What follows belongs to an exercise in optimizing a design on an open flow for small area and a short achievable clock period; a production flow would make more cautious choices.
RTL that was checked went through simulation tests only; none was proved equivalent to the original.
Not every run is shown, and edits may drop behaviour that the tests do not exercise.
The RTL of runs 1 to 6, 8, 9, 12 and 13 was laid out without a check of its function.
Power and IR drop assume default switching activity.

### constraint.sdc
create_clock -name core_clock -period 16.0 [get_ports {clk}]
set_input_delay 3.2000 -clock core_clock [delete_from_list [all_inputs] [get_ports {clk}]]
set_output_delay 3.2000 -clock core_clock [all_outputs]
set_load 0.01 [all_outputs]
### design.v
`default_nettype none
module as2650(
	input clk,
	input rst,
	input [7:0] bus_in,
	output [7:0] bus_out,
	output le_lo,
	output le_hi,
	output OEb,
	output WEb,
	output bus_dir,
	output IOC,
	output IOD,
	input [6:0] irqs,
	output flag,
	input sense,
	output [7:0] ext_io_addr,
	output io_bus_cyc,
	output io_bus_we,
	output [7:0] io_bus_out,
	input [7:0] io_bus_in,
	output [7:0] debug_psl,
	output [7:0] debug_psu,
	output [32:0] la_data_out,
	input wb_hidden_rom_enable,
	output reg cpu_hidden_rom_enable,
	output WE_ram
);
localparam FETCH = 0;
localparam PARAM1 = 1;
localparam PARAM2 = 2;
localparam DATA1 = 3;
localparam IO1 = 4;
localparam IO2 = 5;
localparam INVALID = 6;
localparam HALT = 7;
localparam EXT_IO1 = 8;
localparam EXT_IO2 = 9;
localparam EXT_IO3 = 10;
localparam EXT_IO4 = 11;
localparam INTERRUPT_ACTION1 = 12;
reg trap;
reg [2:0] irq_num;
reg [7:0] r0, r1, r2, r3, r5, r6, r7;
reg [7:0] psu;
reg [7:0] psl;
assign debug_psu = psu;
assign debug_psl = psl;
assign flag = psu[6];
reg [15:0] stack [15:0];
reg [12:0] PC;
reg [2:0] page_reg;
reg [11:0] ivectors_base;
reg [15:0] last_addr;
reg [3:0] cycle;
reg [7:0] insin;
reg [15:0] instruction_args_latch;
reg extend;
reg [1:0] warmup;
reg halted;
wire reset = rst || warmup != 2'b00;
reg indirect_cyc;
reg [1:0] indexed_cyc;
reg relative_cyc;
reg [2:0] chirp_ptr;
wire [3:0] sp = psu[3:0];
wire [3:0] sp_m1 = sp - 4'd1;
wire [3:0] sp_p1 = sp + 4'd1;
wire [15:0] TOS = stack[sp_m1];
wire [7:0] r1_v = psl[4] ? r5 : r1;
wire [7:0] r2_v = psl[4] ? r6 : r2;
wire [7:0] r3_v = psl[4] ? r7 : r3;
assign la_data_out = {halted, r3_v, r2_v, r1_v, r0};
function [7:0] rd;
	input [1:0] a;
	begin
		case(a)
			2'd1: rd = r1_v;
			2'd2: rd = r2_v;
			2'd3: rd = r3_v;
			default: rd = r0;
		endcase
	end
endfunction
wire [7:0] instruction = cycle == FETCH ? bus_in : insin;
wire is_RETURN = (instruction[7:2] == 6'b000101 || instruction[7:2] == 6'b001101) && !extend;
wire is_DAR = instruction[7:2] == 6'b100101 && !extend;
wire is_CLR = instruction[7:2] == 6'h31 && !extend;
wire is_EXT = instruction == 8'hB7 && !extend;
wire is_HALT = instruction == 8'h40 && !extend;
wire is_NOP = instruction == 8'hC0 && !extend;
wire is_XCHG = instruction == 8'h91 && !extend;
wire is_MUL = instruction == 8'h90 && !extend;
wire is_ZBR = (instruction == 8'h9B || instruction == 8'hBB) && !extend;
wire is_BXA = (instruction == 8'h9F || instruction == 8'hBF) && !extend;
wire is_LPS = instruction[7:1] == 7'h49 && !extend;
wire is_SPS = instruction[7:1] == 7'h09 && !extend;
wire is_BRANCH = instruction[4:3] == 2'b11;
wire needs_param = (instruction[3:2] == 2'b01 || instruction[3:2] == 2'b10) && !is_RETURN && !is_DAR && !is_CLR && !is_EXT && !extend;
wire needs_2_param = instruction[3:2] == 2'b11 || (extend && instruction[3:2] == 2'b10);
wire is_indexed = ((instruction[3:2] == 2'b11 && instruction_args_latch[14:13] != 2'b00) && !is_BRANCH && !indirect_cyc && !extend) || (extend && (instruction[7:2] == 6'h03 || instruction[7:2] == 6'h33));
wire is_indirect_pre = (instruction[3:2] == 2'b10 || instruction[3:2] == 2'b11) && !indirect_cyc && !extend;
wire is_indirect_p1 = bus_in[7] && is_indirect_pre;
wire is_indirect_p2 = instruction_args_latch[15] && is_indirect_pre;
wire is_store = (instruction[7:4] == 4'hC && !is_NOP && !extend) || (instruction[7:3] == 5'h19 && extend);
wire is_COM = instruction[7:4] == 4'hE && !extend;
wire is_ALU_op = !instruction[4] && !is_store && !is_HALT && !is_COM && (!extend || instruction[3] == 1);
wire is_immediate = instruction[3:2] == 2'b01;
wire is_zero_reg = instruction[3:2] == 2'b00;
wire is_add_sub = instruction[7:5] == 3'h4 || instruction[7:5] == 3'h5;
wire is_relative = instruction[3:2] == 2'b10;
wire is_PUSH = instruction == 8'h10 && !extend;
wire is_POP = instruction == 8'h11 && !extend;
wire is_TPS = instruction[7:1] == 7'h5A && !extend;
wire is_CPS = instruction[7:1] == 7'h3A && !extend;
wire is_PPS = instruction[7:1] == 7'h3B && !extend;
wire is_RRR = instruction[7:2] == 6'h14 && !extend;
wire is_RRL = instruction[7:2] == 6'h34 && !extend;
wire is_TMI = instruction[7:2] == 6'h3D && !extend;
wire is_IO_READ = (instruction[7:2] == 6'h0C || instruction[7:2] == 6'h1C) && !extend;
wire is_IO_WRITE = (instruction[7:2] == 6'h2C || instruction[7:2] == 6'h3C) && !extend;
wire is_CPL = instruction[7:2] == 6'h38 && extend;
wire is_PSHS = instruction == 8'h10 && extend;
wire is_POPS = instruction == 8'h11 && extend;
wire is_SVB = instruction == 8'h12 && extend;
wire is_CHRP = instruction == 8'h13 && extend;
wire is_EXT_IO = (instruction[7:2] == 6'h15 || instruction[7:2] == 6'h35) && !extend;
wire is_TRAP = instruction == 8'h90 && extend;
wire is_CLRT = instruction == 8'h91 && extend;
wire is_LIR = instruction == 8'h92 && extend;
wire is_SIR = instruction == 8'h93 && extend;
wire [2:0] instr_reg_a = {psl[4], instruction[1:0]};
wire [7:0] instr_reg_v = rd(instruction[1:0]);
wire is_store_q = (insin[7:4] == 4'hC && insin != 8'hC0 && !extend) || (insin[7:3] == 5'h19 && extend);
wire is_IO_READ_q = (insin[7:2] == 6'h0C || insin[7:2] == 6'h1C) && !extend;
wire is_IO_WRITE_q = (insin[7:2] == 6'h2C || insin[7:2] == 6'h3C) && !extend;
wire [7:0] instr_reg_v_q = rd(insin[1:0]);
wire [12:0] PC_p1 = PC + 13'd1;
wire q_RETURN = (insin[7:2] == 6'b000101 || insin[7:2] == 6'b001101) && !extend;
wire q_DAR = insin[7:2] == 6'b100101 && !extend;
wire q_CLR = insin[7:2] == 6'h31 && !extend;
wire q_EXT = insin == 8'hB7 && !extend;
wire q_HALT = insin == 8'h40 && !extend;
wire q_NOP = insin == 8'hC0 && !extend;
wire q_XCHG = insin == 8'h91 && !extend;
wire q_MUL = insin == 8'h90 && !extend;
wire q_ZBR = (insin == 8'h9B || insin == 8'hBB) && !extend;
wire q_BXA = (insin == 8'h9F || insin == 8'hBF) && !extend;
wire q_LPS = insin[7:1] == 7'h49 && !extend;
wire q_SPS = insin[7:1] == 7'h09 && !extend;
wire q_BRANCH = insin[4:3] == 2'b11;
wire q_needs_param = (insin[3:2] == 2'b01 || insin[3:2] == 2'b10) && !q_RETURN && !q_DAR && !q_CLR && !q_EXT && !extend;
wire q_needs_2_param = insin[3:2] == 2'b11 || (extend && insin[3:2] == 2'b10);
wire q_indexed = ((insin[3:2] == 2'b11 && instruction_args_latch[14:13] != 2'b00) && !q_BRANCH && !indirect_cyc && !extend) || (extend && (insin[7:2] == 6'h03 || insin[7:2] == 6'h33));
wire q_indirect_pre = (insin[3:2] == 2'b10 || insin[3:2] == 2'b11) && !indirect_cyc && !extend;
wire q_indirect_p1 = bus_in[7] && q_indirect_pre;
wire q_indirect_p2 = instruction_args_latch[15] && q_indirect_pre;
wire q_store = (insin[7:4] == 4'hC && !q_NOP && !extend) || (insin[7:3] == 5'h19 && extend);
wire q_COM = insin[7:4] == 4'hE && !extend;
wire q_ALU_op = !insin[4] && !q_store && !q_HALT && !q_COM && (!extend || insin[3] == 1);
wire q_immediate = insin[3:2] == 2'b01;
wire q_zero_reg = insin[3:2] == 2'b00;
wire q_add_sub = insin[7:5] == 3'h4 || insin[7:5] == 3'h5;
wire q_relative = insin[3:2] == 2'b10;
wire q_PUSH = insin == 8'h10 && !extend;
wire q_POP = insin == 8'h11 && !extend;
wire q_TPS = insin[7:1] == 7'h5A && !extend;
wire q_CPS = insin[7:1] == 7'h3A && !extend;
wire q_PPS = insin[7:1] == 7'h3B && !extend;
wire q_RRR = insin[7:2] == 6'h14 && !extend;
wire q_RRL = insin[7:2] == 6'h34 && !extend;
wire q_TMI = insin[7:2] == 6'h3D && !extend;
wire q_IO_READ = (insin[7:2] == 6'h0C || insin[7:2] == 6'h1C) && !extend;
wire q_IO_WRITE = (insin[7:2] == 6'h2C || insin[7:2] == 6'h3C) && !extend;
wire q_CPL = insin[7:2] == 6'h38 && extend;
wire q_PSHS = insin == 8'h10 && extend;
wire q_POPS = insin == 8'h11 && extend;
wire q_SVB = insin == 8'h12 && extend;
wire q_CHRP = insin == 8'h13 && extend;
wire q_EXT_IO = (insin[7:2] == 6'h15 || insin[7:2] == 6'h35) && !extend;
wire q_TRAP = insin == 8'h90 && extend;
wire q_CLRT = insin == 8'h91 && extend;
wire q_LIR = insin == 8'h92 && extend;
wire q_SIR = insin == 8'h93 && extend;
wire q_CC_BRANCH = insin[7:4] == 4'h1 || insin[7:4] == 4'h3 || insin[7:4] == 4'h9 || insin[7:4] == 4'hB;
wire q_REG_BRANCH = !q_CC_BRANCH;
wire q_BRANCH_SUB = insin[7:4] != 4'hF && insin[5:4] == 2'b11;
wire [2:0] instr_reg_a_q = {psl[4], insin[1:0]};
wire [12:0] PC_p2 = PC + 13'd2;
wire [12:0] PC_p3 = PC + 13'd3;
wire [12:0] PC_p23 = needs_2_param ? PC_p3 : PC_p2;
wire [7:0] rel_lo = {1'b0, PC_p1[6:0]} + {1'b0, bus_in[6:0]};
wire [5:0] rel_hi_p1 = PC_p1[12:7] + 6'd1;
wire [5:0] rel_hi_m1 = PC_p1[12:7] - 6'd1;
wire [5:0] rel_hi = rel_lo[7] == bus_in[6] ? PC_p1[12:7] : (rel_lo[7] ? rel_hi_p1 : rel_hi_m1);
wire [12:0] relative_eff_address_pre = {rel_hi, rel_lo[6:0]};
wire [15:0] relative_eff_address = {page_reg, relative_eff_address_pre};
wire is_CC_BRANCH = instruction[7:4] == 4'h1 || instruction[7:4] == 4'h3 || instruction[7:4] == 4'h9 || instruction[7:4] == 4'hB;
wire is_REG_BRANCH = !is_CC_BRANCH;
wire is_BRANCH_SUB = instruction[7:4] != 4'hF && instruction[5:4] == 2'b11;
wire [7:0] reg_plus_1 = instr_reg_v + 8'd1;
wire [7:0] reg_minus_1 = instr_reg_v - 8'd1;
wire bcr_nonzero = instruction[7:4] == 4'hD ? instr_reg_v != 8'hFF : (instruction[7:4] == 4'hF ? instr_reg_v != 8'h01 : instr_reg_v != 8'h00);
wire should_branch = (is_CC_BRANCH && instruction[7] && psl[7:6] != instruction[1:0]) || (is_CC_BRANCH && !instruction[7] && instruction[1:0] == 2'b11) || (is_CC_BRANCH && !instruction[7] && psl[7:6] == instruction[1:0] || (is_REG_BRANCH && bcr_nonzero)) || is_ZBR || is_BXA;
wire [15:0] zbr_target = {(bus_in[6] ? 10'b0000000111 : 10'h000), bus_in[5:0]};
wire is_interrupt_cycle = cycle == INTERRUPT_ACTION1;
wire is_data_fetch_cycle = relative_cyc || indirect_cyc || cycle == DATA1 || is_interrupt_cycle;
wire is_instr_fetch_cycle = (cycle == FETCH || cycle == PARAM1 || cycle == PARAM2) && !is_data_fetch_cycle;
wire indexed_data1 = indexed_cyc != 2'b00 && cycle == DATA1;
wire IO_cyc = cycle == IO1 || cycle == IO2;
reg [15:0] requested_addr;
wire hit = last_addr == requested_addr;
wire hi_eq = requested_addr[15:8] == last_addr[15:8];
wire lo_eq = requested_addr[7:0] == last_addr[7:0];
wire mem_cyc = (is_instr_fetch_cycle || is_data_fetch_cycle) && !IO_cyc;
wire le_lo_act = mem_cyc && !lo_eq && hi_eq;
wire le_hi_act = mem_cyc && !hi_eq;
assign le_lo = le_lo_act && !reset;
assign le_hi = le_hi_act && !reset;
wire write_cyc = (cycle == DATA1 || (cycle == PARAM1 && relative_cyc)) && is_store_q;
wire [7:0] alu_instr_reg_q = indexed_data1 ? r0 : instr_reg_v_q;
assign OEb = !(((is_instr_fetch_cycle || is_data_fetch_cycle) && hit) || (IO_cyc && is_IO_READ_q)) || reset || write_cyc;
assign WE_ram = write_cyc && !reset && hit;
assign WEb = !(write_cyc || (is_IO_WRITE_q && cycle == IO1)) || reset || (!hit && !IO_cyc);
assign bus_out = is_IO_WRITE_q && IO_cyc ? instr_reg_v_q : (le_lo_act ? requested_addr[7:0] : (le_hi_act ? requested_addr[15:8] : alu_instr_reg_q));
assign bus_dir = !(!WEb || le_lo_act || le_hi_act || (is_IO_WRITE_q && IO_cyc)) || reset;
assign IOC = IO_cyc && !insin[6];
assign io_bus_cyc = cycle == EXT_IO3 || cycle == EXT_IO4;
assign io_bus_we = insin[7];
assign io_bus_out = instr_reg_v_q;
assign ext_io_addr = instruction_args_latch[15:8];
assign IOD = IO_cyc && insin[6];
reg [15:0] mul_res;
function [1:0] fadd;
	input x, y, z;
	begin
		fadd = {(x & y) | (x & z) | (y & z), x ^ y ^ z};
	end
endfunction
integer mi, mj;
reg [7:0] ms, mc;
reg [1:0] mt;
always @(*) begin
	for(mj = 0; mj < 8; mj = mj + 1) begin
		ms[mj] = r0[mj] & r1_v[0];
		mc[mj] = 1'b0;
	end
	mul_res[0] = ms[0];
	for(mi = 1; mi < 8; mi = mi + 1) begin
		for(mj = 0; mj < 8; mj = mj + 1) begin
			mt = fadd(r0[mj] & r1_v[mi], mj < 7 ? ms[mj + 1] : 1'b0, mc[mj]);
			ms[mj] = mt[0];
			mc[mj] = mt[1];
		end
		mul_res[mi] = ms[0];
	end
	mul_res[15:8] = {1'b0, ms[7:1]} + mc;
end
wire [7:0] rrr = psl[3] ? {psl[0], instr_reg_v[7:1]} : {instr_reg_v[0], instr_reg_v[7:1]};
wire [7:0] rrl = psl[3] ? {instr_reg_v[6:0], psl[0]} : {instr_reg_v[6:0], instr_reg_v[7]};
wire [7:0] alu_instr_reg = indexed_data1 ? r0 : instr_reg_v;
wire [7:0] alu_input1 = is_zero_reg ? r0 : alu_instr_reg;
wire [7:0] alu_input2 = is_zero_reg ? instr_reg_v : bus_in;
wire [2:0] alu_op = instruction[7:5];
wire alu_inv = alu_op != 3'd4;
wire alu_cin = alu_op == 3'd4 ? (psl[3] && psl[0]) : (alu_op == 3'd5 ? (!psl[3] || psl[0]) : 1'b0);
wire [8:0] alu_sum = {1'b0, alu_input1} + {1'b0, alu_inv ? ~alu_input2 : alu_input2} + {8'h00, alu_cin};
reg [8:0] alu_next;
always @(*) begin
	case(alu_op)
		1: alu_next = {psl[0], alu_input1 ^ alu_input2};
		2: alu_next = {psl[0], alu_input1 & alu_input2};
		3: alu_next = {psl[0], alu_input1 | alu_input2};
		4: alu_next = alu_sum;
		5: alu_next = alu_sum;
		default: alu_next = {psl[0], alu_input2};
	endcase
end
wire next_idc = alu_next[4] != alu_input1[4] ^ (alu_op == 5 ? ~alu_input2[4] : alu_input2[4]);
wire next_ovf = alu_input1[7] == alu_input2[7] && alu_next[7] != alu_input1[7];
wire cmp_eq = alu_input1 == alu_input2;
wire cmp_gt = alu_sum[8];
wire [1:0] cmp_cc = cmp_eq ? 2'b00 : ((psl[1] || alu_input1[7] == alu_input2[7]) ? (cmp_gt ? 2'b01 : 2'b10) : (alu_input1[7] ? 2'b10 : 2'b01));
function [1:0] cc_of;
	input [7:0] v;
	begin
		cc_of = v[7] ? 2'b10 : (v != 8'h00 ? 2'b01 : 2'b00);
	end
endfunction
wire [55:0] chirp_tab = {7'd10, 7'd13, 7'h21, 7'h70, 7'h72, 7'h69, 7'h68, 7'h43};
wire [6:0] chirpchar = chirp_tab[{chirp_ptr, 3'b000} - {3'b000, chirp_ptr} +: 7];
wire [7:0] irqs_all = {irqs[6], irqs[5], irqs[4], trap, irqs[3], irqs[2], irqs[1], irqs[0]};
wire [2:0] irq_enc = irqs_all[7] ? 3'h7 : (irqs_all[6] ? 3'h6 : (irqs_all[5] ? 3'h5 : (irqs_all[4] ? 3'h4 : (irqs_all[3] ? 3'h3 : (irqs_all[2] ? 3'h2 : (irqs_all[1] ? 3'h1 : 3'h0))))));
localparam WB_ALU = 4'd0, WB_REG = 4'd1, WB_INC = 4'd2, WB_DEC = 4'd3, WB_NOT = 4'd4, WB_CHRP = 4'd5, WB_ZERO = 4'd6, WB_R0 = 4'd7,
	WB_DAR = 4'd8, WB_RRR = 4'd9, WB_RRL = 4'd10, WB_PSL = 4'd11, WB_PSU = 4'd12, WB_BUS = 4'd13, WB_IO = 4'd14;
localparam PCS_HOLD = 3'd0, PCS_P1 = 3'd1, PCS_P23 = 3'd2, PCS_REL = 3'd3, PCS_ZBR = 3'd4, PCS_ABS = 3'd5, PCS_TOS = 3'd6;
localparam ITS_HOLD = 3'd0, ITS_ZBR = 3'd1, ITS_REL = 3'd2, ITS_IND2 = 3'd3, ITS_INT = 3'd4;
localparam A_HOLD = 2'd0, A_BUS = 2'd1, A_REG = 2'd2;
localparam ST_PC = 2'd0, ST_R10 = 2'd1, ST_PS = 2'd2;
localparam PR_MUL = 2'd0, PR_XCHG = 2'd1, PR_TOS = 2'd2;
localparam INS_HOLD = 3'd0, INS_BUS = 3'd1, INS_0C = 3'd2, INS_CC = 3'd3, INS_3F = 3'd4;
localparam ALL_FIELDS = 2'd0, ALL_TOS = 2'd1, ALL_R0 = 2'd2, ALL_CP = 2'd3;
localparam CC_HOLD = 3'd0, CC_CMP = 3'd1, CC_WB = 3'd2, CC_MUL = 3'd3, CC_01 = 3'd4, CC_TPS = 3'd5, CC_TMI = 3'd6;
localparam F_HOLD = 2'd0, F_ALU = 2'd1, F_RRR = 2'd2, F_RRL = 2'd3;
localparam SP_HOLD = 2'd0, SP_INC = 2'd1, SP_DEC = 2'd2;
localparam II_HOLD = 2'd0, II_CLR = 2'd1, II_SET = 2'd2;
wire [3:0] bcr_sel = instruction[7:4] == 4'hD ? WB_INC : (instruction[7:4] == 4'hF ? WB_DEC : WB_REG);
wire [3:0] bcr_sel_q = insin[7:4] == 4'hD ? WB_INC : (insin[7:4] == 4'hF ? WB_DEC : WB_REG);
reg trap_n;
reg [2:0] irq_num_n;
reg [11:0] ivb_n;
reg [3:0] cycle_n;
reg extend_n, halted_n, ind_n, rel_n;
reg [1:0] idx_n;
reg [2:0] chirp_n;
reg chre_n;
reg wb_en;
reg [2:0] wb_a;
reg [3:0] wb_sel;
reg pr_en;
reg [1:0] pr_sel;
reg st_en;
reg [1:0] st_sel;
reg [2:0] pc_sel, it_sel, ins_sel, cc_sel;
reg [1:0] ah_sel, al_sel, psl_all, psu_all, c_sel, idc_sel, sp_sel, ii_sel;
reg ovf_sel, cp_set;
always @(*) begin
	trap_n = trap;
	irq_num_n = irq_num;
	ivb_n = ivectors_base;
	cycle_n = cycle;
	extend_n = extend;
	halted_n = halted;
	ind_n = indirect_cyc;
	rel_n = relative_cyc;
	idx_n = indexed_cyc;
	chirp_n = chirp_ptr;
	chre_n = cpu_hidden_rom_enable;
	wb_en = 1'b0;
	wb_a = instr_reg_a;
	wb_sel = WB_ALU;
	pr_en = 1'b0;
	pr_sel = PR_MUL;
	st_en = 1'b0;
	st_sel = ST_PC;
	pc_sel = PCS_HOLD;
	it_sel = ITS_HOLD;
	ins_sel = INS_HOLD;
	ah_sel = A_HOLD;
	al_sel = A_HOLD;
	psl_all = ALL_FIELDS;
	psu_all = ALL_FIELDS;
	cc_sel = CC_HOLD;
	c_sel = F_HOLD;
	idc_sel = F_HOLD;
	ovf_sel = 1'b0;
	sp_sel = SP_HOLD;
	ii_sel = II_HOLD;
	cp_set = 1'b0;
	case(cycle)
	FETCH: begin
		ind_n = 1'b0;
		rel_n = 1'b0;
		idx_n = 2'b00;
		if(hit) begin
			pc_sel = PCS_P1;
			ins_sel = INS_BUS;
			if(is_LIR) begin
				ah_sel = A_REG;
				al_sel = A_REG;
				cycle_n = DATA1;
				extend_n = 1'b0;
				ins_sel = INS_0C;
			end else if(is_SIR) begin
				ah_sel = A_REG;
				al_sel = A_REG;
				cycle_n = DATA1;
				extend_n = 1'b0;
				ins_sel = INS_CC;
			end else if(needs_param || needs_2_param) begin
				if(is_BRANCH && !should_branch) begin
					pc_sel = PCS_P23;
					cycle_n = FETCH;
					if(is_REG_BRANCH) begin
						wb_en = 1'b1;
						wb_sel = bcr_sel;
					end
				end else cycle_n = PARAM1;
			end else begin
				if(is_HALT) halted_n = 1'b1;
				extend_n = is_EXT;
				if(is_CPL) begin
					wb_en = 1'b1;
					wb_sel = WB_NOT;
				end
				if(is_TRAP) trap_n = 1'b1;
				if(is_CLRT) trap_n = 1'b0;
				if(is_XCHG) begin
					pr_en = 1'b1;
					pr_sel = PR_XCHG;
				end
				if(is_PUSH) begin
					st_en = 1'b1;
					st_sel = ST_R10;
					sp_sel = SP_INC;
				end
				if(is_POP) begin
					pr_en = 1'b1;
					pr_sel = PR_TOS;
					sp_sel = SP_DEC;
				end
				if(is_PSHS) begin
					st_en = 1'b1;
					st_sel = ST_PS;
					sp_sel = SP_INC;
				end
				if(is_POPS) begin
					psl_all = ALL_TOS;
					psu_all = ALL_TOS;
				end
				if(is_SVB) ivb_n = {r1_v, r0[7:4]};
				if(is_CHRP) begin
					wb_en = 1'b1;
					wb_a = 3'b000;
					wb_sel = WB_CHRP;
					chirp_n = chirp_ptr + 3'd1;
					cc_sel = CC_01;
				end
				if(is_CLR) begin
					wb_en = 1'b1;
					wb_sel = WB_ZERO;
				end
				if(is_RETURN) begin
					if(instruction[1:0] == 2'b11 || instruction[1:0] == psl[7:6]) begin
						pc_sel = PCS_TOS;
						sp_sel = SP_DEC;
						if(instruction[5]) ii_sel = II_CLR;
					end
				end
				if(is_MUL) begin
					pr_en = 1'b1;
					pr_sel = PR_MUL;
					cc_sel = CC_MUL;
				end
				if(is_COM && is_zero_reg) begin
					cc_sel = CC_CMP;
				end else if(is_ALU_op && is_zero_reg) begin
					wb_en = 1'b1;
					wb_a = 3'b000;
					wb_sel = WB_ALU;
					c_sel = F_ALU;
					cc_sel = CC_WB;
					if(is_add_sub) begin
						idc_sel = F_ALU;
						ovf_sel = 1'b1;
					end
				end else if(is_store && !is_NOP && is_zero_reg) begin
					wb_en = 1'b1;
					wb_sel = WB_R0;
					cc_sel = CC_WB;
				end
				if(is_DAR) begin
					wb_en = 1'b1;
					wb_sel = WB_DAR;
				end
				if(is_RRR) begin
					if(psl[3]) begin
						c_sel = F_RRR;
						idc_sel = F_RRR;
					end
					cc_sel = CC_WB;
					wb_en = 1'b1;
					wb_sel = WB_RRR;
				end
				if(is_RRL) begin
					if(psl[3]) begin
						c_sel = F_RRL;
						idc_sel = F_RRL;
					end
					cc_sel = CC_WB;
					wb_en = 1'b1;
					wb_sel = WB_RRL;
				end
				if(is_LPS) begin
					if(instruction[0]) psl_all = ALL_R0;
					else psu_all = ALL_R0;
				end
				if(is_SPS) begin
					wb_en = 1'b1;
					wb_a = 3'b000;
					wb_sel = instruction[0] ? WB_PSL : WB_PSU;
					cc_sel = CC_WB;
				end
				cycle_n = is_HALT ? HALT : (is_IO_READ || is_IO_WRITE ? IO1 : FETCH);
			end
		end
	end
	PARAM1: begin
		if(hit) begin
			if(is_instr_fetch_cycle) pc_sel = PCS_P1;
			if(q_immediate || relative_cyc) begin
				if(q_store) begin
				end else if(q_ALU_op) begin
					wb_en = 1'b1;
					wb_sel = WB_ALU;
					c_sel = F_ALU;
					cc_sel = CC_WB;
					if(q_add_sub) begin
						idc_sel = F_ALU;
						ovf_sel = 1'b1;
					end
				end else begin
					if(q_TPS) cc_sel = CC_TPS;
					if(q_CPS) begin
						cp_set = 1'b0;
						if(insin[0]) psl_all = ALL_CP;
						else psu_all = ALL_CP;
					end
					if(q_PPS) begin
						cp_set = 1'b1;
						if(insin[0]) psl_all = ALL_CP;
						else psu_all = ALL_CP;
					end
					if(q_COM) cc_sel = CC_CMP;
					if(q_TMI) cc_sel = CC_TMI;
				end
				cycle_n = q_EXT_IO ? EXT_IO1 : FETCH;
				extend_n = 1'b0;
				rel_n = 1'b0;
			end else if(q_needs_2_param || indirect_cyc) begin
				cycle_n = PARAM2;
			end else if(q_relative && q_indirect_p1) begin
				it_sel = q_ZBR ? ITS_ZBR : ITS_REL;
				ind_n = 1'b1;
			end else if(q_relative && !q_indirect_p1) begin
				if(q_BRANCH) begin
					if(q_BRANCH_SUB) begin
						st_en = 1'b1;
						sp_sel = SP_INC;
					end
					pc_sel = q_ZBR ? PCS_ZBR : PCS_REL;
					if(q_REG_BRANCH) begin
						wb_en = 1'b1;
						wb_sel = bcr_sel_q;
					end
					extend_n = 1'b0;
					cycle_n = FETCH;
				end else begin
					rel_n = 1'b1;
					it_sel = ITS_REL;
				end
			end
			ah_sel = A_BUS;
		end
	end
	PARAM2: begin
		if(hit) begin
			if(is_instr_fetch_cycle) pc_sel = PCS_P1;
			if(!indirect_cyc && instruction_args_latch[14:13] != 2'b00 && !q_BRANCH) begin
				idx_n = q_indexed ? instruction_args_latch[14:13] : 2'b00;
				if(q_indexed && instruction_args_latch[14:13] != 2'b11 && !extend) begin
					wb_en = 1'b1;
					wb_sel = instruction_args_latch[14:13] == 2'b01 ? WB_INC : WB_DEC;
				end
			end
			if(q_indirect_p2 && !indirect_cyc) begin
				ind_n = 1'b1;
				it_sel = ITS_IND2;
				cycle_n = PARAM1;
			end else if(q_BRANCH) begin
				if(insin == 8'h1F) chre_n = 1'b0;
				if(q_BRANCH_SUB) begin
					st_en = 1'b1;
					sp_sel = SP_INC;
				end
				pc_sel = PCS_ABS;
				if(q_REG_BRANCH) begin
					wb_en = 1'b1;
					wb_sel = bcr_sel_q;
				end
				cycle_n = FETCH;
				extend_n = 1'b0;
			end else cycle_n = DATA1;
			al_sel = A_BUS;
		end
	end
	DATA1: begin
		if(hit) begin
			ind_n = 1'b0;
			idx_n = 2'b00;
			if(q_store) begin
			end else if(q_COM) begin
				cc_sel = CC_CMP;
			end else if(q_ALU_op) begin
				wb_en = 1'b1;
				wb_a = indexed_data1 ? 3'b000 : instr_reg_a_q;
				wb_sel = WB_ALU;
				c_sel = F_ALU;
				cc_sel = CC_WB;
				if(q_add_sub) begin
					idc_sel = F_ALU;
					ovf_sel = 1'b1;
				end
			end
			cycle_n = FETCH;
			extend_n = 1'b0;
		end
	end
	IO1: begin
		cycle_n = IO2;
	end
	IO2: begin
		if(q_IO_READ) begin
			wb_en = 1'b1;
			wb_sel = WB_BUS;
			cc_sel = CC_WB;
		end
		cycle_n = FETCH;
	end
	EXT_IO1: begin
		cycle_n = EXT_IO2;
	end
	EXT_IO2: begin
		cycle_n = EXT_IO3;
	end
	EXT_IO3: begin
		cycle_n = EXT_IO4;
	end
	EXT_IO4: begin
		if(!insin[7]) begin
			wb_en = 1'b1;
			wb_sel = WB_IO;
			cc_sel = CC_WB;
		end
		cycle_n = FETCH;
	end
	INTERRUPT_ACTION1: begin
		ins_sel = INS_3F;
		ind_n = 1'b1;
		it_sel = ITS_INT;
		ii_sel = II_SET;
		cycle_n = PARAM1;
	end
	default: begin
	end
	endcase
	if(cycle == HALT || (cycle == FETCH && !hit)) begin
		if(irqs != 7'h00 && !psu[5]) begin
			irq_num_n = irq_enc;
			cycle_n = INTERRUPT_ACTION1;
		end
	end
end
wire [7:0] dar_res = {instr_reg_v[7:4] + (psl[0] ? 4'h0 : 4'hA), instr_reg_v[3:0] + (psl[5] ? 4'h0 : 4'hA)};
reg [7:0] wb_d;
always @(*) begin
	case(wb_sel)
		WB_REG: wb_d = instr_reg_v;
		WB_INC: wb_d = reg_plus_1;
		WB_DEC: wb_d = reg_minus_1;
		WB_NOT: wb_d = ~instr_reg_v;
		WB_CHRP: wb_d = {1'b0, chirpchar};
		WB_ZERO: wb_d = 8'h00;
		WB_R0: wb_d = r0;
		WB_DAR: wb_d = dar_res;
		WB_RRR: wb_d = rrr;
		WB_RRL: wb_d = rrl;
		WB_PSL: wb_d = psl;
		WB_PSU: wb_d = psu;
		WB_BUS: wb_d = bus_in;
		WB_IO: wb_d = io_bus_in;
		default: wb_d = alu_next[7:0];
	endcase
end
reg [15:0] pr_d;
always @(*) begin
	case(pr_sel)
		PR_XCHG: pr_d = {r0, r1_v};
		PR_TOS: pr_d = TOS;
		default: pr_d = mul_res;
	endcase
end
reg [15:0] st_d;
always @(*) begin
	case(st_sel)
		ST_R10: st_d = {r1_v, r0};
		ST_PS: st_d = {psu, psl};
		default: st_d = {page_reg, indirect_cyc ? PC : PC_p1};
	endcase
end
wire [7:0] abs_hi = indirect_cyc || extend ? instruction_args_latch[15:8] : {page_reg[2], instruction_args_latch[14:8]};
wire [7:0] abs_hi_p1 = abs_hi + 8'd1;
wire [8:0] abs_lo = {1'b0, bus_in} + {1'b0, q_BXA ? r3_v : 8'h00};
wire [15:0] abs_target = {abs_lo[8] ? abs_hi_p1 : abs_hi, abs_lo[7:0]};
reg [15:0] pcp_n;
always @(*) begin
	case(pc_sel)
		PCS_P1: pcp_n = {page_reg, PC_p1};
		PCS_P23: pcp_n = {page_reg, PC_p23};
		PCS_REL: pcp_n = relative_eff_address;
		PCS_ZBR: pcp_n = zbr_target;
		PCS_ABS: pcp_n = abs_target;
		PCS_TOS: pcp_n = TOS;
		default: pcp_n = {page_reg, PC};
	endcase
end
wire [2:0] page_n = pcp_n[15:13];
wire [12:0] PC_n = pcp_n[12:0];
wire it_step_up = cycle == PARAM1 && hit;
wire it_step_down = cycle == PARAM2 && hit;
wire [15:0] it_held = requested_addr + (it_step_down ? 16'hFFFF : {15'h0000, it_step_up});
reg [15:0] it_n;
always @(*) begin
	case(it_sel)
		ITS_ZBR: it_n = zbr_target;
		ITS_REL: it_n = relative_eff_address;
		ITS_IND2: it_n = q_BRANCH ? {page_reg[2], instruction_args_latch[14:8], bus_in} : {page_reg, instruction_args_latch[12:8], bus_in};
		ITS_INT: it_n = {ivectors_base, irq_num, 1'b0};
		default: it_n = it_held;
	endcase
end
wire [15:0] args_n = {ah_sel == A_BUS ? bus_in : (ah_sel == A_REG ? r3_v : instruction_args_latch[15:8]),
					al_sel == A_BUS ? bus_in : (al_sel == A_REG ? r2_v : instruction_args_latch[7:0])};
reg [7:0] insin_n;
always @(*) begin
	case(ins_sel)
		INS_BUS: insin_n = bus_in;
		INS_0C: insin_n = 8'h0C;
		INS_CC: insin_n = 8'hCC;
		INS_3F: insin_n = 8'h3F;
		default: insin_n = insin;
	endcase
end
wire [15:0] last_n = {le_hi_act ? requested_addr[15:8] : last_addr[15:8], le_lo_act ? requested_addr[7:0] : last_addr[7:0]};
reg [1:0] cc_n;
always @(*) begin
	case(cc_sel)
		CC_CMP: cc_n = cmp_cc;
		CC_WB: cc_n = cc_of(wb_d);
		CC_MUL: cc_n = mul_res[15] ? 2'b10 : ((r0 != 8'h00 && r1_v != 8'h00) ? 2'b01 : 2'b00);
		CC_01: cc_n = 2'b01;
		CC_TPS: cc_n = (((insin[0] ? psl : psu) & bus_in) == bus_in) ? 2'b00 : 2'b01;
		CC_TMI: cc_n = ((instr_reg_v_q & bus_in) == instr_reg_v_q) ? 2'b00 : 2'b01;
		default: cc_n = psl[7:6];
	endcase
end
reg c_n, idc_n;
always @(*) begin
	case(c_sel)
		F_ALU: c_n = alu_next[8];
		F_RRR: c_n = instr_reg_v[0];
		F_RRL: c_n = instr_reg_v[7];
		default: c_n = psl[0];
	endcase
	case(idc_sel)
		F_ALU: idc_n = next_idc;
		F_RRR: idc_n = instr_reg_v[6];
		F_RRL: idc_n = instr_reg_v[4];
		default: idc_n = psl[5];
	endcase
end
wire ovf_n = ovf_sel ? next_ovf : psl[2];
wire [3:0] sp_n = sp_sel == SP_INC ? sp_p1 : (sp_sel == SP_DEC ? sp_m1 : sp);
wire ii_n = ii_sel == II_CLR ? 1'b0 : (ii_sel == II_SET ? 1'b1 : psu[5]);
reg [7:0] psl_n, psu_n;
always @(*) begin
	case(psl_all)
		ALL_TOS: psl_n = TOS[7:0];
		ALL_R0: psl_n = r0;
		ALL_CP: psl_n = cp_set ? (psl | bus_in) : (psl & ~bus_in);
		default: psl_n = {cc_n, idc_n, psl[4:3], ovf_n, psl[1], c_n};
	endcase
	case(psu_all)
		ALL_TOS: psu_n = {TOS[15:12], sp_m1};
		ALL_R0: psu_n = r0;
		ALL_CP: psu_n = cp_set ? (psu | bus_in) : (psu & ~bus_in);
		default: psu_n = {sense, psu[6], ii_n, psu[4], sp_n};
	endcase
end
wire fetch_n = (cycle_n == FETCH || cycle_n == PARAM1 || cycle_n == PARAM2) && !(rel_n || ind_n);
wire [7:0] index_n = (cycle == PARAM2 && !indirect_cyc && !extend && instruction_args_latch[14:13] == 2'b01) ? instr_reg_v_q + 8'd1 :
					((cycle == PARAM2 && !indirect_cyc && !extend && instruction_args_latch[14:13] == 2'b10) ? instr_reg_v_q - 8'd1 : instr_reg_v_q);
wire [7:0] d1_hi = indirect_cyc || extend ? instruction_args_latch[15:8] : {page_reg, instruction_args_latch[12:8]};
wire [7:0] d1_hi_p1 = d1_hi + 8'd1;
wire [8:0] d1_lo = {1'b0, bus_in} + {1'b0, idx_n != 2'b00 ? index_n : 8'h00};
wire [15:0] d1_addr = cycle == PARAM2 ? {d1_lo[8] ? d1_hi_p1 : d1_hi, d1_lo[7:0]} :
					(cycle == FETCH ? {page_reg, r3_v[4:0], r2_v} : requested_addr);
wire [15:0] req_n = cycle_n == DATA1 ? d1_addr : (fetch_n ? pcp_n : ((ind_n || rel_n) ? it_n : 16'h0000));
always @(posedge clk) begin
	if(reset) begin
		requested_addr <= 16'h0000;
		psl <= 8'h00;
		psu <= 8'h20;  
		cycle <= 4'h0;
		last_addr <= 16'hAAAA;
		insin <= 8'h00;
		PC <= 13'h0000;
		extend <= 1'b0;
		warmup <= rst ? 2'b11 : warmup - 2'd1;
		halted <= 1'b0;
		indirect_cyc <= 1'b0;
		relative_cyc <= 1'b0;
		indexed_cyc <= 2'b00;
		page_reg <= 3'b000;
		ivectors_base <= 12'h000;
		chirp_ptr <= 3'b000;
		trap <= 1'b0;
		cpu_hidden_rom_enable <= wb_hidden_rom_enable;
	end else begin
		trap <= trap_n;
		requested_addr <= req_n;
		irq_num <= irq_num_n;
		psu <= psu_n;
		psl <= psl_n;
		PC <= PC_n;
		page_reg <= page_n;
		ivectors_base <= ivb_n;
		last_addr <= last_n;
		cycle <= cycle_n;
		insin <= insin_n;
		extend <= extend_n;
		halted <= halted_n;
		indirect_cyc <= ind_n;
		relative_cyc <= rel_n;
		indexed_cyc <= idx_n;
		chirp_ptr <= chirp_n;
		cpu_hidden_rom_enable <= chre_n;
	end
end
always @(posedge clk) begin
	if(!reset && st_en) stack[sp] <= st_d;
end
wire [7:0] wd_lo = (pr_en ? pr_d[7:0] : wb_d) & {8{!reset}};
wire [7:0] wd_hi = (pr_en ? pr_d[15:8] : wb_d) & {8{!reset}};
wire [7:0] wd = wb_d & {8{!reset}};
wire wr_any = wb_en && !pr_en;
always @(posedge clk) begin
	if(reset || pr_en || (wr_any && wb_a[1:0] == 2'd0)) r0 <= wd_lo;
	if(reset || (pr_en && !psl[4]) || (wr_any && wb_a == 3'd1)) r1 <= wd_hi;
	if(reset || (pr_en && psl[4]) || (wr_any && wb_a == 3'd5)) r5 <= wd_hi;
	if(reset || (wr_any && wb_a == 3'd2)) r2 <= wd;
	if(reset || (wr_any && wb_a == 3'd3)) r3 <= wd;
	if(reset || (wr_any && wb_a == 3'd6)) r6 <= wd;
	if(reset || (wr_any && wb_a == 3'd7)) r7 <= wd;
end
always @(posedge clk) begin
	instruction_args_latch <= args_n;
end
endmodule
### run.sh
#!/bin/bash
# synth_recipe.tcl (not shown) runs the flow's synth.tcl, then flattens the netlist and writes it again
# the make line also repeats each setting of config.mk as NAME=value (left out here)
make -C /OpenROAD-flow-scripts/flow DESIGN_CONFIG=/design/flow/config.mk WORK_HOME=/design/flow/orfs CLKGATE_MAP_FILE= SYNTH_SCRIPT=/design/flow/synth_recipe.tcl finish
### config.mk
export PLATFORM = sky130hd
export DESIGN_NAME = as2650
export DESIGN_NICKNAME = as2650
export VERILOG_FILES = /design/flow/design.v
export SDC_FILE = /design/flow/constraint.sdc
export NUM_CORES = 4
export LEC_CHECK = 0
export CAP_MARGIN = 20
export CORE_MARGIN = 2
export CORE_UTILIZATION = 40
export CTS_BUF_LIST = sky130_fd_sc_hd__clkbuf_8
export CTS_CLUSTER_SIZE = 20
export SLEW_MARGIN = 20
**Run 1: signal wires on met1**

Supply wires on this layer in gray.
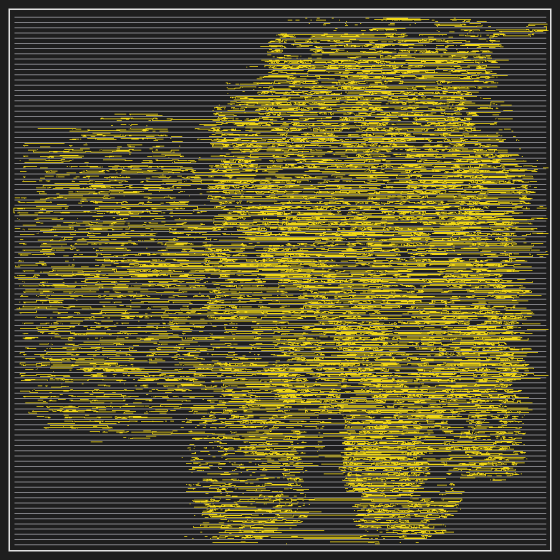
share of all routed wire: 40%
longest straight run: 65.3 µm
wire length on this layer: 47.5 mm
vias: 27180
wire length reported by the detailed router: 120200 µm
met1 Track Usage GR: 39.53%

**Run 1: metal 2**

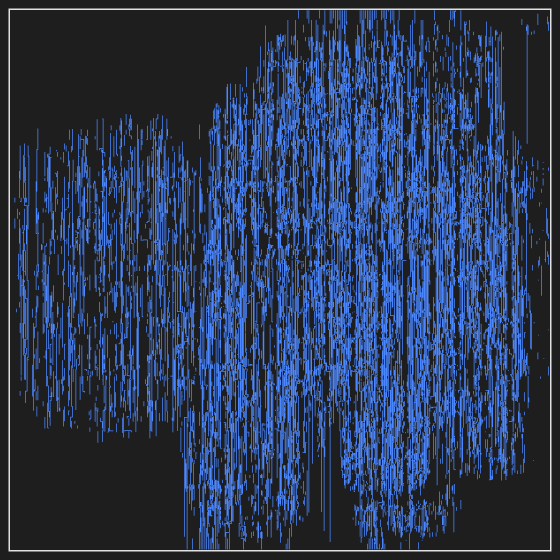
wire length on this layer: 52.1 mm
nets with wire on the layer: 2789
main direction: vertical
GR met2 Demand/Resource: 44.69%

==> out/qor.txt, run 1 <==
FINAL LAYOUT
------------------------------------------------------------------------------
Filler cell count                                                         7336
Sequential cell area                                               0.01176 mm²
Final layout net count                                                    3396
Share of post-route cells with drive strength above 1                   11.92%
Registers with the most flip-flops                                stack (256), last_addr (16), requested_addr (16)
Layout clock buffers                                                        76
Number of flip-flops in the largest register                               256
Seq cells                                                                  424

CTS
------------------------------------------------------------------------------
Reg clk slew, reported paths                                             70 ps
Number of clock buffers inserted by TritonCTS                               74
Clock tree root driver cell                                           clkbuf_8
Clock tree from TritonCTS                                                 done

GLOBAL ROUTE
------------------------------------------------------------------------------
Global route overflow                                                        0
Antenna violations before repair                                             1
Maximum number of pins on one net before global-route repair                54

PLACE
------------------------------------------------------------------------------
Instance area at placement                                         0.03296 mm²
Number of port buffers                                                     111
Post-placement worst setup slack                                       5932 ps
Detailed placer's ending HPWL                                         85430 µm

FLOORPLAN
------------------------------------------------------------------------------
Area of the core                                                   0.07608 mm²
Initial cell density of the core                                        40.41%
Die X-Extent                                                          281.2 µm
Placement row count                                                        101
Die outline area                                                   0.07909 mm²

STA
------------------------------------------------------------------------------
Fraction of the cycle the final worst path needs                        60.56%
RSZ-0062 raised after global routing                                     false
Post-Route Hold Slack                                                 471.8 ps
Number of failing setup endpoints in the final timing report                 0
Transition time of the tightest slew-check pin                         1168 ps
Max Transition Viols Final                                                   0

PWR
------------------------------------------------------------------------------
Power Combinational                                                   0.251 mW
Sequential share of power                                                49.2%
Part of the power in combinational logic                                 10.4%
Cell leakage power                                                    11.93 nW

SYNTHESIS
------------------------------------------------------------------------------
Leading post-synthesis cells by cell area                         edfxtp_1 32%, dfxtp_1 6.4%, mux4_2 6.4%, ha_1 5.2%, nor2_1 3.7%
Total number of yosys warnings                                               1
Cell variety after synth                                                   107
Most numerous cell types in the synthesized netlist               326 x edfxtp_1, 307 x nor2_1, 244 x nand2_1
Netlist area before placement                                      0.03074 mm²
XOR/XNOR share of the synthesized area                                  3.789%
Complex-gate fraction of the synthesized area                           18.04%
Post-synthesis simple-gate area fraction                                15.37%
Count of flip-flops with a built-in enable after synthesis                 326
Seq/Total Area, Yosys                                                   38.23%
Top cell type by total area after synthesis                           edfxtp_1
Multiplexer area fraction after synthesis                               11.15%
Syn_nets                                                                  3350
Area fraction of the dominant cell type after synthesis                 31.84%
Fraction of registers with async set/reset                                  0%

SETUP PATH
------------------------------------------------------------------------------
Standard cell with the maximum stage delay on the critical path        a41oi_1
Critical path's top delay family                                  simple AND/OR/NAND/NOR gates
Crit end category                                                     register
Signal arrival time at the worst endpoint                             10240 ps
Cell-by-cell trace of the critical path                           clkdlybuf4s50_1 > buf_4 > mux2i_1 > ha_1 > nand2_1 > nor2_1 > a41oi_1 > nand3_2 > or2_1 > nor4_1 > a21oi_1 > inv_1 > ha_1 > or3_1 > or4_1 > nand2_1 > or3b_2 > nor2_1 > nand4b_1 > o311a_1
Biggest cell delay along the critical path                              920 ps
WP data required                                                      16550 ps
Combined buffer and inverter count along the critical path                   3

DETAILED ROUTING
------------------------------------------------------------------------------
DRC violation count after routing                                            0
Top Metal Used                                                            met4
M1 WL                                                                 47480 µm
Wire length on met3                                                   12670 µm
WL per Instance                                                       28.09 µm

OUTCOME
------------------------------------------------------------------------------
Outcome                                       no timing/DRC/antenna violations

HOLD PATH
------------------------------------------------------------------------------
Endpoint of the worst hold path                                         halted

**Run 1: met3 routing**

Scale bar: 100 µm.
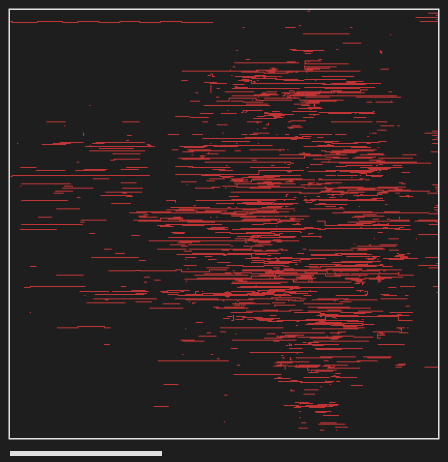
wire length on this layer: 12700 µm
main direction: horizontal
nets with wire on the layer: 521

==> run 2, diff against run 1 <==
==> flow/run.sh (new file) <==
#!/bin/bash
# The standard layout (standard.sh: the standard flow's own synthesis and ORFS flow), except that the
# input and output ports are buffered with sky130_fd_sc_hd__buf_2 cells instead of the
# cell buffer_ports picks by default. Make's full output goes to flow_make.log here.
set -euo pipefail
export BUFFER_PORTS_ARGS="-buffer_cell sky130_fd_sc_hd__buf_2"
bash standard.sh finish > flow_make.log 2>&1
==> standard.sh (new file) <==
#!/bin/bash
# synth_recipe.tcl (not shown) runs the flow's synth.tcl, then flattens the netlist and writes it again
# the make line also repeats each setting of config.mk as NAME=value (left out here)
make -C /OpenROAD-flow-scripts/flow DESIGN_CONFIG=/design/flow/config.mk WORK_HOME=/design/flow/orfs CLKGATE_MAP_FILE= SYNTH_SCRIPT=/design/flow/synth_recipe.tcl "${@:-finish}"
--- a/config.mk
+++ b/config.mk
@@ -10,4 +10,2 @@
 export CORE_UTILIZATION = 40
-export CTS_BUF_LIST = sky130_fd_sc_hd__clkbuf_8
-export CTS_CLUSTER_SIZE = 20
 export SLEW_MARGIN = 20
removed: run.sh
==> run 2 against run 1 <==
Compared with the run above: synthesized area did not move; still clean on timing, DRC and antenna; clock power is about 10% higher; critical path depth is the same; via count decreased by 0.62%; total power is 3.8% higher; largest power group unchanged; setup slack better by 820 ps; highest routed layer is now met5; first-iteration DRC count shrank 4.9%.
==> out/qor.txt, run 2 <==
FLOORPLAN
-------------------------------------------------------------------------------------
Initial cell density of the core                                               40.41%   unchanged
Area of the core                                                          0.07608 mm²   unchanged
Die X-Extent                                                                 281.2 µm   unchanged
Die outline area                                                          0.07909 mm²   unchanged
Placement row count                                                               101   unchanged

SYNTHESIS
-------------------------------------------------------------------------------------
Post-synthesis adder-cell area fraction                                        8.498%   unchanged
Synthesized flop and latch total                                                  424   unchanged
Netlist area before placement                                             0.03074 mm²   unchanged
XOR/XNOR share of the synthesized area                                         3.789%   unchanged
Syn Inst Count                                                                   3145   unchanged
Seq/Total Area, Yosys                                                          38.23%   unchanged
Fraction of registers with async set/reset                                         0%   unchanged
Leading post-synthesis cells by cell area                                edfxtp_1 32%, dfxtp_1 6.4%, mux4_2 6.4%, ha_1 5.2%, nor2_1 3.7%   unchanged
Top cell type by total area after synthesis                                  edfxtp_1   unchanged
Multiplexer area fraction after synthesis                                      11.15%   unchanged
Post-synthesis simple-gate area fraction                                       15.37%   unchanged
Most numerous cell types in the synthesized netlist                      326 x edfxtp_1, 307 x nor2_1, 244 x nand2_1   unchanged
Syn_nets                                                                         3350   unchanged
Most numerous cell in the Yosys netlist                                      edfxtp_1   unchanged
Complex-gate fraction of the synthesized area                                  18.04%   unchanged
Total number of yosys warnings                                                      1   unchanged
Cell variety after synth                                                          107   unchanged
Area fraction of the dominant cell type after synthesis                        31.84%   unchanged
Average footprint of a synthesized cell                                     9.775 µm²   unchanged
Count of flip-flops with a built-in enable after synthesis                        326   unchanged

GLOBAL ROUTE
-------------------------------------------------------------------------------------
Maximum number of pins on one net before global-route repair                       51   was 54
M3 GR Usage                                                                    6.426%   was 6.601%
GR met2 Demand/Resource                                                        44.40%   was 44.69%
Antenna violations before repair                                                    2   was 1
Global route overflow                                                               0   unchanged

SETUP PATH
-------------------------------------------------------------------------------------
Worst setup endpoint                                                           psl[6]   unchanged
Biggest cell delay along the critical path                                     920 ps   about the same
Critical path's top delay family                                         simple AND/OR/NAND/NOR gates   unchanged
Path type of the worst setup path                                              in2reg   unchanged
Startpoint of the worst setup timing path                                   bus_in[3]   unchanged
Crit end category                                                            register   unchanged
Combined buffer and inverter count along the critical path                          3   unchanged
Cell-by-cell trace of the critical path                                  buf_2 > mux2i_1 > ha_1 > nand2_1 > nor2_1 > a41oi_1 > buf_4 > nand3_2 > or2_1 > nor4_1 > a21oi_1 > inv_1 > ha_1 > or3_1 > or4_1 > nand2_1 > or3b_2 > nor2_1 > nand4b_1 > o311a_1   was clkdlybuf4s50_1 > buf_4 > mux2i_1 > ha_1 > nand2_1 > nor2_1 > a41oi_1 > nand3_2 > or2_1 > nor4_1 > a21oi_1 > inv_1 > ha_1 > or3_1 > or4_1 > nand2_1 > or3b_2 > nor2_1 > nand4b_1 > o311a_1
Standard cell with the maximum stage delay on the critical path                nor4_1   was a41oi_1
WP data required                                                             16500 ps   was 16550 ps
Highest fanout seen on the critical path                                           27   unchanged
Signal arrival time at the worst endpoint                                     9360 ps   was 10240 ps
Logic depth of the worst setup path including buffers                              20   unchanged
Crit path launch type                                                      input port   unchanged

PWR
-------------------------------------------------------------------------------------
Sequential share of power                                                       47.4%   was 49.2%
Max VDD drop                                                                0.1377 mV   was 0.08011 mV
Sequential-cell power consumption                                             1.18 mW   about the same
Power Clock                                                                   1.07 mW   was 0.972 mW
Reported net switching power                                                0.6430 mW   was 0.6495 mW
Power Combinational                                                          0.242 mW   was 0.251 mW
Part of the power in combinational logic                                         9.7%   was 10.4%
Top power group                                                             registers   unchanged
Cell leakage power                                                           11.96 nW   was 11.93 nW

FINAL LAYOUT
-------------------------------------------------------------------------------------
Count of non-CTS buffers in the layout                                            195   was 202
Final layout net count                                                           3362   was 3396
Flip-flop and latch share of the layout cell area                              34.64%   was 34.19%
Number of flip-flops in the largest register                                      256   unchanged
Seq cells                                                                         424   unchanged
Sequential cell area                                                      0.01176 mm²   unchanged
Count of inserted antenna diode cells                                               2   unchanged
Registers with the most flip-flops                                       stack (256), last_addr (16), requested_addr (16)   unchanged
Share of post-route cells with drive strength above 1                          14.53%   was 11.92%
Layout clock buffers                                                               59   was 76
Post-layout instance count excluding filler cells                                4226   was 4278
Most frequent standard cell in the layout excluding fill and tap cells       edfxtp_1   unchanged
Filler cell count                                                                7292   was 7336

STA
-------------------------------------------------------------------------------------
Tightest slew margin relative to the limit                                     14.48%   was 21.41%
Time the final worst path needs with I/O delays and setup                     8865 ps   was 9689 ps
Fraction of the cycle the final worst path needs                               55.40%   was 60.56%
Max Transition Viols Final                                                          0   unchanged
RSZ-0062 raised after global routing                                            false   unchanged
Top achievable clock speed                                                  112.8 MHz   was 103.2 MHz
Post-Route Hold Slack                                                        469.3 ps   was 471.8 ps
Final Hold Fails                                                                    0   unchanged
Transition time of the tightest slew-check pin                                1271 ps   was 1168 ps
Number of failing setup endpoints in the final timing report                        0   unchanged

PLACE
-------------------------------------------------------------------------------------
Instance area at placement                                                0.03237 mm²   was 0.03296 mm²
Post-placement worst setup slack                                              6754 ps   was 5932 ps
Detailed placer's ending HPWL                                                84470 µm   was 85430 µm
Number of port buffers                                                            111   unchanged

CTS
-------------------------------------------------------------------------------------
Clock insertion delay at the later pin of the skew report                      620 ps   was 710 ps
Number of clock buffers inserted by TritonCTS                                      47   was 74
Gates resized, CTS repair                                                           0   unchanged
Reg clk slew, reported paths                                                    60 ps   was 70 ps
Clock tree from TritonCTS                                                        done   unchanged
CTS max path bufs                                                                   3   unchanged

OUTCOME
-------------------------------------------------------------------------------------
Outcome                                              no timing/DRC/antenna violations   unchanged

DETAILED ROUTING
-------------------------------------------------------------------------------------
Pre-Repair DR Iteration Count                                                       7   was 10
WL per Instance                                                              28.40 µm   was 28.09 µm
DRC violation count after routing                                                   0   unchanged
M1 WL                                                                        47130 µm   was 47480 µm
Wire length on met3                                                          13030 µm   was 12670 µm
Top Metal Used                                                                   met5   was met4

HOLD PATH
-------------------------------------------------------------------------------------
Startpoint of the lowest-slack hold path                                       halted   unchanged
Endpoint of the worst hold path                                                halted   unchanged
Count of cells along the worst hold path                                            2   unchanged

RUN
-------------------------------------------------------------------------------------
MaxCap Viol Count                                                                   0   unchanged

**Run 2: the metal 4 layer**

Scale bar: 100 µm. Supply wires on this layer in gray.
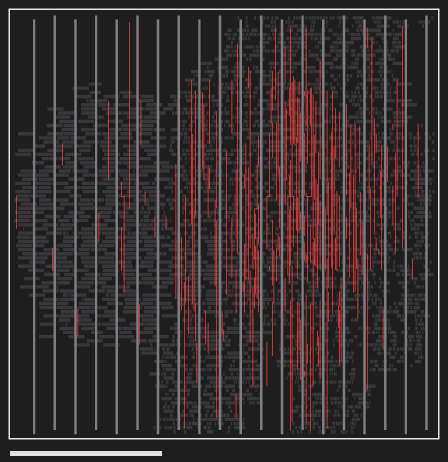
wire length on this layer: 8190 µm
main direction: vertical
share of all routed wire: 6.8%
nets with wire on the layer: 128
longest straight run: 146 µm

**Run 2: signal wires on met1**

Supply wires on this layer in gray.
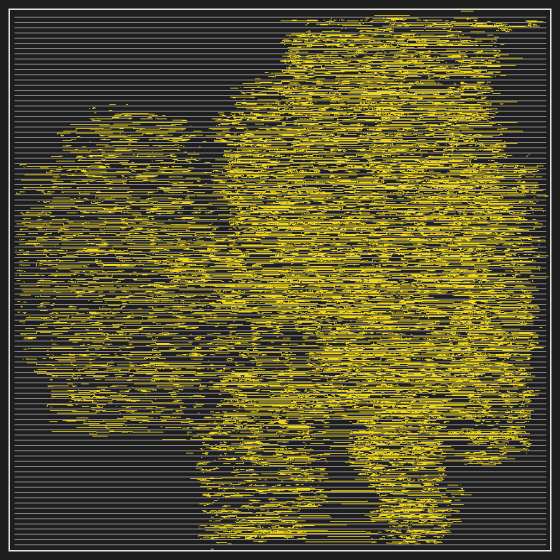
wire length on this layer: 47.1 mm
nets with wire on the layer: 3140
longest straight run: 68.5 µm
main direction: horizontal
share of all routed wire: 39%
wire length reported by the detailed router: 120000 µm
met1 Track Usage GR: 39.76%
vias: 27010

**Run 2: CTS result over the die**

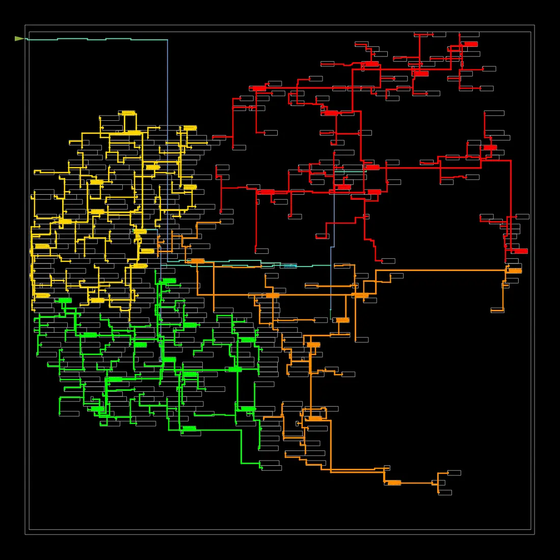
sink count of the clock tree: 424
H-tree Lvls: 2
clock tree root driver cell: clkbuf_16

==> run 3, diff against run 2 <==
--- a/config.mk
+++ b/config.mk
@@ -10,2 +10,3 @@
 export CORE_UTILIZATION = 40
+export CTS_BUF_LIST = sky130_fd_sc_hd__clkbuf_8
 export SLEW_MARGIN = 20
**Run 3: the metal 4 layer**

Scale bar: 100 µm. Supply wires on this layer in gray.
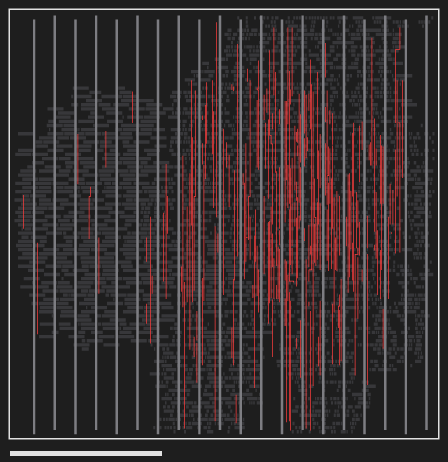
wire length reported by the detailed router: 120200 µm
vias: 27170

**Run 3: signal wires on met1**

Supply wires on this layer in gray.
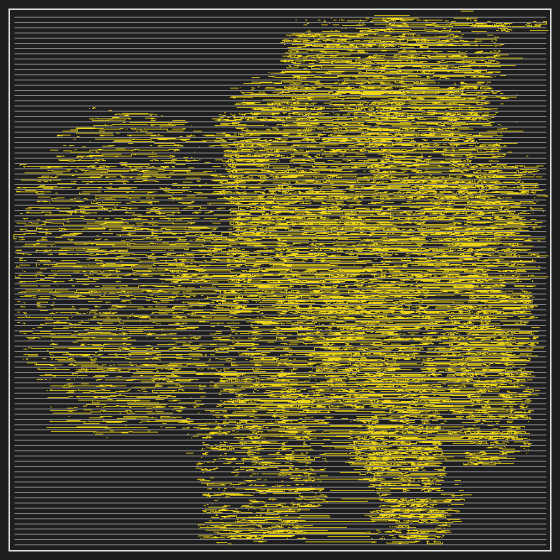
wire length on this layer: 47.1 mm
share of all routed wire: 39%

**Run 3: CTS result over the die**

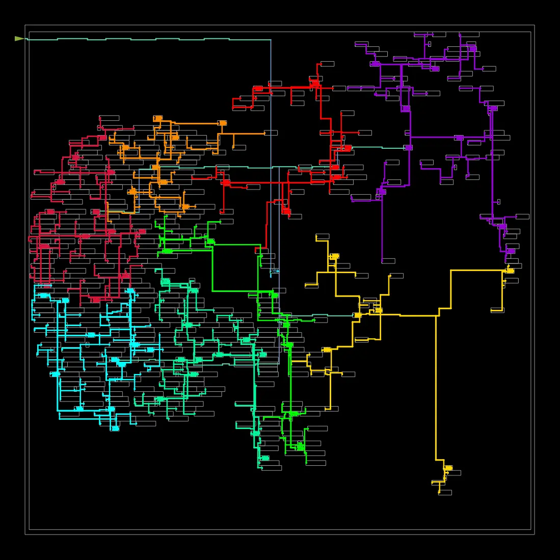
Seq cells: 424
number of clock buffers inserted by TritonCTS: 76
clock tree root driver cell: clkbuf_8
H-tree Lvls: 3

==> run 3 against run 2 <==
Compared with the run above: worst hold slack gained 1.6 ps; highest routed layer unchanged; via count grew 0.60%; die area is the same; sequential share of layout area is essentially flat; non-clock buffer count is the same; critical path depth is the same; flip-flop and latch count is the same; clock power shrank 7%; setup slack gained 94 ps; global-route usage grew 0.15 points.
==> out/qor.txt, run 3 <==
OUTCOME
------------------------------------------------------------------------------
Outcome                                       no timing/DRC/antenna violations   unchanged

CTS
------------------------------------------------------------------------------
Clock insertion delay at the later pin of the skew report               710 ps   was 620 ps
CTS max path bufs                                                            3   unchanged

FLOORPLAN
------------------------------------------------------------------------------
Initial cell density of the core                                        40.41%   unchanged
Die outline area                                                   0.07909 mm²   unchanged

HOLD PATH
------------------------------------------------------------------------------
Endpoint of the worst hold path                                         halted   unchanged
Startpoint of the lowest-slack hold path                                halted   unchanged

STA
------------------------------------------------------------------------------
Final Hold Fails                                                             0   unchanged
Number of failing setup endpoints in the final timing report                 0   unchanged
RSZ-0062 raised after global routing                                     false   unchanged
Max Transition Viols Final                                                   0   unchanged
Fraction of the cycle the final worst path needs                        54.81%   was 55.40%
Tightest slew margin relative to the limit                              14.83%   was 14.48%

SETUP PATH
------------------------------------------------------------------------------
Standard cell with the maximum stage delay on the critical path         nor4_1   unchanged
Worst setup endpoint                                                    psl[6]   unchanged
Critical path's top delay family                                  simple AND/OR/NAND/NOR gates   unchanged
Startpoint of the worst setup timing path                            bus_in[3]   unchanged
Crit path launch type                                               input port   unchanged
Cell-by-cell trace of the critical path                           buf_2 > mux2i_1 > ha_1 > nand2_1 > nor2_1 > a41oi_1 > buf_4 > nand3_2 > or2_1 > nor4_1 > a21oi_1 > inv_1 > ha_1 > or3_1 > or4_1 > nand2_1 > or3b_2 > nor2_1 > nand4b_1 > o311a_1   unchanged
WP data required                                                      16600 ps   was 16500 ps

DETAILED ROUTING
------------------------------------------------------------------------------
WL per Instance                                                       28.09 µm   was 28.40 µm
M1 WL                                                                 47060 µm   was 47130 µm

SYNTHESIS
------------------------------------------------------------------------------
Synthesized flop and latch total                                           424   unchanged
Syn Inst Count                                                            3145   unchanged
Post-synthesis adder-cell area fraction                                 8.498%   unchanged
Netlist area before placement                                      0.03074 mm²   unchanged
XOR/XNOR share of the synthesized area                                  3.789%   unchanged
Count of flip-flops with a built-in enable after synthesis                 326   unchanged
Cell variety after synth                                                   107   unchanged
Post-synthesis simple-gate area fraction                                15.37%   unchanged

FINAL LAYOUT
------------------------------------------------------------------------------
Layout clock buffers                                                        81   was 59
Count of inserted antenna diode cells                                        2   unchanged
Sequential cell area                                               0.01176 mm²   unchanged
Count of non-CTS buffers in the layout                                     195   unchanged

PWR
------------------------------------------------------------------------------
Part of the power in combinational logic                                 10.0%   was 9.7%
Max VDD drop                                                        0.08671 mV   was 0.1377 mV
Sequential share of power                                                49.0%   was 47.4%
Sequential-cell power consumption                                      1.18 mW   about the same

GLOBAL ROUTE
------------------------------------------------------------------------------
Met1 Track Usage GR                                                     39.71%   was 39.76%

PLACE
------------------------------------------------------------------------------
Post-placement worst setup slack                                       6754 ps   unchanged
Instance area at placement                                         0.03237 mm²   unchanged
Number of port buffers                                                     111   unchanged

==> run 4, diff against run 3 <==
==> flow/run.sh (replaced) <==
#!/bin/bash
# The standard layout (standard.sh: the standard flow's own synthesis and ORFS flow) with two changes:
# - the input and output ports are buffered with sky130_fd_sc_hd__buf_2 cells instead of
#   the cell buffer_ports picks by default;
# - ORFS's repair_timing steps aim for 8 ns of setup slack rather than 0, so that they size
#   up the slowest paths; the clock and constraints are the design's.
# Make's full output goes to flow_make.log here; ORFS's own logs are under orfs/logs.
set -euo pipefail
export BUFFER_PORTS_ARGS="-buffer_cell sky130_fd_sc_hd__buf_2"
export SETUP_SLACK_MARGIN=8
export TNS_END_PERCENT=5
bash standard.sh finish > flow_make.log 2>&1
--- a/config.mk
+++ b/config.mk
@@ -10,3 +10,2 @@
 export CORE_UTILIZATION = 40
-export CTS_BUF_LIST = sky130_fd_sc_hd__clkbuf_8
 export SLEW_MARGIN = 20
==> run 4 against run 3 <==
Compared with the run above: sequential share of layout area down 0.23 points; core utilization up 0.30 points; register-to-register slack better by 310 ps; highest routed layer unchanged; final cell count shrank 0.84%; non-clock buffer count increased by 15; routed wire length about the same; first-iteration DRC count down 2.1%.
==> out/qor.txt, run 4 <==
SYNTHESIS
-------------------------------------------------------------------------------------
Count of flip-flops with a built-in enable after synthesis                        326   unchanged
Cell variety after synth                                                          107   unchanged
Most numerous cell types in the synthesized netlist                      326 x edfxtp_1, 307 x nor2_1, 244 x nand2_1   unchanged
Area fraction of the dominant cell type after synthesis                        31.84%   unchanged
Average footprint of a synthesized cell                                     9.775 µm²   unchanged
Seq/Total Area, Yosys                                                          38.23%   unchanged
Post-synthesis adder-cell area fraction                                        8.498%   unchanged
XOR/XNOR share of the synthesized area                                         3.789%   unchanged
Top cell type by total area after synthesis                                  edfxtp_1   unchanged
Fraction of registers with async set/reset                                         0%   unchanged
Syn Inst Count                                                                   3145   unchanged
Post-synthesis simple-gate area fraction                                       15.37%   unchanged

STA
-------------------------------------------------------------------------------------
Top achievable clock speed                                                  125.6 MHz   was 114.0 MHz
Max Transition Viols Final                                                          0   unchanged
Final Hold Fails                                                                    0   unchanged
Tightest slew margin relative to the limit                                     14.29%   was 14.83%
RSZ-0062 raised after global routing                                             true   was false
Post-Route Hold Slack                                                        469.4 ps   was 470.9 ps
Transition time of the tightest slew-check pin                                1274 ps   was 1266 ps

HOLD PATH
-------------------------------------------------------------------------------------
Startpoint of the lowest-slack hold path                                       halted   unchanged
Count of cells along the worst hold path                                            2   unchanged

CTS
-------------------------------------------------------------------------------------
Sink count of the clock tree                                                      424   unchanged
CTS max path bufs                                                                   3   unchanged
Gates resized, CTS repair                                                           3   was 0
Clock insertion delay at the later pin of the skew report                      620 ps   was 710 ps

PWR
-------------------------------------------------------------------------------------
Cell leakage power                                                           12.03 nW   was 12.05 nW
Sequential share of power                                                       47.3%   was 49.0%
Top power group                                                             registers   unchanged
Power Clock                                                                   1.07 mW   was 0.993 mW
Max VDD drop                                                                0.1377 mV   was 0.08671 mV
Part of the power in combinational logic                                         9.8%   was 10.0%
Sequential-cell power consumption                                             1.18 mW   about the same

FINAL LAYOUT
-------------------------------------------------------------------------------------
Registers with the most flip-flops                                       stack (256), last_addr (16), requested_addr (16)   unchanged
Most frequent standard cell in the layout excluding fill and tap cells       edfxtp_1   unchanged
Post-layout instance count excluding filler cells                                4241   was 4277
Final layout net count                                                           3377   was 3391
Count of inserted antenna diode cells                                               2   unchanged
Layout clock buffers                                                               59   was 81
Number of flip-flops in the largest register                                      256   unchanged
Count of non-CTS buffers in the layout                                            210   was 195
Filler cell count                                                                7278   was 7333

SETUP PATH
-------------------------------------------------------------------------------------
Logic depth of the worst setup path including buffers                              10   was 20
WP data required                                                             12800 ps   was 16600 ps
Crit path launch type                                                      input port   unchanged
Standard cell with the maximum stage delay on the critical path                 buf_4   was nor4_1
Cell-by-cell trace of the critical path                                  buf_2 > nor2b_4 > buf_4 > clkinv_2 > buf_4 > a21oi_1 > o21ai_0 > nand2_1 > nand2_1 > buf_2   was buf_2 > mux2i_1 > ha_1 > nand2_1 > nor2_1 > a41oi_1 > buf_4 > nand3_2 > or2_1 > nor4_1 > a21oi_1 > inv_1 > ha_1 > or3_1 > or4_1 > nand2_1 > or3b_2 > nor2_1 > nand4b_1 > o311a_1
Biggest cell delay along the critical path                                     340 ps   was 920 ps
Signal arrival time at the worst endpoint                                     4760 ps   was 9370 ps
Crit end category                                                        primary output   was register

DETAILED ROUTING
-------------------------------------------------------------------------------------
Wire length on met3                                                          12890 µm   was 12810 µm
M1 WL                                                                        47340 µm   was 47060 µm
WL per Instance                                                              28.32 µm   was 28.09 µm
Wire length reported by the detailed router                                 120100 µm   was 120200 µm
Top Metal Used                                                                   met5   unchanged
Vias                                                                            27050   was 27170

OUTCOME
-------------------------------------------------------------------------------------
Outcome                                              no timing/DRC/antenna violations   unchanged

GLOBAL ROUTE
-------------------------------------------------------------------------------------
Met1 Track Usage GR                                                            39.71%   about the same
GR met2 Demand/Resource                                                        44.44%   was 44.52%
Maximum number of pins on one net before global-route repair                       51   unchanged
M3 GR Usage                                                                    6.493%   was 6.659%

PLACE
-------------------------------------------------------------------------------------
Number of port buffers                                                            111   unchanged
Detailed placer's ending HPWL                                                84470 µm   unchanged

FLOORPLAN
-------------------------------------------------------------------------------------
Die X-Extent                                                                 281.2 µm   unchanged

RUN
-------------------------------------------------------------------------------------
MaxCap Viol Count                                                                   0   unchanged

**Run 4: met3 routing**

Scale bar: 100 µm.
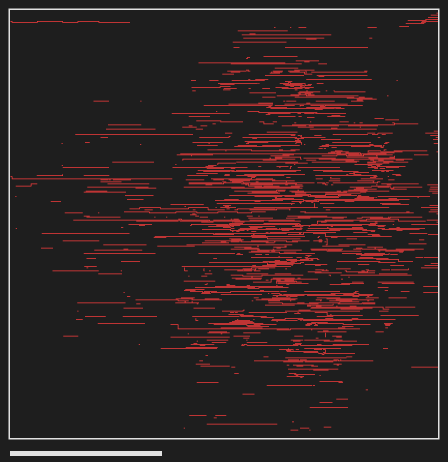
main direction: horizontal
wire length on this layer: 12900 µm
nets with wire on the layer: 481

**Run 4: full-chip view from the flow's report step**

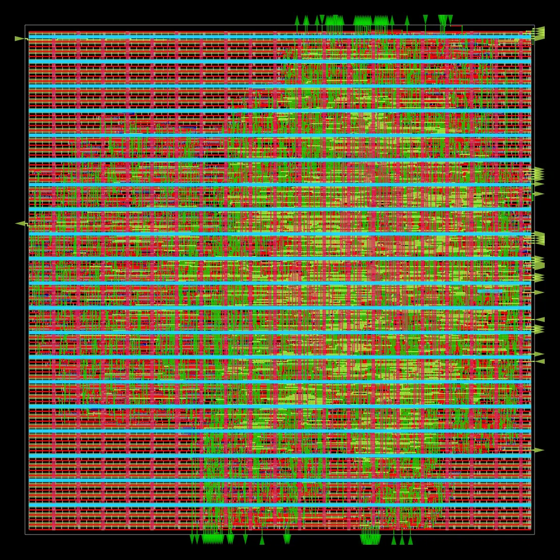
Finished Cell Area: 0.03412 mm²
placement row count: 101
die outline area: 0.07909 mm²
I/O Pins: 112

**Run 4: the metal 4 layer**

Scale bar: 100 µm. Supply wires on this layer in gray.
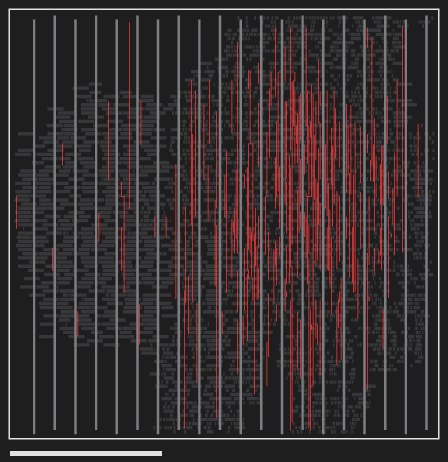
share of all routed wire: 6.7%
longest straight run: 148 µm

==> run 5, diff against run 4 <==
--- a/flow/run.sh
+++ b/flow/run.sh
@@ -4,3 +4,3 @@
 #   the cell buffer_ports picks by default;
-# - ORFS's repair_timing steps aim for 8 ns of setup slack rather than 0, so that they size
+# - ORFS's repair_timing steps aim for 12 ns of setup slack rather than 0, so that they size
 #   up the slowest paths; the clock and constraints are the design's.
@@ -9,3 +9,3 @@
 export BUFFER_PORTS_ARGS="-buffer_cell sky130_fd_sc_hd__buf_2"
-export SETUP_SLACK_MARGIN=8
+export SETUP_SLACK_MARGIN=12
 export TNS_END_PERCENT=5
--- a/config.mk
+++ b/config.mk
@@ -10,2 +10,3 @@
 export CORE_UTILIZATION = 40
+export CTS_BUF_LIST = sky130_fd_sc_hd__clkbuf_8
 export SLEW_MARGIN = 20
**Run 5: metal 2**

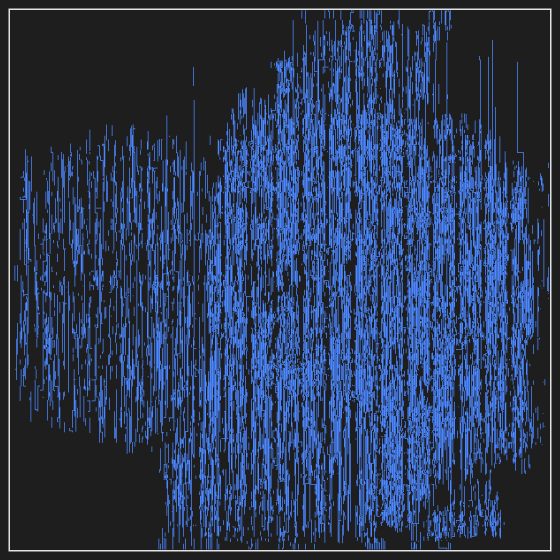
vias: 29010
wire length reported by the detailed router: 129300 µm
GR met2 Demand/Resource: 47.06%

**Run 5: signal wires on met1**

Supply wires on this layer in gray.
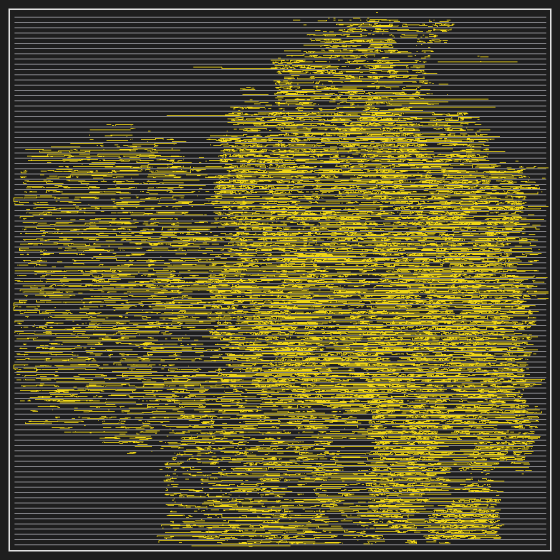
nets with wire on the layer: 3399
wire length on this layer: 48.4 mm
longest straight run: 81.9 µm
main direction: horizontal
met1 Track Usage GR: 40.65%

**Run 5: met3 routing**

Scale bar: 100 µm.
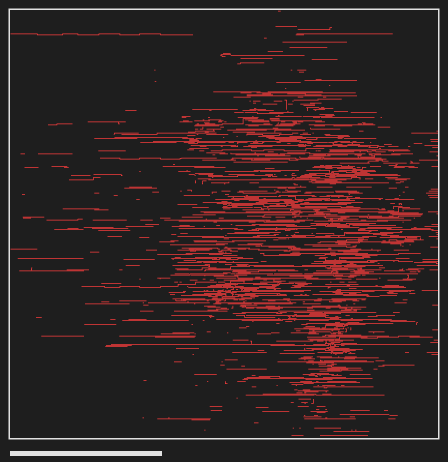
M3 GR Usage: 8.920%

==> run 5 against run 4 <==
Compared with the run above: synthesized area stayed put; highest routed layer unchanged; flip-flop and latch count stayed put; sequential share of layout area is 3.6 points lower; largest power group unchanged.
==> out/qor.txt, run 5 <==
OUTCOME
-------------------------------------------------------------------------------------
Outcome                                              no timing/DRC/antenna violations   unchanged

STA
-------------------------------------------------------------------------------------
Max Transition Viols Final                                                          0   unchanged
Time the final worst path needs with I/O delays and setup                     7305 ps   was 7960 ps
RSZ-0062 raised after global routing                                             true   unchanged
Final Hold Fails                                                                    0   unchanged
Post-Route Hold Slack                                                        483.1 ps   was 469.4 ps
Fraction of the cycle the final worst path needs                               45.66%   was 49.75%
Number of failing setup endpoints in the final timing report                        0   unchanged
Top achievable clock speed                                                  136.9 MHz   was 125.6 MHz
Tightest slew margin relative to the limit                                     24.11%   was 14.29%

FINAL LAYOUT
-------------------------------------------------------------------------------------
Sequential cell area                                                      0.01177 mm²   was 0.01176 mm²
Registers with the most flip-flops                                       stack (256), last_addr (16), requested_addr (16)   unchanged
Finished Cell Area                                                        0.03818 mm²   was 0.03412 mm²
Share of post-route cells with drive strength above 1                          28.19%   was 15.30%
Count of inserted antenna diode cells                                               3   was 2
Count of non-CTS buffers in the layout                                            426   was 210
Post-layout instance count excluding filler cells                                4509   was 4241
Filler cell count                                                                6938   was 7278
Most frequent standard cell in the layout excluding fill and tap cells       edfxtp_1   unchanged
Layout clock buffers                                                               79   was 59
Flip-flop and latch share of the layout cell area                              30.83%   was 34.45%
Number of flip-flops in the largest register                                      256   unchanged
Final layout net count                                                           3626   was 3377

DETAILED ROUTING
-------------------------------------------------------------------------------------
Pre-Repair DR Iteration Count                                                      10   was 6
Wire length on met3                                                          15560 µm   was 12890 µm
M1 WL                                                                        48420 µm   was 47340 µm
WL per Instance                                                              28.68 µm   was 28.32 µm
DRC violation count after routing                                                   0   unchanged
Top Metal Used                                                                   met5   unchanged

CTS
-------------------------------------------------------------------------------------
Gates resized, CTS repair                                                         221   was 3
Reg clk slew, reported paths                                                    60 ps   was 50 ps
Clock insertion delay at the later pin of the skew report                      710 ps   was 620 ps
Sink count of the clock tree                                                      424   unchanged
Number of clock buffers inserted by TritonCTS                                      75   was 47
CTS max path bufs                                                                   3   unchanged
Clock tree root driver cell                                                  clkbuf_8   was clkbuf_16
Clock tree from TritonCTS                                                        done   unchanged

FLOORPLAN
-------------------------------------------------------------------------------------
Die outline area                                                          0.07909 mm²   unchanged
Placement row count                                                               101   unchanged
Die X-Extent                                                                 281.2 µm   unchanged
Area of the core                                                          0.07608 mm²   unchanged
Initial cell density of the core                                               40.41%   unchanged
I/O Pins                                                                          112   unchanged

RUN
-------------------------------------------------------------------------------------
MaxCap Viol Count                                                                   0   unchanged

SETUP PATH
-------------------------------------------------------------------------------------
Startpoint of the worst setup timing path                                         rst   unchanged
Highest fanout seen on the critical path                                            5   was 43
Path type of the worst setup path                                              in2out   unchanged
Destination of the worst register-to-register timing path                      psl[6]   unchanged
WP data required                                                             12800 ps   about the same
Biggest cell delay along the critical path                                     150 ps   was 340 ps
Logic depth of the worst setup path including buffers                               9   was 10
Critical path's top delay family                                         buffers and inverters   unchanged
Worst setup endpoint                                                          bus_dir   unchanged
Signal arrival time at the worst endpoint                                     4110 ps   was 4760 ps
Crit end category                                                        primary output   unchanged
Combined buffer and inverter count along the critical path                          4   was 5
Cell-by-cell trace of the critical path                                  buf_8 > nor2b_4 > buf_12 > clkinv_8 > a21oi_2 > o21ai_1 > nand2_1 > nand2_1 > buf_2   was buf_2 > nor2b_4 > buf_4 > clkinv_2 > buf_4 > a21oi_1 > o21ai_0 > nand2_1 > nand2_1 > buf_2
Standard cell with the maximum stage delay on the critical path                 buf_2   was buf_4

GLOBAL ROUTE
-------------------------------------------------------------------------------------
Global route overflow                                                               0   unchanged
Antenna violations before repair                                                    6   was 1
Number of global-route vias before repair                                       26720   was 25230
Maximum number of pins on one net before global-route repair                       49   was 51

SYNTHESIS
-------------------------------------------------------------------------------------
Fraction of registers with async set/reset                                         0%   unchanged
Most numerous cell in the Yosys netlist                                      edfxtp_1   unchanged
Leading post-synthesis cells by cell area                                edfxtp_1 32%, dfxtp_1 6.4%, mux4_2 6.4%, ha_1 5.2%, nor2_1 3.7%   unchanged
Post-synthesis simple-gate area fraction                                       15.37%   unchanged
Total number of yosys warnings                                                      1   unchanged
Average footprint of a synthesized cell                                     9.775 µm²   unchanged
Netlist area before placement                                             0.03074 mm²   unchanged
Area fraction of the dominant cell type after synthesis                        31.84%   unchanged
Count of flip-flops with a built-in enable after synthesis                        326   unchanged
Top cell type by total area after synthesis                                  edfxtp_1   unchanged
Syn Inst Count                                                                   3145   unchanged
XOR/XNOR share of the synthesized area                                         3.789%   unchanged
Synthesized flop and latch total                                                  424   unchanged
Multiplexer area fraction after synthesis                                      11.15%   unchanged
Cell variety after synth                                                          107   unchanged

PWR
-------------------------------------------------------------------------------------
Part of the power in combinational logic                                        13.6%   was 9.8%
Cell leakage power                                                           13.79 nW   was 12.03 nW
Power Clock                                                                   1.05 mW   was 1.07 mW
Top power group                                                             registers   unchanged
Sequential-cell power consumption                                             1.19 mW   was 1.18 mW
Sequential share of power                                                       45.9%   was 47.3%
Power Combinational                                                          0.350 mW   was 0.246 mW
Reported net switching power                                                0.7152 mW   was 0.6438 mW

PLACE
-------------------------------------------------------------------------------------
Instance area at placement                                                0.03250 mm²   was 0.03237 mm²
Detailed placer's ending HPWL                                                84550 µm   was 84470 µm
Number of port buffers                                                            111   unchanged

HOLD PATH
-------------------------------------------------------------------------------------
Startpoint of the lowest-slack hold path                                       halted   unchanged
Endpoint of the worst hold path                                                halted   unchanged

==> run 6, diff against run 5 <==
--- a/flow/run.sh
+++ b/flow/run.sh
@@ -4,3 +4,3 @@
 #   the cell buffer_ports picks by default;
-# - ORFS's repair_timing steps aim for 12 ns of setup slack rather than 0, so that they size
+# - ORFS's repair_timing steps aim for 10 ns of setup slack rather than 0, so that they size
 #   up the slowest paths; the clock and constraints are the design's.
@@ -9,3 +9,3 @@
 export BUFFER_PORTS_ARGS="-buffer_cell sky130_fd_sc_hd__buf_2"
-export SETUP_SLACK_MARGIN=12
+export SETUP_SLACK_MARGIN=10
 export TNS_END_PERCENT=5
**Run 6: CTS result over the die**

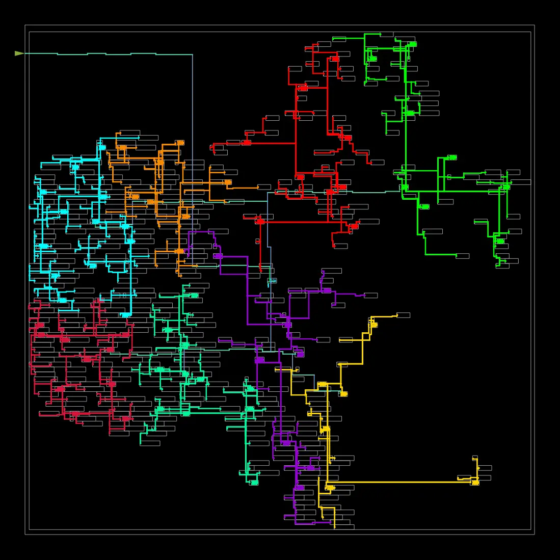
number of clock buffers inserted by TritonCTS: 75

**Run 6: met3 routing**

Scale bar: 100 µm.
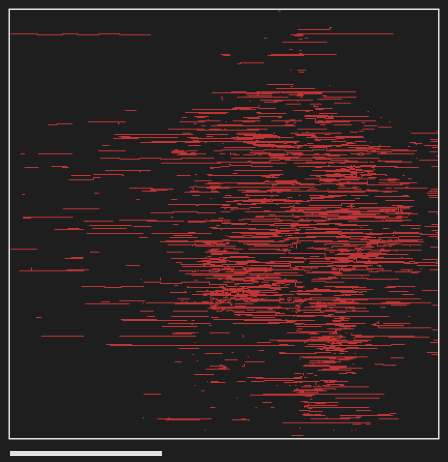
main direction: horizontal
share of all routed wire: 12%
longest straight run: 121 µm
wire length on this layer: 15100 µm
nets with wire on the layer: 603

==> run 6 against run 5 <==
Compared with the run above: largest cell class unchanged; count of clock-buffer cells in the layout stayed put; critical endpoint unchanged; sequential power is essentially flat; critical path type unchanged; global-route usage is 0.11 points lower; still clean.
==> out/qor.txt, run 6 <==
OUTCOME
---------------------------------------------------------------------------
Outcome                                    no timing/DRC/antenna violations   unchanged

PWR
---------------------------------------------------------------------------
Power Clock                                                         1.05 mW   about the same
Part of the power in combinational logic                              12.8%   was 13.6%
Sequential-cell power consumption                                   1.19 mW   about the same
Reported net switching power                                      0.7048 mW   was 0.7152 mW

FLOORPLAN
---------------------------------------------------------------------------
Area of the core                                                0.07608 mm²   unchanged
Die outline area                                                0.07909 mm²   unchanged
Initial cell density of the core                                     40.41%   unchanged
Placement row count                                                     101   unchanged

DETAILED ROUTING
---------------------------------------------------------------------------
WL per Instance                                                    28.56 µm   was 28.68 µm
Wire length on met3                                                15090 µm   was 15560 µm
Top Metal Used                                                         met5   unchanged
DRC violation count after routing                                         0   unchanged

SETUP PATH
---------------------------------------------------------------------------
Crit end category                                              primary output   unchanged
Combined buffer and inverter count along the critical path                4   unchanged
Biggest cell delay along the critical path                           150 ps   about the same
WP data required                                                   12800 ps   about the same
Cell-by-cell trace of the critical path                        buf_8 > nor2b_4 > buf_12 > clkinv_8 > a21oi_2 > o21ai_1 > nand2_1 > nand2_1 > buf_2   unchanged
Worst setup endpoint                                                bus_dir   unchanged
Destination of the worst register-to-register timing path            psl[6]   unchanged

GLOBAL ROUTE
---------------------------------------------------------------------------
Maximum number of pins on one net before global-route repair             49   unchanged
M3 GR Usage                                                          8.056%   was 8.920%
Number of global-route vias before repair                             26560   was 26720
Met1 Track Usage GR                                                  41.07%   was 40.65%

SYNTHESIS
---------------------------------------------------------------------------
Area fraction of the dominant cell type after synthesis              31.84%   unchanged
Synthesized flop and latch total                                        424   unchanged
Most numerous cell in the Yosys netlist                            edfxtp_1   unchanged
Fraction of registers with async set/reset                               0%   unchanged
Syn_nets                                                               3350   unchanged
Post-synthesis simple-gate area fraction                             15.37%   unchanged
Syn Inst Count                                                         3145   unchanged
Average footprint of a synthesized cell                           9.775 µm²   unchanged
Total number of yosys warnings                                            1   unchanged
Complex-gate fraction of the synthesized area                        18.04%   unchanged
Multiplexer area fraction after synthesis                            11.15%   unchanged
Leading post-synthesis cells by cell area                      edfxtp_1 32%, dfxtp_1 6.4%, mux4_2 6.4%, ha_1 5.2%, nor2_1 3.7%   unchanged

PLACE
---------------------------------------------------------------------------
Instance area at placement                                      0.03250 mm²   unchanged
Number of port buffers                                                  111   unchanged
Post-placement worst setup slack                                    7454 ps   unchanged

FINAL LAYOUT
---------------------------------------------------------------------------
Share of post-route cells with drive strength above 1                25.60%   was 28.19%
Seq cells                                                               424   unchanged
Post-layout instance count excluding filler cells                      4467   was 4509
Flip-flop and latch share of the layout cell area                    31.53%   was 30.83%
Filler cell count                                                      7018   was 6938
Number of flip-flops in the largest register                            256   unchanged

RUN
---------------------------------------------------------------------------
MaxCap Viol Count                                                         0   unchanged

HOLD PATH
---------------------------------------------------------------------------
Startpoint of the lowest-slack hold path                             halted   unchanged
Count of cells along the worst hold path                                  2   unchanged

STA
---------------------------------------------------------------------------
Tightest slew margin relative to the limit                           7.967%   was 24.11%
Final Hold Fails                                                          0   unchanged
Transition time of the tightest slew-check pin                      1368 ps   was 1126 ps
Top achievable clock speed                                        136.8 MHz   was 136.9 MHz

CTS
---------------------------------------------------------------------------
Gates resized, CTS repair                                               189   was 221
Sink count of the clock tree                                            424   unchanged
Clock tree from TritonCTS                                              done   unchanged

**Run 6: the metal 4 layer**

Scale bar: 100 µm. Supply wires on this layer in gray.
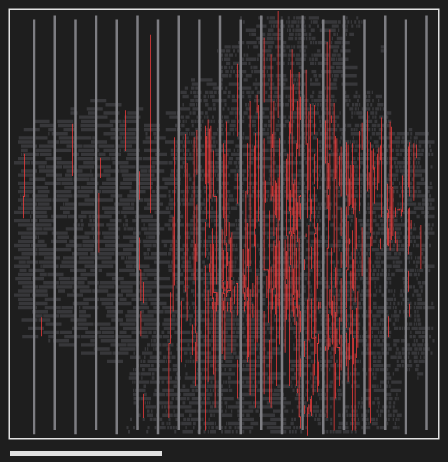
wire length on this layer: 9910 µm
longest straight run: 122 µm
share of all routed wire: 7.8%
vias: 28730
wire length reported by the detailed router: 127600 µm

==> run 7, diff against run 6 <==
--- a/design.v
+++ b/design.v
@@ -708,4 +708,4 @@
 wire [12:0] PC_n = pcp_n[12:0];
-wire it_step_up = cycle == PARAM1 && hit;
-wire it_step_down = cycle == PARAM2 && hit;
+wire it_step_up = cycle == PARAM1 && cycle_n == PARAM2;
+wire it_step_down = cycle == PARAM2 && cycle_n == FETCH;
 wire [15:0] it_held = requested_addr + (it_step_down ? 16'hFFFF : {15'h0000, it_step_up});
==> run.sh (new file) <==
#!/bin/bash
# synth_recipe.tcl (not shown) runs the flow's synth.tcl, then flattens the netlist and writes it again
# the make line also repeats each setting of config.mk as NAME=value (left out here)
make -C /OpenROAD-flow-scripts/flow DESIGN_CONFIG=/design/flow/config.mk WORK_HOME=/design/flow/orfs CLKGATE_MAP_FILE= SYNTH_SCRIPT=/design/flow/synth_recipe.tcl finish
--- a/config.mk
+++ b/config.mk
@@ -10,3 +10,2 @@
 export CORE_UTILIZATION = 40
-export CTS_BUF_LIST = sky130_fd_sc_hd__clkbuf_8
 export SLEW_MARGIN = 20
removed: flow/run.sh
removed: standard.sh
==> run 7 against run 6 <==
Compared with the run above: critical path depth increased by 22; non-clock buffer count decreased by 158; core utilization fell by 3.2 points; count of clock-buffer cells in the layout decreased by 13; synthesized area grew 0.55%; total power is 2.1% higher; first-iteration DRC count fell by 5.1%; via count decreased by 3.2%; routed wire length is 0.11% higher; die area is 0.55% higher; combinational power decreased by 19%; final area decreased by 6.3%; largest cell class unchanged.
==> out/qor.txt, run 7 <==
SETUP PATH
---------------------------------------------------------------------------
WP data required                                                   16540 ps   was 12800 ps
Startpoint of the worst setup timing path                         bus_in[0]   was rst
Biggest cell delay along the critical path                           590 ps   was 150 ps
Crit end category                                                  register   was primary output
Worst setup endpoint                                           requested_addr[15]   was bus_dir

CTS
---------------------------------------------------------------------------
H-tree Lvls                                                               2   was 3
Reg clk slew, reported paths                                          50 ps   was 60 ps
Clock tree from TritonCTS                                              done   unchanged
CTS max path bufs                                                         3   unchanged
Clock insertion delay at the later pin of the skew report            630 ps   was 710 ps
Gates resized, CTS repair                                                 0   was 189

FINAL LAYOUT
---------------------------------------------------------------------------
Layout clock buffers                                                     66   was 79
Seq cells                                                               424   unchanged
Finished Cell Area                                              0.03498 mm²   was 0.03734 mm²
Number of flip-flops in the largest register                            256   unchanged
Final layout net count                                                 3417   was 3580
Registers with the most flip-flops                             stack (256), last_addr (16), requested_addr (16)   unchanged
Count of non-CTS buffers in the layout                                  223   was 381
Sequential cell area                                            0.01176 mm²   was 0.01177 mm²

OUTCOME
---------------------------------------------------------------------------
Outcome                                    no timing/DRC/antenna violations   unchanged

DETAILED ROUTING
---------------------------------------------------------------------------
Top Metal Used                                                         met4   was met5
DRC violation count after routing                                         0   unchanged
Wire length on met3                                                13600 µm   was 15090 µm
WL per Instance                                                    29.82 µm   was 28.56 µm
M1 WL                                                              50290 µm   was 48190 µm
Wire length reported by the detailed router                       127700 µm   was 127600 µm

SYNTHESIS
---------------------------------------------------------------------------
Area fraction of the dominant cell type after synthesis              31.67%   was 31.84%
Count of flip-flops with a built-in enable after synthesis              326   unchanged
Syn Inst Count                                                         3175   was 3145
Top cell type by total area after synthesis                        edfxtp_1   unchanged
Fraction of registers with async set/reset                               0%   unchanged
Netlist area before placement                                   0.03091 mm²   was 0.03074 mm²
Most numerous cell types in the synthesized netlist            326 x edfxtp_1, 290 x nor2_1, 246 x nand2_1   was 326 x edfxtp_1, 307 x nor2_1, 244 x nand2_1
Syn_nets                                                               3380   was 3350
Most numerous cell in the Yosys netlist                            edfxtp_1   unchanged
Total number of yosys warnings                                            1   unchanged
Cell variety after synth                                                109   was 107
Post-synthesis simple-gate area fraction                             15.58%   was 15.37%
Seq/Total Area, Yosys                                                38.02%   was 38.23%
Multiplexer area fraction after synthesis                            9.933%   was 11.15%

PWR
---------------------------------------------------------------------------
Reported net switching power                                      0.6586 mW   was 0.7048 mW
Power Combinational                                                0.265 mW   was 0.326 mW
Sequential share of power                                             45.4%   was 46.4%
Max VDD drop                                                     0.07803 mV   was 0.08208 mV
Power Clock                                                         1.16 mW   was 1.05 mW
Top power group                                                   registers   unchanged
Cell leakage power                                                 12.04 nW   was 13.43 nW

GLOBAL ROUTE
---------------------------------------------------------------------------
Maximum number of pins on one net before global-route repair             57   was 49
M3 GR Usage                                                          7.325%   was 8.056%
GR met2 Demand/Resource                                              47.57%   was 46.95%
Antenna violations before repair                                          0   was 8
Number of global-route vias before repair                             25960   was 26560

RUN
---------------------------------------------------------------------------
MaxCap Viol Count                                                         0   unchanged

PLACE
---------------------------------------------------------------------------
Detailed placer's ending HPWL                                      91540 µm   was 84550 µm
Instance area at placement                                      0.03330 mm²   was 0.03250 mm²
Number of port buffers                                                  111   unchanged

FLOORPLAN
---------------------------------------------------------------------------
Placement row count                                                     101   unchanged
Die X-Extent                                                       282.0 µm   was 281.2 µm
Die outline area                                                0.07952 mm²   was 0.07909 mm²
I/O Pins                                                                112   unchanged

STA
---------------------------------------------------------------------------
Top achievable clock speed                                        93.43 MHz   was 136.8 MHz
Transition time of the tightest slew-check pin                      1259 ps   was 1368 ps
Time the final worst path needs with I/O delays and setup          10700 ps   was 7307 ps
Number of failing setup endpoints in the final timing report              0   unchanged
Max Transition Viols Final                                                0   unchanged

**Run 7: the metal 4 layer**

Scale bar: 100 µm. Supply wires on this layer in gray.
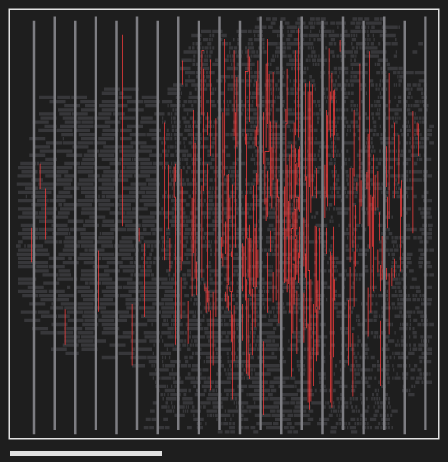
nets with wire on the layer: 139
share of all routed wire: 6.9%
wire length on this layer: 8750 µm

**Run 7: signal wires on met1**

Supply wires on this layer in gray.
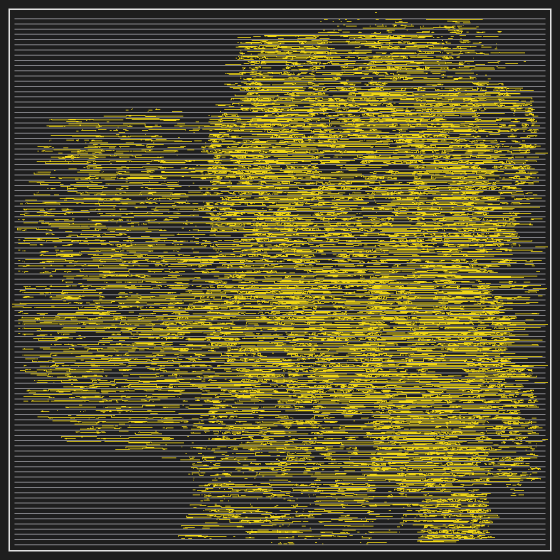
main direction: horizontal
wire length on this layer: 50.3 mm

**Run 7: met3 routing**

Scale bar: 100 µm.
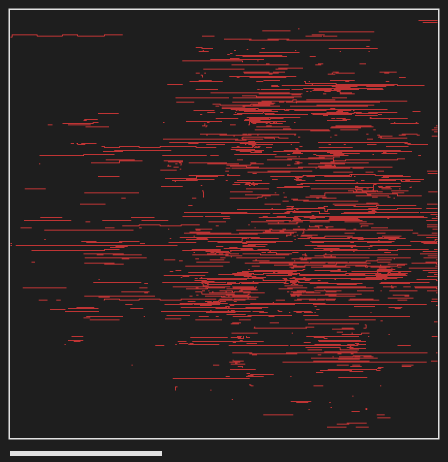
nets with wire on the layer: 529
share of all routed wire: 11%

==> run 8, diff against run 7 <==
--- a/design.v
+++ b/design.v
@@ -60,3 +60,4 @@
 reg halted;
-wire reset = rst || warmup != 2'b00;
+wire warm = warmup != 2'b00;
+wire reset = rst || warm;
 reg indirect_cyc;
@@ -217,11 +218,12 @@
 wire le_hi_act = mem_cyc && !hi_eq;
-assign le_lo = le_lo_act && !reset;
-assign le_hi = le_hi_act && !reset;
+assign le_lo = (le_lo_act && !warm) && !rst;
+assign le_hi = (le_hi_act && !warm) && !rst;
 wire write_cyc = (cycle == DATA1 || (cycle == PARAM1 && relative_cyc)) && is_store_q;
 wire [7:0] alu_instr_reg_q = indexed_data1 ? r0 : instr_reg_v_q;
-assign OEb = !(((is_instr_fetch_cycle || is_data_fetch_cycle) && hit) || (IO_cyc && is_IO_READ_q)) || reset || write_cyc;
-assign WE_ram = write_cyc && !reset && hit;
-assign WEb = !(write_cyc || (is_IO_WRITE_q && cycle == IO1)) || reset || (!hit && !IO_cyc);
+assign OEb = (!(((is_instr_fetch_cycle || is_data_fetch_cycle) && hit) || (IO_cyc && is_IO_READ_q)) || warm || write_cyc) || rst;
+assign WE_ram = (write_cyc && !warm && hit) && !rst;
+wire WEb_run = !(write_cyc || (is_IO_WRITE_q && cycle == IO1)) || (!hit && !IO_cyc);
+assign WEb = (WEb_run || warm) || rst;
 assign bus_out = is_IO_WRITE_q && IO_cyc ? instr_reg_v_q : (le_lo_act ? requested_addr[7:0] : (le_hi_act ? requested_addr[15:8] : alu_instr_reg_q));
-assign bus_dir = !(!WEb || le_lo_act || le_hi_act || (is_IO_WRITE_q && IO_cyc)) || reset;
+assign bus_dir = (!(!WEb_run || le_lo_act || le_hi_act || (is_IO_WRITE_q && IO_cyc)) || warm) || rst;
 assign IOC = IO_cyc && !insin[6];
@@ -708,4 +710,4 @@
 wire [12:0] PC_n = pcp_n[12:0];
-wire it_step_up = cycle == PARAM1 && cycle_n == PARAM2;
-wire it_step_down = cycle == PARAM2 && cycle_n == FETCH;
+wire it_step_up = cycle == PARAM1 && hit;
+wire it_step_down = cycle == PARAM2 && hit;
 wire [15:0] it_held = requested_addr + (it_step_down ? 16'hFFFF : {15'h0000, it_step_up});
==> flow/run.sh (new file) <==
#!/bin/bash
# The standard layout (standard.sh: the standard flow's own synthesis and ORFS flow) with two changes:
# - the input and output ports are buffered with sky130_fd_sc_hd__buf_2 cells instead of
#   the cell buffer_ports picks by default;
# - ORFS's repair_timing steps aim for 9 ns of setup slack rather than 0, so that they size
#   up the slowest paths; the clock and constraints are the design's.
# Make's full output goes to flow_make.log here; ORFS's own logs are under orfs/logs.
set -euo pipefail
export BUFFER_PORTS_ARGS="-buffer_cell sky130_fd_sc_hd__buf_2"
export SETUP_SLACK_MARGIN=9
export TNS_END_PERCENT=5
bash standard.sh finish > flow_make.log 2>&1
==> standard.sh (new file) <==
#!/bin/bash
# synth_recipe.tcl (not shown) runs the flow's synth.tcl, then flattens the netlist and writes it again
# the make line also repeats each setting of config.mk as NAME=value (left out here)
make -C /OpenROAD-flow-scripts/flow DESIGN_CONFIG=/design/flow/config.mk WORK_HOME=/design/flow/orfs CLKGATE_MAP_FILE= SYNTH_SCRIPT=/design/flow/synth_recipe.tcl "${@:-finish}"
--- a/config.mk
+++ b/config.mk
@@ -10,2 +10,3 @@
 export CORE_UTILIZATION = 40
+export CTS_BUF_LIST = sky130_fd_sc_hd__clkbuf_8
 export SLEW_MARGIN = 20
removed: run.sh
**Run 8: the metal 4 layer**

Scale bar: 100 µm. Supply wires on this layer in gray.
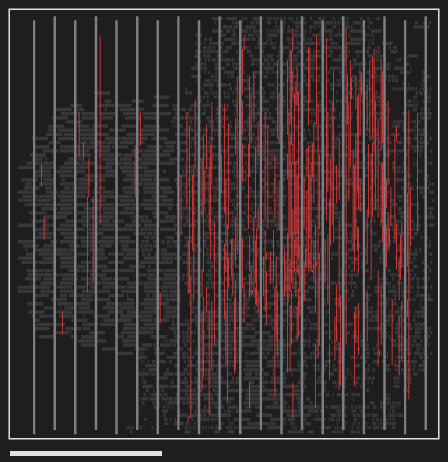
longest straight run: 208 µm
share of all routed wire: 7.6%
vias: 28140
wire length reported by the detailed router: 126200 µm

**Run 8: signal wires on met1**

Supply wires on this layer in gray.
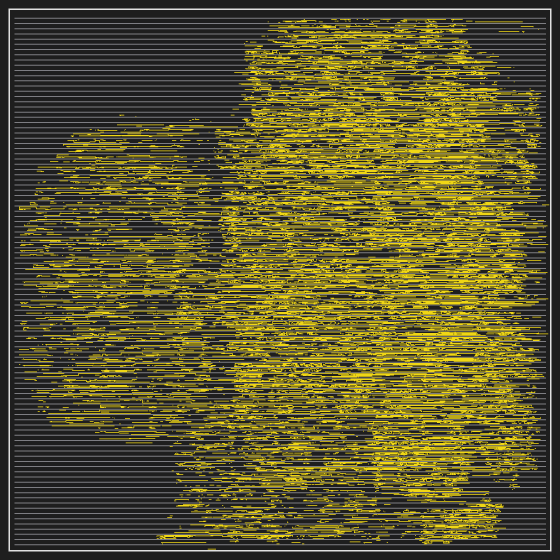
share of all routed wire: 39%
main direction: horizontal

==> run 8 against run 7 <==
Compared with the run above: still clean; die area fell by 0.16%; setup slack improved by 3600 ps; sequential share of layout area decreased by 0.19 points; worst hold slack gained 21 ps; synthesized cell count about the same; final cell count rose by 2.1%; total power decreased by 7.5%; combinational power increased by 5%; critical path depth shrank 24; routed wire length decreased by 1.2%; synthesized area is 0.16% lower.
==> out/qor.txt, run 8 <==
CTS
---------------------------------------------------------------------------
Reg clk slew, reported paths                                          60 ps   was 50 ps
Gates resized, CTS repair                                                87   was 0
CTS max path bufs                                                         3   unchanged
H-tree Lvls                                                               3   was 2
Number of clock buffers inserted by TritonCTS                            76   was 49
Clock tree root driver cell                                        clkbuf_8   was clkbuf_16

SYNTHESIS
---------------------------------------------------------------------------
Total number of yosys warnings                                            1   unchanged
Cell variety after synth                                                101   was 109
Netlist area before placement                                   0.03086 mm²   was 0.03091 mm²
Seq/Total Area, Yosys                                                38.08%   was 38.02%
Syn Inst Count                                                         3173   was 3175
Average footprint of a synthesized cell                           9.726 µm²   was 9.736 µm²
Leading post-synthesis cells by cell area                      edfxtp_1 32%, dfxtp_1 6.4%, mux4_2 6.3%, ha_1 5.2%, a21oi_1 3.8%   was edfxtp_1 32%, mux4_2 6.5%, dfxtp_1 6.3%, ha_1 5.2%, a21oi_1 3.7%
Post-synthesis adder-cell area fraction                              8.465%   was 8.451%
Multiplexer area fraction after synthesis                            10.77%   was 9.933%
Synthesized flop and latch total                                        424   unchanged
Most numerous cell types in the synthesized netlist            326 x edfxtp_1, 301 x nor2_1, 236 x nand2_1   was 326 x edfxtp_1, 290 x nor2_1, 246 x nand2_1
Fraction of registers with async set/reset                               0%   unchanged

FLOORPLAN
---------------------------------------------------------------------------
Initial cell density of the core                                     40.50%   was 40.57%
Die outline area                                                0.07939 mm²   was 0.07952 mm²
I/O Pins                                                                112   unchanged

STA
---------------------------------------------------------------------------
Tightest slew margin relative to the limit                           22.04%   was 13.67%
Max Transition Viols Final                                                0   unchanged
Time the final worst path needs with I/O delays and setup           7144 ps   was 10700 ps
RSZ-0062 raised after global routing                                   true   was false
Fraction of the cycle the final worst path needs                     44.65%   was 66.90%
Number of failing setup endpoints in the final timing report              0   unchanged
Post-Route Hold Slack                                              487.0 ps   was 466.0 ps

FINAL LAYOUT
---------------------------------------------------------------------------
Layout clock buffers                                                     79   was 66
Sequential cell area                                            0.01176 mm²   about the same
Registers with the most flip-flops                             stack (256), last_addr (16), requested_addr (16)   unchanged
Post-layout instance count excluding filler cells                      4373   was 4282
Share of post-route cells with drive strength above 1                19.60%   was 12.31%
Flip-flop and latch share of the layout cell area                    33.42%   was 33.61%
Finished Cell Area                                              0.03518 mm²   was 0.03498 mm²

GLOBAL ROUTE
---------------------------------------------------------------------------
Maximum number of pins on one net before global-route repair             56   was 57
Global route overflow                                                     0   unchanged
GR met2 Demand/Resource                                              47.20%   was 47.57%
Antenna violations before repair                                          5   was 0

SETUP PATH
---------------------------------------------------------------------------
Startpoint of the worst setup timing path                               rst   was bus_in[0]
Worst setup endpoint                                                    WEb   was requested_addr[15]
Crit end category                                              primary output   was register
Path type of the worst setup path                                    in2out   was in2reg
Highest fanout seen on the critical path                                  6   was 19
Critical path's top delay family                               buffers and inverters   was compound AO/OA/AOI/OAI gates
WP data required                                                   12800 ps   was 16540 ps
Crit path launch type                                            input port   unchanged
Cell-by-cell trace of the critical path                        buf_6 > nor2b_4 > buf_12 > inv_16 > nor2_4 > nand2_1 > buf_2

DETAILED ROUTING
---------------------------------------------------------------------------
Top Metal Used                                                         met5   was met4
M1 WL                                                              48660 µm   was 50290 µm
DRC violation count after routing                                         0   unchanged

PWR
---------------------------------------------------------------------------
Cell leakage power                                                 12.56 nW   was 12.04 nW
Sequential-cell power consumption                                   1.19 mW   was 1.18 mW
Sequential share of power                                             49.1%   was 45.4%
Max VDD drop                                                     0.05737 mV   was 0.07803 mV
Power Clock                                                        0.951 mW   was 1.16 mW
Reported net switching power                                      0.6651 mW   was 0.6586 mW
Top power group                                                   registers   unchanged

PLACE
---------------------------------------------------------------------------
Number of port buffers                                                  111   unchanged
Detailed placer's ending HPWL                                      87190 µm   was 91540 µm

HOLD PATH
---------------------------------------------------------------------------
Startpoint of the lowest-slack hold path                       last_addr[5]   was last_addr[14]
Endpoint of the worst hold path                                last_addr[5]   was last_addr[14]

OUTCOME
---------------------------------------------------------------------------
Outcome                                    no timing/DRC/antenna violations   unchanged

**Run 8: met3 routing**

Scale bar: 100 µm.
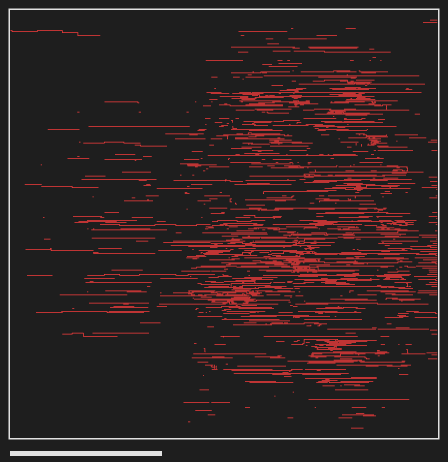
M3 GR Usage: 6.836%

==> run 9, diff against run 8 <==
--- a/flow/run.sh
+++ b/flow/run.sh
@@ -4,3 +4,3 @@
 #   the cell buffer_ports picks by default;
-# - ORFS's repair_timing steps aim for 9 ns of setup slack rather than 0, so that they size
+# - ORFS's repair_timing steps aim for 10 ns of setup slack rather than 0, so that they size
 #   up the slowest paths; the clock and constraints are the design's.
@@ -9,3 +9,3 @@
 export BUFFER_PORTS_ARGS="-buffer_cell sky130_fd_sc_hd__buf_2"
-export SETUP_SLACK_MARGIN=9
+export SETUP_SLACK_MARGIN=10
 export TNS_END_PERCENT=5
**Run 9: signal wires on met1**

Supply wires on this layer in gray.
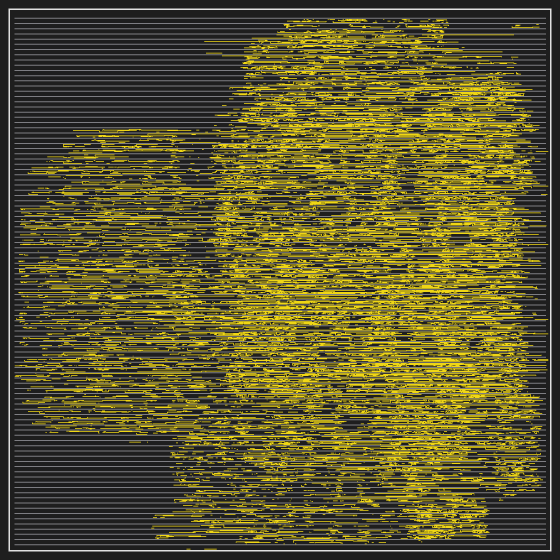
longest straight run: 73.6 µm
wire length on this layer: 49.1 mm
share of all routed wire: 38%
met1 Track Usage GR: 41.22%
wire length reported by the detailed router: 129200 µm
vias: 28640

**Run 9: CTS result over the die**

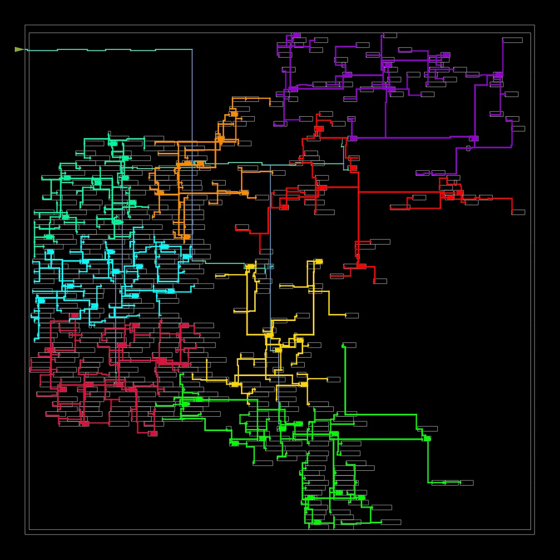
number of clock buffers inserted by TritonCTS: 77

==> run 9 against run 8 <==
Compared with the run above: clock skew down 13 ps; routed wire length rose by 2.4%; still clean on timing, DRC and antenna; highest routed layer is now met4; non-clock buffer count grew 68; fmax is 0.12% lower; critical path depth decreased by 1; global-route usage is 0.70 points higher; core utilization up 2.1 points; synthesized cell count unchanged; first-iteration DRC count fell by 6.8%; largest cell class unchanged; critical path type unchanged; setup slack worse by 8.8 ps; flip-flop and latch count unchanged; final cell count grew 1.6%.
==> out/qor.txt, run 9 <==
OUTCOME
-------------------------------------------------------------------------------------
Outcome                                              no timing/DRC/antenna violations   unchanged

CTS
-------------------------------------------------------------------------------------
Clock insertion delay at the later pin of the skew report                      700 ps   about the same
Sink count of the clock tree                                                      424   unchanged
H-tree Lvls                                                                         3   unchanged

SETUP PATH
-------------------------------------------------------------------------------------
Standard cell with the maximum stage delay on the critical path                buf_12   unchanged
Startpoint of the worst setup timing path                                         rst   unchanged
Biggest cell delay along the critical path                                     180 ps   about the same
Worst setup endpoint                                                              OEb   was WEb
Combined buffer and inverter count along the critical path                          4   unchanged
Path type of the worst setup path                                              in2out   unchanged
Crit end category                                                        primary output   unchanged
Critical path's top delay family                                         buffers and inverters   unchanged
Crit path launch type                                                      input port   unchanged

STA
-------------------------------------------------------------------------------------
Post-Route Hold Slack                                                        491.1 ps   was 487.0 ps
Top achievable clock speed                                                  139.8 MHz   was 140.0 MHz
Final Hold Fails                                                                    0   unchanged
Fraction of the cycle the final worst path needs                               44.71%   was 44.65%
Time the final worst path needs with I/O delays and setup                     7153 ps   was 7144 ps
Number of failing setup endpoints in the final timing report                        0   unchanged

SYNTHESIS
-------------------------------------------------------------------------------------
Multiplexer area fraction after synthesis                                      10.77%   unchanged
Total number of yosys warnings                                                      1   unchanged
XOR/XNOR share of the synthesized area                                         3.774%   unchanged
Average footprint of a synthesized cell                                     9.726 µm²   unchanged
Syn Inst Count                                                                   3173   unchanged
Post-synthesis adder-cell area fraction                                        8.465%   unchanged
Leading post-synthesis cells by cell area                                edfxtp_1 32%, dfxtp_1 6.4%, mux4_2 6.3%, ha_1 5.2%, a21oi_1 3.8%   unchanged
Cell variety after synth                                                          101   unchanged

PWR
-------------------------------------------------------------------------------------
Power Clock                                                                   1.11 mW   was 0.951 mW
Power Combinational                                                          0.299 mW   was 0.279 mW
Top power group                                                             registers   unchanged
Sequential-cell power consumption                                             1.19 mW   about the same
Max VDD drop                                                               0.05945 mV   was 0.05737 mV

FINAL LAYOUT
-------------------------------------------------------------------------------------
Most frequent standard cell in the layout excluding fill and tap cells       edfxtp_1   unchanged
Final layout net count                                                           3556   was 3483
Filler cell count                                                                7142   was 7340
Sequential cell area                                                      0.01176 mm²   unchanged
Post-layout instance count excluding filler cells                                4445   was 4373
Flip-flop and latch share of the layout cell area                              31.98%   was 33.42%
Layout clock buffers                                                               87   was 79
Share of post-route cells with drive strength above 1                          23.86%   was 19.60%

RUN
-------------------------------------------------------------------------------------
MaxCap Viol Count                                                                   0   unchanged

DETAILED ROUTING
-------------------------------------------------------------------------------------
M1 WL                                                                        49130 µm   was 48660 µm
Wire length on met3                                                          14630 µm   was 13220 µm

HOLD PATH
-------------------------------------------------------------------------------------
Startpoint of the lowest-slack hold path                                 last_addr[7]   was last_addr[5]

FLOORPLAN
-------------------------------------------------------------------------------------
Die X-Extent                                                                 281.8 µm   unchanged

PLACE
-------------------------------------------------------------------------------------
Instance area at placement                                                0.03279 mm²   was 0.03264 mm²
Post-placement worst setup slack                                              7280 ps   was 7208 ps
Number of port buffers                                                            111   unchanged

GLOBAL ROUTE
-------------------------------------------------------------------------------------
Global route overflow                                                               0   unchanged
Maximum number of pins on one net before global-route repair                       65   was 56

**Run 9: metal 2**

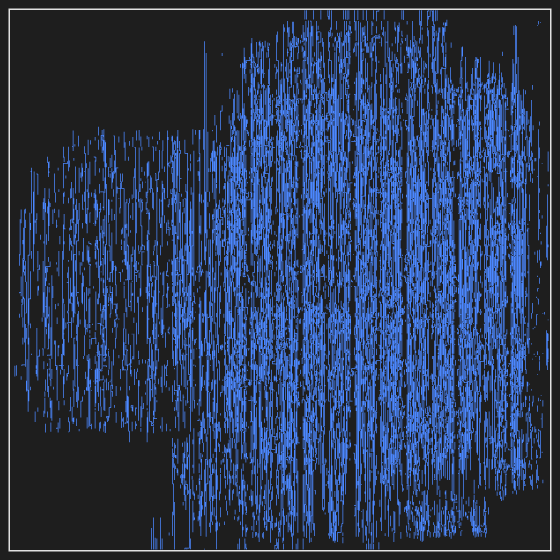
GR met2 Demand/Resource: 48.38%

==> run 10, diff against run 9 <==
--- a/design.v
+++ b/design.v
@@ -218,12 +218,12 @@
 wire le_hi_act = mem_cyc && !hi_eq;
-assign le_lo = (le_lo_act && !warm) && !rst;
-assign le_hi = (le_hi_act && !warm) && !rst;
+assign le_lo = le_lo_act && !rst;
+assign le_hi = le_hi_act && !rst;
 wire write_cyc = (cycle == DATA1 || (cycle == PARAM1 && relative_cyc)) && is_store_q;
 wire [7:0] alu_instr_reg_q = indexed_data1 ? r0 : instr_reg_v_q;
-assign OEb = (!(((is_instr_fetch_cycle || is_data_fetch_cycle) && hit) || (IO_cyc && is_IO_READ_q)) || warm || write_cyc) || rst;
-assign WE_ram = (write_cyc && !warm && hit) && !rst;
+assign OEb = (!(((is_instr_fetch_cycle || is_data_fetch_cycle) && hit) || (IO_cyc && is_IO_READ_q)) || write_cyc) || rst;
+assign WE_ram = (write_cyc && hit) && !rst;
 wire WEb_run = !(write_cyc || (is_IO_WRITE_q && cycle == IO1)) || (!hit && !IO_cyc);
-assign WEb = (WEb_run || warm) || rst;
+assign WEb = WEb_run || rst;
 assign bus_out = is_IO_WRITE_q && IO_cyc ? instr_reg_v_q : (le_lo_act ? requested_addr[7:0] : (le_hi_act ? requested_addr[15:8] : alu_instr_reg_q));
-assign bus_dir = (!(!WEb_run || le_lo_act || le_hi_act || (is_IO_WRITE_q && IO_cyc)) || warm) || rst;
+assign bus_dir = (!(!WEb_run || le_lo_act || le_hi_act || (is_IO_WRITE_q && IO_cyc))) || rst;
 assign IOC = IO_cyc && !insin[6];
@@ -795,3 +795,3 @@
 		psu <= 8'h20;  
-		cycle <= 4'h0;
+		cycle <= (rst || warmup[1]) ? INVALID : FETCH;
 		last_addr <= 16'hAAAA;
--- a/flow/run.sh
+++ b/flow/run.sh
@@ -4,3 +4,3 @@
 #   the cell buffer_ports picks by default;
-# - ORFS's repair_timing steps aim for 10 ns of setup slack rather than 0, so that they size
+# - ORFS's repair_timing steps aim for 8.5 ns of setup slack rather than 0, so that they size
 #   up the slowest paths; the clock and constraints are the design's.
@@ -9,3 +9,3 @@
 export BUFFER_PORTS_ARGS="-buffer_cell sky130_fd_sc_hd__buf_2"
-export SETUP_SLACK_MARGIN=10
+export SETUP_SLACK_MARGIN=8.5
 export TNS_END_PERCENT=5
**Run 10: the metal 4 layer**

Scale bar: 100 µm. Supply wires on this layer in gray.
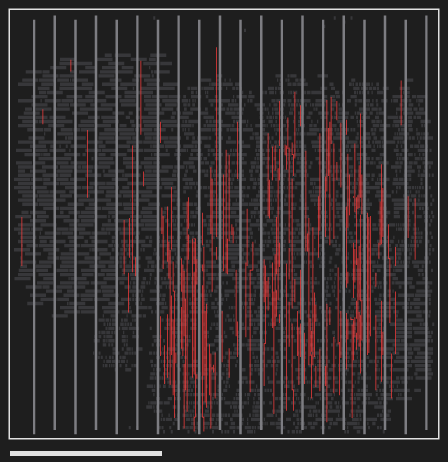
longest straight run: 124 µm
share of all routed wire: 5.8%
nets with wire on the layer: 135

**Run 10: CTS result over the die**

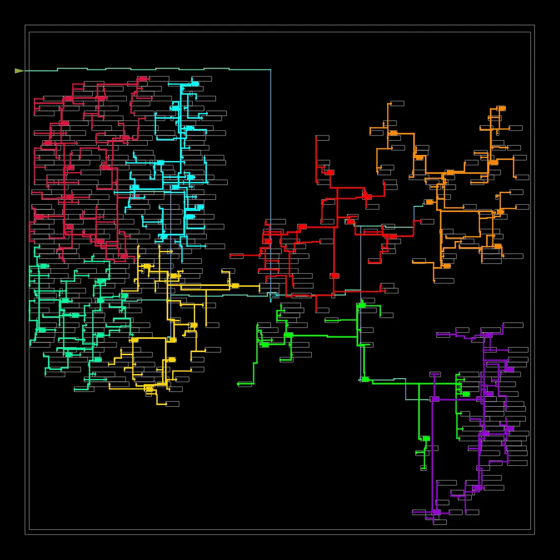
number of clock buffers inserted by TritonCTS: 73

==> run 10 against run 9 <==
Compared with the run above: sequential power barely moved; core utilization fell by 3.0 points; largest cell class unchanged; via count fell by 3.7%; flip-flop and latch count did not move.
==> out/qor.txt, run 10 <==
STA
-------------------------------------------------------------------------------------
Time the final worst path needs with I/O delays and setup                     7577 ps   was 7153 ps
Tightest slew margin relative to the limit                                     27.30%   was 29.91%
Fraction of the cycle the final worst path needs                               47.36%   was 44.71%
Final Hold Fails                                                                    0   unchanged
Max Transition Viols Final                                                          0   unchanged
Transition time of the tightest slew-check pin                                1060 ps   was 1047 ps
Post-Route Hold Slack                                                        468.5 ps   was 491.1 ps
Top achievable clock speed                                                  132.0 MHz   was 139.8 MHz
Number of failing setup endpoints in the final timing report                        0   unchanged

SYNTHESIS
-------------------------------------------------------------------------------------
Syn_nets                                                                         3384   was 3378
Post-synthesis simple-gate area fraction                                       15.96%   was 15.73%
Average footprint of a synthesized cell                                     9.679 µm²   was 9.726 µm²
Multiplexer area fraction after synthesis                                      10.98%   was 10.77%
Cell variety after synth                                                          102   was 101
Total number of yosys warnings                                                      1   unchanged
Most numerous cell in the Yosys netlist                                      edfxtp_1   unchanged
Post-synthesis adder-cell area fraction                                        8.458%   was 8.465%
Netlist area before placement                                             0.03077 mm²   was 0.03086 mm²
Most numerous cell types in the synthesized netlist                      326 x edfxtp_1, 293 x nand2_1, 276 x nor2_1   was 326 x edfxtp_1, 301 x nor2_1, 236 x nand2_1
Area fraction of the dominant cell type after synthesis                        31.81%   was 31.72%
Count of flip-flops with a built-in enable after synthesis                        326   unchanged
Synthesized flop and latch total                                                  424   unchanged
Syn Inst Count                                                                   3179   was 3173
XOR/XNOR share of the synthesized area                                         3.729%   was 3.774%
Leading post-synthesis cells by cell area                                edfxtp_1 32%, dfxtp_1 6.4%, mux4_2 6.1%, ha_1 5.2%, nand2_1 3.6%   was edfxtp_1 32%, dfxtp_1 6.4%, mux4_2 6.3%, ha_1 5.2%, a21oi_1 3.8%
Fraction of registers with async set/reset                                         0%   unchanged

SETUP PATH
-------------------------------------------------------------------------------------
Startpoint of the worst setup timing path                                   bus_in[2]   was rst
Worst setup endpoint                                                            r2[6]   was OEb
Biggest cell delay along the critical path                                     690 ps   was 180 ps
Highest fanout seen on the critical path                                           21   was 5
Destination of the worst register-to-register timing path                      psl[6]   unchanged
Logic depth of the worst setup path including buffers                              17   was 6
WP data required                                                             16410 ps   was 12800 ps
Crit path launch type                                                      input port   unchanged
Combined buffer and inverter count along the critical path                          4   unchanged
Standard cell with the maximum stage delay on the critical path              o311ai_0   was buf_12
Cell-by-cell trace of the critical path                                  buf_2 > buf_6 > mux2i_1 > inv_1 > ha_1 > or4bb_1 > or3b_2 > o2111ai_1 > o31ai_4 > a31oi_1 > nor2_2 > a21oi_1 > buf_4 > nand2_1 > o311ai_0 > o21ai_2 > nor2_1   was buf_8 > nor2b_4 > buf_12 > buf_8 > nand3_2 > buf_6
Crit end category                                                            register   was primary output
Signal arrival time at the worst endpoint                                     7990 ps   was 3950 ps
Path type of the worst setup path                                              in2reg   was in2out

GLOBAL ROUTE
-------------------------------------------------------------------------------------
Met1 Track Usage GR                                                            39.50%   was 41.22%
GR met2 Demand/Resource                                                        45.80%   was 48.38%
Global route overflow                                                               0   unchanged
Number of global-route vias before repair                                       25850   was 26920
Antenna violations before repair                                                    4   was 3
Maximum number of pins on one net before global-route repair                       73   was 65
M3 GR Usage                                                                    6.927%   was 7.383%

CTS
-------------------------------------------------------------------------------------
Sink count of the clock tree                                                      424   unchanged
Clock insertion delay at the later pin of the skew report                      700 ps   about the same
Gates resized, CTS repair                                                          25   was 200
Reg clk slew, reported paths                                                    60 ps   about the same
Clock tree from TritonCTS                                                        done   unchanged
Clock tree root driver cell                                                  clkbuf_8   unchanged
H-tree Lvls                                                                         3   unchanged

PLACE
-------------------------------------------------------------------------------------
Placer's final routability congestion estimate                                  1.032   was 1.029
Number of port buffers                                                            111   unchanged
Detailed placer's ending HPWL                                                84730 µm   was 87940 µm
Post-placement worst setup slack                                              7192 ps   was 7280 ps

FINAL LAYOUT
-------------------------------------------------------------------------------------
Proportion of final cell area spent on non-clock buffers                       4.105%   was 7.106%
Count of inserted antenna diode cells                                               7   was 4
Filler cell count                                                                7371   was 7142
Registers with the most flip-flops                                       stack (256), last_addr (16), requested_addr (16)   unchanged
Final layout net count                                                           3458   was 3556
Layout clock buffers                                                               76   was 87
Flip-flop and latch share of the layout cell area                              34.13%   was 31.98%
Sequential cell area                                                      0.01176 mm²   about the same
Finished Cell Area                                                        0.03445 mm²   was 0.03677 mm²
Count of non-CTS buffers in the layout                                            222   was 336
Most frequent standard cell in the layout excluding fill and tap cells       edfxtp_1   unchanged
Seq cells                                                                         424   unchanged

HOLD PATH
-------------------------------------------------------------------------------------
Count of cells along the worst hold path                                            2   unchanged
Startpoint of the lowest-slack hold path                                 last_addr[4]   was last_addr[7]
Endpoint of the worst hold path                                          last_addr[4]   was last_addr[7]
Worst min-delay path category                                                 reg2reg   unchanged

DETAILED ROUTING
-------------------------------------------------------------------------------------
Wire length on met3                                                          13670 µm   was 14630 µm
Pre-Repair DR Iteration Count                                                       9   was 6
Top Metal Used                                                                   met5   was met4
M1 WL                                                                        47550 µm   was 49130 µm
Vias                                                                            27590   was 28640
Average via count per standard cell                                             6.360   was 6.444
Initial drt markers                                                              3692   was 3641
DRC violation count after routing                                                   0   unchanged

RUN
-------------------------------------------------------------------------------------
MaxCap Viol Count                                                                   0   unchanged

PWR
-------------------------------------------------------------------------------------
Sequential share of power                                                       49.6%   was 45.7%
Top power group                                                             registers   unchanged
Sequential-cell power consumption                                             1.18 mW   was 1.19 mW
Cell leakage power                                                           11.97 nW   was 13.19 nW
Power Clock                                                                  0.999 mW   was 1.11 mW
Part of the power in combinational logic                                         8.5%   was 11.5%
Switching part of the total power                                              26.38%   was 27.11%

FLOORPLAN
-------------------------------------------------------------------------------------
Initial cell density of the core                                               40.45%   was 40.50%
I/O Pins                                                                          112   unchanged
Area of the core                                                          0.07608 mm²   was 0.07620 mm²
Placement row count                                                               101   unchanged

OUTCOME
-------------------------------------------------------------------------------------
Outcome                                              no timing/DRC/antenna violations   unchanged

**Run 10: full-chip view from the flow's report step**

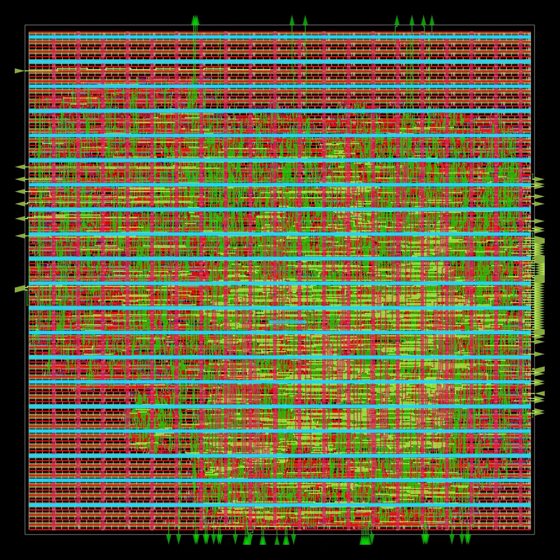
die outline area: 0.07916 mm²
final core utilization: 45.28%
wire length reported by the detailed router: 120400 µm
post-layout instance count excluding filler cells: 4338
Die X-Extent: 281.4 µm

==> run 11, diff against run 10 <==
--- a/flow/run.sh
+++ b/flow/run.sh
@@ -4,3 +4,3 @@
 #   the cell buffer_ports picks by default;
-# - ORFS's repair_timing steps aim for 8.5 ns of setup slack rather than 0, so that they size
+# - ORFS's repair_timing steps aim for 9 ns of setup slack rather than 0, so that they size
 #   up the slowest paths; the clock and constraints are the design's.
@@ -9,3 +9,3 @@
 export BUFFER_PORTS_ARGS="-buffer_cell sky130_fd_sc_hd__buf_2"
-export SETUP_SLACK_MARGIN=8.5
+export SETUP_SLACK_MARGIN=9
 export TNS_END_PERCENT=5
==> run 11 against run 10 <==
Compared with the run above: clock power about the same; flip-flop and latch count stayed put; die area unchanged; largest cell class unchanged.
==> out/qor.txt, run 11 <==
OUTCOME
-------------------------------------------------------------------------------------
Outcome                                              no timing/DRC/antenna violations   unchanged

SETUP PATH
-------------------------------------------------------------------------------------
Crit path launch type                                                      input port   unchanged
Startpoint of the worst setup timing path                                         rst   was bus_in[2]
Highest fanout seen on the critical path                                            7   was 21
Signal arrival time at the worst endpoint                                     3870 ps   was 7990 ps
WP data required                                                             12800 ps   was 16410 ps
Crit end category                                                        primary output   was register
Cell-by-cell trace of the critical path                                  buf_2 > inv_2 > nand3_1 > buf_2   was buf_2 > buf_6 > mux2i_1 > inv_1 > ha_1 > or4bb_1 > or3b_2 > o2111ai_1 > o31ai_4 > a31oi_1 > nor2_2 > a21oi_1 > buf_4 > nand2_1 > o311ai_0 > o21ai_2 > nor2_1
Combined buffer and inverter count along the critical path                          3   was 4

FINAL LAYOUT
-------------------------------------------------------------------------------------
Count of inserted antenna diode cells                                               6   was 7
Seq cells                                                                         424   unchanged
Filler cell count                                                                7238   was 7371
Flip-flop and latch share of the layout cell area                              33.21%   was 34.13%
Sequential cell area                                                      0.01176 mm²   about the same
Share of post-route cells with drive strength above 1                          20.59%   was 17.24%
Finished Cell Area                                                        0.03542 mm²   was 0.03445 mm²
Most frequent standard cell in the layout excluding fill and tap cells       edfxtp_1   unchanged
Registers with the most flip-flops                                       stack (256), last_addr (16), requested_addr (16)   unchanged

CTS
-------------------------------------------------------------------------------------
Gates resized, CTS repair                                                         105   was 25
Clock tree root driver cell                                                  clkbuf_8   unchanged
Clock insertion delay at the later pin of the skew report                      710 ps   was 700 ps
CTS max path bufs                                                                   3   unchanged
H-tree Lvls                                                                         3   unchanged

SYNTHESIS
-------------------------------------------------------------------------------------
Fraction of registers with async set/reset                                         0%   unchanged
Multiplexer area fraction after synthesis                                      10.98%   unchanged
Leading post-synthesis cells by cell area                                edfxtp_1 32%, dfxtp_1 6.4%, mux4_2 6.1%, ha_1 5.2%, nand2_1 3.6%   unchanged
Most numerous cell types in the synthesized netlist                      326 x edfxtp_1, 293 x nand2_1, 276 x nor2_1   unchanged
Post-synthesis adder-cell area fraction                                        8.458%   unchanged
Cell variety after synth                                                          102   unchanged
Average footprint of a synthesized cell                                     9.679 µm²   unchanged
Syn Inst Count                                                                   3179   unchanged
Count of flip-flops with a built-in enable after synthesis                        326   unchanged
Area fraction of the dominant cell type after synthesis                        31.81%   unchanged
Netlist area before placement                                             0.03077 mm²   unchanged
Synthesized flop and latch total                                                  424   unchanged

PWR
-------------------------------------------------------------------------------------
Power Clock                                                                   1.02 mW   was 0.999 mW
Cell leakage power                                                           12.32 nW   was 11.97 nW
Power Combinational                                                          0.222 mW   was 0.204 mW

GLOBAL ROUTE
-------------------------------------------------------------------------------------
Antenna violations before repair                                                    3   was 4
Maximum number of pins on one net before global-route repair                       67   was 73
GR met2 Demand/Resource                                                        44.35%   was 45.80%

STA
-------------------------------------------------------------------------------------
Post-Route Hold Slack                                                        477.0 ps   was 468.5 ps
Transition time of the tightest slew-check pin                                1057 ps   was 1060 ps
Fraction of the cycle the final worst path needs                               44.21%   was 47.36%

PLACE
-------------------------------------------------------------------------------------
Number of port buffers                                                            111   unchanged
Instance area at placement                                                0.03272 mm²   was 0.03250 mm²
Placer's final routability congestion estimate                                  1.030   was 1.032

DETAILED ROUTING
-------------------------------------------------------------------------------------
Average via count per standard cell                                             6.379   was 6.360
WL per Instance                                                              28.30 µm   was 27.75 µm

RUN
-------------------------------------------------------------------------------------
MaxCap Viol Count                                                                   0   unchanged

HOLD PATH
-------------------------------------------------------------------------------------
Startpoint of the lowest-slack hold path                                 last_addr[6]   was last_addr[4]

FLOORPLAN
-------------------------------------------------------------------------------------
Area of the core                                                          0.07608 mm²   unchanged

**Run 11: signal wires on met1**

Supply wires on this layer in gray.
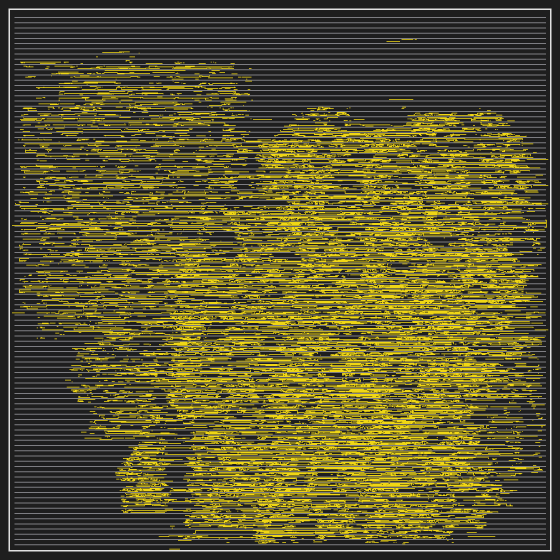
wire length reported by the detailed router: 124000 µm
met1 Track Usage GR: 41.84%
vias: 27960

**Run 11: full-chip view from the flow's report step**

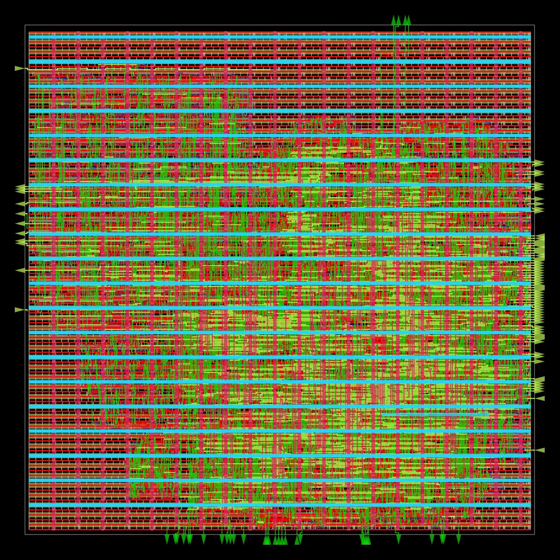
post-layout instance count excluding filler cells: 4383
Die Ht: 281.4 µm

**Run 11: CTS result over the die**

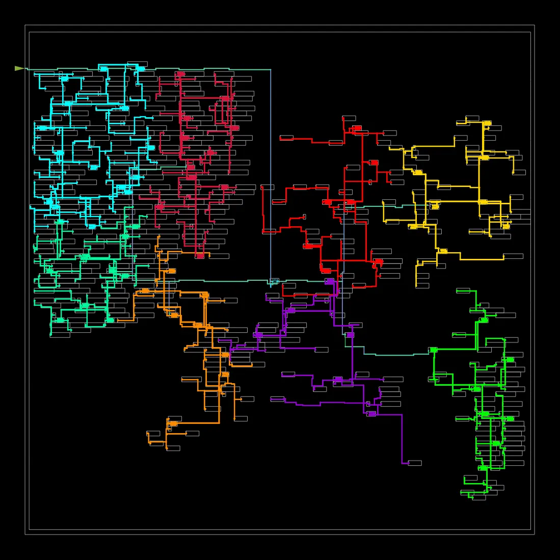
number of clock buffers inserted by TritonCTS: 74

==> run 12, diff against run 11 <==
--- a/design.v
+++ b/design.v
@@ -656,22 +656,26 @@
 wire [7:0] dar_res = {instr_reg_v[7:4] + (psl[0] ? 4'h0 : 4'hA), instr_reg_v[3:0] + (psl[5] ? 4'h0 : 4'hA)};
-reg [7:0] wb_d;
-always @(*) begin
-	case(wb_sel)
-		WB_REG: wb_d = instr_reg_v;
-		WB_INC: wb_d = reg_plus_1;
-		WB_DEC: wb_d = reg_minus_1;
-		WB_NOT: wb_d = ~instr_reg_v;
-		WB_CHRP: wb_d = {1'b0, chirpchar};
-		WB_ZERO: wb_d = 8'h00;
-		WB_R0: wb_d = r0;
-		WB_DAR: wb_d = dar_res;
-		WB_RRR: wb_d = rrr;
-		WB_RRL: wb_d = rrl;
-		WB_PSL: wb_d = psl;
-		WB_PSU: wb_d = psu;
-		WB_BUS: wb_d = bus_in;
-		WB_IO: wb_d = io_bus_in;
-		default: wb_d = alu_next[7:0];
-	endcase
-end
+wire c_f = cycle == FETCH;
+wire c_p1 = cycle == PARAM1;
+wire c_p2 = cycle == PARAM2;
+wire s_bcr = (c_f && is_BRANCH) || ((c_p1 || c_p2) && q_BRANCH);
+wire [3:0] bcr_op = c_f ? instruction[7:4] : insin[7:4];
+wire s_inc = (s_bcr && bcr_op == 4'hD) || (c_p2 && !q_BRANCH && instruction_args_latch[14:13] == 2'b01);
+wire s_dec = (s_bcr && bcr_op == 4'hF) || (c_p2 && !q_BRANCH && instruction_args_latch[14:13] == 2'b10);
+wire s_reg = s_bcr && bcr_op != 4'hD && bcr_op != 4'hF;
+wire s_not = c_f && is_CPL;
+wire s_chrp = c_f && is_CHRP;
+wire s_r0 = c_f && is_store && is_zero_reg;
+wire s_dar = c_f && is_DAR;
+wire s_rrr = c_f && is_RRR;
+wire s_rrl = c_f && is_RRL;
+wire s_psl = c_f && is_SPS && instruction[0];
+wire s_psu = c_f && is_SPS && !instruction[0];
+wire s_bus = cycle == IO2;
+wire s_io = cycle == EXT_IO4;
+wire s_alu = (c_f && is_ALU_op && is_zero_reg) || (c_p1 && !q_BRANCH) || cycle == DATA1;
+wire [7:0] wb_other = ({8{s_inc}} & reg_plus_1) | ({8{s_dec}} & reg_minus_1) |
+				({8{s_reg}} & instr_reg_v) | ({8{s_not}} & ~instr_reg_v) | ({8{s_chrp}} & {1'b0, chirpchar}) |
+				({8{s_r0}} & r0) | ({8{s_dar}} & dar_res) | ({8{s_rrr}} & rrr) | ({8{s_rrl}} & rrl) |
+				({8{s_psl}} & psl) | ({8{s_psu}} & psu) | ({8{s_bus}} & bus_in) | ({8{s_io}} & io_bus_in);
+wire [7:0] wb_d = wb_other | ({8{s_alu}} & alu_next[7:0]);
 reg [15:0] pr_d;
@@ -740,3 +744,3 @@
 		CC_CMP: cc_n = cmp_cc;
-		CC_WB: cc_n = cc_of(wb_d);
+		CC_WB: cc_n = s_alu ? cc_of(alu_next[7:0]) : cc_of(wb_other);
 		CC_MUL: cc_n = mul_res[15] ? 2'b10 : ((r0 != 8'h00 && r1_v != 8'h00) ? 2'b01 : 2'b00);
--- a/config.mk
+++ b/config.mk
@@ -10,3 +10,5 @@
 export CORE_UTILIZATION = 40
-export CTS_BUF_LIST = sky130_fd_sc_hd__clkbuf_8
+export CTS_BUF_LIST = sky130_fd_sc_hd__clkbuf_16
+export CTS_CLUSTER_DIAMETER = 100
+export CTS_CLUSTER_SIZE = 24
 export SLEW_MARGIN = 20
==> run 12 against run 11 <==
Compared with the run above: still clean; final area shrank 3.7%; die area is 0.81% lower; flip-flop and latch count stayed put; register-to-register slack improved by 110 ps; fmax is 1.9% lower; worst hold slack worse by 27 ps; final cell count fell by 3.7%; setup slack lost 130 ps; core utilization decreased by 1.5 points; via count down 0.69%; sequential share of layout area grew 1.3 points; count of clock-buffer cells in the layout down 55; critical path type is now reg2out.
==> out/qor.txt, run 12 <==
DETAILED ROUTING
------------------------------------------------------------------------------
DRC violation count after routing                                            0   unchanged
Initial drt markers                                                       3954   was 3912
Pre-Repair DR Iteration Count                                                6   was 10
WL per Instance                                                       29.56 µm   was 28.30 µm
Wire length on met3                                                   13630 µm   was 16880 µm

OUTCOME
------------------------------------------------------------------------------
Outcome                                       no timing/DRC/antenna violations   unchanged

SETUP PATH
------------------------------------------------------------------------------
WP data required                                                      12800 ps   about the same
Standard cell with the maximum stage delay on the critical path        a21oi_1   was buf_2
Combined buffer and inverter count along the critical path                   3   unchanged
Worst setup endpoint                                                bus_out[2]   was OEb
Signal arrival time at the worst endpoint                              4010 ps   was 3870 ps
Crit path launch type                                                 register   was input port
Critical path's top delay family                                  compound AO/OA/AOI/OAI gates   was buffers and inverters
Biggest cell delay along the critical path                              730 ps   was 200 ps

STA
------------------------------------------------------------------------------
RSZ-0062 raised after global routing                                      true   unchanged
Fraction of the cycle the final worst path needs                        45.05%   was 44.21%
Max Transition Viols Final                                                   0   unchanged
Final Hold Fails                                                             0   unchanged

SYNTHESIS
------------------------------------------------------------------------------
Multiplexer area fraction after synthesis                               10.40%   was 10.98%
Post-synthesis simple-gate area fraction                                15.75%   was 15.96%
Synthesized flop and latch total                                           424   unchanged
XOR/XNOR share of the synthesized area                                  3.977%   was 3.729%
Complex-gate fraction of the synthesized area                           17.91%   was 17.74%
Syn_nets                                                                  3341   was 3384
Total number of yosys warnings                                               1   unchanged
Cell variety after synth                                                    90   was 102

PWR
------------------------------------------------------------------------------
Sequential-cell power consumption                                      1.18 mW   about the same
Power Combinational                                                   0.241 mW   was 0.222 mW
Top power group                                                      registers   unchanged
Max VDD drop                                                        0.06969 mV   was 0.06950 mV
Reported net switching power                                         0.5492 mW   was 0.6598 mW

CTS
------------------------------------------------------------------------------
Clock tree from TritonCTS                                                 done   unchanged
CTS max path bufs                                                            3   unchanged
Number of clock buffers inserted by TritonCTS                               23   was 74
Gates resized, CTS repair                                                   33   was 105

FLOORPLAN
------------------------------------------------------------------------------
Placement row count                                                        101   unchanged
I/O Pins                                                                   112   unchanged
Die outline area                                                   0.07852 mm²   was 0.07916 mm²

FINAL LAYOUT
------------------------------------------------------------------------------
Sequential cell area                                               0.01176 mm²   about the same
Registers with the most flip-flops                                stack (256), last_addr (16), requested_addr (16)   unchanged
Count of non-CTS buffers in the layout                                     279   was 257
Layout clock buffers                                                        24   was 79

PLACE
------------------------------------------------------------------------------
Placer's final routability congestion estimate                           1.065   was 1.030
Number of port buffers                                                     111   unchanged
Detailed placer's ending HPWL                                         87560 µm   was 84760 µm

GLOBAL ROUTE
------------------------------------------------------------------------------
GR met2 Demand/Resource                                                 46.27%   was 44.35%

**Run 12: full-chip view from the flow's report step**

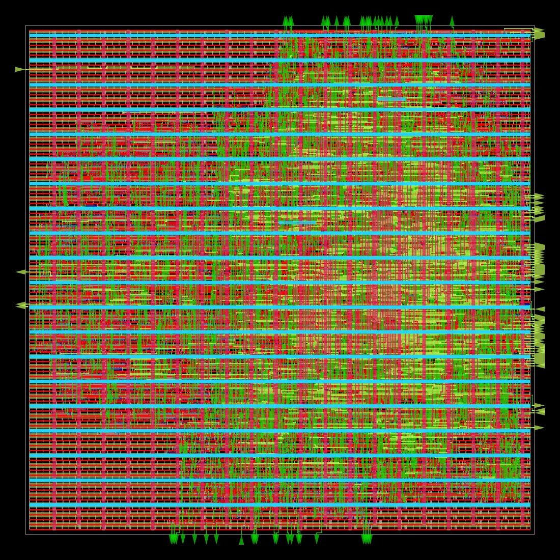
Die X-Extent: 280.2 µm
Finished Cell Area: 0.03410 mm²

**Run 12: met3 routing**

Scale bar: 100 µm.
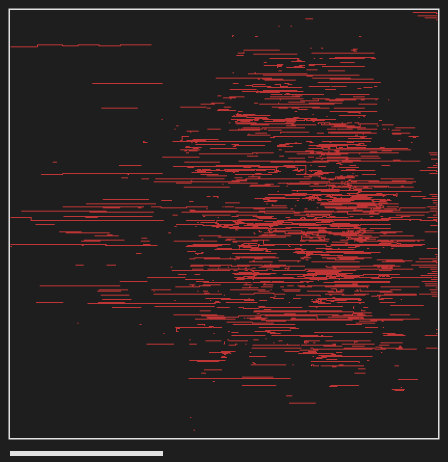
nets with wire on the layer: 565
longest straight run: 87.4 µm
wire length on this layer: 13600 µm
main direction: horizontal
share of all routed wire: 11%

**Run 12: the metal 4 layer**

Scale bar: 100 µm. Supply wires on this layer in gray.
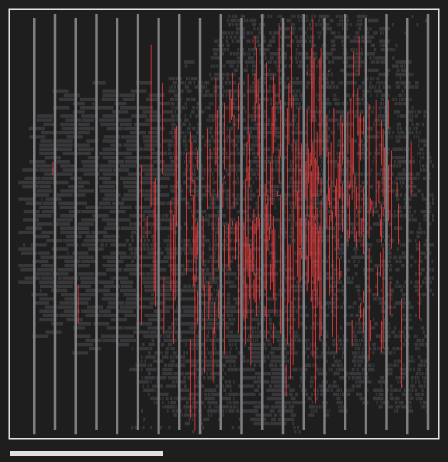
vias: 27770
wire length reported by the detailed router: 124700 µm

==> run 13, diff against run 12 <==
--- a/config.mk
+++ b/config.mk
@@ -9,6 +9,6 @@
 export CORE_MARGIN = 2
-export CORE_UTILIZATION = 40
+export CORE_UTILIZATION = 50
 export CTS_BUF_LIST = sky130_fd_sc_hd__clkbuf_16
 export CTS_CLUSTER_DIAMETER = 100
-export CTS_CLUSTER_SIZE = 24
+export CTS_CLUSTER_SIZE = 20
 export SLEW_MARGIN = 20
==> run 13 against run 12 <==
Compared with the run above: combinational power shrank 3%; total power grew 4.1%; routed wire length grew 1.5%; critical endpoint is now bus_out[5]; setup slack gained 140 ps; fmax grew 2.0%; largest power group unchanged; worst hold slack lost 4.8 ps; final cell count shrank 5.1%; count of clock-buffer cells in the layout grew 4; non-clock buffer count shrank 30; first-iteration DRC count grew 6.0%; core utilization grew 11 points; global-route usage grew 8.7 points.
==> out/qor.txt, run 13 <==
OUTCOME
-------------------------------------------------------------------------------------
Outcome                                              no timing/DRC/antenna violations   unchanged

SYNTHESIS
-------------------------------------------------------------------------------------
Average footprint of a synthesized cell                                     9.729 µm²   unchanged
Post-synthesis adder-cell area fraction                                        8.552%   unchanged
Syn Inst Count                                                                   3137   unchanged
Area fraction of the dominant cell type after synthesis                        32.08%   unchanged
Seq/Total Area, Yosys                                                          38.50%   unchanged
Count of flip-flops with a built-in enable after synthesis                        326   unchanged
Netlist area before placement                                             0.03052 mm²   unchanged
Syn_nets                                                                         3341   unchanged
Top cell type by total area after synthesis                                  edfxtp_1   unchanged
Total number of yosys warnings                                                      1   unchanged
Cell variety after synth                                                           90   unchanged
Most numerous cell types in the synthesized netlist                      326 x edfxtp_1, 300 x nor2_1, 237 x nand2_1   unchanged
Post-synthesis simple-gate area fraction                                       15.75%   unchanged
Most numerous cell in the Yosys netlist                                      edfxtp_1   unchanged

PLACE
-------------------------------------------------------------------------------------
Placer's final routability congestion estimate                                  1.025   was 1.065
Instance area at placement                                                0.03210 mm²   was 0.03239 mm²
Post-placement worst setup slack                                              7165 ps   was 7379 ps
Number of port buffers                                                            111   unchanged
Detailed placer's ending HPWL                                                90670 µm   was 87560 µm

FLOORPLAN
-------------------------------------------------------------------------------------
Initial cell density of the core                                               50.56%   was 40.32%
Die outline area                                                          0.06303 mm²   was 0.07852 mm²
Area of the core                                                          0.06036 mm²   was 0.07570 mm²
Die X-Extent                                                                 251.1 µm   was 280.2 µm

STA
-------------------------------------------------------------------------------------
Final Hold Fails                                                                    0   unchanged
Transition time of the tightest slew-check pin                                1130 ps   was 1232 ps
RSZ-0062 raised after global routing                                             true   unchanged
Fraction of the cycle the final worst path needs                               44.18%   was 45.05%
Tightest slew margin relative to the limit                                     24.02%   was 17.51%
Number of failing setup endpoints in the final timing report                        0   unchanged
Time the final worst path needs with I/O delays and setup                     7070 ps   was 7208 ps
Top achievable clock speed                                                  141.5 MHz   was 138.7 MHz

HOLD PATH
-------------------------------------------------------------------------------------
Worst min-delay path category                                                 reg2reg   unchanged
Startpoint of the lowest-slack hold path                                       halted   unchanged
Count of cells along the worst hold path                                            2   unchanged

FINAL LAYOUT
-------------------------------------------------------------------------------------
Layout clock buffers                                                               28   was 24
Share of post-route cells with drive strength above 1                          16.20%   was 17.28%
Seq cells                                                                         424   unchanged
Count of inserted antenna diode cells                                               1   was 2
Most frequent standard cell in the layout excluding fill and tap cells       edfxtp_1   unchanged
Post-layout instance count excluding filler cells                                4005   was 4220
Registers with the most flip-flops                                       stack (256), last_addr (16), requested_addr (16)   unchanged
Number of flip-flops in the largest register                                      256   unchanged
Flip-flop and latch share of the layout cell area                              34.93%   was 34.49%
Sequential cell area                                                      0.01176 mm²   about the same
Final layout net count                                                           3404   was 3428
Proportion of final cell area spent on non-clock buffers                       4.998%   was 5.761%
Finished Cell Area                                                        0.03367 mm²   was 0.03410 mm²
Filler cell count                                                                5359   was 7273

PWR
-------------------------------------------------------------------------------------
Max VDD drop                                                                0.1100 mV   was 0.06969 mV
Power Combinational                                                          0.233 mW   was 0.241 mW
Power Clock                                                                  0.755 mW   was 0.663 mW
Top power group                                                             registers   unchanged
Cell leakage power                                                           11.88 nW   was 11.98 nW
Reported net switching power                                                0.5874 mW   was 0.5492 mW
Sequential-cell power consumption                                             1.18 mW   about the same

SETUP PATH
-------------------------------------------------------------------------------------
Startpoint of the worst setup timing path                                      psl[4]   unchanged
Path type of the worst setup path                                             reg2out   unchanged
Logic depth of the worst setup path including buffers                               9   was 10
Highest fanout seen on the critical path                                           12   unchanged
Worst setup endpoint                                                       bus_out[5]   was bus_out[2]
Crit path launch type                                                        register   unchanged
Critical path's top delay family                                         multiplexers   was compound AO/OA/AOI/OAI gates

GLOBAL ROUTE
-------------------------------------------------------------------------------------
GR met2 Demand/Resource                                                        59.65%   was 46.27%
Maximum number of pins on one net before global-route repair                       65   was 64
Met1 Track Usage GR                                                            52.82%   was 40.56%
Global route overflow                                                               0   unchanged

CTS
-------------------------------------------------------------------------------------
CTS max path bufs                                                                   3   unchanged
Reg clk slew, reported paths                                                   100 ps   about the same
Gates resized, CTS repair                                                          35   was 33
Number of clock buffers inserted by TritonCTS                                      28   was 23
Clock tree from TritonCTS                                                        done   unchanged
Clock insertion delay at the later pin of the skew report                      660 ps   was 590 ps
H-tree Lvls                                                                         1   unchanged

DETAILED ROUTING
-------------------------------------------------------------------------------------
Initial drt markers                                                              4192   was 3954
Wire length reported by the detailed router                                 126600 µm   was 124700 µm
Top Metal Used                                                                   met4   was met5
DRC violation count after routing                                                   0   unchanged
Wire length on met3                                                          13580 µm   was 13630 µm

RUN
-------------------------------------------------------------------------------------
MaxCap Viol Count                                                                   0   unchanged

**Run 13: signal wires on met1**

Supply wires on this layer in gray.
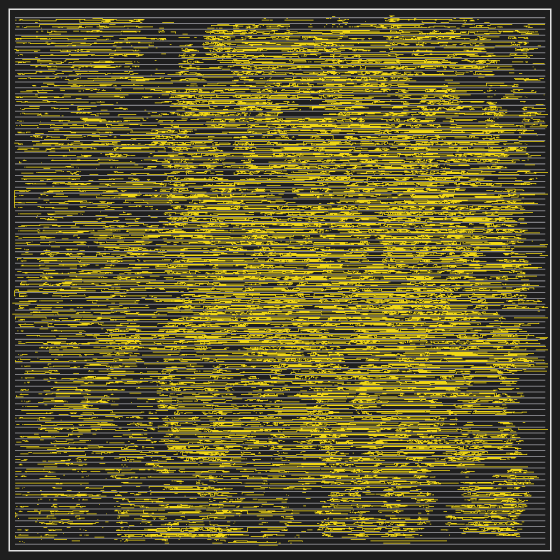
nets with wire on the layer: 3197
main direction: horizontal
share of all routed wire: 39%
longest straight run: 71.3 µm
wire length on this layer: 49.0 mm

**Run 13: full-chip view from the flow's report step**

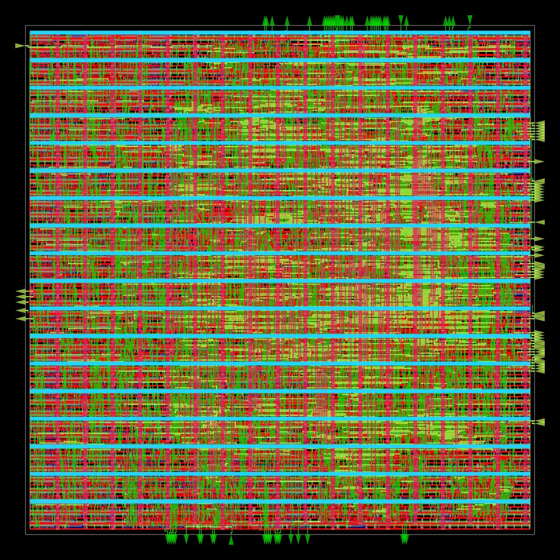
final core utilization: 55.79%
placement row count: 90
Die Ht: 251.1 µm

**Run 13: met3 routing**

Scale bar: 100 µm.
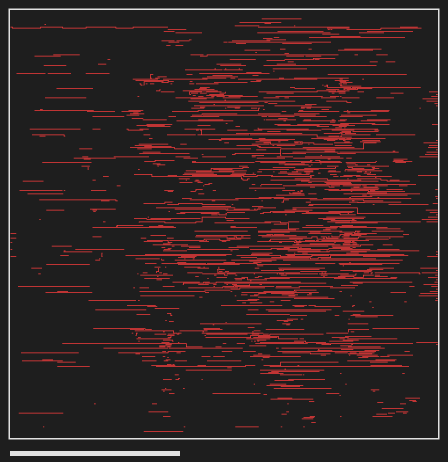
wire length on this layer: 13600 µm
share of all routed wire: 11%
main direction: horizontal

==> run 14, diff against run 13 <==
--- a/design.v
+++ b/design.v
@@ -716,3 +716,5 @@
 wire it_step_down = cycle == PARAM2 && hit;
-wire [15:0] it_held = requested_addr + (it_step_down ? 16'hFFFF : {15'h0000, it_step_up});
+wire [15:0] ra_p1 = requested_addr + 16'd1;
+wire [15:0] ra_m1 = requested_addr - 16'd1;
+wire [15:0] it_held = it_step_down ? ra_m1 : (it_step_up ? ra_p1 : requested_addr);
 reg [15:0] it_n;
--- a/config.mk
+++ b/config.mk
@@ -9,3 +9,3 @@
 export CORE_MARGIN = 2
-export CORE_UTILIZATION = 50
+export CORE_UTILIZATION = 40
 export CTS_BUF_LIST = sky130_fd_sc_hd__clkbuf_16
**Run 14: metal 2**

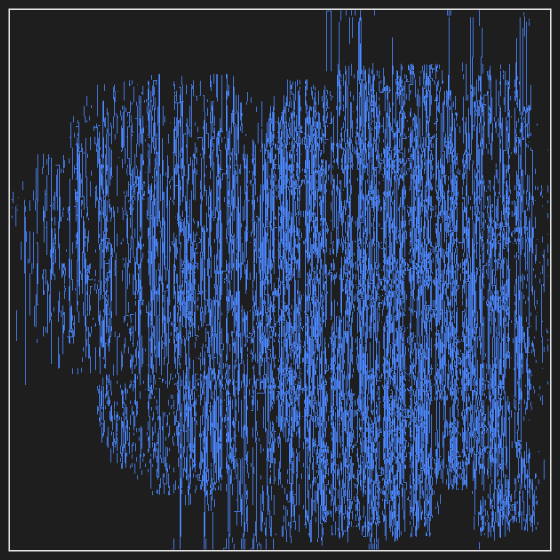
vias: 26690
wire length reported by the detailed router: 119600 µm
GR met2 Demand/Resource: 44.70%

**Run 14: full-chip view from the flow's report step**

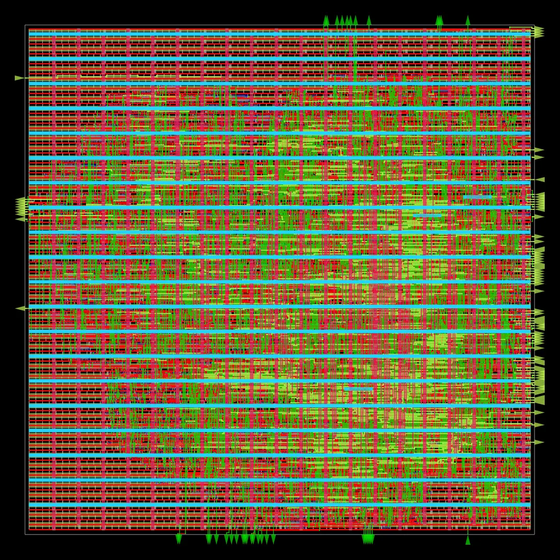
die outline area: 0.07823 mm²
Die Ht: 279.7 µm
final core utilization: 44.55%

==> run 14 against run 13 <==
Compared with the run above: still clean; count of clock-buffer cells in the layout down 1; total power shrank 2.2%; synthesized cell count shrank 1.1%; core utilization down 11 points; die area up 24%; flip-flop and latch count is the same; sequential power barely moved; fmax down 1.4%; worst hold slack better by 17 ps; non-clock buffer count is 7 lower; critical path type is now in2reg.
==> out/qor.txt, run 14 <==
SYNTHESIS
-------------------------------------------------------------------------------------
Seq/Total Area, Yosys                                                          38.65%   was 38.50%
Netlist area before placement                                             0.03040 mm²   was 0.03052 mm²
Cell variety after synth                                                           99   was 90
Average footprint of a synthesized cell                                     9.798 µm²   was 9.729 µm²
Post-synthesis simple-gate area fraction                                       16.13%   was 15.75%
Area fraction of the dominant cell type after synthesis                        32.20%   was 32.08%
Total number of yosys warnings                                                      1   unchanged
Top cell type by total area after synthesis                                  edfxtp_1   unchanged
Syn Inst Count                                                                   3103   was 3137
Most numerous cell types in the synthesized netlist                      326 x edfxtp_1, 284 x nor2_1, 266 x nand2_1   was 326 x edfxtp_1, 300 x nor2_1, 237 x nand2_1
Leading post-synthesis cells by cell area                                edfxtp_1 32%, mux4_2 6.5%, dfxtp_1 6.5%, ha_1 5.2%, nor2_1 3.5%   was edfxtp_1 32%, dfxtp_1 6.4%, mux4_2 6.3%, ha_1 5.2%, nor2_1 3.7%
XOR/XNOR share of the synthesized area                                         3.889%   was 3.977%
Most numerous cell in the Yosys netlist                                      edfxtp_1   unchanged
Complex-gate fraction of the synthesized area                                  17.28%   was 17.91%
Synthesized flop and latch total                                                  424   unchanged
Fraction of registers with async set/reset                                         0%   unchanged
Post-synthesis adder-cell area fraction                                        8.511%   was 8.552%

DETAILED ROUTING
-------------------------------------------------------------------------------------
Average via count per standard cell                                             6.425   was 6.996
M1 WL                                                                        48340 µm   was 49030 µm
DRC violation count after routing                                                   0   unchanged
Initial drt markers                                                              3933   was 4192
Top Metal Used                                                                   met5   was met4
Wire length on met3                                                          13170 µm   was 13580 µm
WL per Instance                                                              28.80 µm   was 31.60 µm
Pre-Repair DR Iteration Count                                                       7   unchanged

FINAL LAYOUT
-------------------------------------------------------------------------------------
Layout clock buffers                                                               27   was 28
Multi-input gates                                                                2314   was 2333
Post-layout instance count excluding filler cells                                4154   was 4005
Share of post-route cells with drive strength above 1                          16.66%   was 16.20%
Final layout net count                                                           3352   was 3404
Number of flip-flops in the largest register                                      256   unchanged
Flip-flop and latch share of the layout cell area                              34.93%   about the same
Sequential cell area                                                      0.01176 mm²   about the same
Finished Cell Area                                                        0.03366 mm²   was 0.03367 mm²
Filler cell count                                                                7246   was 5359
Seq cells                                                                         424   unchanged
Count of non-CTS buffers in the layout                                            242   was 249
Most frequent standard cell in the layout excluding fill and tap cells       edfxtp_1   unchanged
Registers with the most flip-flops                                       stack (256), last_addr (16), requested_addr (16)   unchanged
Count of inserted antenna diode cells                                               6   was 1

PLACE
-------------------------------------------------------------------------------------
Post-placement worst setup slack                                              7301 ps   was 7165 ps
Placer's final routability congestion estimate                                  1.022   was 1.025
Detailed placer's ending HPWL                                                84490 µm   was 90670 µm

CTS
-------------------------------------------------------------------------------------
Gates resized, CTS repair                                                          35   unchanged
Setup bufs post-CTS                                                                 0   was 7
Reg clk slew, reported paths                                                   100 ps   about the same
Clock insertion delay at the later pin of the skew report                      650 ps   was 660 ps
Number of clock buffers inserted by TritonCTS                                      27   was 28
Clock tree from TritonCTS                                                        done   unchanged
Clock tree root driver cell                                                 clkbuf_16   unchanged
H-tree Lvls                                                                         1   unchanged
CTS max path bufs                                                                   3   unchanged

SETUP PATH
-------------------------------------------------------------------------------------
Critical path's top delay family                                         simple AND/OR/NAND/NOR gates   was multiplexers
Crit end category                                                            register   was primary output
Biggest cell delay along the critical path                                     590 ps   was 780 ps
Highest fanout seen on the critical path                                           23   was 12
Path type of the worst setup path                                              in2reg   was reg2out
Crit path launch type                                                      input port   was register
Worst setup endpoint                                                            r7[3]   was bus_out[5]
Startpoint of the worst setup timing path                                   bus_in[4]   was psl[4]
Cell-by-cell trace of the critical path                                  buf_2 > inv_1 > mux2i_1 > nand4_1 > nor3_1 > nor3_1 > and3_1 > o311a_1 > o31ai_2 > nand3b_1 > o21ai_2   was mux2i_1 > buf_4 > clkinv_1 > mux4_2 > inv_1 > o21ai_0 > mux2i_1 > a21oi_1 > buf_2
Logic depth of the worst setup path including buffers                              11   was 9
Signal arrival time at the worst endpoint                                     7430 ps   was 3870 ps

FLOORPLAN
-------------------------------------------------------------------------------------
Area of the core                                                          0.07557 mm²   was 0.06036 mm²
Die X-Extent                                                                 279.7 µm   was 251.1 µm
Initial cell density of the core                                               40.23%   was 50.56%
I/O Pins                                                                          112   unchanged
Placement row count                                                               101   was 90

PWR
-------------------------------------------------------------------------------------
Sequential-cell power consumption                                             1.18 mW   about the same
Power Clock                                                                  0.728 mW   was 0.755 mW
Switching part of the total power                                              26.42%   was 27.08%
Part of the power in combinational logic                                        10.1%   was 10.8%
Sequential share of power                                                       55.6%   was 54.5%
Max VDD drop                                                               0.08586 mV   was 0.1100 mV
Top power group                                                             registers   unchanged

GLOBAL ROUTE
-------------------------------------------------------------------------------------
Number of global-route vias before repair                                       24770   was 26460
Met1 Track Usage GR                                                            41.11%   was 52.82%
M3 GR Usage                                                                    5.963%   was 7.486%
Global route overflow                                                               0   unchanged
Maximum number of pins on one net before global-route repair                       53   was 65

STA
-------------------------------------------------------------------------------------
Max Transition Viols Final                                                          0   unchanged
Transition time of the tightest slew-check pin                                1146 ps   was 1130 ps
Setup total negative slack                                                       0 ps   unchanged
Tightest slew margin relative to the limit                                     23.45%   was 24.02%
Time the final worst path needs with I/O delays and setup                     7169 ps   was 7070 ps
Number of failing setup endpoints in the final timing report                        0   unchanged
Final Hold Fails                                                                    0   unchanged
Post-Route Hold Slack                                                        462.1 ps   was 445.1 ps
Top achievable clock speed                                                  139.5 MHz   was 141.5 MHz
Fraction of the cycle the final worst path needs                               44.81%   was 44.18%

HOLD PATH
-------------------------------------------------------------------------------------
Count of cells along the worst hold path                                            2   unchanged
Endpoint of the worst hold path                                          ivectors_base[6]   was halted
Worst min-delay path category                                                 reg2reg   unchanged
Startpoint of the lowest-slack hold path                                 ivectors_base[6]   was halted

OUTCOME
-------------------------------------------------------------------------------------
Outcome                                              no timing/DRC/antenna violations   unchanged

**Run 14: the metal 4 layer**

Scale bar: 100 µm. Supply wires on this layer in gray.
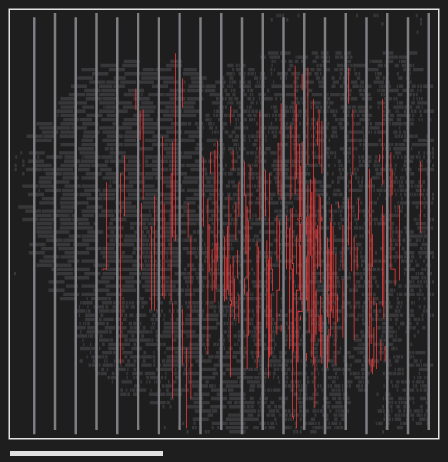

**Run 14: CTS result over the die**

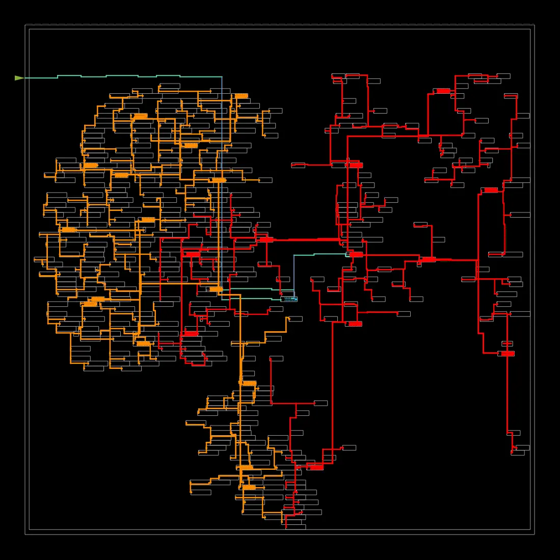

==> run 15, diff against run 14 <==
--- a/config.mk
+++ b/config.mk
@@ -9,3 +9,3 @@
 export CORE_MARGIN = 2
-export CORE_UTILIZATION = 40
+export CORE_UTILIZATION = 60
 export CTS_BUF_LIST = sky130_fd_sc_hd__clkbuf_16
**Run 15: CTS result over the die**

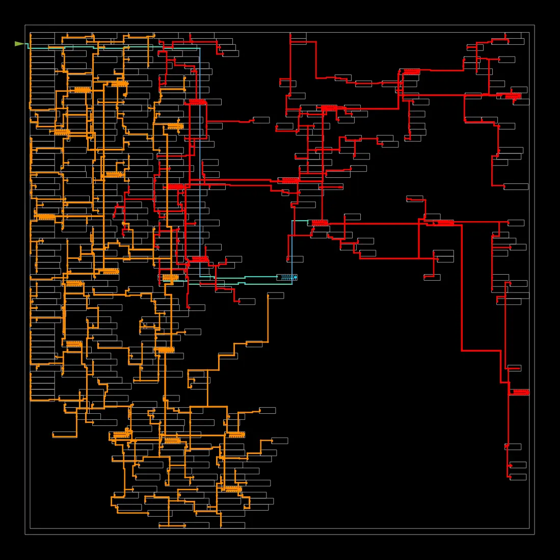
H-tree Lvls: 1
clock tree root driver cell: clkbuf_16
number of clock buffers inserted by TritonCTS: 26

**Run 15: full-chip view from the flow's report step**

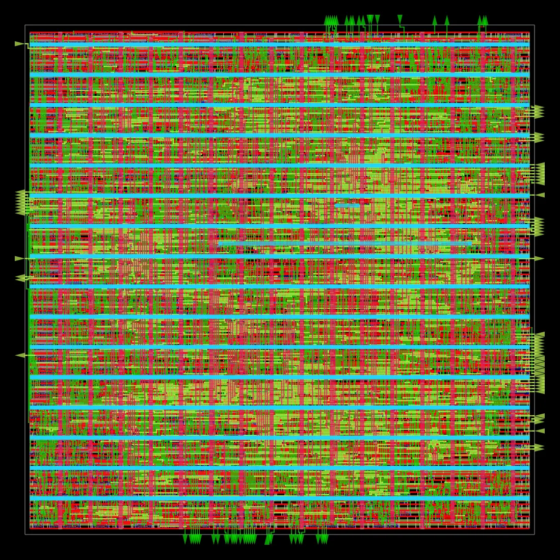
Die X-Extent: 229.1 µm
wire length reported by the detailed router: 120100 µm

**Run 15: the metal 4 layer**

Scale bar: 50 µm. Supply wires on this layer in gray.
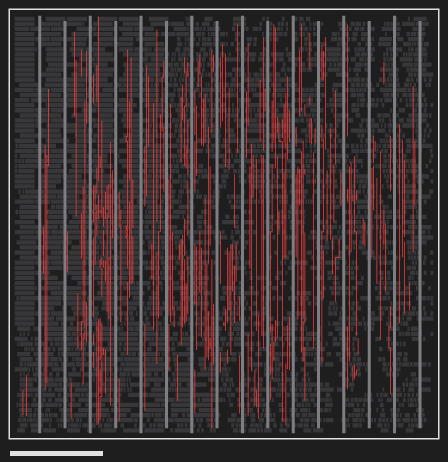
main direction: vertical
share of all routed wire: 7.7%
nets with wire on the layer: 164
vias: 27880

==> run 15 against run 14 <==
Compared with the run above: count of clock-buffer cells in the layout is the same; clock skew down 17 ps; still clean on timing, DRC and antenna; highest routed layer unchanged; sequential share of layout area is 0.44 points higher; synthesized cell count is the same; synthesized area is the same; routed wire length is 0.39% higher.
==> out/qor.txt, run 15 <==
SETUP PATH
-------------------------------------------------------------------------------------
Logic depth of the worst setup path including buffers                              13   was 11
WP data required                                                             16330 ps   was 16260 ps
Worst setup endpoint                                                            r0[5]   was r7[3]
Crit path launch type                                                      input port   unchanged
Biggest cell delay along the critical path                                    1130 ps   was 590 ps
Cell-by-cell trace of the critical path                                  clkbuf_4 > inv_1 > mux2i_1 > nand4_1 > nor3_1 > buf_4 > nand2_1 > o221a_2 > o2111ai_1 > a2111oi_1 > a21oi_1 > nor2_1 > a21oi_1   was buf_2 > inv_1 > mux2i_1 > nand4_1 > nor3_1 > nor3_1 > and3_1 > o311a_1 > o31ai_2 > nand3b_1 > o21ai_2
Worst reg-to-reg setup slack                                                  9220 ps   was 9190 ps
Combined buffer and inverter count along the critical path                          3   was 2
Standard cell with the maximum stage delay on the critical path             a2111oi_1   was buf_2
Critical path's top delay family                                         compound AO/OA/AOI/OAI gates   was simple AND/OR/NAND/NOR gates
Crit end category                                                            register   unchanged
Signal arrival time at the worst endpoint                                     7650 ps   was 7430 ps
Path type of the worst setup path                                              in2reg   unchanged

STA
-------------------------------------------------------------------------------------
Final Hold Fails                                                                    0   unchanged
Number of failing setup endpoints in the final timing report                        0   unchanged
Time the final worst path needs with I/O delays and setup                     7317 ps   was 7169 ps
Transition time of the tightest slew-check pin                                1326 ps   was 1146 ps
Post-Route Hold Slack                                                        459.0 ps   was 462.1 ps
Fraction of the cycle the final worst path needs                               45.73%   was 44.81%
Tightest slew margin relative to the limit                                     11.37%   was 23.45%
Setup total negative slack                                                       0 ps   unchanged
Top achievable clock speed                                                  136.7 MHz   was 139.5 MHz

GLOBAL ROUTE
-------------------------------------------------------------------------------------
Maximum number of pins on one net before global-route repair                       60   was 53
Global route overflow                                                               0   unchanged
GR met2 Demand/Resource                                                        66.47%   was 44.70%
Number of global-route vias before repair                                       26320   was 24770
M3 GR Usage                                                                    12.65%   was 5.963%
Met1 Track Usage GR                                                            58.54%   was 41.11%

FLOORPLAN
-------------------------------------------------------------------------------------
Die outline area                                                          0.05249 mm²   was 0.07823 mm²
I/O Pins                                                                          112   unchanged
Placement row count                                                                82   was 101
Area of the core                                                          0.05007 mm²   was 0.07557 mm²
Initial cell density of the core                                               60.72%   was 40.23%

FINAL LAYOUT
-------------------------------------------------------------------------------------
Share of post-route cells with drive strength above 1                          16.59%   was 16.66%
Final core utilization                                                         66.39%   was 44.55%
Proportion of final cell area spent on non-clock buffers                       4.570%   was 4.802%
Number of flip-flops in the largest register                                      256   unchanged
Count of non-CTS buffers in the layout                                            232   was 242
Flip-flop and latch share of the layout cell area                              35.37%   was 34.93%
Layout clock buffers                                                               27   unchanged
Multi-input gates                                                                2314   unchanged
Registers with the most flip-flops                                       stack (256), last_addr (16), requested_addr (16)   unchanged
Post-layout instance count excluding filler cells                                3833   was 4154
Finished Cell Area                                                        0.03324 mm²   was 0.03366 mm²
Top library cells by usage in the layout, fill and taps aside            326 x edfxtp_1, 268 x nor2_1, 263 x nand2_1, 180 x a21oi_1, 150 x inv_1   was 326 x edfxtp_1, 267 x nor2_1, 263 x nand2_1, 181 x a21oi_1
Seq cells                                                                         424   unchanged
Sequential cell area                                                      0.01176 mm²   about the same
Invs w/o clock                                                                    140   unchanged
Filler cell count                                                                4013   was 7246
Most frequent standard cell in the layout excluding fill and tap cells       edfxtp_1   unchanged

PWR
-------------------------------------------------------------------------------------
Cell leakage power                                                           11.77 nW   was 11.85 nW
Sequential-cell power consumption                                             1.18 mW   about the same
Top power group                                                             registers   unchanged
Power Combinational                                                          0.219 mW   was 0.214 mW
Max VDD drop                                                                0.1200 mV   was 0.08586 mV
Sequential share of power                                                       56.0%   was 55.6%
Switching part of the total power                                              26.01%   was 26.42%
Power Clock                                                                  0.707 mW   was 0.728 mW
Reported net switching power                                                0.5480 mW   was 0.5607 mW
Clk network pwr share                                                           33.6%   was 34.3%
Part of the power in combinational logic                                        10.4%   was 10.1%

SYNTHESIS
-------------------------------------------------------------------------------------
Total number of yosys warnings                                                      1   unchanged
Post-synthesis adder-cell area fraction                                        8.511%   unchanged
Most numerous cell in the Yosys netlist                                      edfxtp_1   unchanged
Synthesized flop and latch total                                                  424   unchanged
Leading post-synthesis cells by cell area                                edfxtp_1 32%, mux4_2 6.5%, dfxtp_1 6.5%, ha_1 5.2%, nor2_1 3.5%   unchanged
Area fraction of the dominant cell type after synthesis                        32.20%   unchanged
Post-synthesis simple-gate area fraction                                       16.13%   unchanged
XOR/XNOR share of the synthesized area                                         3.889%   unchanged
Seq/Total Area, Yosys                                                          38.65%   unchanged
Most numerous cell types in the synthesized netlist                      326 x edfxtp_1, 284 x nor2_1, 266 x nand2_1   unchanged
Fraction of registers with async set/reset                                         0%   unchanged
Syn_nets                                                                         3306   unchanged
Multiplexer area fraction after synthesis                                      10.82%   unchanged
Count of flip-flops with a built-in enable after synthesis                        326   unchanged
Top cell type by total area after synthesis                                  edfxtp_1   unchanged
Syn Inst Count                                                                   3103   unchanged
Average footprint of a synthesized cell                                     9.798 µm²   unchanged
Netlist area before placement                                             0.03040 mm²   unchanged
Complex-gate fraction of the synthesized area                                  17.28%   unchanged

CTS
-------------------------------------------------------------------------------------
Clock insertion delay at the later pin of the skew report                      620 ps   was 650 ps
Sink count of the clock tree                                                      424   unchanged
CTS max path bufs                                                                   3   unchanged
Setup bufs post-CTS                                                                 2   was 0
Gates resized, CTS repair                                                          43   was 35
Reg clk slew, reported paths                                                    90 ps   was 100 ps
Clock tree from TritonCTS                                                        done   unchanged

PLACE
-------------------------------------------------------------------------------------
Placer's final routability congestion estimate                                  1.025   was 1.022
Number of port buffers                                                            111   unchanged
Post-placement worst setup slack                                              7215 ps   was 7301 ps
Instance area at placement                                                0.03170 mm²   was 0.03217 mm²
Detailed placer's ending HPWL                                                84110 µm   was 84490 µm

DETAILED ROUTING
-------------------------------------------------------------------------------------
Wire length on met3                                                          16990 µm   was 13170 µm
DRC violation count after routing                                                   0   unchanged
WL per Instance                                                              31.33 µm   was 28.80 µm
Routed length on met2                                                        50720 µm   was 51400 µm
Average via count per standard cell                                             7.274   was 6.425
M1 WL                                                                        43020 µm   was 48340 µm
Initial drt markers                                                              4989   was 3933
Top Metal Used                                                                   met5   unchanged

HOLD PATH
-------------------------------------------------------------------------------------
Worst min-delay path category                                                 reg2reg   unchanged
Endpoint of the worst hold path                                          ivectors_base[5]   was ivectors_base[6]
Startpoint of the lowest-slack hold path                                 ivectors_base[5]   was ivectors_base[6]
Count of cells along the worst hold path                                            2   unchanged

RUN
-------------------------------------------------------------------------------------
MaxCap Viol Count                                                                   0   unchanged

OUTCOME
-------------------------------------------------------------------------------------
Outcome                                              no timing/DRC/antenna violations   unchanged

**Run 15: metal 2**

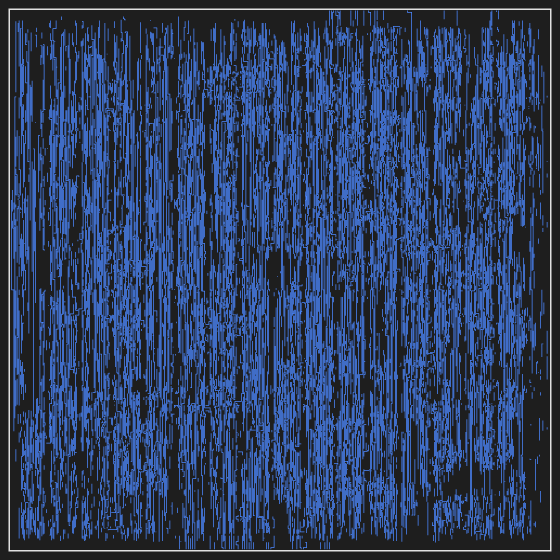

==> run 16, diff against run 15 <==
--- a/config.mk
+++ b/config.mk
@@ -9,3 +9,3 @@
 export CORE_MARGIN = 2
-export CORE_UTILIZATION = 60
+export CORE_UTILIZATION = 50
 export CTS_BUF_LIST = sky130_fd_sc_hd__clkbuf_16
**Run 16: metal 2**

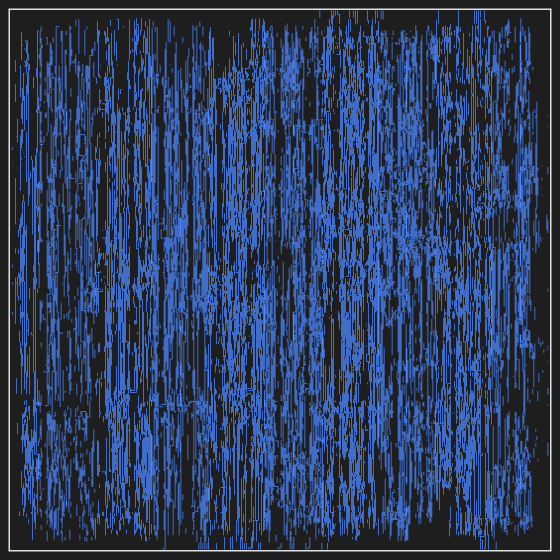
main direction: vertical
wire length on this layer: 53.6 mm
share of all routed wire: 44%
nets with wire on the layer: 2832

**Run 16: full-chip view from the flow's report step**

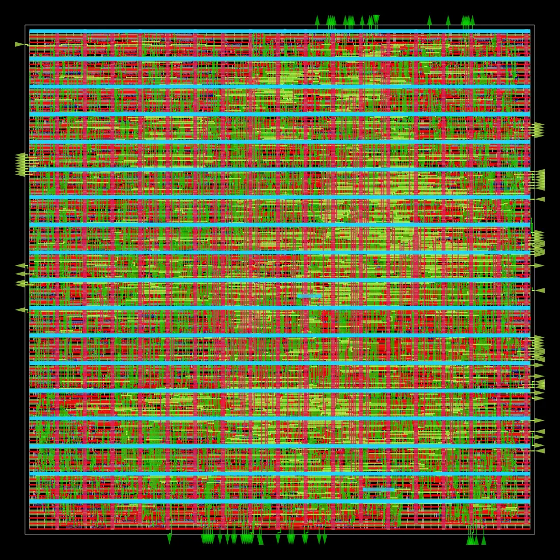
post-layout instance count excluding filler cells: 3979
final core utilization: 55.89%
Die Ht: 250.6 µm
Finished Cell Area: 0.03367 mm²

==> run 16 against run 15 <==
Compared with the run above: still clean on timing, DRC and antenna; routed wire length is 2.0% higher; worst hold slack better by 2.5 ps; clock power grew 6.5%; fmax grew 5.0%; largest power group unchanged.
==> out/qor.txt, run 16 <==
GLOBAL ROUTE
-------------------------------------------------------------------------------------
Maximum number of pins on one net before global-route repair                       62   was 60
Number of global-route vias before repair                                       25750   was 26320
Met1 Track Usage GR                                                            52.45%   was 58.54%
GR met2 Demand/Resource                                                        58.09%   was 66.47%
Antenna violations before repair                                                    7   was 6
Global route overflow                                                               0   unchanged
M3 GR Usage                                                                    7.950%   was 12.65%

FINAL LAYOUT
-------------------------------------------------------------------------------------
Top library cells by usage in the layout, fill and taps aside            326 x edfxtp_1, 267 x nor2_1, 263 x nand2_1, 179 x a21oi_1, 149 x inv_1   was 326 x edfxtp_1, 268 x nor2_1, 263 x nand2_1, 180 x a21oi_1, 150 x inv_1
Most frequent standard cell in the layout excluding fill and tap cells       edfxtp_1   unchanged
Final layout net count                                                           3372   was 3341
Count of non-CTS buffers in the layout                                            261   was 232
Layout clock buffers                                                               29   was 27
Sequential cell area                                                      0.01176 mm²   about the same
Count of inserted antenna diode cells                                               6   was 3
Proportion of final cell area spent on non-clock buffers                       5.236%   was 4.570%
Invs w/o clock                                                                    140   unchanged
Registers with the most flip-flops                                       stack (256), last_addr (16), requested_addr (16)   unchanged

FLOORPLAN
-------------------------------------------------------------------------------------
Initial cell density of the core                                               50.47%   was 60.72%
Die outline area                                                          0.06280 mm²   was 0.05249 mm²
Placement row count                                                                90   was 82
Area of the core                                                          0.06025 mm²   was 0.05007 mm²
I/O Pins                                                                          112   unchanged

PWR
-------------------------------------------------------------------------------------
Reported net switching power                                                0.5637 mW   was 0.5480 mW
Top power group                                                             registers   unchanged
Switching part of the total power                                              26.22%   was 26.01%
Sequential share of power                                                       54.9%   was 56.0%
Part of the power in combinational logic                                        10.1%   was 10.4%
Clk network pwr share                                                           35.0%   was 33.6%
Sequential-cell power consumption                                             1.18 mW   about the same

PLACE
-------------------------------------------------------------------------------------
Detailed placer's ending HPWL                                                87720 µm   was 84110 µm
Number of port buffers                                                            111   unchanged
Instance area at placement                                                0.03200 mm²   was 0.03170 mm²
Placer's final routability congestion estimate                                  1.007   was 1.025

SETUP PATH
-------------------------------------------------------------------------------------
Destination of the worst register-to-register timing path                      psl[6]   unchanged
Highest fanout seen on the critical path                                           25   was 23
Biggest cell delay along the critical path                                     450 ps   was 1130 ps
Worst setup endpoint                                                            r5[2]   was r0[5]
WP data required                                                             16340 ps   was 16330 ps
Signal arrival time at the worst endpoint                                     7300 ps   was 7650 ps
Standard cell with the maximum stage delay on the critical path               o31ai_4   was a2111oi_1
Startpoint of the worst setup timing path                                   bus_in[0]   was bus_in[4]
Combined buffer and inverter count along the critical path                          6   was 3

SYNTHESIS
-------------------------------------------------------------------------------------
Multiplexer area fraction after synthesis                                      10.82%   unchanged
Leading post-synthesis cells by cell area                                edfxtp_1 32%, mux4_2 6.5%, dfxtp_1 6.5%, ha_1 5.2%, nor2_1 3.5%   unchanged
XOR/XNOR share of the synthesized area                                         3.889%   unchanged
Syn Inst Count                                                                   3103   unchanged
Top cell type by total area after synthesis                                  edfxtp_1   unchanged
Post-synthesis adder-cell area fraction                                        8.511%   unchanged
Post-synthesis simple-gate area fraction                                       16.13%   unchanged
Most numerous cell types in the synthesized netlist                      326 x edfxtp_1, 284 x nor2_1, 266 x nand2_1   unchanged
Cell variety after synth                                                           99   unchanged
Fraction of registers with async set/reset                                         0%   unchanged
Syn_nets                                                                         3306   unchanged

CTS
-------------------------------------------------------------------------------------
Clock insertion delay at the later pin of the skew report                      640 ps   was 620 ps
Number of clock buffers inserted by TritonCTS                                      28   was 26
CTS max path bufs                                                                   3   unchanged
Clock tree root driver cell                                                 clkbuf_16   unchanged
Setup bufs post-CTS                                                                 5   was 2
Clock tree from TritonCTS                                                        done   unchanged

HOLD PATH
-------------------------------------------------------------------------------------
Endpoint of the worst hold path                                          ivectors_base[0]   was ivectors_base[5]

STA
-------------------------------------------------------------------------------------
Number of failing setup endpoints in the final timing report                        0   unchanged
Fraction of the cycle the final worst path needs                               43.55%   was 45.73%
Max Transition Viols Final                                                          0   unchanged
Top achievable clock speed                                                  143.5 MHz   was 136.7 MHz
Tightest slew margin relative to the limit                                     21.07%   was 11.37%
Transition time of the tightest slew-check pin                                1184 ps   was 1326 ps

RUN
-------------------------------------------------------------------------------------
MaxCap Viol Count                                                                   0   unchanged

DETAILED ROUTING
-------------------------------------------------------------------------------------
Wire length on met3                                                          13940 µm   was 16990 µm
Wire length reported by the detailed router                                 122500 µm   was 120100 µm
Initial drt markers                                                              3531   was 4989
Average via count per standard cell                                             6.821   was 7.274
WL per Instance                                                              30.79 µm   was 31.33 µm
DRC violation count after routing                                                   0   unchanged

OUTCOME
-------------------------------------------------------------------------------------
Outcome                                              no timing/DRC/antenna violations   unchanged

**Run 16: signal wires on met1**

Supply wires on this layer in gray.
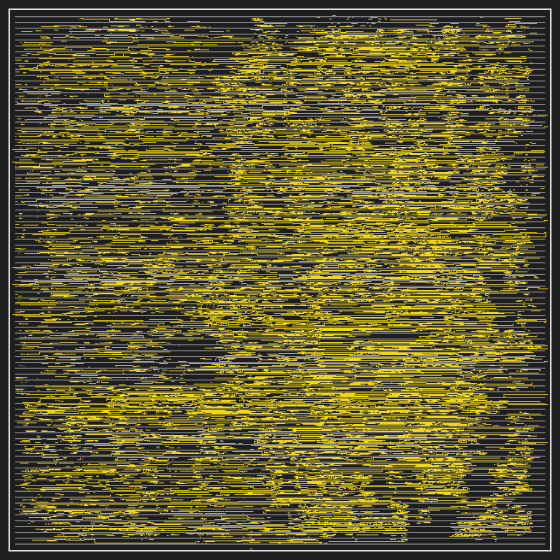
nets with wire on the layer: 3158
main direction: horizontal

==> run 17, diff against run 16 <==
--- a/flow/run.sh
+++ b/flow/run.sh
@@ -10,3 +10,3 @@
 export SETUP_SLACK_MARGIN=9
-export TNS_END_PERCENT=5
+export TNS_END_PERCENT=20
 bash standard.sh finish > flow_make.log 2>&1
==> run 17 against run 16 <==
Compared with the run above: clock skew decreased by 1.3 ps; count of clock-buffer cells in the layout is the same; routed wire length rose by 0.12%; critical path type is now reg2out; synthesized cell count stayed put; setup slack worse by 7.3 ps; final cell count hardly changed; largest cell class unchanged.
==> out/qor.txt, run 17 <==
SYNTHESIS
-------------------------------------------------------------------------------------
Most numerous cell in the Yosys netlist                                      edfxtp_1   unchanged
Post-synthesis simple-gate area fraction                                       16.13%   unchanged
Leading post-synthesis cells by cell area                                edfxtp_1 32%, mux4_2 6.5%, dfxtp_1 6.5%, ha_1 5.2%, nor2_1 3.5%   unchanged
Seq/Total Area, Yosys                                                          38.65%   unchanged
Post-synthesis adder-cell area fraction                                        8.511%   unchanged
Average footprint of a synthesized cell                                     9.798 µm²   unchanged
Fraction of registers with async set/reset                                         0%   unchanged
Cell variety after synth                                                           99   unchanged
Most numerous cell types in the synthesized netlist                      326 x edfxtp_1, 284 x nor2_1, 266 x nand2_1   unchanged
Count of flip-flops with a built-in enable after synthesis                        326   unchanged

HOLD PATH
-------------------------------------------------------------------------------------
Endpoint of the worst hold path                                          ivectors_base[2]   was ivectors_base[0]
Count of cells along the worst hold path                                            2   unchanged

PLACE
-------------------------------------------------------------------------------------
Detailed placer's ending HPWL                                                87720 µm   unchanged
Placer's final routability congestion estimate                                  1.007   unchanged
Number of port buffers                                                            111   unchanged
Instance area at placement                                                0.03200 mm²   unchanged

FLOORPLAN
-------------------------------------------------------------------------------------
Placement row count                                                                90   unchanged
I/O Pins                                                                          112   unchanged
Area of the core                                                          0.06025 mm²   unchanged

FINAL LAYOUT
-------------------------------------------------------------------------------------
Proportion of final cell area spent on non-clock buffers                       5.276%   was 5.236%
Flip-flop and latch share of the layout cell area                              34.92%   about the same
Sequential cell area                                                      0.01176 mm²   unchanged
Most frequent standard cell in the layout excluding fill and tap cells       edfxtp_1   unchanged
Registers with the most flip-flops                                       stack (256), last_addr (16), requested_addr (16)   unchanged
Count of inserted antenna diode cells                                               3   was 6
Post-layout instance count excluding filler cells                                3977   was 3979
Share of post-route cells with drive strength above 1                          17.39%   was 17.46%
Number of flip-flops in the largest register                                      256   unchanged
Filler cell count                                                                5382   was 5357
Count of non-CTS buffers in the layout                                            262   was 261

CTS
-------------------------------------------------------------------------------------
H-tree Lvls                                                                         1   unchanged
Setup bufs post-CTS                                                                12   was 5
Clock tree from TritonCTS                                                        done   unchanged
Clock tree root driver cell                                                 clkbuf_16   unchanged

GLOBAL ROUTE
-------------------------------------------------------------------------------------
Number of global-route vias before repair                                       25800   was 25750
GR met2 Demand/Resource                                                        58.33%   was 58.09%
Antenna violations before repair                                                    8   was 7
Maximum number of pins on one net before global-route repair                       62   unchanged
Met1 Track Usage GR                                                            52.20%   was 52.45%

DETAILED ROUTING
-------------------------------------------------------------------------------------
Wire length on met3                                                          13910 µm   was 13940 µm
WL per Instance                                                              30.84 µm   was 30.79 µm
Average via count per standard cell                                             6.815   was 6.821
Pre-Repair DR Iteration Count                                                       9   was 8

RUN
-------------------------------------------------------------------------------------
MaxCap Viol Count                                                                   0   unchanged

PWR
-------------------------------------------------------------------------------------
Power Combinational                                                          0.215 mW   was 0.216 mW
Part of the power in combinational logic                                        10.0%   was 10.1%
Cell leakage power                                                           12.03 nW   was 12.00 nW
Reported net switching power                                                0.5610 mW   was 0.5637 mW
Clk network pwr share                                                           35.0%   about the same
Switching part of the total power                                              26.14%   was 26.22%

STA
-------------------------------------------------------------------------------------
Top achievable clock speed                                                  143.4 MHz   was 143.5 MHz
Setup total negative slack                                                       0 ps   unchanged
Tightest slew margin relative to the limit                                     16.80%   was 21.07%
RSZ-0062 raised after global routing                                             true   unchanged
Max Transition Viols Final                                                          0   unchanged
Transition time of the tightest slew-check pin                                1239 ps   was 1184 ps
Time the final worst path needs with I/O delays and setup                     6975 ps   was 6968 ps
Post-Route Hold Slack                                                        465.0 ps   was 461.5 ps

SETUP PATH
-------------------------------------------------------------------------------------
Worst reg-to-reg setup slack                                                  9240 ps   was 9180 ps
Critical path's top delay family                                         multiplexers   was compound AO/OA/AOI/OAI gates
Combined buffer and inverter count along the critical path                          5   was 6
Worst setup endpoint                                                       bus_out[4]   was r5[2]
Startpoint of the worst setup timing path                                      psl[4]   was bus_in[0]
Path type of the worst setup path                                             reg2out   was in2reg

OUTCOME
-------------------------------------------------------------------------------------
Outcome                                              no timing/DRC/antenna violations   unchanged

**Run 17: full-chip view from the flow's report step**

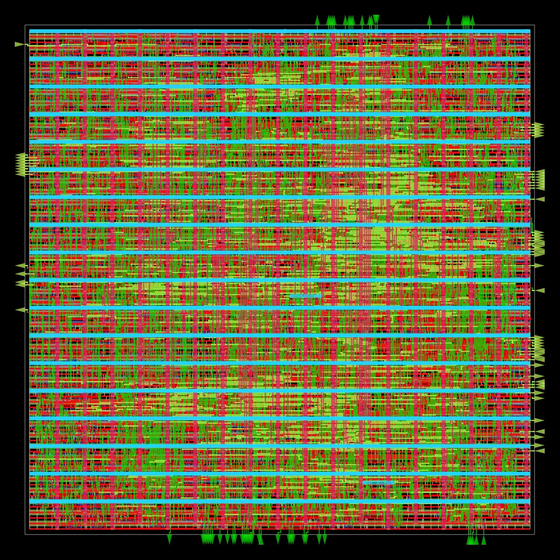
Finished Cell Area: 0.03367 mm²
wire length reported by the detailed router: 122600 µm
die outline area: 0.06280 mm²
Die X-Extent: 250.6 µm
final core utilization: 55.89%

**Run 17: met3 routing**

Scale bar: 100 µm.
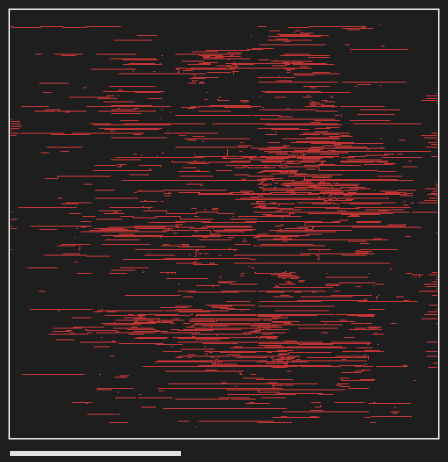
longest straight run: 91.1 µm
share of all routed wire: 11%
vias: 27100
M3 GR Usage: 8.313%

**Run 17: CTS result over the die**

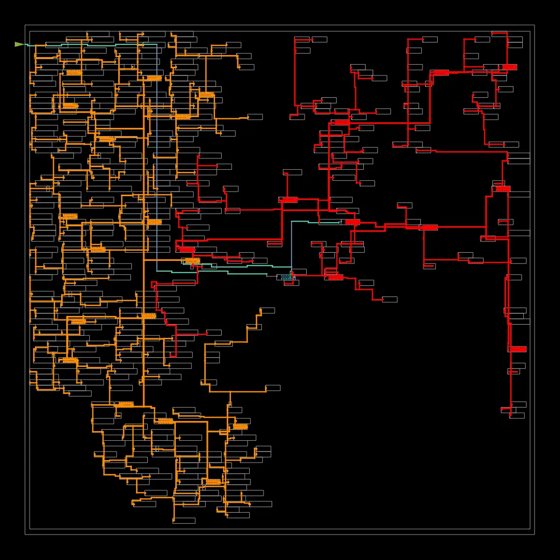
number of clock buffers inserted by TritonCTS: 28

**Run 17: the metal 4 layer**

Scale bar: 100 µm. Supply wires on this layer in gray.
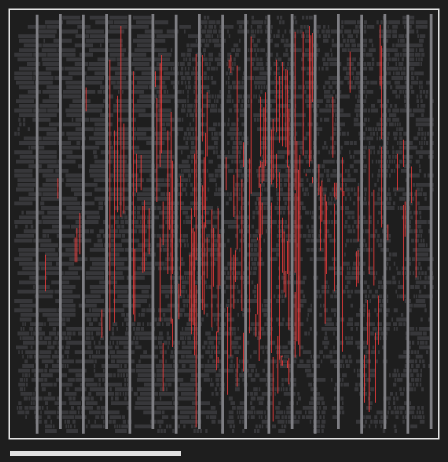

==> run 18, diff against run 17 <==
--- a/flow/run.sh
+++ b/flow/run.sh
@@ -10,3 +10,3 @@
 export SETUP_SLACK_MARGIN=9
-export TNS_END_PERCENT=20
+export TNS_END_PERCENT=5
 bash standard.sh finish > flow_make.log 2>&1
--- a/config.mk
+++ b/config.mk
@@ -13,2 +13,3 @@
 export CTS_CLUSTER_SIZE = 20
+export PLACE_DENSITY = 0.8
 export SLEW_MARGIN = 20
**Run 18: the metal 4 layer**

Scale bar: 100 µm. Supply wires on this layer in gray.
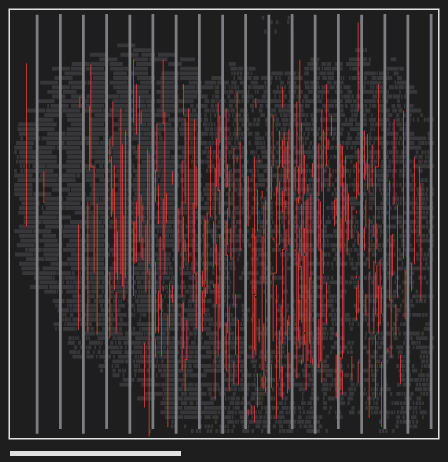
share of all routed wire: 7.6%
longest straight run: 124 µm
nets with wire on the layer: 171
main direction: vertical
wire length on this layer: 8930 µm

**Run 18: full-chip view from the flow's report step**

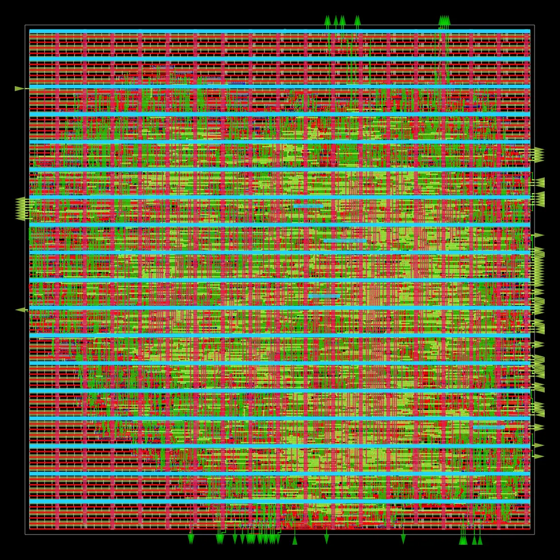
post-layout instance count excluding filler cells: 3949
wire length reported by the detailed router: 117700 µm

**Run 18: metal 2**

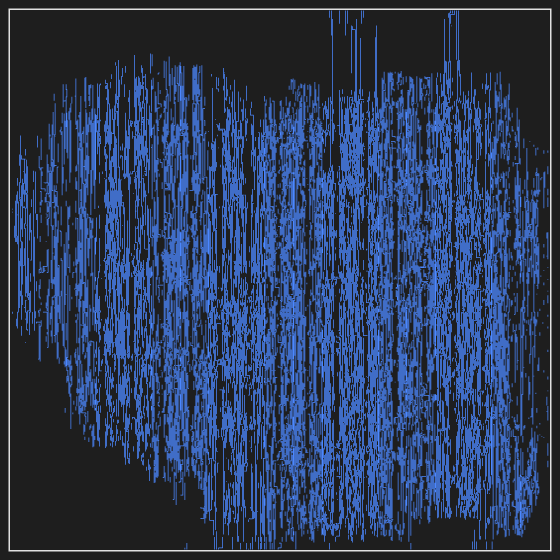
GR met2 Demand/Resource: 53.77%
vias: 27750

==> run 18 against run 17 <==
Compared with the run above: non-clock buffer count fell by 25; sequential share of layout area up 0.20 points; count of clock-buffer cells in the layout decreased by 3; core utilization is 0.32 points lower; routed wire length fell by 4.1%; die area stayed put; first-iteration DRC count is 27% higher; critical path depth is 4 higher; sequential power hardly changed; synthesized cell count is the same; critical endpoint is now r0[2]; highest routed layer unchanged.
==> out/qor.txt, run 18 <==
OUTCOME
-------------------------------------------------------------------------------------
Outcome                                              no timing/DRC/antenna violations   unchanged

SYNTHESIS
-------------------------------------------------------------------------------------
XOR/XNOR share of the synthesized area                                         3.889%   unchanged
Count of flip-flops with a built-in enable after synthesis                        326   unchanged
Most numerous cell types in the synthesized netlist                      326 x edfxtp_1, 284 x nor2_1, 266 x nand2_1   unchanged
Fraction of registers with async set/reset                                         0%   unchanged
Top cell type by total area after synthesis                                  edfxtp_1   unchanged
Multiplexer area fraction after synthesis                                      10.82%   unchanged
Syn Inst Count                                                                   3103   unchanged
Post-synthesis adder-cell area fraction                                        8.511%   unchanged
Seq/Total Area, Yosys                                                          38.65%   unchanged
Average footprint of a synthesized cell                                     9.798 µm²   unchanged
Syn_nets                                                                         3306   unchanged
Netlist area before placement                                             0.03040 mm²   unchanged
Complex-gate fraction of the synthesized area                                  17.28%   unchanged
Synthesized flop and latch total                                                  424   unchanged
Total number of yosys warnings                                                      1   unchanged
Area fraction of the dominant cell type after synthesis                        32.20%   unchanged
Most numerous cell in the Yosys netlist                                      edfxtp_1   unchanged
Leading post-synthesis cells by cell area                                edfxtp_1 32%, mux4_2 6.5%, dfxtp_1 6.5%, ha_1 5.2%, nor2_1 3.5%   unchanged

GLOBAL ROUTE
-------------------------------------------------------------------------------------
Number of global-route vias before repair                                       25710   was 25800
Antenna violations before repair                                                    6   was 8
Maximum number of pins on one net before global-route repair                       62   unchanged
Global route overflow                                                               0   unchanged
M3 GR Usage                                                                    10.99%   was 8.313%
Met1 Track Usage GR                                                            47.20%   was 52.20%

PLACE
-------------------------------------------------------------------------------------
Number of port buffers                                                            111   unchanged
Placer's final routability congestion estimate                                  1.062   was 1.007
Post-placement worst setup slack                                              7153 ps   was 7312 ps
Detailed placer's ending HPWL                                                81040 µm   was 87720 µm
Instance area at placement                                                0.03183 mm²   was 0.03200 mm²

CTS
-------------------------------------------------------------------------------------
Setup bufs post-CTS                                                                 5   was 12
Gates resized, CTS repair                                                          53   was 59
Reg clk slew, reported paths                                                   100 ps   about the same
Sink count of the clock tree                                                      424   unchanged
H-tree Lvls                                                                         1   unchanged
CTS max path bufs                                                                   3   unchanged
Clock tree root driver cell                                                 clkbuf_16   unchanged
Clock insertion delay at the later pin of the skew report                      630 ps   about the same

SETUP PATH
-------------------------------------------------------------------------------------
Worst setup endpoint                                                            r0[2]   was bus_out[4]
Startpoint of the worst setup timing path                                   bus_in[2]   was psl[4]
Signal arrival time at the worst endpoint                                     7380 ps   was 3780 ps
Crit path launch type                                                      input port   was register
Highest fanout seen on the critical path                                           32   was 9
Critical path's top delay family                                         compound AO/OA/AOI/OAI gates   was multiplexers
WP data required                                                             16340 ps   was 12800 ps
Destination of the worst register-to-register timing path                      psl[6]   unchanged
Path type of the worst setup path                                              in2reg   was reg2out
Cell-by-cell trace of the critical path                                  buf_4 > mux2i_4 > inv_1 > ha_1 > nand2_1 > a41o_1 > a211oi_1 > nand2_2 > nor3_1 > ha_1 > a221oi_1 > a21oi_1 > nor2_1 > nor2_1   was buf_12 > buf_4 > mux2i_1 > inv_1 > buf_4 > mux4_2 > mux2_2 > mux2i_1 > o21ai_0 > buf_2
Crit end category                                                            register   was primary output
Worst reg-to-reg setup slack                                                  9270 ps   was 9240 ps
Standard cell with the maximum stage delay on the critical path                  ha_1   was mux4_2

STA
-------------------------------------------------------------------------------------
Fraction of the cycle the final worst path needs                               43.95%   was 43.59%
Time the final worst path needs with I/O delays and setup                     7033 ps   was 6975 ps
RSZ-0062 raised after global routing                                             true   unchanged
Number of failing setup endpoints in the final timing report                        0   unchanged
Final Hold Fails                                                                    0   unchanged
Setup total negative slack                                                       0 ps   unchanged
Transition time of the tightest slew-check pin                                1295 ps   was 1239 ps
Top achievable clock speed                                                  142.2 MHz   was 143.4 MHz
Tightest slew margin relative to the limit                                     12.87%   was 16.80%

HOLD PATH
-------------------------------------------------------------------------------------
Startpoint of the lowest-slack hold path                                 ivectors_base[6]   was ivectors_base[2]
Count of cells along the worst hold path                                            2   unchanged
Worst min-delay path category                                                 reg2reg   unchanged
Endpoint of the worst hold path                                          ivectors_base[6]   was ivectors_base[2]

FLOORPLAN
-------------------------------------------------------------------------------------
Area of the core                                                          0.06025 mm²   unchanged
Die X-Extent                                                                 250.6 µm   unchanged
Placement row count                                                                90   unchanged
I/O Pins                                                                          112   unchanged
Initial cell density of the core                                               50.47%   unchanged
Die outline area                                                          0.06280 mm²   unchanged

FINAL LAYOUT
-------------------------------------------------------------------------------------
Count of inserted antenna diode cells                                               4   was 3
Invs w/o clock                                                                    140   unchanged
Share of post-route cells with drive strength above 1                          16.53%   was 17.39%
Seq cells                                                                         424   unchanged
Top library cells by usage in the layout, fill and taps aside            326 x edfxtp_1, 266 x nor2_1, 263 x nand2_1, 180 x a21oi_1, 152 x inv_1   was 326 x edfxtp_1, 267 x nor2_1, 263 x nand2_1, 180 x a21oi_1, 150 x inv_1
Proportion of final cell area spent on non-clock buffers                       4.664%   was 5.276%
Finished Cell Area                                                        0.03348 mm²   was 0.03367 mm²
Sequential cell area                                                      0.01176 mm²   unchanged
Final layout net count                                                           3346   was 3373
Final core utilization                                                         55.58%   was 55.89%
Registers with the most flip-flops                                       stack (256), last_addr (16), requested_addr (16)   unchanged
Filler cell count                                                                5172   was 5382
Count of non-CTS buffers in the layout                                            237   was 262
Most frequent standard cell in the layout excluding fill and tap cells       edfxtp_1   unchanged

PWR
-------------------------------------------------------------------------------------
Max VDD drop                                                                0.1026 mV   was 0.08415 mV
Reported net switching power                                                0.5370 mW   was 0.5610 mW
Power Clock                                                                  0.693 mW   was 0.750 mW
Cell leakage power                                                           11.83 nW   was 12.03 nW
Part of the power in combinational logic                                        10.1%   was 10.0%
Clk network pwr share                                                           33.3%   was 35.0%
Switching part of the total power                                              25.77%   was 26.14%
Top power group                                                             registers   unchanged

DETAILED ROUTING
-------------------------------------------------------------------------------------
Average via count per standard cell                                             7.026   was 6.815
WL per Instance                                                              29.80 µm   was 30.84 µm
Wire length on met3                                                          17260 µm   was 13910 µm
Pre-Repair DR Iteration Count                                                       7   was 9
DRC violation count after routing                                                   0   unchanged
Initial drt markers                                                              4540   was 3584
Routed length on met2                                                        49790 µm   was 53600 µm

RUN
-------------------------------------------------------------------------------------
MaxCap Viol Count                                                                   0   unchanged

**Run 18: CTS result over the die**

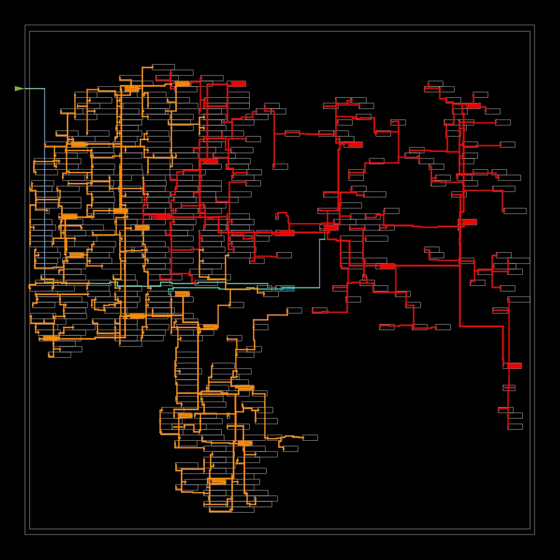

==> run 19, diff against run 18 <==
--- a/flow/run.sh
+++ b/flow/run.sh
@@ -2,3 +2,3 @@
 # The standard layout (standard.sh: the standard flow's own synthesis and ORFS flow) with two changes:
-# - the input and output ports are buffered with sky130_fd_sc_hd__buf_2 cells instead of
+# - the input and output ports are buffered with sky130_fd_sc_hd__buf_1 cells instead of
 #   the cell buffer_ports picks by default;
@@ -8,3 +8,3 @@
 set -euo pipefail
-export BUFFER_PORTS_ARGS="-buffer_cell sky130_fd_sc_hd__buf_2"
+export BUFFER_PORTS_ARGS="-buffer_cell sky130_fd_sc_hd__buf_1"
 export SETUP_SLACK_MARGIN=9
--- a/config.mk
+++ b/config.mk
@@ -7,3 +7,3 @@
 export LEC_CHECK = 0
-export CAP_MARGIN = 20
+export CAP_MARGIN = 10
 export CORE_MARGIN = 2
@@ -13,3 +13,2 @@
 export CTS_CLUSTER_SIZE = 20
-export PLACE_DENSITY = 0.8
-export SLEW_MARGIN = 20
+export SLEW_MARGIN = 10
**Run 19: CTS result over the die**

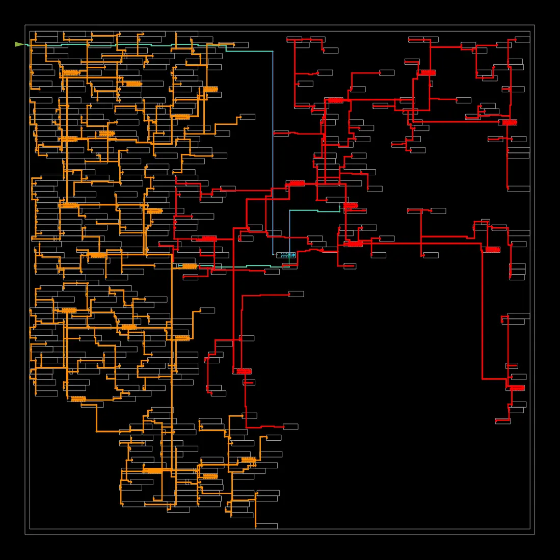

**Run 19: full-chip view from the flow's report step**

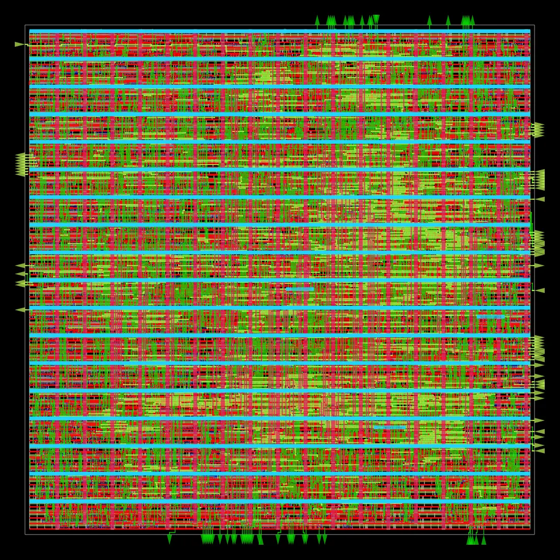
wire length reported by the detailed router: 123000 µm
final core utilization: 55.19%
post-layout instance count excluding filler cells: 3947
Finished Cell Area: 0.03325 mm²

**Run 19: the metal 4 layer**

Scale bar: 100 µm. Supply wires on this layer in gray.
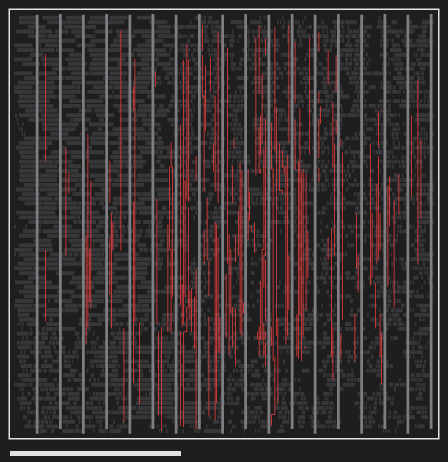
vias: 27190

==> run 19 against run 18 <==
Compared with the run above: total power up 2.6%; via count is 2.0% lower; final cell count about the same; clock power grew 7.5%; critical path depth decreased by 4; setup slack lost 65 ps; largest cell class unchanged; synthesized cell count stayed put; combinational power is essentially flat; worst hold slack better by 3.4 ps; core utilization decreased by 0.39 points; count of clock-buffer cells in the layout is 2 higher; routed wire length is 4.5% higher.
==> out/qor.txt, run 19 <==
DETAILED ROUTING
-------------------------------------------------------------------------------------
DRC violation count after routing                                                   0   unchanged
Pre-Repair DR Iteration Count                                                       8   was 7
Routed length on met2                                                        53260 µm   was 49790 µm
M1 WL                                                                        48210 µm   was 41640 µm
Top Metal Used                                                                   met5   unchanged
Wire length on met3                                                          14240 µm   was 17260 µm
Average via count per standard cell                                             6.890   was 7.026

SYNTHESIS
-------------------------------------------------------------------------------------
Average footprint of a synthesized cell                                     9.798 µm²   unchanged
Synthesized flop and latch total                                                  424   unchanged
Count of flip-flops with a built-in enable after synthesis                        326   unchanged
Area fraction of the dominant cell type after synthesis                        32.20%   unchanged
Syn Inst Count                                                                   3103   unchanged
Combinational family with the most area after synthesis                  compound AO/OA/AOI/OAI gates   unchanged
Total number of yosys warnings                                                      1   unchanged
Cell variety after synth                                                           99   unchanged
Fraction of registers with async set/reset                                         0%   unchanged
Seq/Total Area, Yosys                                                          38.65%   unchanged
Top cell type by total area after synthesis                                  edfxtp_1   unchanged
Most numerous cell types in the synthesized netlist                      326 x edfxtp_1, 284 x nor2_1, 266 x nand2_1   unchanged
Post-synthesis simple-gate area fraction                                       16.13%   unchanged
Syn_nets                                                                         3306   unchanged
Leading post-synthesis cells by cell area                                edfxtp_1 32%, mux4_2 6.5%, dfxtp_1 6.5%, ha_1 5.2%, nor2_1 3.5%   unchanged
XOR/XNOR share of the synthesized area                                         3.889%   unchanged
Complex-gate fraction of the synthesized area                                  17.28%   unchanged
Netlist area before placement                                             0.03040 mm²   unchanged
Most numerous cell in the Yosys netlist                                      edfxtp_1   unchanged

SETUP PATH
-------------------------------------------------------------------------------------
Highest fanout seen on the critical path                                           29   was 32
Destination of the worst register-to-register timing path                      psl[6]   unchanged
Signal arrival time at the worst endpoint                                     3900 ps   was 7380 ps
Standard cell with the maximum stage delay on the critical path                mux4_2   was ha_1
Cell-by-cell trace of the critical path                                  buf_4 > mux2i_1 > inv_1 > buf_4 > mux4_2 > inv_1 > o21ai_0 > mux2i_1 > o21ai_0 > buf_1   was buf_4 > mux2i_4 > inv_1 > ha_1 > nand2_1 > a41o_1 > a211oi_1 > nand2_2 > nor3_1 > ha_1 > a221oi_1 > a21oi_1 > nor2_1 > nor2_1
Crit path launch type                                                        register   was input port
Worst setup endpoint                                                       bus_out[6]   was r0[2]
Worst reg-to-reg setup slack                                                  9200 ps   was 9270 ps
Logic depth of the worst setup path including buffers                              10   was 14
Biggest cell delay along the critical path                                     630 ps   was 670 ps
Crit end category                                                        primary output   was register
Startpoint of the worst setup timing path                                      psl[4]   was bus_in[2]
Critical path's top delay family                                         multiplexers   was compound AO/OA/AOI/OAI gates
WP data required                                                             12800 ps   was 16340 ps

CTS
-------------------------------------------------------------------------------------
Setup bufs post-CTS                                                                 7   was 5
CTS max path bufs                                                                   3   unchanged
Gates resized, CTS repair                                                          61   was 53
Clock insertion delay at the later pin of the skew report                      640 ps   was 630 ps
Clock tree from TritonCTS                                                        done   unchanged
Number of clock buffers inserted by TritonCTS                                      28   was 26
Clock tree root driver cell                                                 clkbuf_16   unchanged
Sink count of the clock tree                                                      424   unchanged

FLOORPLAN
-------------------------------------------------------------------------------------
Tap Cells                                                                         782   unchanged
Placement row count                                                                90   unchanged
I/O Pins                                                                          112   unchanged
Die outline area                                                          0.06280 mm²   unchanged
Die X-Extent                                                                 250.6 µm   unchanged
Initial cell density of the core                                               50.47%   unchanged
Area of the core                                                          0.06025 mm²   unchanged
Die Ht                                                                       250.6 µm   unchanged

FINAL LAYOUT
-------------------------------------------------------------------------------------
Final layout net count                                                           3344   was 3346
Invs w/o clock                                                                    140   unchanged
Seq cells                                                                         424   unchanged
Sequential cell area                                                      0.01176 mm²   about the same
Count of non-CTS buffers in the layout                                            232   was 237
Most frequent standard cell in the layout excluding fill and tap cells       edfxtp_1   unchanged
Layout clock buffers                                                               28   was 26
Multi-input gates                                                                2315   was 2314
Number of flip-flops in the largest register                                      256   unchanged
Flip-flop and latch share of the layout cell area                              35.36%   was 35.12%
Proportion of final cell area spent on non-clock buffers                       4.207%   was 4.664%
Count of inserted antenna diode cells                                               2   was 4

STA
-------------------------------------------------------------------------------------
Time the final worst path needs with I/O delays and setup                     7098 ps   was 7033 ps
Tightest slew margin relative to the limit                                     16.82%   was 12.87%
Final Hold Fails                                                                    0   unchanged
Setup total negative slack                                                       0 ps   unchanged
Max Transition Viols Final                                                          0   unchanged
Number of failing setup endpoints in the final timing report                        0   unchanged
RSZ-0062 raised after global routing                                             true   unchanged
Transition time of the tightest slew-check pin                                1245 ps   was 1295 ps
Top achievable clock speed                                                  140.9 MHz   was 142.2 MHz
Fraction of the cycle the final worst path needs                               44.36%   was 43.95%

HOLD PATH
-------------------------------------------------------------------------------------
Endpoint of the worst hold path                                          ivectors_base[1]   was ivectors_base[6]
Worst min-delay path category                                                 reg2reg   unchanged
Count of cells along the worst hold path                                            2   unchanged
Startpoint of the lowest-slack hold path                                 ivectors_base[1]   was ivectors_base[6]

PLACE
-------------------------------------------------------------------------------------
Placer's final routability congestion estimate                                  1.006   was 1.062
Detailed placer's ending HPWL                                                87690 µm   was 81040 µm
Number of port buffers                                                            111   unchanged
Instance area at placement                                                0.03180 mm²   was 0.03183 mm²

PWR
-------------------------------------------------------------------------------------
Power Combinational                                                          0.212 mW   was 0.210 mW
Sequential share of power                                                       55.2%   was 56.7%
Sequential-cell power consumption                                             1.18 mW   about the same
Top power group                                                             registers   unchanged
Clk network pwr share                                                           34.8%   was 33.3%
Power Clock                                                                  0.745 mW   was 0.693 mW
Max VDD drop                                                               0.08953 mV   was 0.1026 mV
Part of the power in combinational logic                                         9.9%   was 10.1%
Switching part of the total power                                              26.45%   was 25.77%
Reported net switching power                                                0.5653 mW   was 0.5370 mW

GLOBAL ROUTE
-------------------------------------------------------------------------------------
M3 GR Usage                                                                    8.324%   was 10.99%
Met1 Track Usage GR                                                            52.51%   was 47.20%
Antenna violations before repair                                                    7   was 6
GR met2 Demand/Resource                                                        58.18%   was 53.77%
Maximum number of pins on one net before global-route repair                       62   unchanged
Global route overflow                                                               0   unchanged

OUTCOME
-------------------------------------------------------------------------------------
Outcome                                              no timing/DRC/antenna violations   unchanged

RUN
-------------------------------------------------------------------------------------
MaxCap Viol Count                                                                   0   unchanged

==> run 20, diff against run 19 <==
--- a/design.v
+++ b/design.v
@@ -76,8 +76,9 @@
 	input [1:0] a;
+	input [7:0] v0, v1, v2, v3;
 	begin
 		case(a)
-			2'd1: rd = r1_v;
-			2'd2: rd = r2_v;
-			2'd3: rd = r3_v;
-			default: rd = r0;
+			2'd1: rd = v1;
+			2'd2: rd = v2;
+			2'd3: rd = v3;
+			default: rd = v0;
 		endcase
@@ -133,3 +134,3 @@
 wire [2:0] instr_reg_a = {psl[4], instruction[1:0]};
-wire [7:0] instr_reg_v = rd(instruction[1:0]);
+wire [7:0] instr_reg_v = rd(instruction[1:0], r0, r1_v, r2_v, r3_v);
 wire is_store_q = (insin[7:4] == 4'hC && insin != 8'hC0 && !extend) || (insin[7:3] == 5'h19 && extend);
@@ -137,3 +138,3 @@
 wire is_IO_WRITE_q = (insin[7:2] == 6'h2C || insin[7:2] == 6'h3C) && !extend;
-wire [7:0] instr_reg_v_q = rd(insin[1:0]);
+wire [7:0] instr_reg_v_q = rd(insin[1:0], r0, r1_v, r2_v, r3_v);
 wire [12:0] PC_p1 = PC + 13'd1;
--- a/flow/run.sh
+++ b/flow/run.sh
@@ -10,3 +10,3 @@
 export SETUP_SLACK_MARGIN=9
-export TNS_END_PERCENT=5
+export TNS_END_PERCENT=0
 bash standard.sh finish > flow_make.log 2>&1
==> run 20 against run 19 <==
Compared with the run above: global-route usage grew 1.9 points; clock power up 3.9%; routed wire length rose by 5.5%; critical path depth up 3; combinational power is 2% higher.
==> out/qor.txt, run 20 <==
CTS
-------------------------------------------------------------------------------------
Sink count of the clock tree                                                      424   unchanged
H-tree Lvls                                                                         1   unchanged
Clock tree root driver cell                                                 clkbuf_16   unchanged
CTS max path bufs                                                                   3   unchanged
Gates resized, CTS repair                                                          84   was 61
Clock tree from TritonCTS                                                        done   unchanged

STA
-------------------------------------------------------------------------------------
RSZ-0062 raised after global routing                                             true   unchanged
Transition time of the tightest slew-check pin                                1146 ps   was 1245 ps
Post-Route Hold Slack                                                        490.5 ps   was 463.6 ps
Top achievable clock speed                                                  139.0 MHz   was 140.9 MHz
Number of failing setup endpoints in the final timing report                        0   unchanged
Max Transition Viols Final                                                          0   unchanged
Tightest slew margin relative to the limit                                     23.31%   was 16.82%

FINAL LAYOUT
-------------------------------------------------------------------------------------
Proportion of final cell area spent on non-clock buffers                       4.600%   was 4.207%
Final core utilization                                                         56.02%   was 55.19%
Share of post-route cells with drive strength above 1                          13.59%   was 13.15%
Most frequent standard cell in the layout excluding fill and tap cells       edfxtp_1   unchanged
Number of flip-flops in the largest register                                      256   unchanged
Registers with the most flip-flops                                       stack (256), last_addr (16), requested_addr (16)   unchanged
Top library cells by usage in the layout, fill and taps aside            326 x edfxtp_1, 282 x nor2_1, 231 x nand2_1, 182 x a21oi_1, 168 x inv_1   was 326 x edfxtp_1, 267 x nor2_1, 263 x nand2_1, 181 x a21oi_1, 148 x inv_1

FLOORPLAN
-------------------------------------------------------------------------------------
Die outline area                                                          0.06310 mm²   was 0.06280 mm²
Tap Cells                                                                         782   unchanged
Die Ht                                                                       251.2 µm   was 250.6 µm
Area of the core                                                          0.06036 mm²   was 0.06025 mm²
I/O Pins                                                                          112   unchanged

HOLD PATH
-------------------------------------------------------------------------------------
Startpoint of the lowest-slack hold path                                       halted   was ivectors_base[1]

PWR
-------------------------------------------------------------------------------------
Part of the power in combinational logic                                        10.0%   was 9.9%
Max VDD drop                                                                0.1027 mV   was 0.08953 mV
Power Clock                                                                  0.774 mW   was 0.745 mW
Clk network pwr share                                                           35.7%   was 34.8%

SETUP PATH
-------------------------------------------------------------------------------------
Cell-by-cell trace of the critical path                                  buf_1 > buf_4 > clkinv_1 > mux2i_1 > buf_4 > nand2_1 > o21ai_0 > a21oi_1 > a311oi_4 > o21ai_1 > o21ai_0 > a221oi_1 > o21ai_0   was buf_4 > mux2i_1 > inv_1 > buf_4 > mux4_2 > inv_1 > o21ai_0 > mux2i_1 > o21ai_0 > buf_1
Signal arrival time at the worst endpoint                                     7820 ps   was 3900 ps
Logic depth of the worst setup path including buffers                              13   was 10
Crit end category                                                            register   was primary output
Crit path launch type                                                      input port   was register
Highest fanout seen on the critical path                                           18   was 29
Worst reg-to-reg setup slack                                                  9250 ps   was 9200 ps
Destination of the worst register-to-register timing path                       r1[6]   was psl[6]
Combined buffer and inverter count along the critical path                          4   was 5
Biggest cell delay along the critical path                                     790 ps   was 630 ps

SYNTHESIS
-------------------------------------------------------------------------------------
Seq/Total Area, Yosys                                                          38.46%   was 38.65%
XOR/XNOR share of the synthesized area                                         3.841%   was 3.889%
Multiplexer area fraction after synthesis                                      10.14%   was 10.82%
Syn_nets                                                                         3352   was 3306
Post-synthesis simple-gate area fraction                                       15.69%   was 16.13%
Top cell type by total area after synthesis                                  edfxtp_1   unchanged
Synthesized flop and latch total                                                  424   unchanged
Most numerous cell in the Yosys netlist                                      edfxtp_1   unchanged
Netlist area before placement                                             0.03056 mm²   was 0.03040 mm²
Total number of yosys warnings                                                      1   unchanged

DETAILED ROUTING
-------------------------------------------------------------------------------------
Initial drt markers                                                              4219   was 3725
DRC violation count after routing                                                   0   unchanged
WL per Instance                                                              32.37 µm   was 31.15 µm
M1 WL                                                                        49850 µm   was 48210 µm
Average via count per standard cell                                             7.047   was 6.890

OUTCOME
-------------------------------------------------------------------------------------
Outcome                                              no timing/DRC/antenna violations   unchanged

PLACE
-------------------------------------------------------------------------------------
Instance area at placement                                                0.03190 mm²   was 0.03180 mm²
Placer's final routability congestion estimate                                  1.007   was 1.006

GLOBAL ROUTE
-------------------------------------------------------------------------------------
M3 GR Usage                                                                    9.402%   was 8.324%

**Run 20: the metal 4 layer**

Scale bar: 100 µm. Supply wires on this layer in gray.
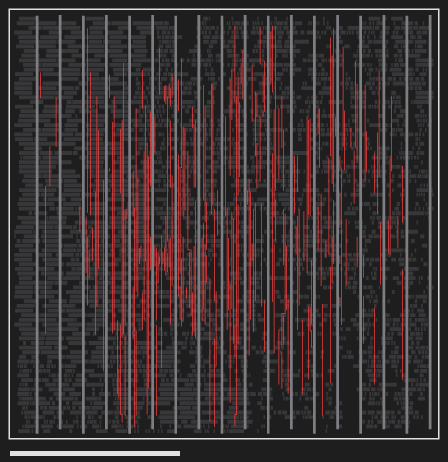
share of all routed wire: 7.3%
wire length on this layer: 9470 µm
longest straight run: 187 µm
main direction: vertical
nets with wire on the layer: 151

**Run 20: CTS result over the die**

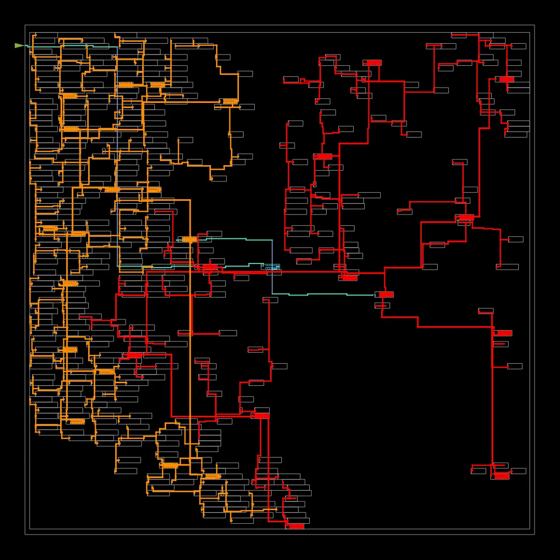
number of clock buffers inserted by TritonCTS: 29

**Run 20: signal wires on met1**

Supply wires on this layer in gray.
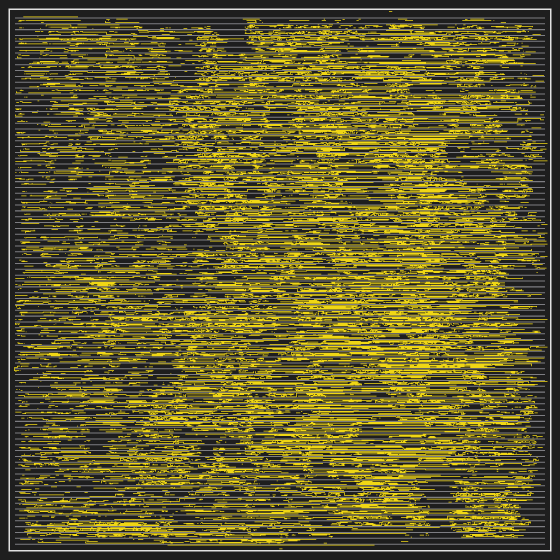
main direction: horizontal
longest straight run: 96.1 µm
met1 Track Usage GR: 54.16%
wire length reported by the detailed router: 129800 µm
vias: 28250

**Run 20: metal 2**

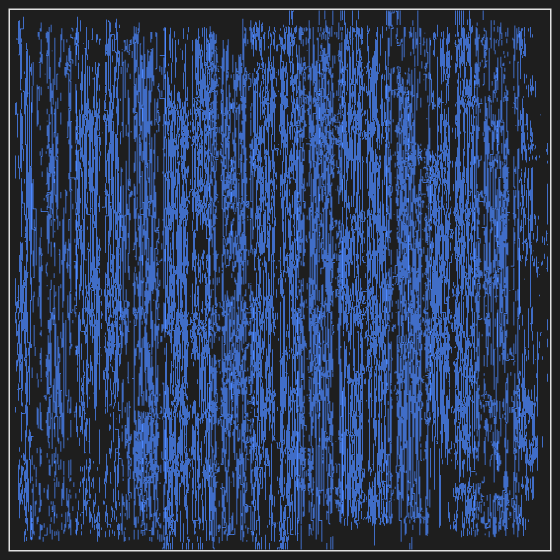

==> run 21, diff against run 20 <==
--- a/flow/run.sh
+++ b/flow/run.sh
@@ -10,3 +10,3 @@
 export SETUP_SLACK_MARGIN=9
-export TNS_END_PERCENT=0
+export TNS_END_PERCENT=5
 bash standard.sh finish > flow_make.log 2>&1
**Run 21: metal 2**

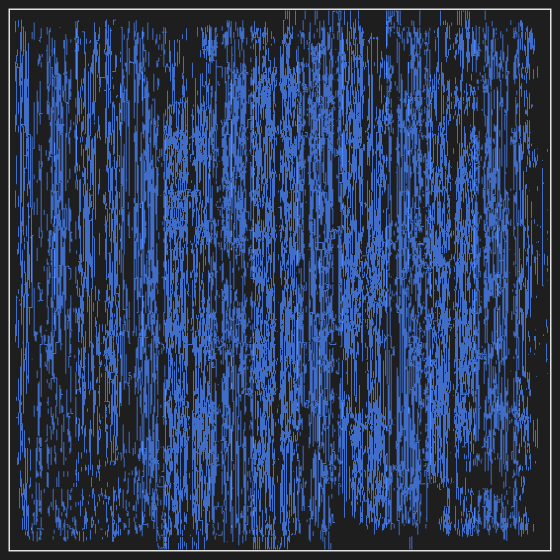
wire length reported by the detailed router: 128100 µm
vias: 27970
GR met2 Demand/Resource: 59.56%

**Run 21: met3 routing**

Scale bar: 100 µm.
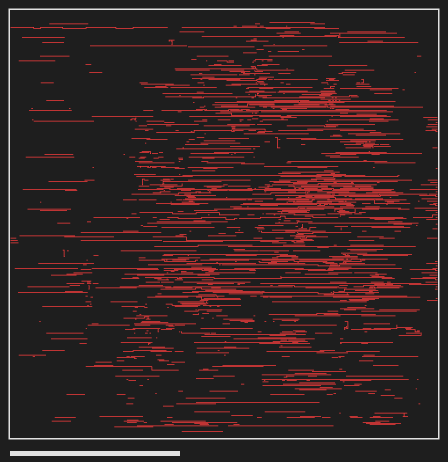
main direction: horizontal
wire length on this layer: 14900 µm
nets with wire on the layer: 546

==> run 21 against run 20 <==
Compared with the run above: fmax up 1.9%; synthesized area unchanged; flip-flop and latch count unchanged; final area up 1.4%; combinational power about the same; largest cell class unchanged.
==> out/qor.txt, run 21 <==
OUTCOME
-------------------------------------------------------------------------------------
Outcome                                              no timing/DRC/antenna violations   unchanged

FINAL LAYOUT
-------------------------------------------------------------------------------------
Proportion of final cell area spent on non-clock buffers                       5.457%   was 4.600%
Registers with the most flip-flops                                       stack (256), last_addr (16), requested_addr (16)   unchanged
Count of inserted antenna diode cells                                               0   was 3
Share of post-route cells with drive strength above 1                          14.72%   was 13.59%
Count of non-CTS buffers in the layout                                            277   was 252
Most frequent standard cell in the layout excluding fill and tap cells       edfxtp_1   unchanged
Sequential cell area                                                      0.01176 mm²   unchanged
Layout clock buffers                                                               29   unchanged
Filler cell count                                                                5325   was 5319
Multi-input gates                                                                2330   unchanged
Invs w/o clock                                                                    164   unchanged
Number of flip-flops in the largest register                                      256   unchanged
Post-layout instance count excluding filler cells                                4029   was 4009
Final layout net count                                                           3428   was 3404
Flip-flop and latch share of the layout cell area                              34.30%   was 34.78%
Finished Cell Area                                                        0.03428 mm²   was 0.03381 mm²
Top library cells by usage in the layout, fill and taps aside            326 x edfxtp_1, 280 x nor2_1, 231 x nand2_1, 180 x a21oi_1, 169 x inv_1   was 326 x edfxtp_1, 282 x nor2_1, 231 x nand2_1, 182 x a21oi_1, 168 x inv_1

CTS
-------------------------------------------------------------------------------------
Clock insertion delay at the later pin of the skew report                      650 ps   was 690 ps
Clock tree root driver cell                                                 clkbuf_16   unchanged
H-tree Lvls                                                                         1   unchanged
Reg clk slew, reported paths                                                    90 ps   was 100 ps
Setup bufs post-CTS                                                                 7   was 5
Gates resized, CTS repair                                                          95   was 84

SETUP PATH
-------------------------------------------------------------------------------------
Combined buffer and inverter count along the critical path                          2   was 4
Cell-by-cell trace of the critical path                                  clkbuf_2 > a21oi_1 > o21ai_0 > buf_1   was buf_1 > buf_4 > clkinv_1 > mux2i_1 > buf_4 > nand2_1 > o21ai_0 > a21oi_1 > a311oi_4 > o21ai_1 > o21ai_0 > a221oi_1 > o21ai_0
Worst setup endpoint                                                              WEb   was requested_addr[1]
Crit path launch type                                                      input port   unchanged
Logic depth of the worst setup path including buffers                               4   was 13
Worst reg-to-reg setup slack                                                  9180 ps   was 9250 ps
Path type of the worst setup path                                              in2out   was in2reg
Crit end category                                                        primary output   was register
Startpoint of the worst setup timing path                                         rst   was bus_in[6]
Biggest cell delay along the critical path                                     190 ps   was 790 ps
Critical path's top delay family                                         buffers and inverters   was compound AO/OA/AOI/OAI gates
Highest fanout seen on the critical path                                           11   was 18
Signal arrival time at the worst endpoint                                     3860 ps   was 7820 ps
Destination of the worst register-to-register timing path                requested_addr[15]   was r1[6]

GLOBAL ROUTE
-------------------------------------------------------------------------------------
Antenna violations before repair                                                    1   was 3
Maximum number of pins on one net before global-route repair                       61   was 65
M3 GR Usage                                                                    9.795%   was 9.402%
Met1 Track Usage GR                                                            53.26%   was 54.16%
Number of global-route vias before repair                                       26250   was 26240

PLACE
-------------------------------------------------------------------------------------
Post-placement worst setup slack                                              6739 ps   was 6731 ps
Placer's final routability congestion estimate                                  1.049   was 1.007
Number of port buffers                                                            111   unchanged
Instance area at placement                                                0.03198 mm²   was 0.03190 mm²
Detailed placer's ending HPWL                                                92790 µm   was 93540 µm

STA
-------------------------------------------------------------------------------------
Tightest slew margin relative to the limit                                     19.34%   was 23.31%
RSZ-0062 raised after global routing                                             true   unchanged
Max Transition Viols Final                                                          0   unchanged
Transition time of the tightest slew-check pin                                1200 ps   was 1146 ps
Post-Route Hold Slack                                                        475.7 ps   was 490.5 ps
Number of failing setup endpoints in the final timing report                        0   unchanged
Final Hold Fails                                                                    0   unchanged
Setup total negative slack                                                       0 ps   unchanged
Fraction of the cycle the final worst path needs                               44.14%   was 44.98%

FLOORPLAN
-------------------------------------------------------------------------------------
Die Ht                                                                       251.2 µm   unchanged
Initial cell density of the core                                               50.62%   unchanged
Tap Cells                                                                         782   unchanged
Area of the core                                                          0.06036 mm²   unchanged

SYNTHESIS
-------------------------------------------------------------------------------------
Most numerous cell types in the synthesized netlist                      326 x edfxtp_1, 300 x nor2_1, 234 x nand2_1   unchanged
Post-synthesis simple-gate area fraction                                       15.69%   unchanged
Multiplexer area fraction after synthesis                                      10.14%   unchanged
Syn_nets                                                                         3352   unchanged
Count of flip-flops with a built-in enable after synthesis                        326   unchanged
Average footprint of a synthesized cell                                     9.703 µm²   unchanged
XOR/XNOR share of the synthesized area                                         3.841%   unchanged
Netlist area before placement                                             0.03056 mm²   unchanged
Leading post-synthesis cells by cell area                                edfxtp_1 32%, dfxtp_1 6.4%, mux4_2 6.2%, ha_1 5.2%, nor2_1 3.7%   unchanged
Syn Inst Count                                                                   3149   unchanged
Synthesized flop and latch total                                                  424   unchanged
Fraction of registers with async set/reset                                         0%   unchanged
Post-synthesis adder-cell area fraction                                        8.468%   unchanged
Cell variety after synth                                                           97   unchanged
Most numerous cell in the Yosys netlist                                      edfxtp_1   unchanged
Top cell type by total area after synthesis                                  edfxtp_1   unchanged

DETAILED ROUTING
-------------------------------------------------------------------------------------
Average via count per standard cell                                             6.943   was 7.047
Pre-Repair DR Iteration Count                                                       8   was 6
M1 WL                                                                        50140 µm   was 49850 µm
Initial drt markers                                                              4120   was 4219
WL per Instance                                                              31.78 µm   was 32.37 µm
Top Metal Used                                                                   met5   unchanged
Wire length on met3                                                          14880 µm   was 15080 µm
DRC violation count after routing                                                   0   unchanged

HOLD PATH
-------------------------------------------------------------------------------------
Startpoint of the lowest-slack hold path                                       halted   unchanged
Count of cells along the worst hold path                                            2   unchanged
Worst min-delay path category                                                 reg2reg   unchanged
Endpoint of the worst hold path                                                halted   unchanged

PWR
-------------------------------------------------------------------------------------
Part of the power in combinational logic                                        10.0%   about the same
Clk network pwr share                                                           35.3%   was 35.7%
Switching part of the total power                                              26.51%   was 26.88%
Sequential share of power                                                       54.7%   was 54.3%
Power Combinational                                                          0.216 mW   was 0.217 mW
Cell leakage power                                                           11.88 nW   was 11.63 nW
Max VDD drop                                                               0.09779 mV   was 0.1027 mV
Power Clock                                                                  0.760 mW   was 0.774 mW
Reported net switching power                                                0.5710 mW   was 0.5834 mW

RUN
-------------------------------------------------------------------------------------
MaxCap Viol Count                                                                   0   unchanged

**Run 21: CTS result over the die**

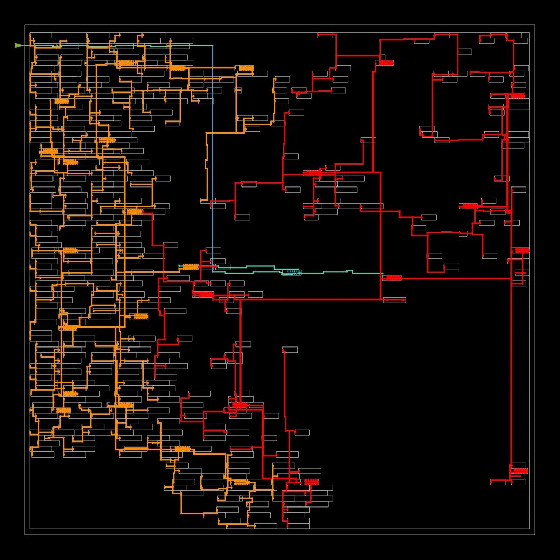
number of clock buffers inserted by TritonCTS: 28

==> run 22, diff against run 21 <==
--- a/config.mk
+++ b/config.mk
@@ -9,3 +9,3 @@
 export CORE_MARGIN = 2
-export CORE_UTILIZATION = 50
+export CORE_UTILIZATION = 45
 export CTS_BUF_LIST = sky130_fd_sc_hd__clkbuf_16
==> run 22 against run 21 <==
Compared with the run above: register-to-register slack about the same; setup slack lost 71 ps; final area down 0.98%; non-clock buffer count shrank 34; first-iteration DRC count down 11%; core utilization down 6.3 points; clock power rose by 5.9%; still clean; sequential power hardly changed.
==> out/qor.txt, run 22 <==
SYNTHESIS
-------------------------------------------------------------------------------------
Most numerous cell types in the synthesized netlist                      326 x edfxtp_1, 300 x nor2_1, 234 x nand2_1   unchanged
Seq/Total Area, Yosys                                                          38.46%   unchanged
Most numerous cell in the Yosys netlist                                      edfxtp_1   unchanged
Count of flip-flops with a built-in enable after synthesis                        326   unchanged
Top cell type by total area after synthesis                                  edfxtp_1   unchanged
Synthesized flop and latch total                                                  424   unchanged
Complex-gate fraction of the synthesized area                                  18.37%   unchanged
Combinational family with the most area after synthesis                  compound AO/OA/AOI/OAI gates   unchanged
Syn Inst Count                                                                   3149   unchanged
XOR/XNOR share of the synthesized area                                         3.841%   unchanged
Multiplexer area fraction after synthesis                                      10.14%   unchanged
Area fraction of the dominant cell type after synthesis                        32.04%   unchanged
Total number of yosys warnings                                                      1   unchanged

GLOBAL ROUTE
-------------------------------------------------------------------------------------
GR met2 Demand/Resource                                                        54.72%   was 59.56%
Antenna violations before repair                                                    6   was 1
M3 GR Usage                                                                    7.682%   was 9.795%

FLOORPLAN
-------------------------------------------------------------------------------------
Tap Cells                                                                         873   was 782
Placement row count                                                                95   was 90
Die X-Extent                                                                 264.6 µm   was 251.2 µm
I/O Pins                                                                          112   unchanged
Die Ht                                                                       264.6 µm   was 251.2 µm
Die outline area                                                          0.07000 mm²   was 0.06310 mm²
Area of the core                                                          0.06716 mm²   was 0.06036 mm²

SETUP PATH
-------------------------------------------------------------------------------------
Logic depth of the worst setup path including buffers                              12   was 4
Path type of the worst setup path                                              in2reg   was in2out
Combined buffer and inverter count along the critical path                          2   unchanged
Crit path launch type                                                      input port   unchanged
Biggest cell delay along the critical path                                     700 ps   was 190 ps
Standard cell with the maximum stage delay on the critical path              a221oi_1   was clkbuf_2
Worst reg-to-reg setup slack                                                  9170 ps   was 9180 ps

FINAL LAYOUT
-------------------------------------------------------------------------------------
Final core utilization                                                         50.54%   was 56.80%
Flip-flop and latch share of the layout cell area                              34.64%   was 34.30%
Proportion of final cell area spent on non-clock buffers                       4.379%   was 5.457%
Multi-input gates                                                                2330   unchanged
Post-layout instance count excluding filler cells                                4091   was 4029
Final layout net count                                                           3396   was 3428
Count of non-CTS buffers in the layout                                            243   was 277
Layout clock buffers                                                               29   unchanged
Seq cells                                                                         424   unchanged
Count of inserted antenna diode cells                                               2   was 0
Most frequent standard cell in the layout excluding fill and tap cells       edfxtp_1   unchanged
Invs w/o clock                                                                    165   was 164
Finished Cell Area                                                        0.03394 mm²   was 0.03428 mm²
Registers with the most flip-flops                                       stack (256), last_addr (16), requested_addr (16)   unchanged
Number of flip-flops in the largest register                                      256   unchanged

STA
-------------------------------------------------------------------------------------
Post-Route Hold Slack                                                        499.0 ps   was 475.7 ps
Time the final worst path needs with I/O delays and setup                     7133 ps   was 7063 ps
RSZ-0062 raised after global routing                                             true   unchanged
Final Hold Fails                                                                    0   unchanged
Transition time of the tightest slew-check pin                                1186 ps   was 1200 ps
Max Transition Viols Final                                                          0   unchanged

PWR
-------------------------------------------------------------------------------------
Switching part of the total power                                              26.45%   was 26.51%
Top power group                                                             registers   unchanged
Sequential share of power                                                       53.6%   was 54.7%
Clk network pwr share                                                           36.6%   was 35.3%
Max VDD drop                                                               0.09105 mV   was 0.09779 mV
Sequential-cell power consumption                                             1.18 mW   about the same
Power Combinational                                                          0.217 mW   was 0.216 mW
Part of the power in combinational logic                                         9.8%   was 10.0%

HOLD PATH
-------------------------------------------------------------------------------------
Count of cells along the worst hold path                                            2   unchanged
Endpoint of the worst hold path                                                halted   unchanged

CTS
-------------------------------------------------------------------------------------
Setup bufs post-CTS                                                                 8   was 7
Gates resized, CTS repair                                                          99   was 95
Sink count of the clock tree                                                      424   unchanged
Clock tree root driver cell                                                 clkbuf_16   unchanged
Clock tree from TritonCTS                                                        done   unchanged
Clock insertion delay at the later pin of the skew report                      650 ps   about the same
H-tree Lvls                                                                         1   unchanged
CTS max path bufs                                                                   3   unchanged
Reg clk slew, reported paths                                                    80 ps   was 90 ps

DETAILED ROUTING
-------------------------------------------------------------------------------------
Average via count per standard cell                                             6.746   was 6.943
WL per Instance                                                              31.39 µm   was 31.78 µm
Initial drt markers                                                              3680   was 4120
Top Metal Used                                                                   met5   unchanged

RUN
-------------------------------------------------------------------------------------
MaxCap Viol Count                                                                   0   unchanged

OUTCOME
-------------------------------------------------------------------------------------
Outcome                                              no timing/DRC/antenna violations   unchanged

PLACE
-------------------------------------------------------------------------------------
Post-placement worst setup slack                                              6734 ps   was 6739 ps
Instance area at placement                                                0.03206 mm²   was 0.03198 mm²

**Run 22: CTS result over the die**

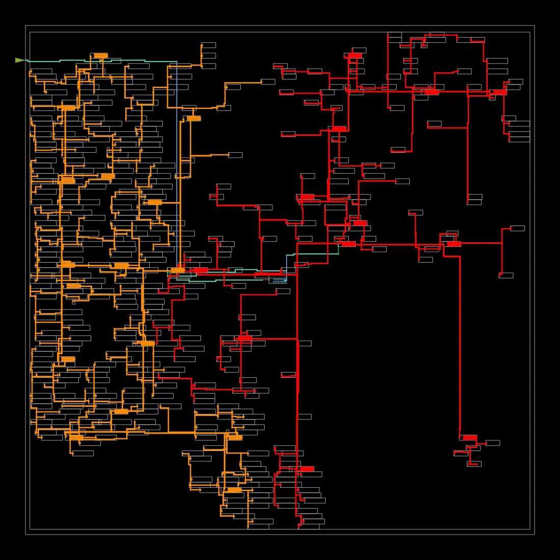
number of clock buffers inserted by TritonCTS: 29

**Run 22: signal wires on met1**

Supply wires on this layer in gray.
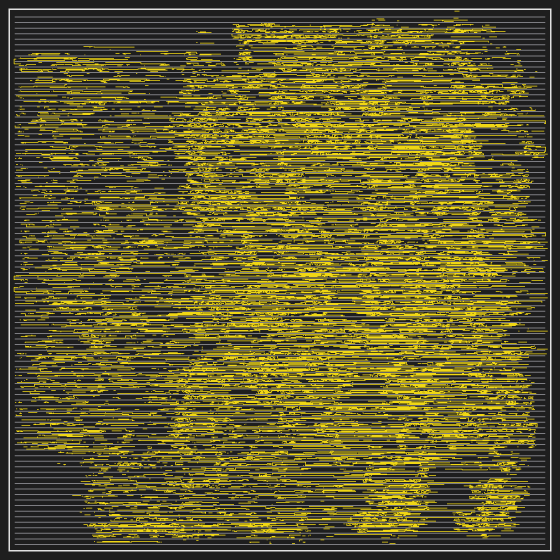
wire length on this layer: 50.6 mm
longest straight run: 63.5 µm
nets with wire on the layer: 3160
main direction: horizontal
share of all routed wire: 39%

**Run 22: the metal 4 layer**

Scale bar: 100 µm. Supply wires on this layer in gray.
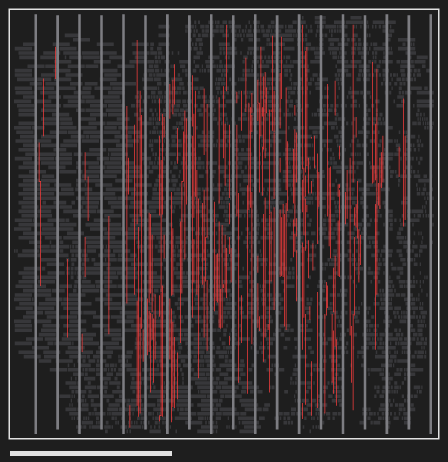
main direction: vertical
longest straight run: 139 µm
nets with wire on the layer: 155

==> run 23, diff against run 22 <==
--- a/config.mk
+++ b/config.mk
@@ -9,6 +9,6 @@
 export CORE_MARGIN = 2
-export CORE_UTILIZATION = 45
+export CORE_UTILIZATION = 50
 export CTS_BUF_LIST = sky130_fd_sc_hd__clkbuf_16
-export CTS_CLUSTER_DIAMETER = 100
-export CTS_CLUSTER_SIZE = 20
+export CTS_CLUSTER_DIAMETER = 80
+export CTS_CLUSTER_SIZE = 14
 export SLEW_MARGIN = 10
**Run 23: the metal 4 layer**

Scale bar: 100 µm. Supply wires on this layer in gray.
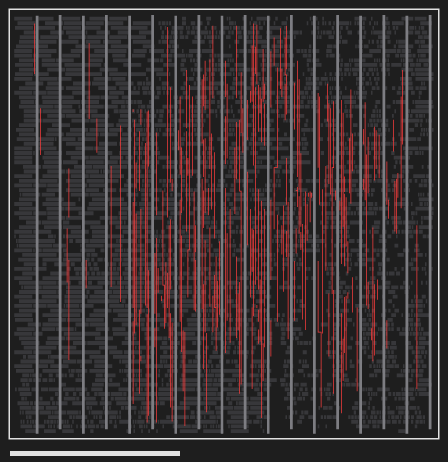
nets with wire on the layer: 146
share of all routed wire: 6.6%
wire length on this layer: 8520 µm

**Run 23: metal 2**

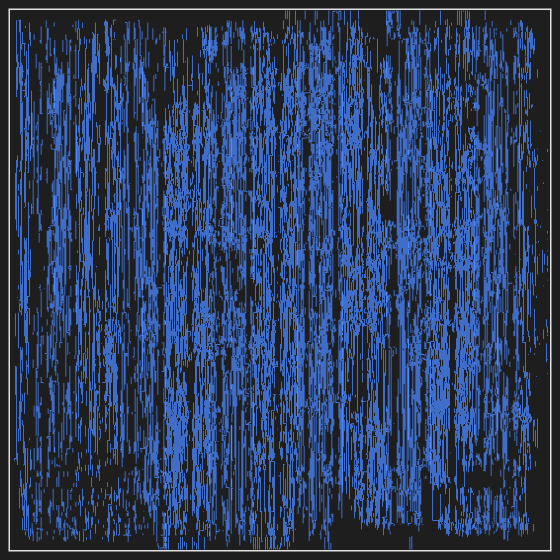
vias: 28110
wire length reported by the detailed router: 128600 µm

**Run 23: full-chip view from the flow's report step**

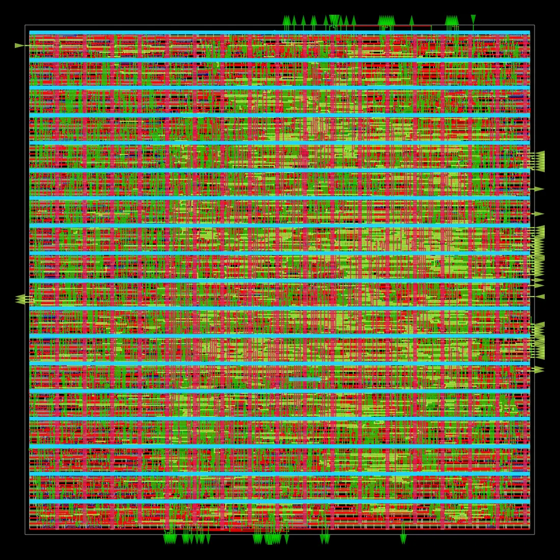
die outline area: 0.06310 mm²
Die Ht: 251.2 µm
Finished Cell Area: 0.03484 mm²
post-layout instance count excluding filler cells: 4059
Die X-Extent: 251.2 µm

==> run 23 against run 22 <==
Compared with the run above: still clean; die area decreased by 9.9%; combinational power about the same; critical path depth decreased by 8; first-iteration DRC count increased by 16%; via count increased by 1.9%; sequential power about the same; fmax increased by 1.1%; clock power increased by 24%; clock skew increased by 3.6 ps; worst hold slack got worse by 30 ps; count of clock-buffer cells in the layout increased by 14; sequential share of layout area decreased by 0.90 points; critical path type is now in2out; largest cell class unchanged; largest power group unchanged.
==> out/qor.txt, run 23 <==
CTS
-------------------------------------------------------------------------------------
Reg clk slew, reported paths                                                    70 ps   was 80 ps
Number of clock buffers inserted by TritonCTS                                      42   was 29
Gates resized, CTS repair                                                         101   was 99
CTS max path bufs                                                                   3   unchanged
H-tree Lvls                                                                         2   was 1
Clock tree from TritonCTS                                                        done   unchanged
Setup bufs post-CTS                                                                 9   was 8

SYNTHESIS
-------------------------------------------------------------------------------------
Synthesized flop and latch total                                                  424   unchanged
Average footprint of a synthesized cell                                     9.703 µm²   unchanged
Post-synthesis adder-cell area fraction                                        8.468%   unchanged
Seq/Total Area, Yosys                                                          38.46%   unchanged
XOR/XNOR share of the synthesized area                                         3.841%   unchanged
Multiplexer area fraction after synthesis                                      10.14%   unchanged
Syn Inst Count                                                                   3149   unchanged
Complex-gate fraction of the synthesized area                                  18.37%   unchanged
Fraction of registers with async set/reset                                         0%   unchanged
Netlist area before placement                                             0.03056 mm²   unchanged
Combinational family with the most area after synthesis                  compound AO/OA/AOI/OAI gates   unchanged
Most numerous cell in the Yosys netlist                                      edfxtp_1   unchanged
Total number of yosys warnings                                                      1   unchanged
Count of flip-flops with a built-in enable after synthesis                        326   unchanged
Cell variety after synth                                                           97   unchanged
Area fraction of the dominant cell type after synthesis                        32.04%   unchanged
Syn_nets                                                                         3352   unchanged
Most numerous cell types in the synthesized netlist                      326 x edfxtp_1, 300 x nor2_1, 234 x nand2_1   unchanged
Post-synthesis simple-gate area fraction                                       15.69%   unchanged
Leading post-synthesis cells by cell area                                edfxtp_1 32%, dfxtp_1 6.4%, mux4_2 6.2%, ha_1 5.2%, nor2_1 3.7%   unchanged

RUN
-------------------------------------------------------------------------------------
MaxCap Viol Count                                                                   0   unchanged

FINAL LAYOUT
-------------------------------------------------------------------------------------
Proportion of final cell area spent on non-clock buffers                       5.548%   was 4.379%
Multi-input gates                                                                2330   unchanged
Count of non-CTS buffers in the layout                                            280   was 243
Invs w/o clock                                                                    164   was 165
Seq cells                                                                         424   unchanged
Top library cells by usage in the layout, fill and taps aside            326 x edfxtp_1, 280 x nor2_1, 231 x nand2_1, 179 x a21oi_1, 175 x inv_1   was 326 x edfxtp_1, 281 x nor2_1, 232 x nand2_1, 180 x a21oi_1, 167 x inv_1
Number of flip-flops in the largest register                                      256   unchanged
Count of inserted antenna diode cells                                               1   was 2
Final core utilization                                                         57.73%   was 50.54%
Sequential cell area                                                      0.01176 mm²   unchanged
Share of post-route cells with drive strength above 1                          15.38%   was 13.59%
Layout clock buffers                                                               43   was 29
Final layout net count                                                           3445   was 3396
Registers with the most flip-flops                                       stack (256), last_addr (16), requested_addr (16)   unchanged
Most frequent standard cell in the layout excluding fill and tap cells       edfxtp_1   unchanged

PWR
-------------------------------------------------------------------------------------
Max VDD drop                                                               0.09979 mV   was 0.09105 mV
Power Clock                                                                   1.00 mW   was 0.805 mW
Cell leakage power                                                           12.17 nW   was 11.60 nW
Reported net switching power                                                0.6217 mW   was 0.5819 mW
Clk network pwr share                                                           41.9%   was 36.6%
Switching part of the total power                                              25.92%   was 26.45%
Sequential-cell power consumption                                             1.18 mW   about the same
Top power group                                                             registers   unchanged
Part of the power in combinational logic                                         9.0%   was 9.8%
Sequential share of power                                                       49.2%   was 53.6%
Power Combinational                                                          0.215 mW   was 0.217 mW

SETUP PATH
-------------------------------------------------------------------------------------
Worst reg-to-reg setup slack                                                  9210 ps   was 9170 ps
Biggest cell delay along the critical path                                     190 ps   was 700 ps
Logic depth of the worst setup path including buffers                               4   was 12
Signal arrival time at the worst endpoint                                     3850 ps   was 7460 ps
Destination of the worst register-to-register timing path                requested_addr[15]   unchanged
Standard cell with the maximum stage delay on the critical path              clkbuf_2   was a221oi_1
Highest fanout seen on the critical path                                           11   was 22
Path type of the worst setup path                                              in2out   was in2reg
WP data required                                                             12800 ps   was 16330 ps
Worst setup endpoint                                                              WEb   was stack[4][9]
Combined buffer and inverter count along the critical path                          2   unchanged
Crit path launch type                                                      input port   unchanged
Crit end category                                                        primary output   was register
Startpoint of the worst setup timing path                                         rst   was bus_in[4]

GLOBAL ROUTE
-------------------------------------------------------------------------------------
GR met2 Demand/Resource                                                        59.63%   was 54.72%
Maximum number of pins on one net before global-route repair                       61   unchanged
Global route overflow                                                               0   unchanged
Number of global-route vias before repair                                       26340   was 26240
M3 GR Usage                                                                    10.73%   was 7.682%
Global-route wire length before repair                                      184200 µm   was 183800 µm
Antenna violations before repair                                                    1   was 6

DETAILED ROUTING
-------------------------------------------------------------------------------------
Top Metal Used                                                                   met5   unchanged
M1 WL                                                                        50500 µm   was 50560 µm
Pre-Repair DR Iteration Count                                                       9   was 8
WL per Instance                                                              31.67 µm   was 31.39 µm
DRC violation count after routing                                                   0   unchanged
Routed length on met2                                                        54520 µm   was 55820 µm
Average via count per standard cell                                             6.925   was 6.746
Initial drt markers                                                              4260   was 3680

PLACE
-------------------------------------------------------------------------------------
Detailed placer's ending HPWL                                                92790 µm   was 93700 µm
Placer's final routability congestion estimate                                  1.049   was 1.039
Instance area at placement                                                0.03198 mm²   was 0.03206 mm²
Number of port buffers                                                            111   unchanged

HOLD PATH
-------------------------------------------------------------------------------------
Startpoint of the lowest-slack hold path                                       halted   unchanged
Count of cells along the worst hold path                                            2   unchanged
Worst min-delay path category                                                 reg2reg   unchanged

STA
-------------------------------------------------------------------------------------
Tightest slew margin relative to the limit                                     18.75%   was 20.11%
RSZ-0062 raised after global routing                                             true   unchanged
Worst setup slack after layout                                                8947 ps   was 8867 ps
Number of failing setup endpoints in the final timing report                        0   unchanged
Fraction of the cycle the final worst path needs                               44.08%   was 44.58%
Setup total negative slack                                                       0 ps   unchanged
Top achievable clock speed                                                  141.8 MHz   was 140.2 MHz
Transition time of the tightest slew-check pin                                1209 ps   was 1186 ps
Post-Route Hold Slack                                                        468.8 ps   was 499.0 ps
Time the final worst path needs with I/O delays and setup                     7053 ps   was 7133 ps
Final Hold Fails                                                                    0   unchanged

FLOORPLAN
-------------------------------------------------------------------------------------
Initial cell density of the core                                               50.62%   was 45.50%
I/O Pins                                                                          112   unchanged
Area of the core                                                          0.06036 mm²   was 0.06716 mm²
Tap Cells                                                                         782   was 873

OUTCOME
-------------------------------------------------------------------------------------
Outcome                                              no timing/DRC/antenna violations   unchanged

**Run 23: signal wires on met1**

Supply wires on this layer in gray.
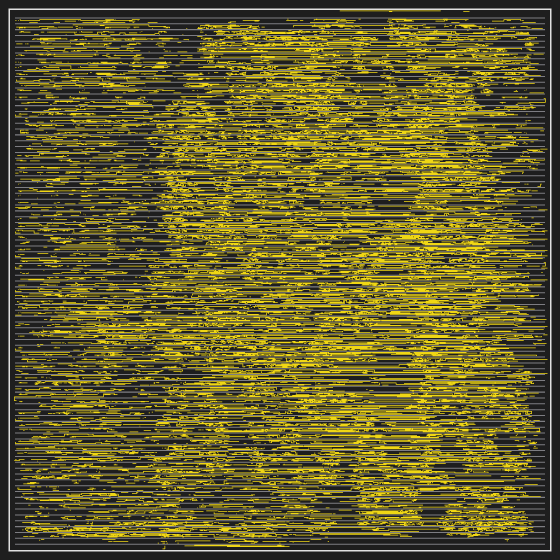

==> run 24, diff against run 23 <==
--- a/flow/run.sh
+++ b/flow/run.sh
@@ -4,3 +4,3 @@
 #   the cell buffer_ports picks by default;
-# - ORFS's repair_timing steps aim for 9 ns of setup slack rather than 0, so that they size
+# - ORFS's repair_timing steps aim for 8.7 ns of setup slack rather than 0, so that they size
 #   up the slowest paths; the clock and constraints are the design's.
@@ -9,3 +9,3 @@
 export BUFFER_PORTS_ARGS="-buffer_cell sky130_fd_sc_hd__buf_1"
-export SETUP_SLACK_MARGIN=9
+export SETUP_SLACK_MARGIN=8.7
 export TNS_END_PERCENT=5
--- a/config.mk
+++ b/config.mk
@@ -11,4 +11,4 @@
 export CTS_BUF_LIST = sky130_fd_sc_hd__clkbuf_16
-export CTS_CLUSTER_DIAMETER = 80
-export CTS_CLUSTER_SIZE = 14
+export CTS_CLUSTER_DIAMETER = 100
+export CTS_CLUSTER_SIZE = 20
 export SLEW_MARGIN = 10
**Run 24: signal wires on met1**

Supply wires on this layer in gray.
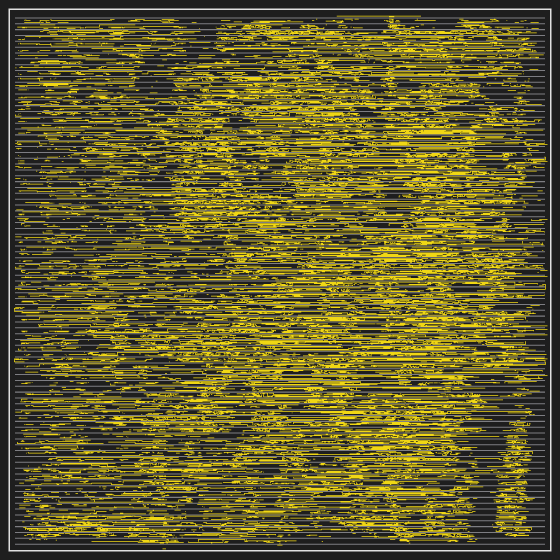
wire length reported by the detailed router: 126800 µm
met1 Track Usage GR: 52.86%

**Run 24: CTS result over the die**

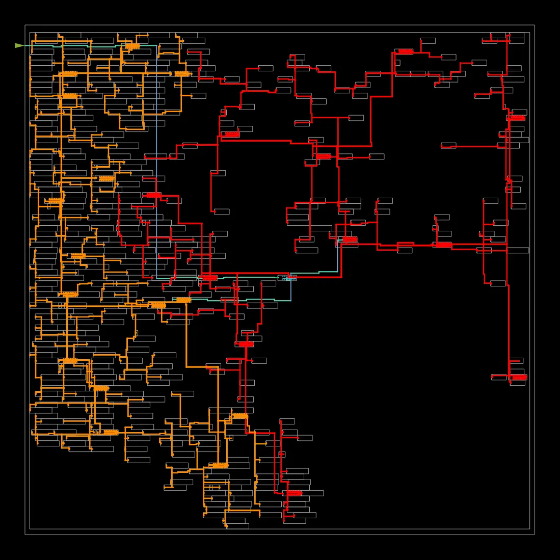
number of clock buffers inserted by TritonCTS: 27

**Run 24: met3 routing**

Scale bar: 100 µm.
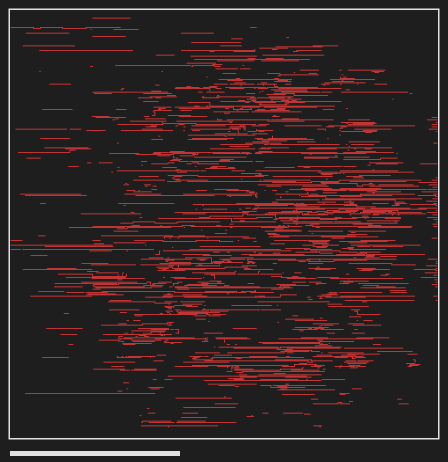
vias: 27860
M3 GR Usage: 8.677%

==> run 24 against run 23 <==
Compared with the run above: still clean; total power shrank 12%; die area did not move; critical path type is now reg2out; sequential power barely moved; fmax down 5.5%; sequential share of layout area increased by 1.4 points; count of clock-buffer cells in the layout shrank 16; setup slack lost 410 ps; synthesized area unchanged; via count shrank 0.90%; worst hold slack better by 15 ps; critical endpoint is now bus_out[4].
==> out/qor.txt, run 24 <==
SYNTHESIS
------------------------------------------------------------------------
Combinational family with the most area after synthesis     compound AO/OA/AOI/OAI gates   unchanged
Top cell type by total area after synthesis                     edfxtp_1   unchanged
Seq/Total Area, Yosys                                             38.46%   unchanged
Fraction of registers with async set/reset                            0%   unchanged
Most numerous cell types in the synthesized netlist         326 x edfxtp_1, 300 x nor2_1, 234 x nand2_1   unchanged
Netlist area before placement                                0.03056 mm²   unchanged
Leading post-synthesis cells by cell area                   edfxtp_1 32%, dfxtp_1 6.4%, mux4_2 6.2%, ha_1 5.2%, nor2_1 3.7%   unchanged
Synthesized flop and latch total                                     424   unchanged
Post-synthesis adder-cell area fraction                           8.468%   unchanged
Syn_nets                                                            3352   unchanged

STA
------------------------------------------------------------------------
Setup total negative slack                                          0 ps   unchanged
Time the final worst path needs with I/O delays and setup        7460 ps   was 7053 ps
Top achievable clock speed                                     134.0 MHz   was 141.8 MHz
Transition time of the tightest slew-check pin                   1338 ps   was 1209 ps
Post-Route Hold Slack                                           483.6 ps   was 468.8 ps
Final Hold Fails                                                       0   unchanged

PWR
------------------------------------------------------------------------
Switching part of the total power                                 26.12%   was 25.92%
Top power group                                                registers   unchanged
Cell leakage power                                              11.49 nW   was 12.17 nW
Power Clock                                                     0.720 mW   was 1.00 mW

DETAILED ROUTING
------------------------------------------------------------------------
Top Metal Used                                                      met5   unchanged
Average via count per standard cell                                6.977   was 6.925
DRC violation count after routing                                      0   unchanged
Initial drt markers                                                 3901   was 4260
M1 WL                                                           49080 µm   was 50500 µm
Pre-Repair DR Iteration Count                                          8   was 9

FINAL LAYOUT
------------------------------------------------------------------------
Post-layout instance count excluding filler cells                   3993   was 4059
Registers with the most flip-flops                          stack (256), last_addr (16), requested_addr (16)   unchanged
Number of flip-flops in the largest register                         256   unchanged
Share of post-route cells with drive strength above 1             12.35%   was 15.38%
Flip-flop and latch share of the layout cell area                 35.15%   was 33.75%
Invs w/o clock                                                       164   unchanged
Proportion of final cell area spent on non-clock buffers          4.235%   was 5.548%
Count of inserted antenna diode cells                                  4   was 1
Final layout net count                                              3389   was 3445

FLOORPLAN
------------------------------------------------------------------------
Placement row count                                                   90   unchanged
Die Ht                                                          251.2 µm   unchanged
I/O Pins                                                             112   unchanged
Tap Cells                                                            782   unchanged

CTS
------------------------------------------------------------------------
Clock insertion delay at the later pin of the skew report         660 ps   was 630 ps
Reg clk slew, reported paths                                       90 ps   was 70 ps
Clock tree from TritonCTS                                           done   unchanged

SETUP PATH
------------------------------------------------------------------------
Biggest cell delay along the critical path                        770 ps   was 190 ps
Worst reg-to-reg setup slack                                     8870 ps   was 9210 ps
Destination of the worst register-to-register timing path          r5[6]   was requested_addr[15]
Crit end category                                           primary output   unchanged
Signal arrival time at the worst endpoint                        4260 ps   was 3850 ps

PLACE
------------------------------------------------------------------------
Number of port buffers                                               111   unchanged
Instance area at placement                                   0.03191 mm²   was 0.03198 mm²

HOLD PATH
------------------------------------------------------------------------
Startpoint of the lowest-slack hold path                          halted   unchanged
Endpoint of the worst hold path                                   halted   unchanged

GLOBAL ROUTE
------------------------------------------------------------------------
GR met2 Demand/Resource                                           59.96%   was 59.63%
Number of global-route vias before repair                          25960   was 26340

OUTCOME
------------------------------------------------------------------------
Outcome                                 no timing/DRC/antenna violations   unchanged


==> gallery <==
Signal wires on met1.
Supply wires on this layer in gray.
panel A
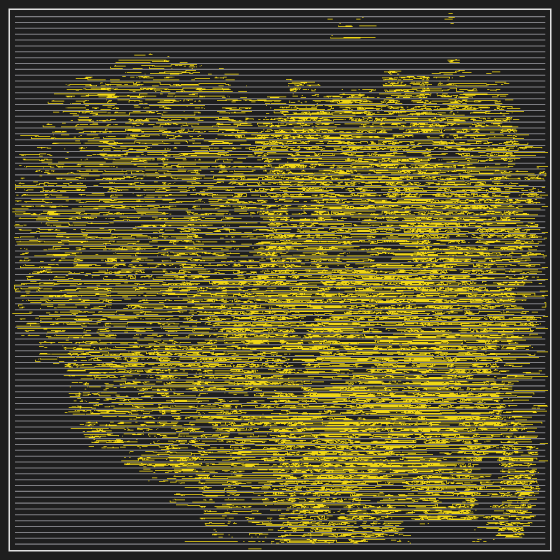
panel B
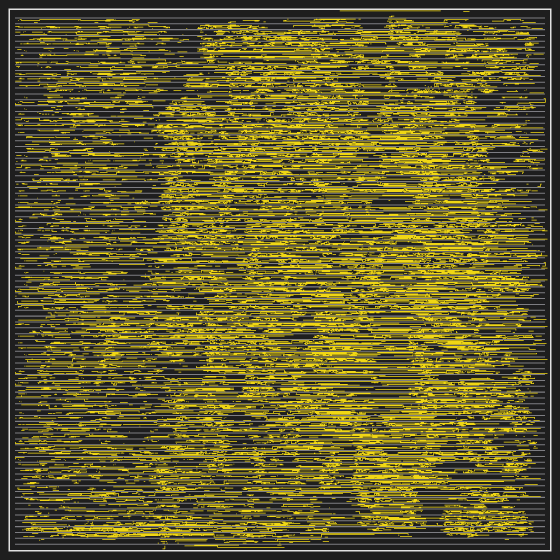
panel C
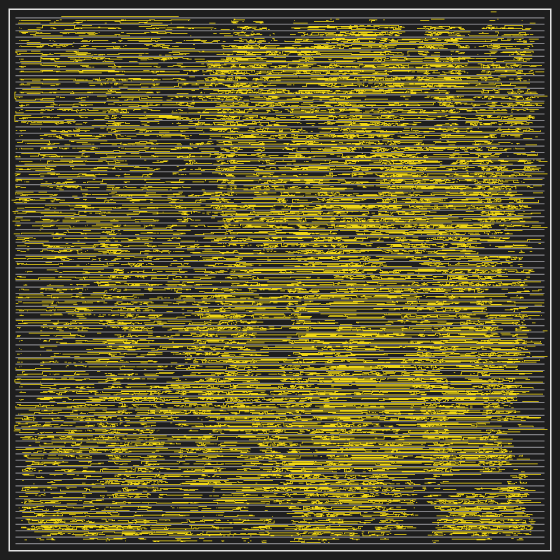
panel D
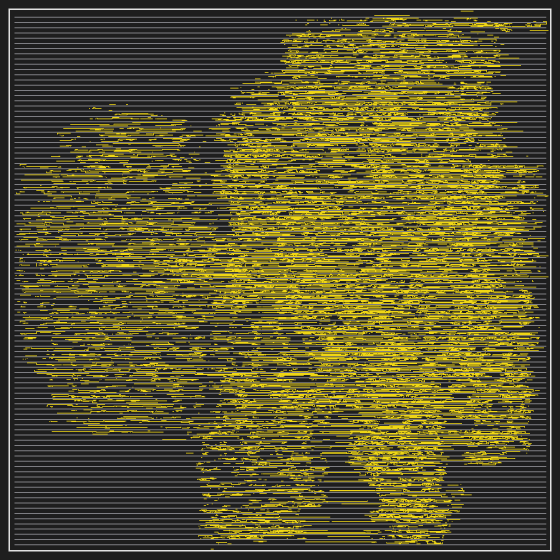
panel E
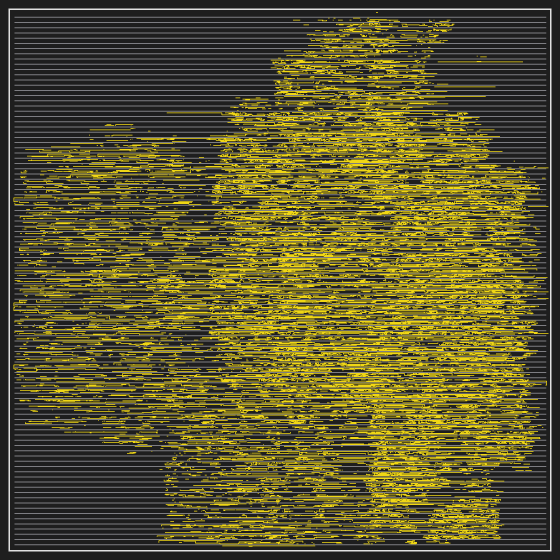
panel B: run 21
panel D: run 4
panel C: run 15
panel E: run 6
panel A: run 18

==> static timing again, ports no longer ideal <==
How much do the figures lean on ideal ports? The routed layouts below were timed once more, with nothing changed but the port constraints.
Step 1 assumes that a clkbuf_16 drives the clock port and a buf_2 every other input.
Step 2, shift: input delay + t, output delay - t, t = (earliest + latest rising clock arrival at the registers) / 2. This alone moves slack from input paths to output paths.
Slacks: ideal ports / drivers / drivers and shift; pairs: ideal ports / drivers.
run | shift t [ns] | slack for setup (ns) | worst setup path at the end
run 1 | 0.735 | 6.311 / 6.337 / 5.602 | input to register
run 2 | 0.667 | 7.135 / 7.178 / 6.511 | input to register
run 3 | 0.738 | 7.230 / 7.267 / 6.529 | input to register
run 4 | 0.671 | 8.040 / 8.012 / 7.425 | input to register
run 5 | 0.746 | 8.695 / 8.646 / 8.316 | input to register
run 6 | 0.742 | 8.693 / 8.644 / 8.405 | input to register
run 7 | 0.666 | 5.296 / 5.329 / 4.663 | input to register
run 8 | 0.726 | 8.856 / 8.825 / 8.211 | input to register
run 9 | 0.732 | 8.847 / 8.808 / 8.402 | input to register
run 10 | 0.742 | 8.423 / 8.411 / 7.716 | input to register
run 11 | 0.742 | 8.927 / 8.898 / 8.262 | input to register
run 12 | 0.637 | 8.792 / 8.732 / 8.419 | input to register
run 13 | 0.705 | 8.930 / 8.867 / 8.276 | input to register
run 14 | 0.687 | 8.831 / 8.857 / 8.170 | input to register
run 15 | 0.669 | 8.683 / 8.726 / 8.056 | input to register
run 16 | 0.681 | 9.032 / 9.023 / 8.393 | input to register
run 17 | 0.680 | 9.025 / 8.958 / 8.407 | input to register
run 18 | 0.671 | 8.967 / 8.941 / 8.335 | input to register
run 19 | 0.684 | 8.902 / 8.840 / 8.313 | input to register
run 20 | 0.720 | 8.804 / 8.801 / 8.128 | input to register
run 21 | 0.701 | 8.937 / 8.917 / 8.314 | input to register
run 22 | 0.695 | 8.867 / 8.904 / 8.209 | input to register
run 23 | 0.676 | 8.947 / 8.927 / 8.336 | input to register
run 24 | 0.695 | 8.540 / 8.472 / 7.979 | input to register
After both steps setup and hold are still met in every run listed. The setup slack of run 1, which loses most, moves by +0.026 ns with the drivers and by -0.709 ns with both steps.
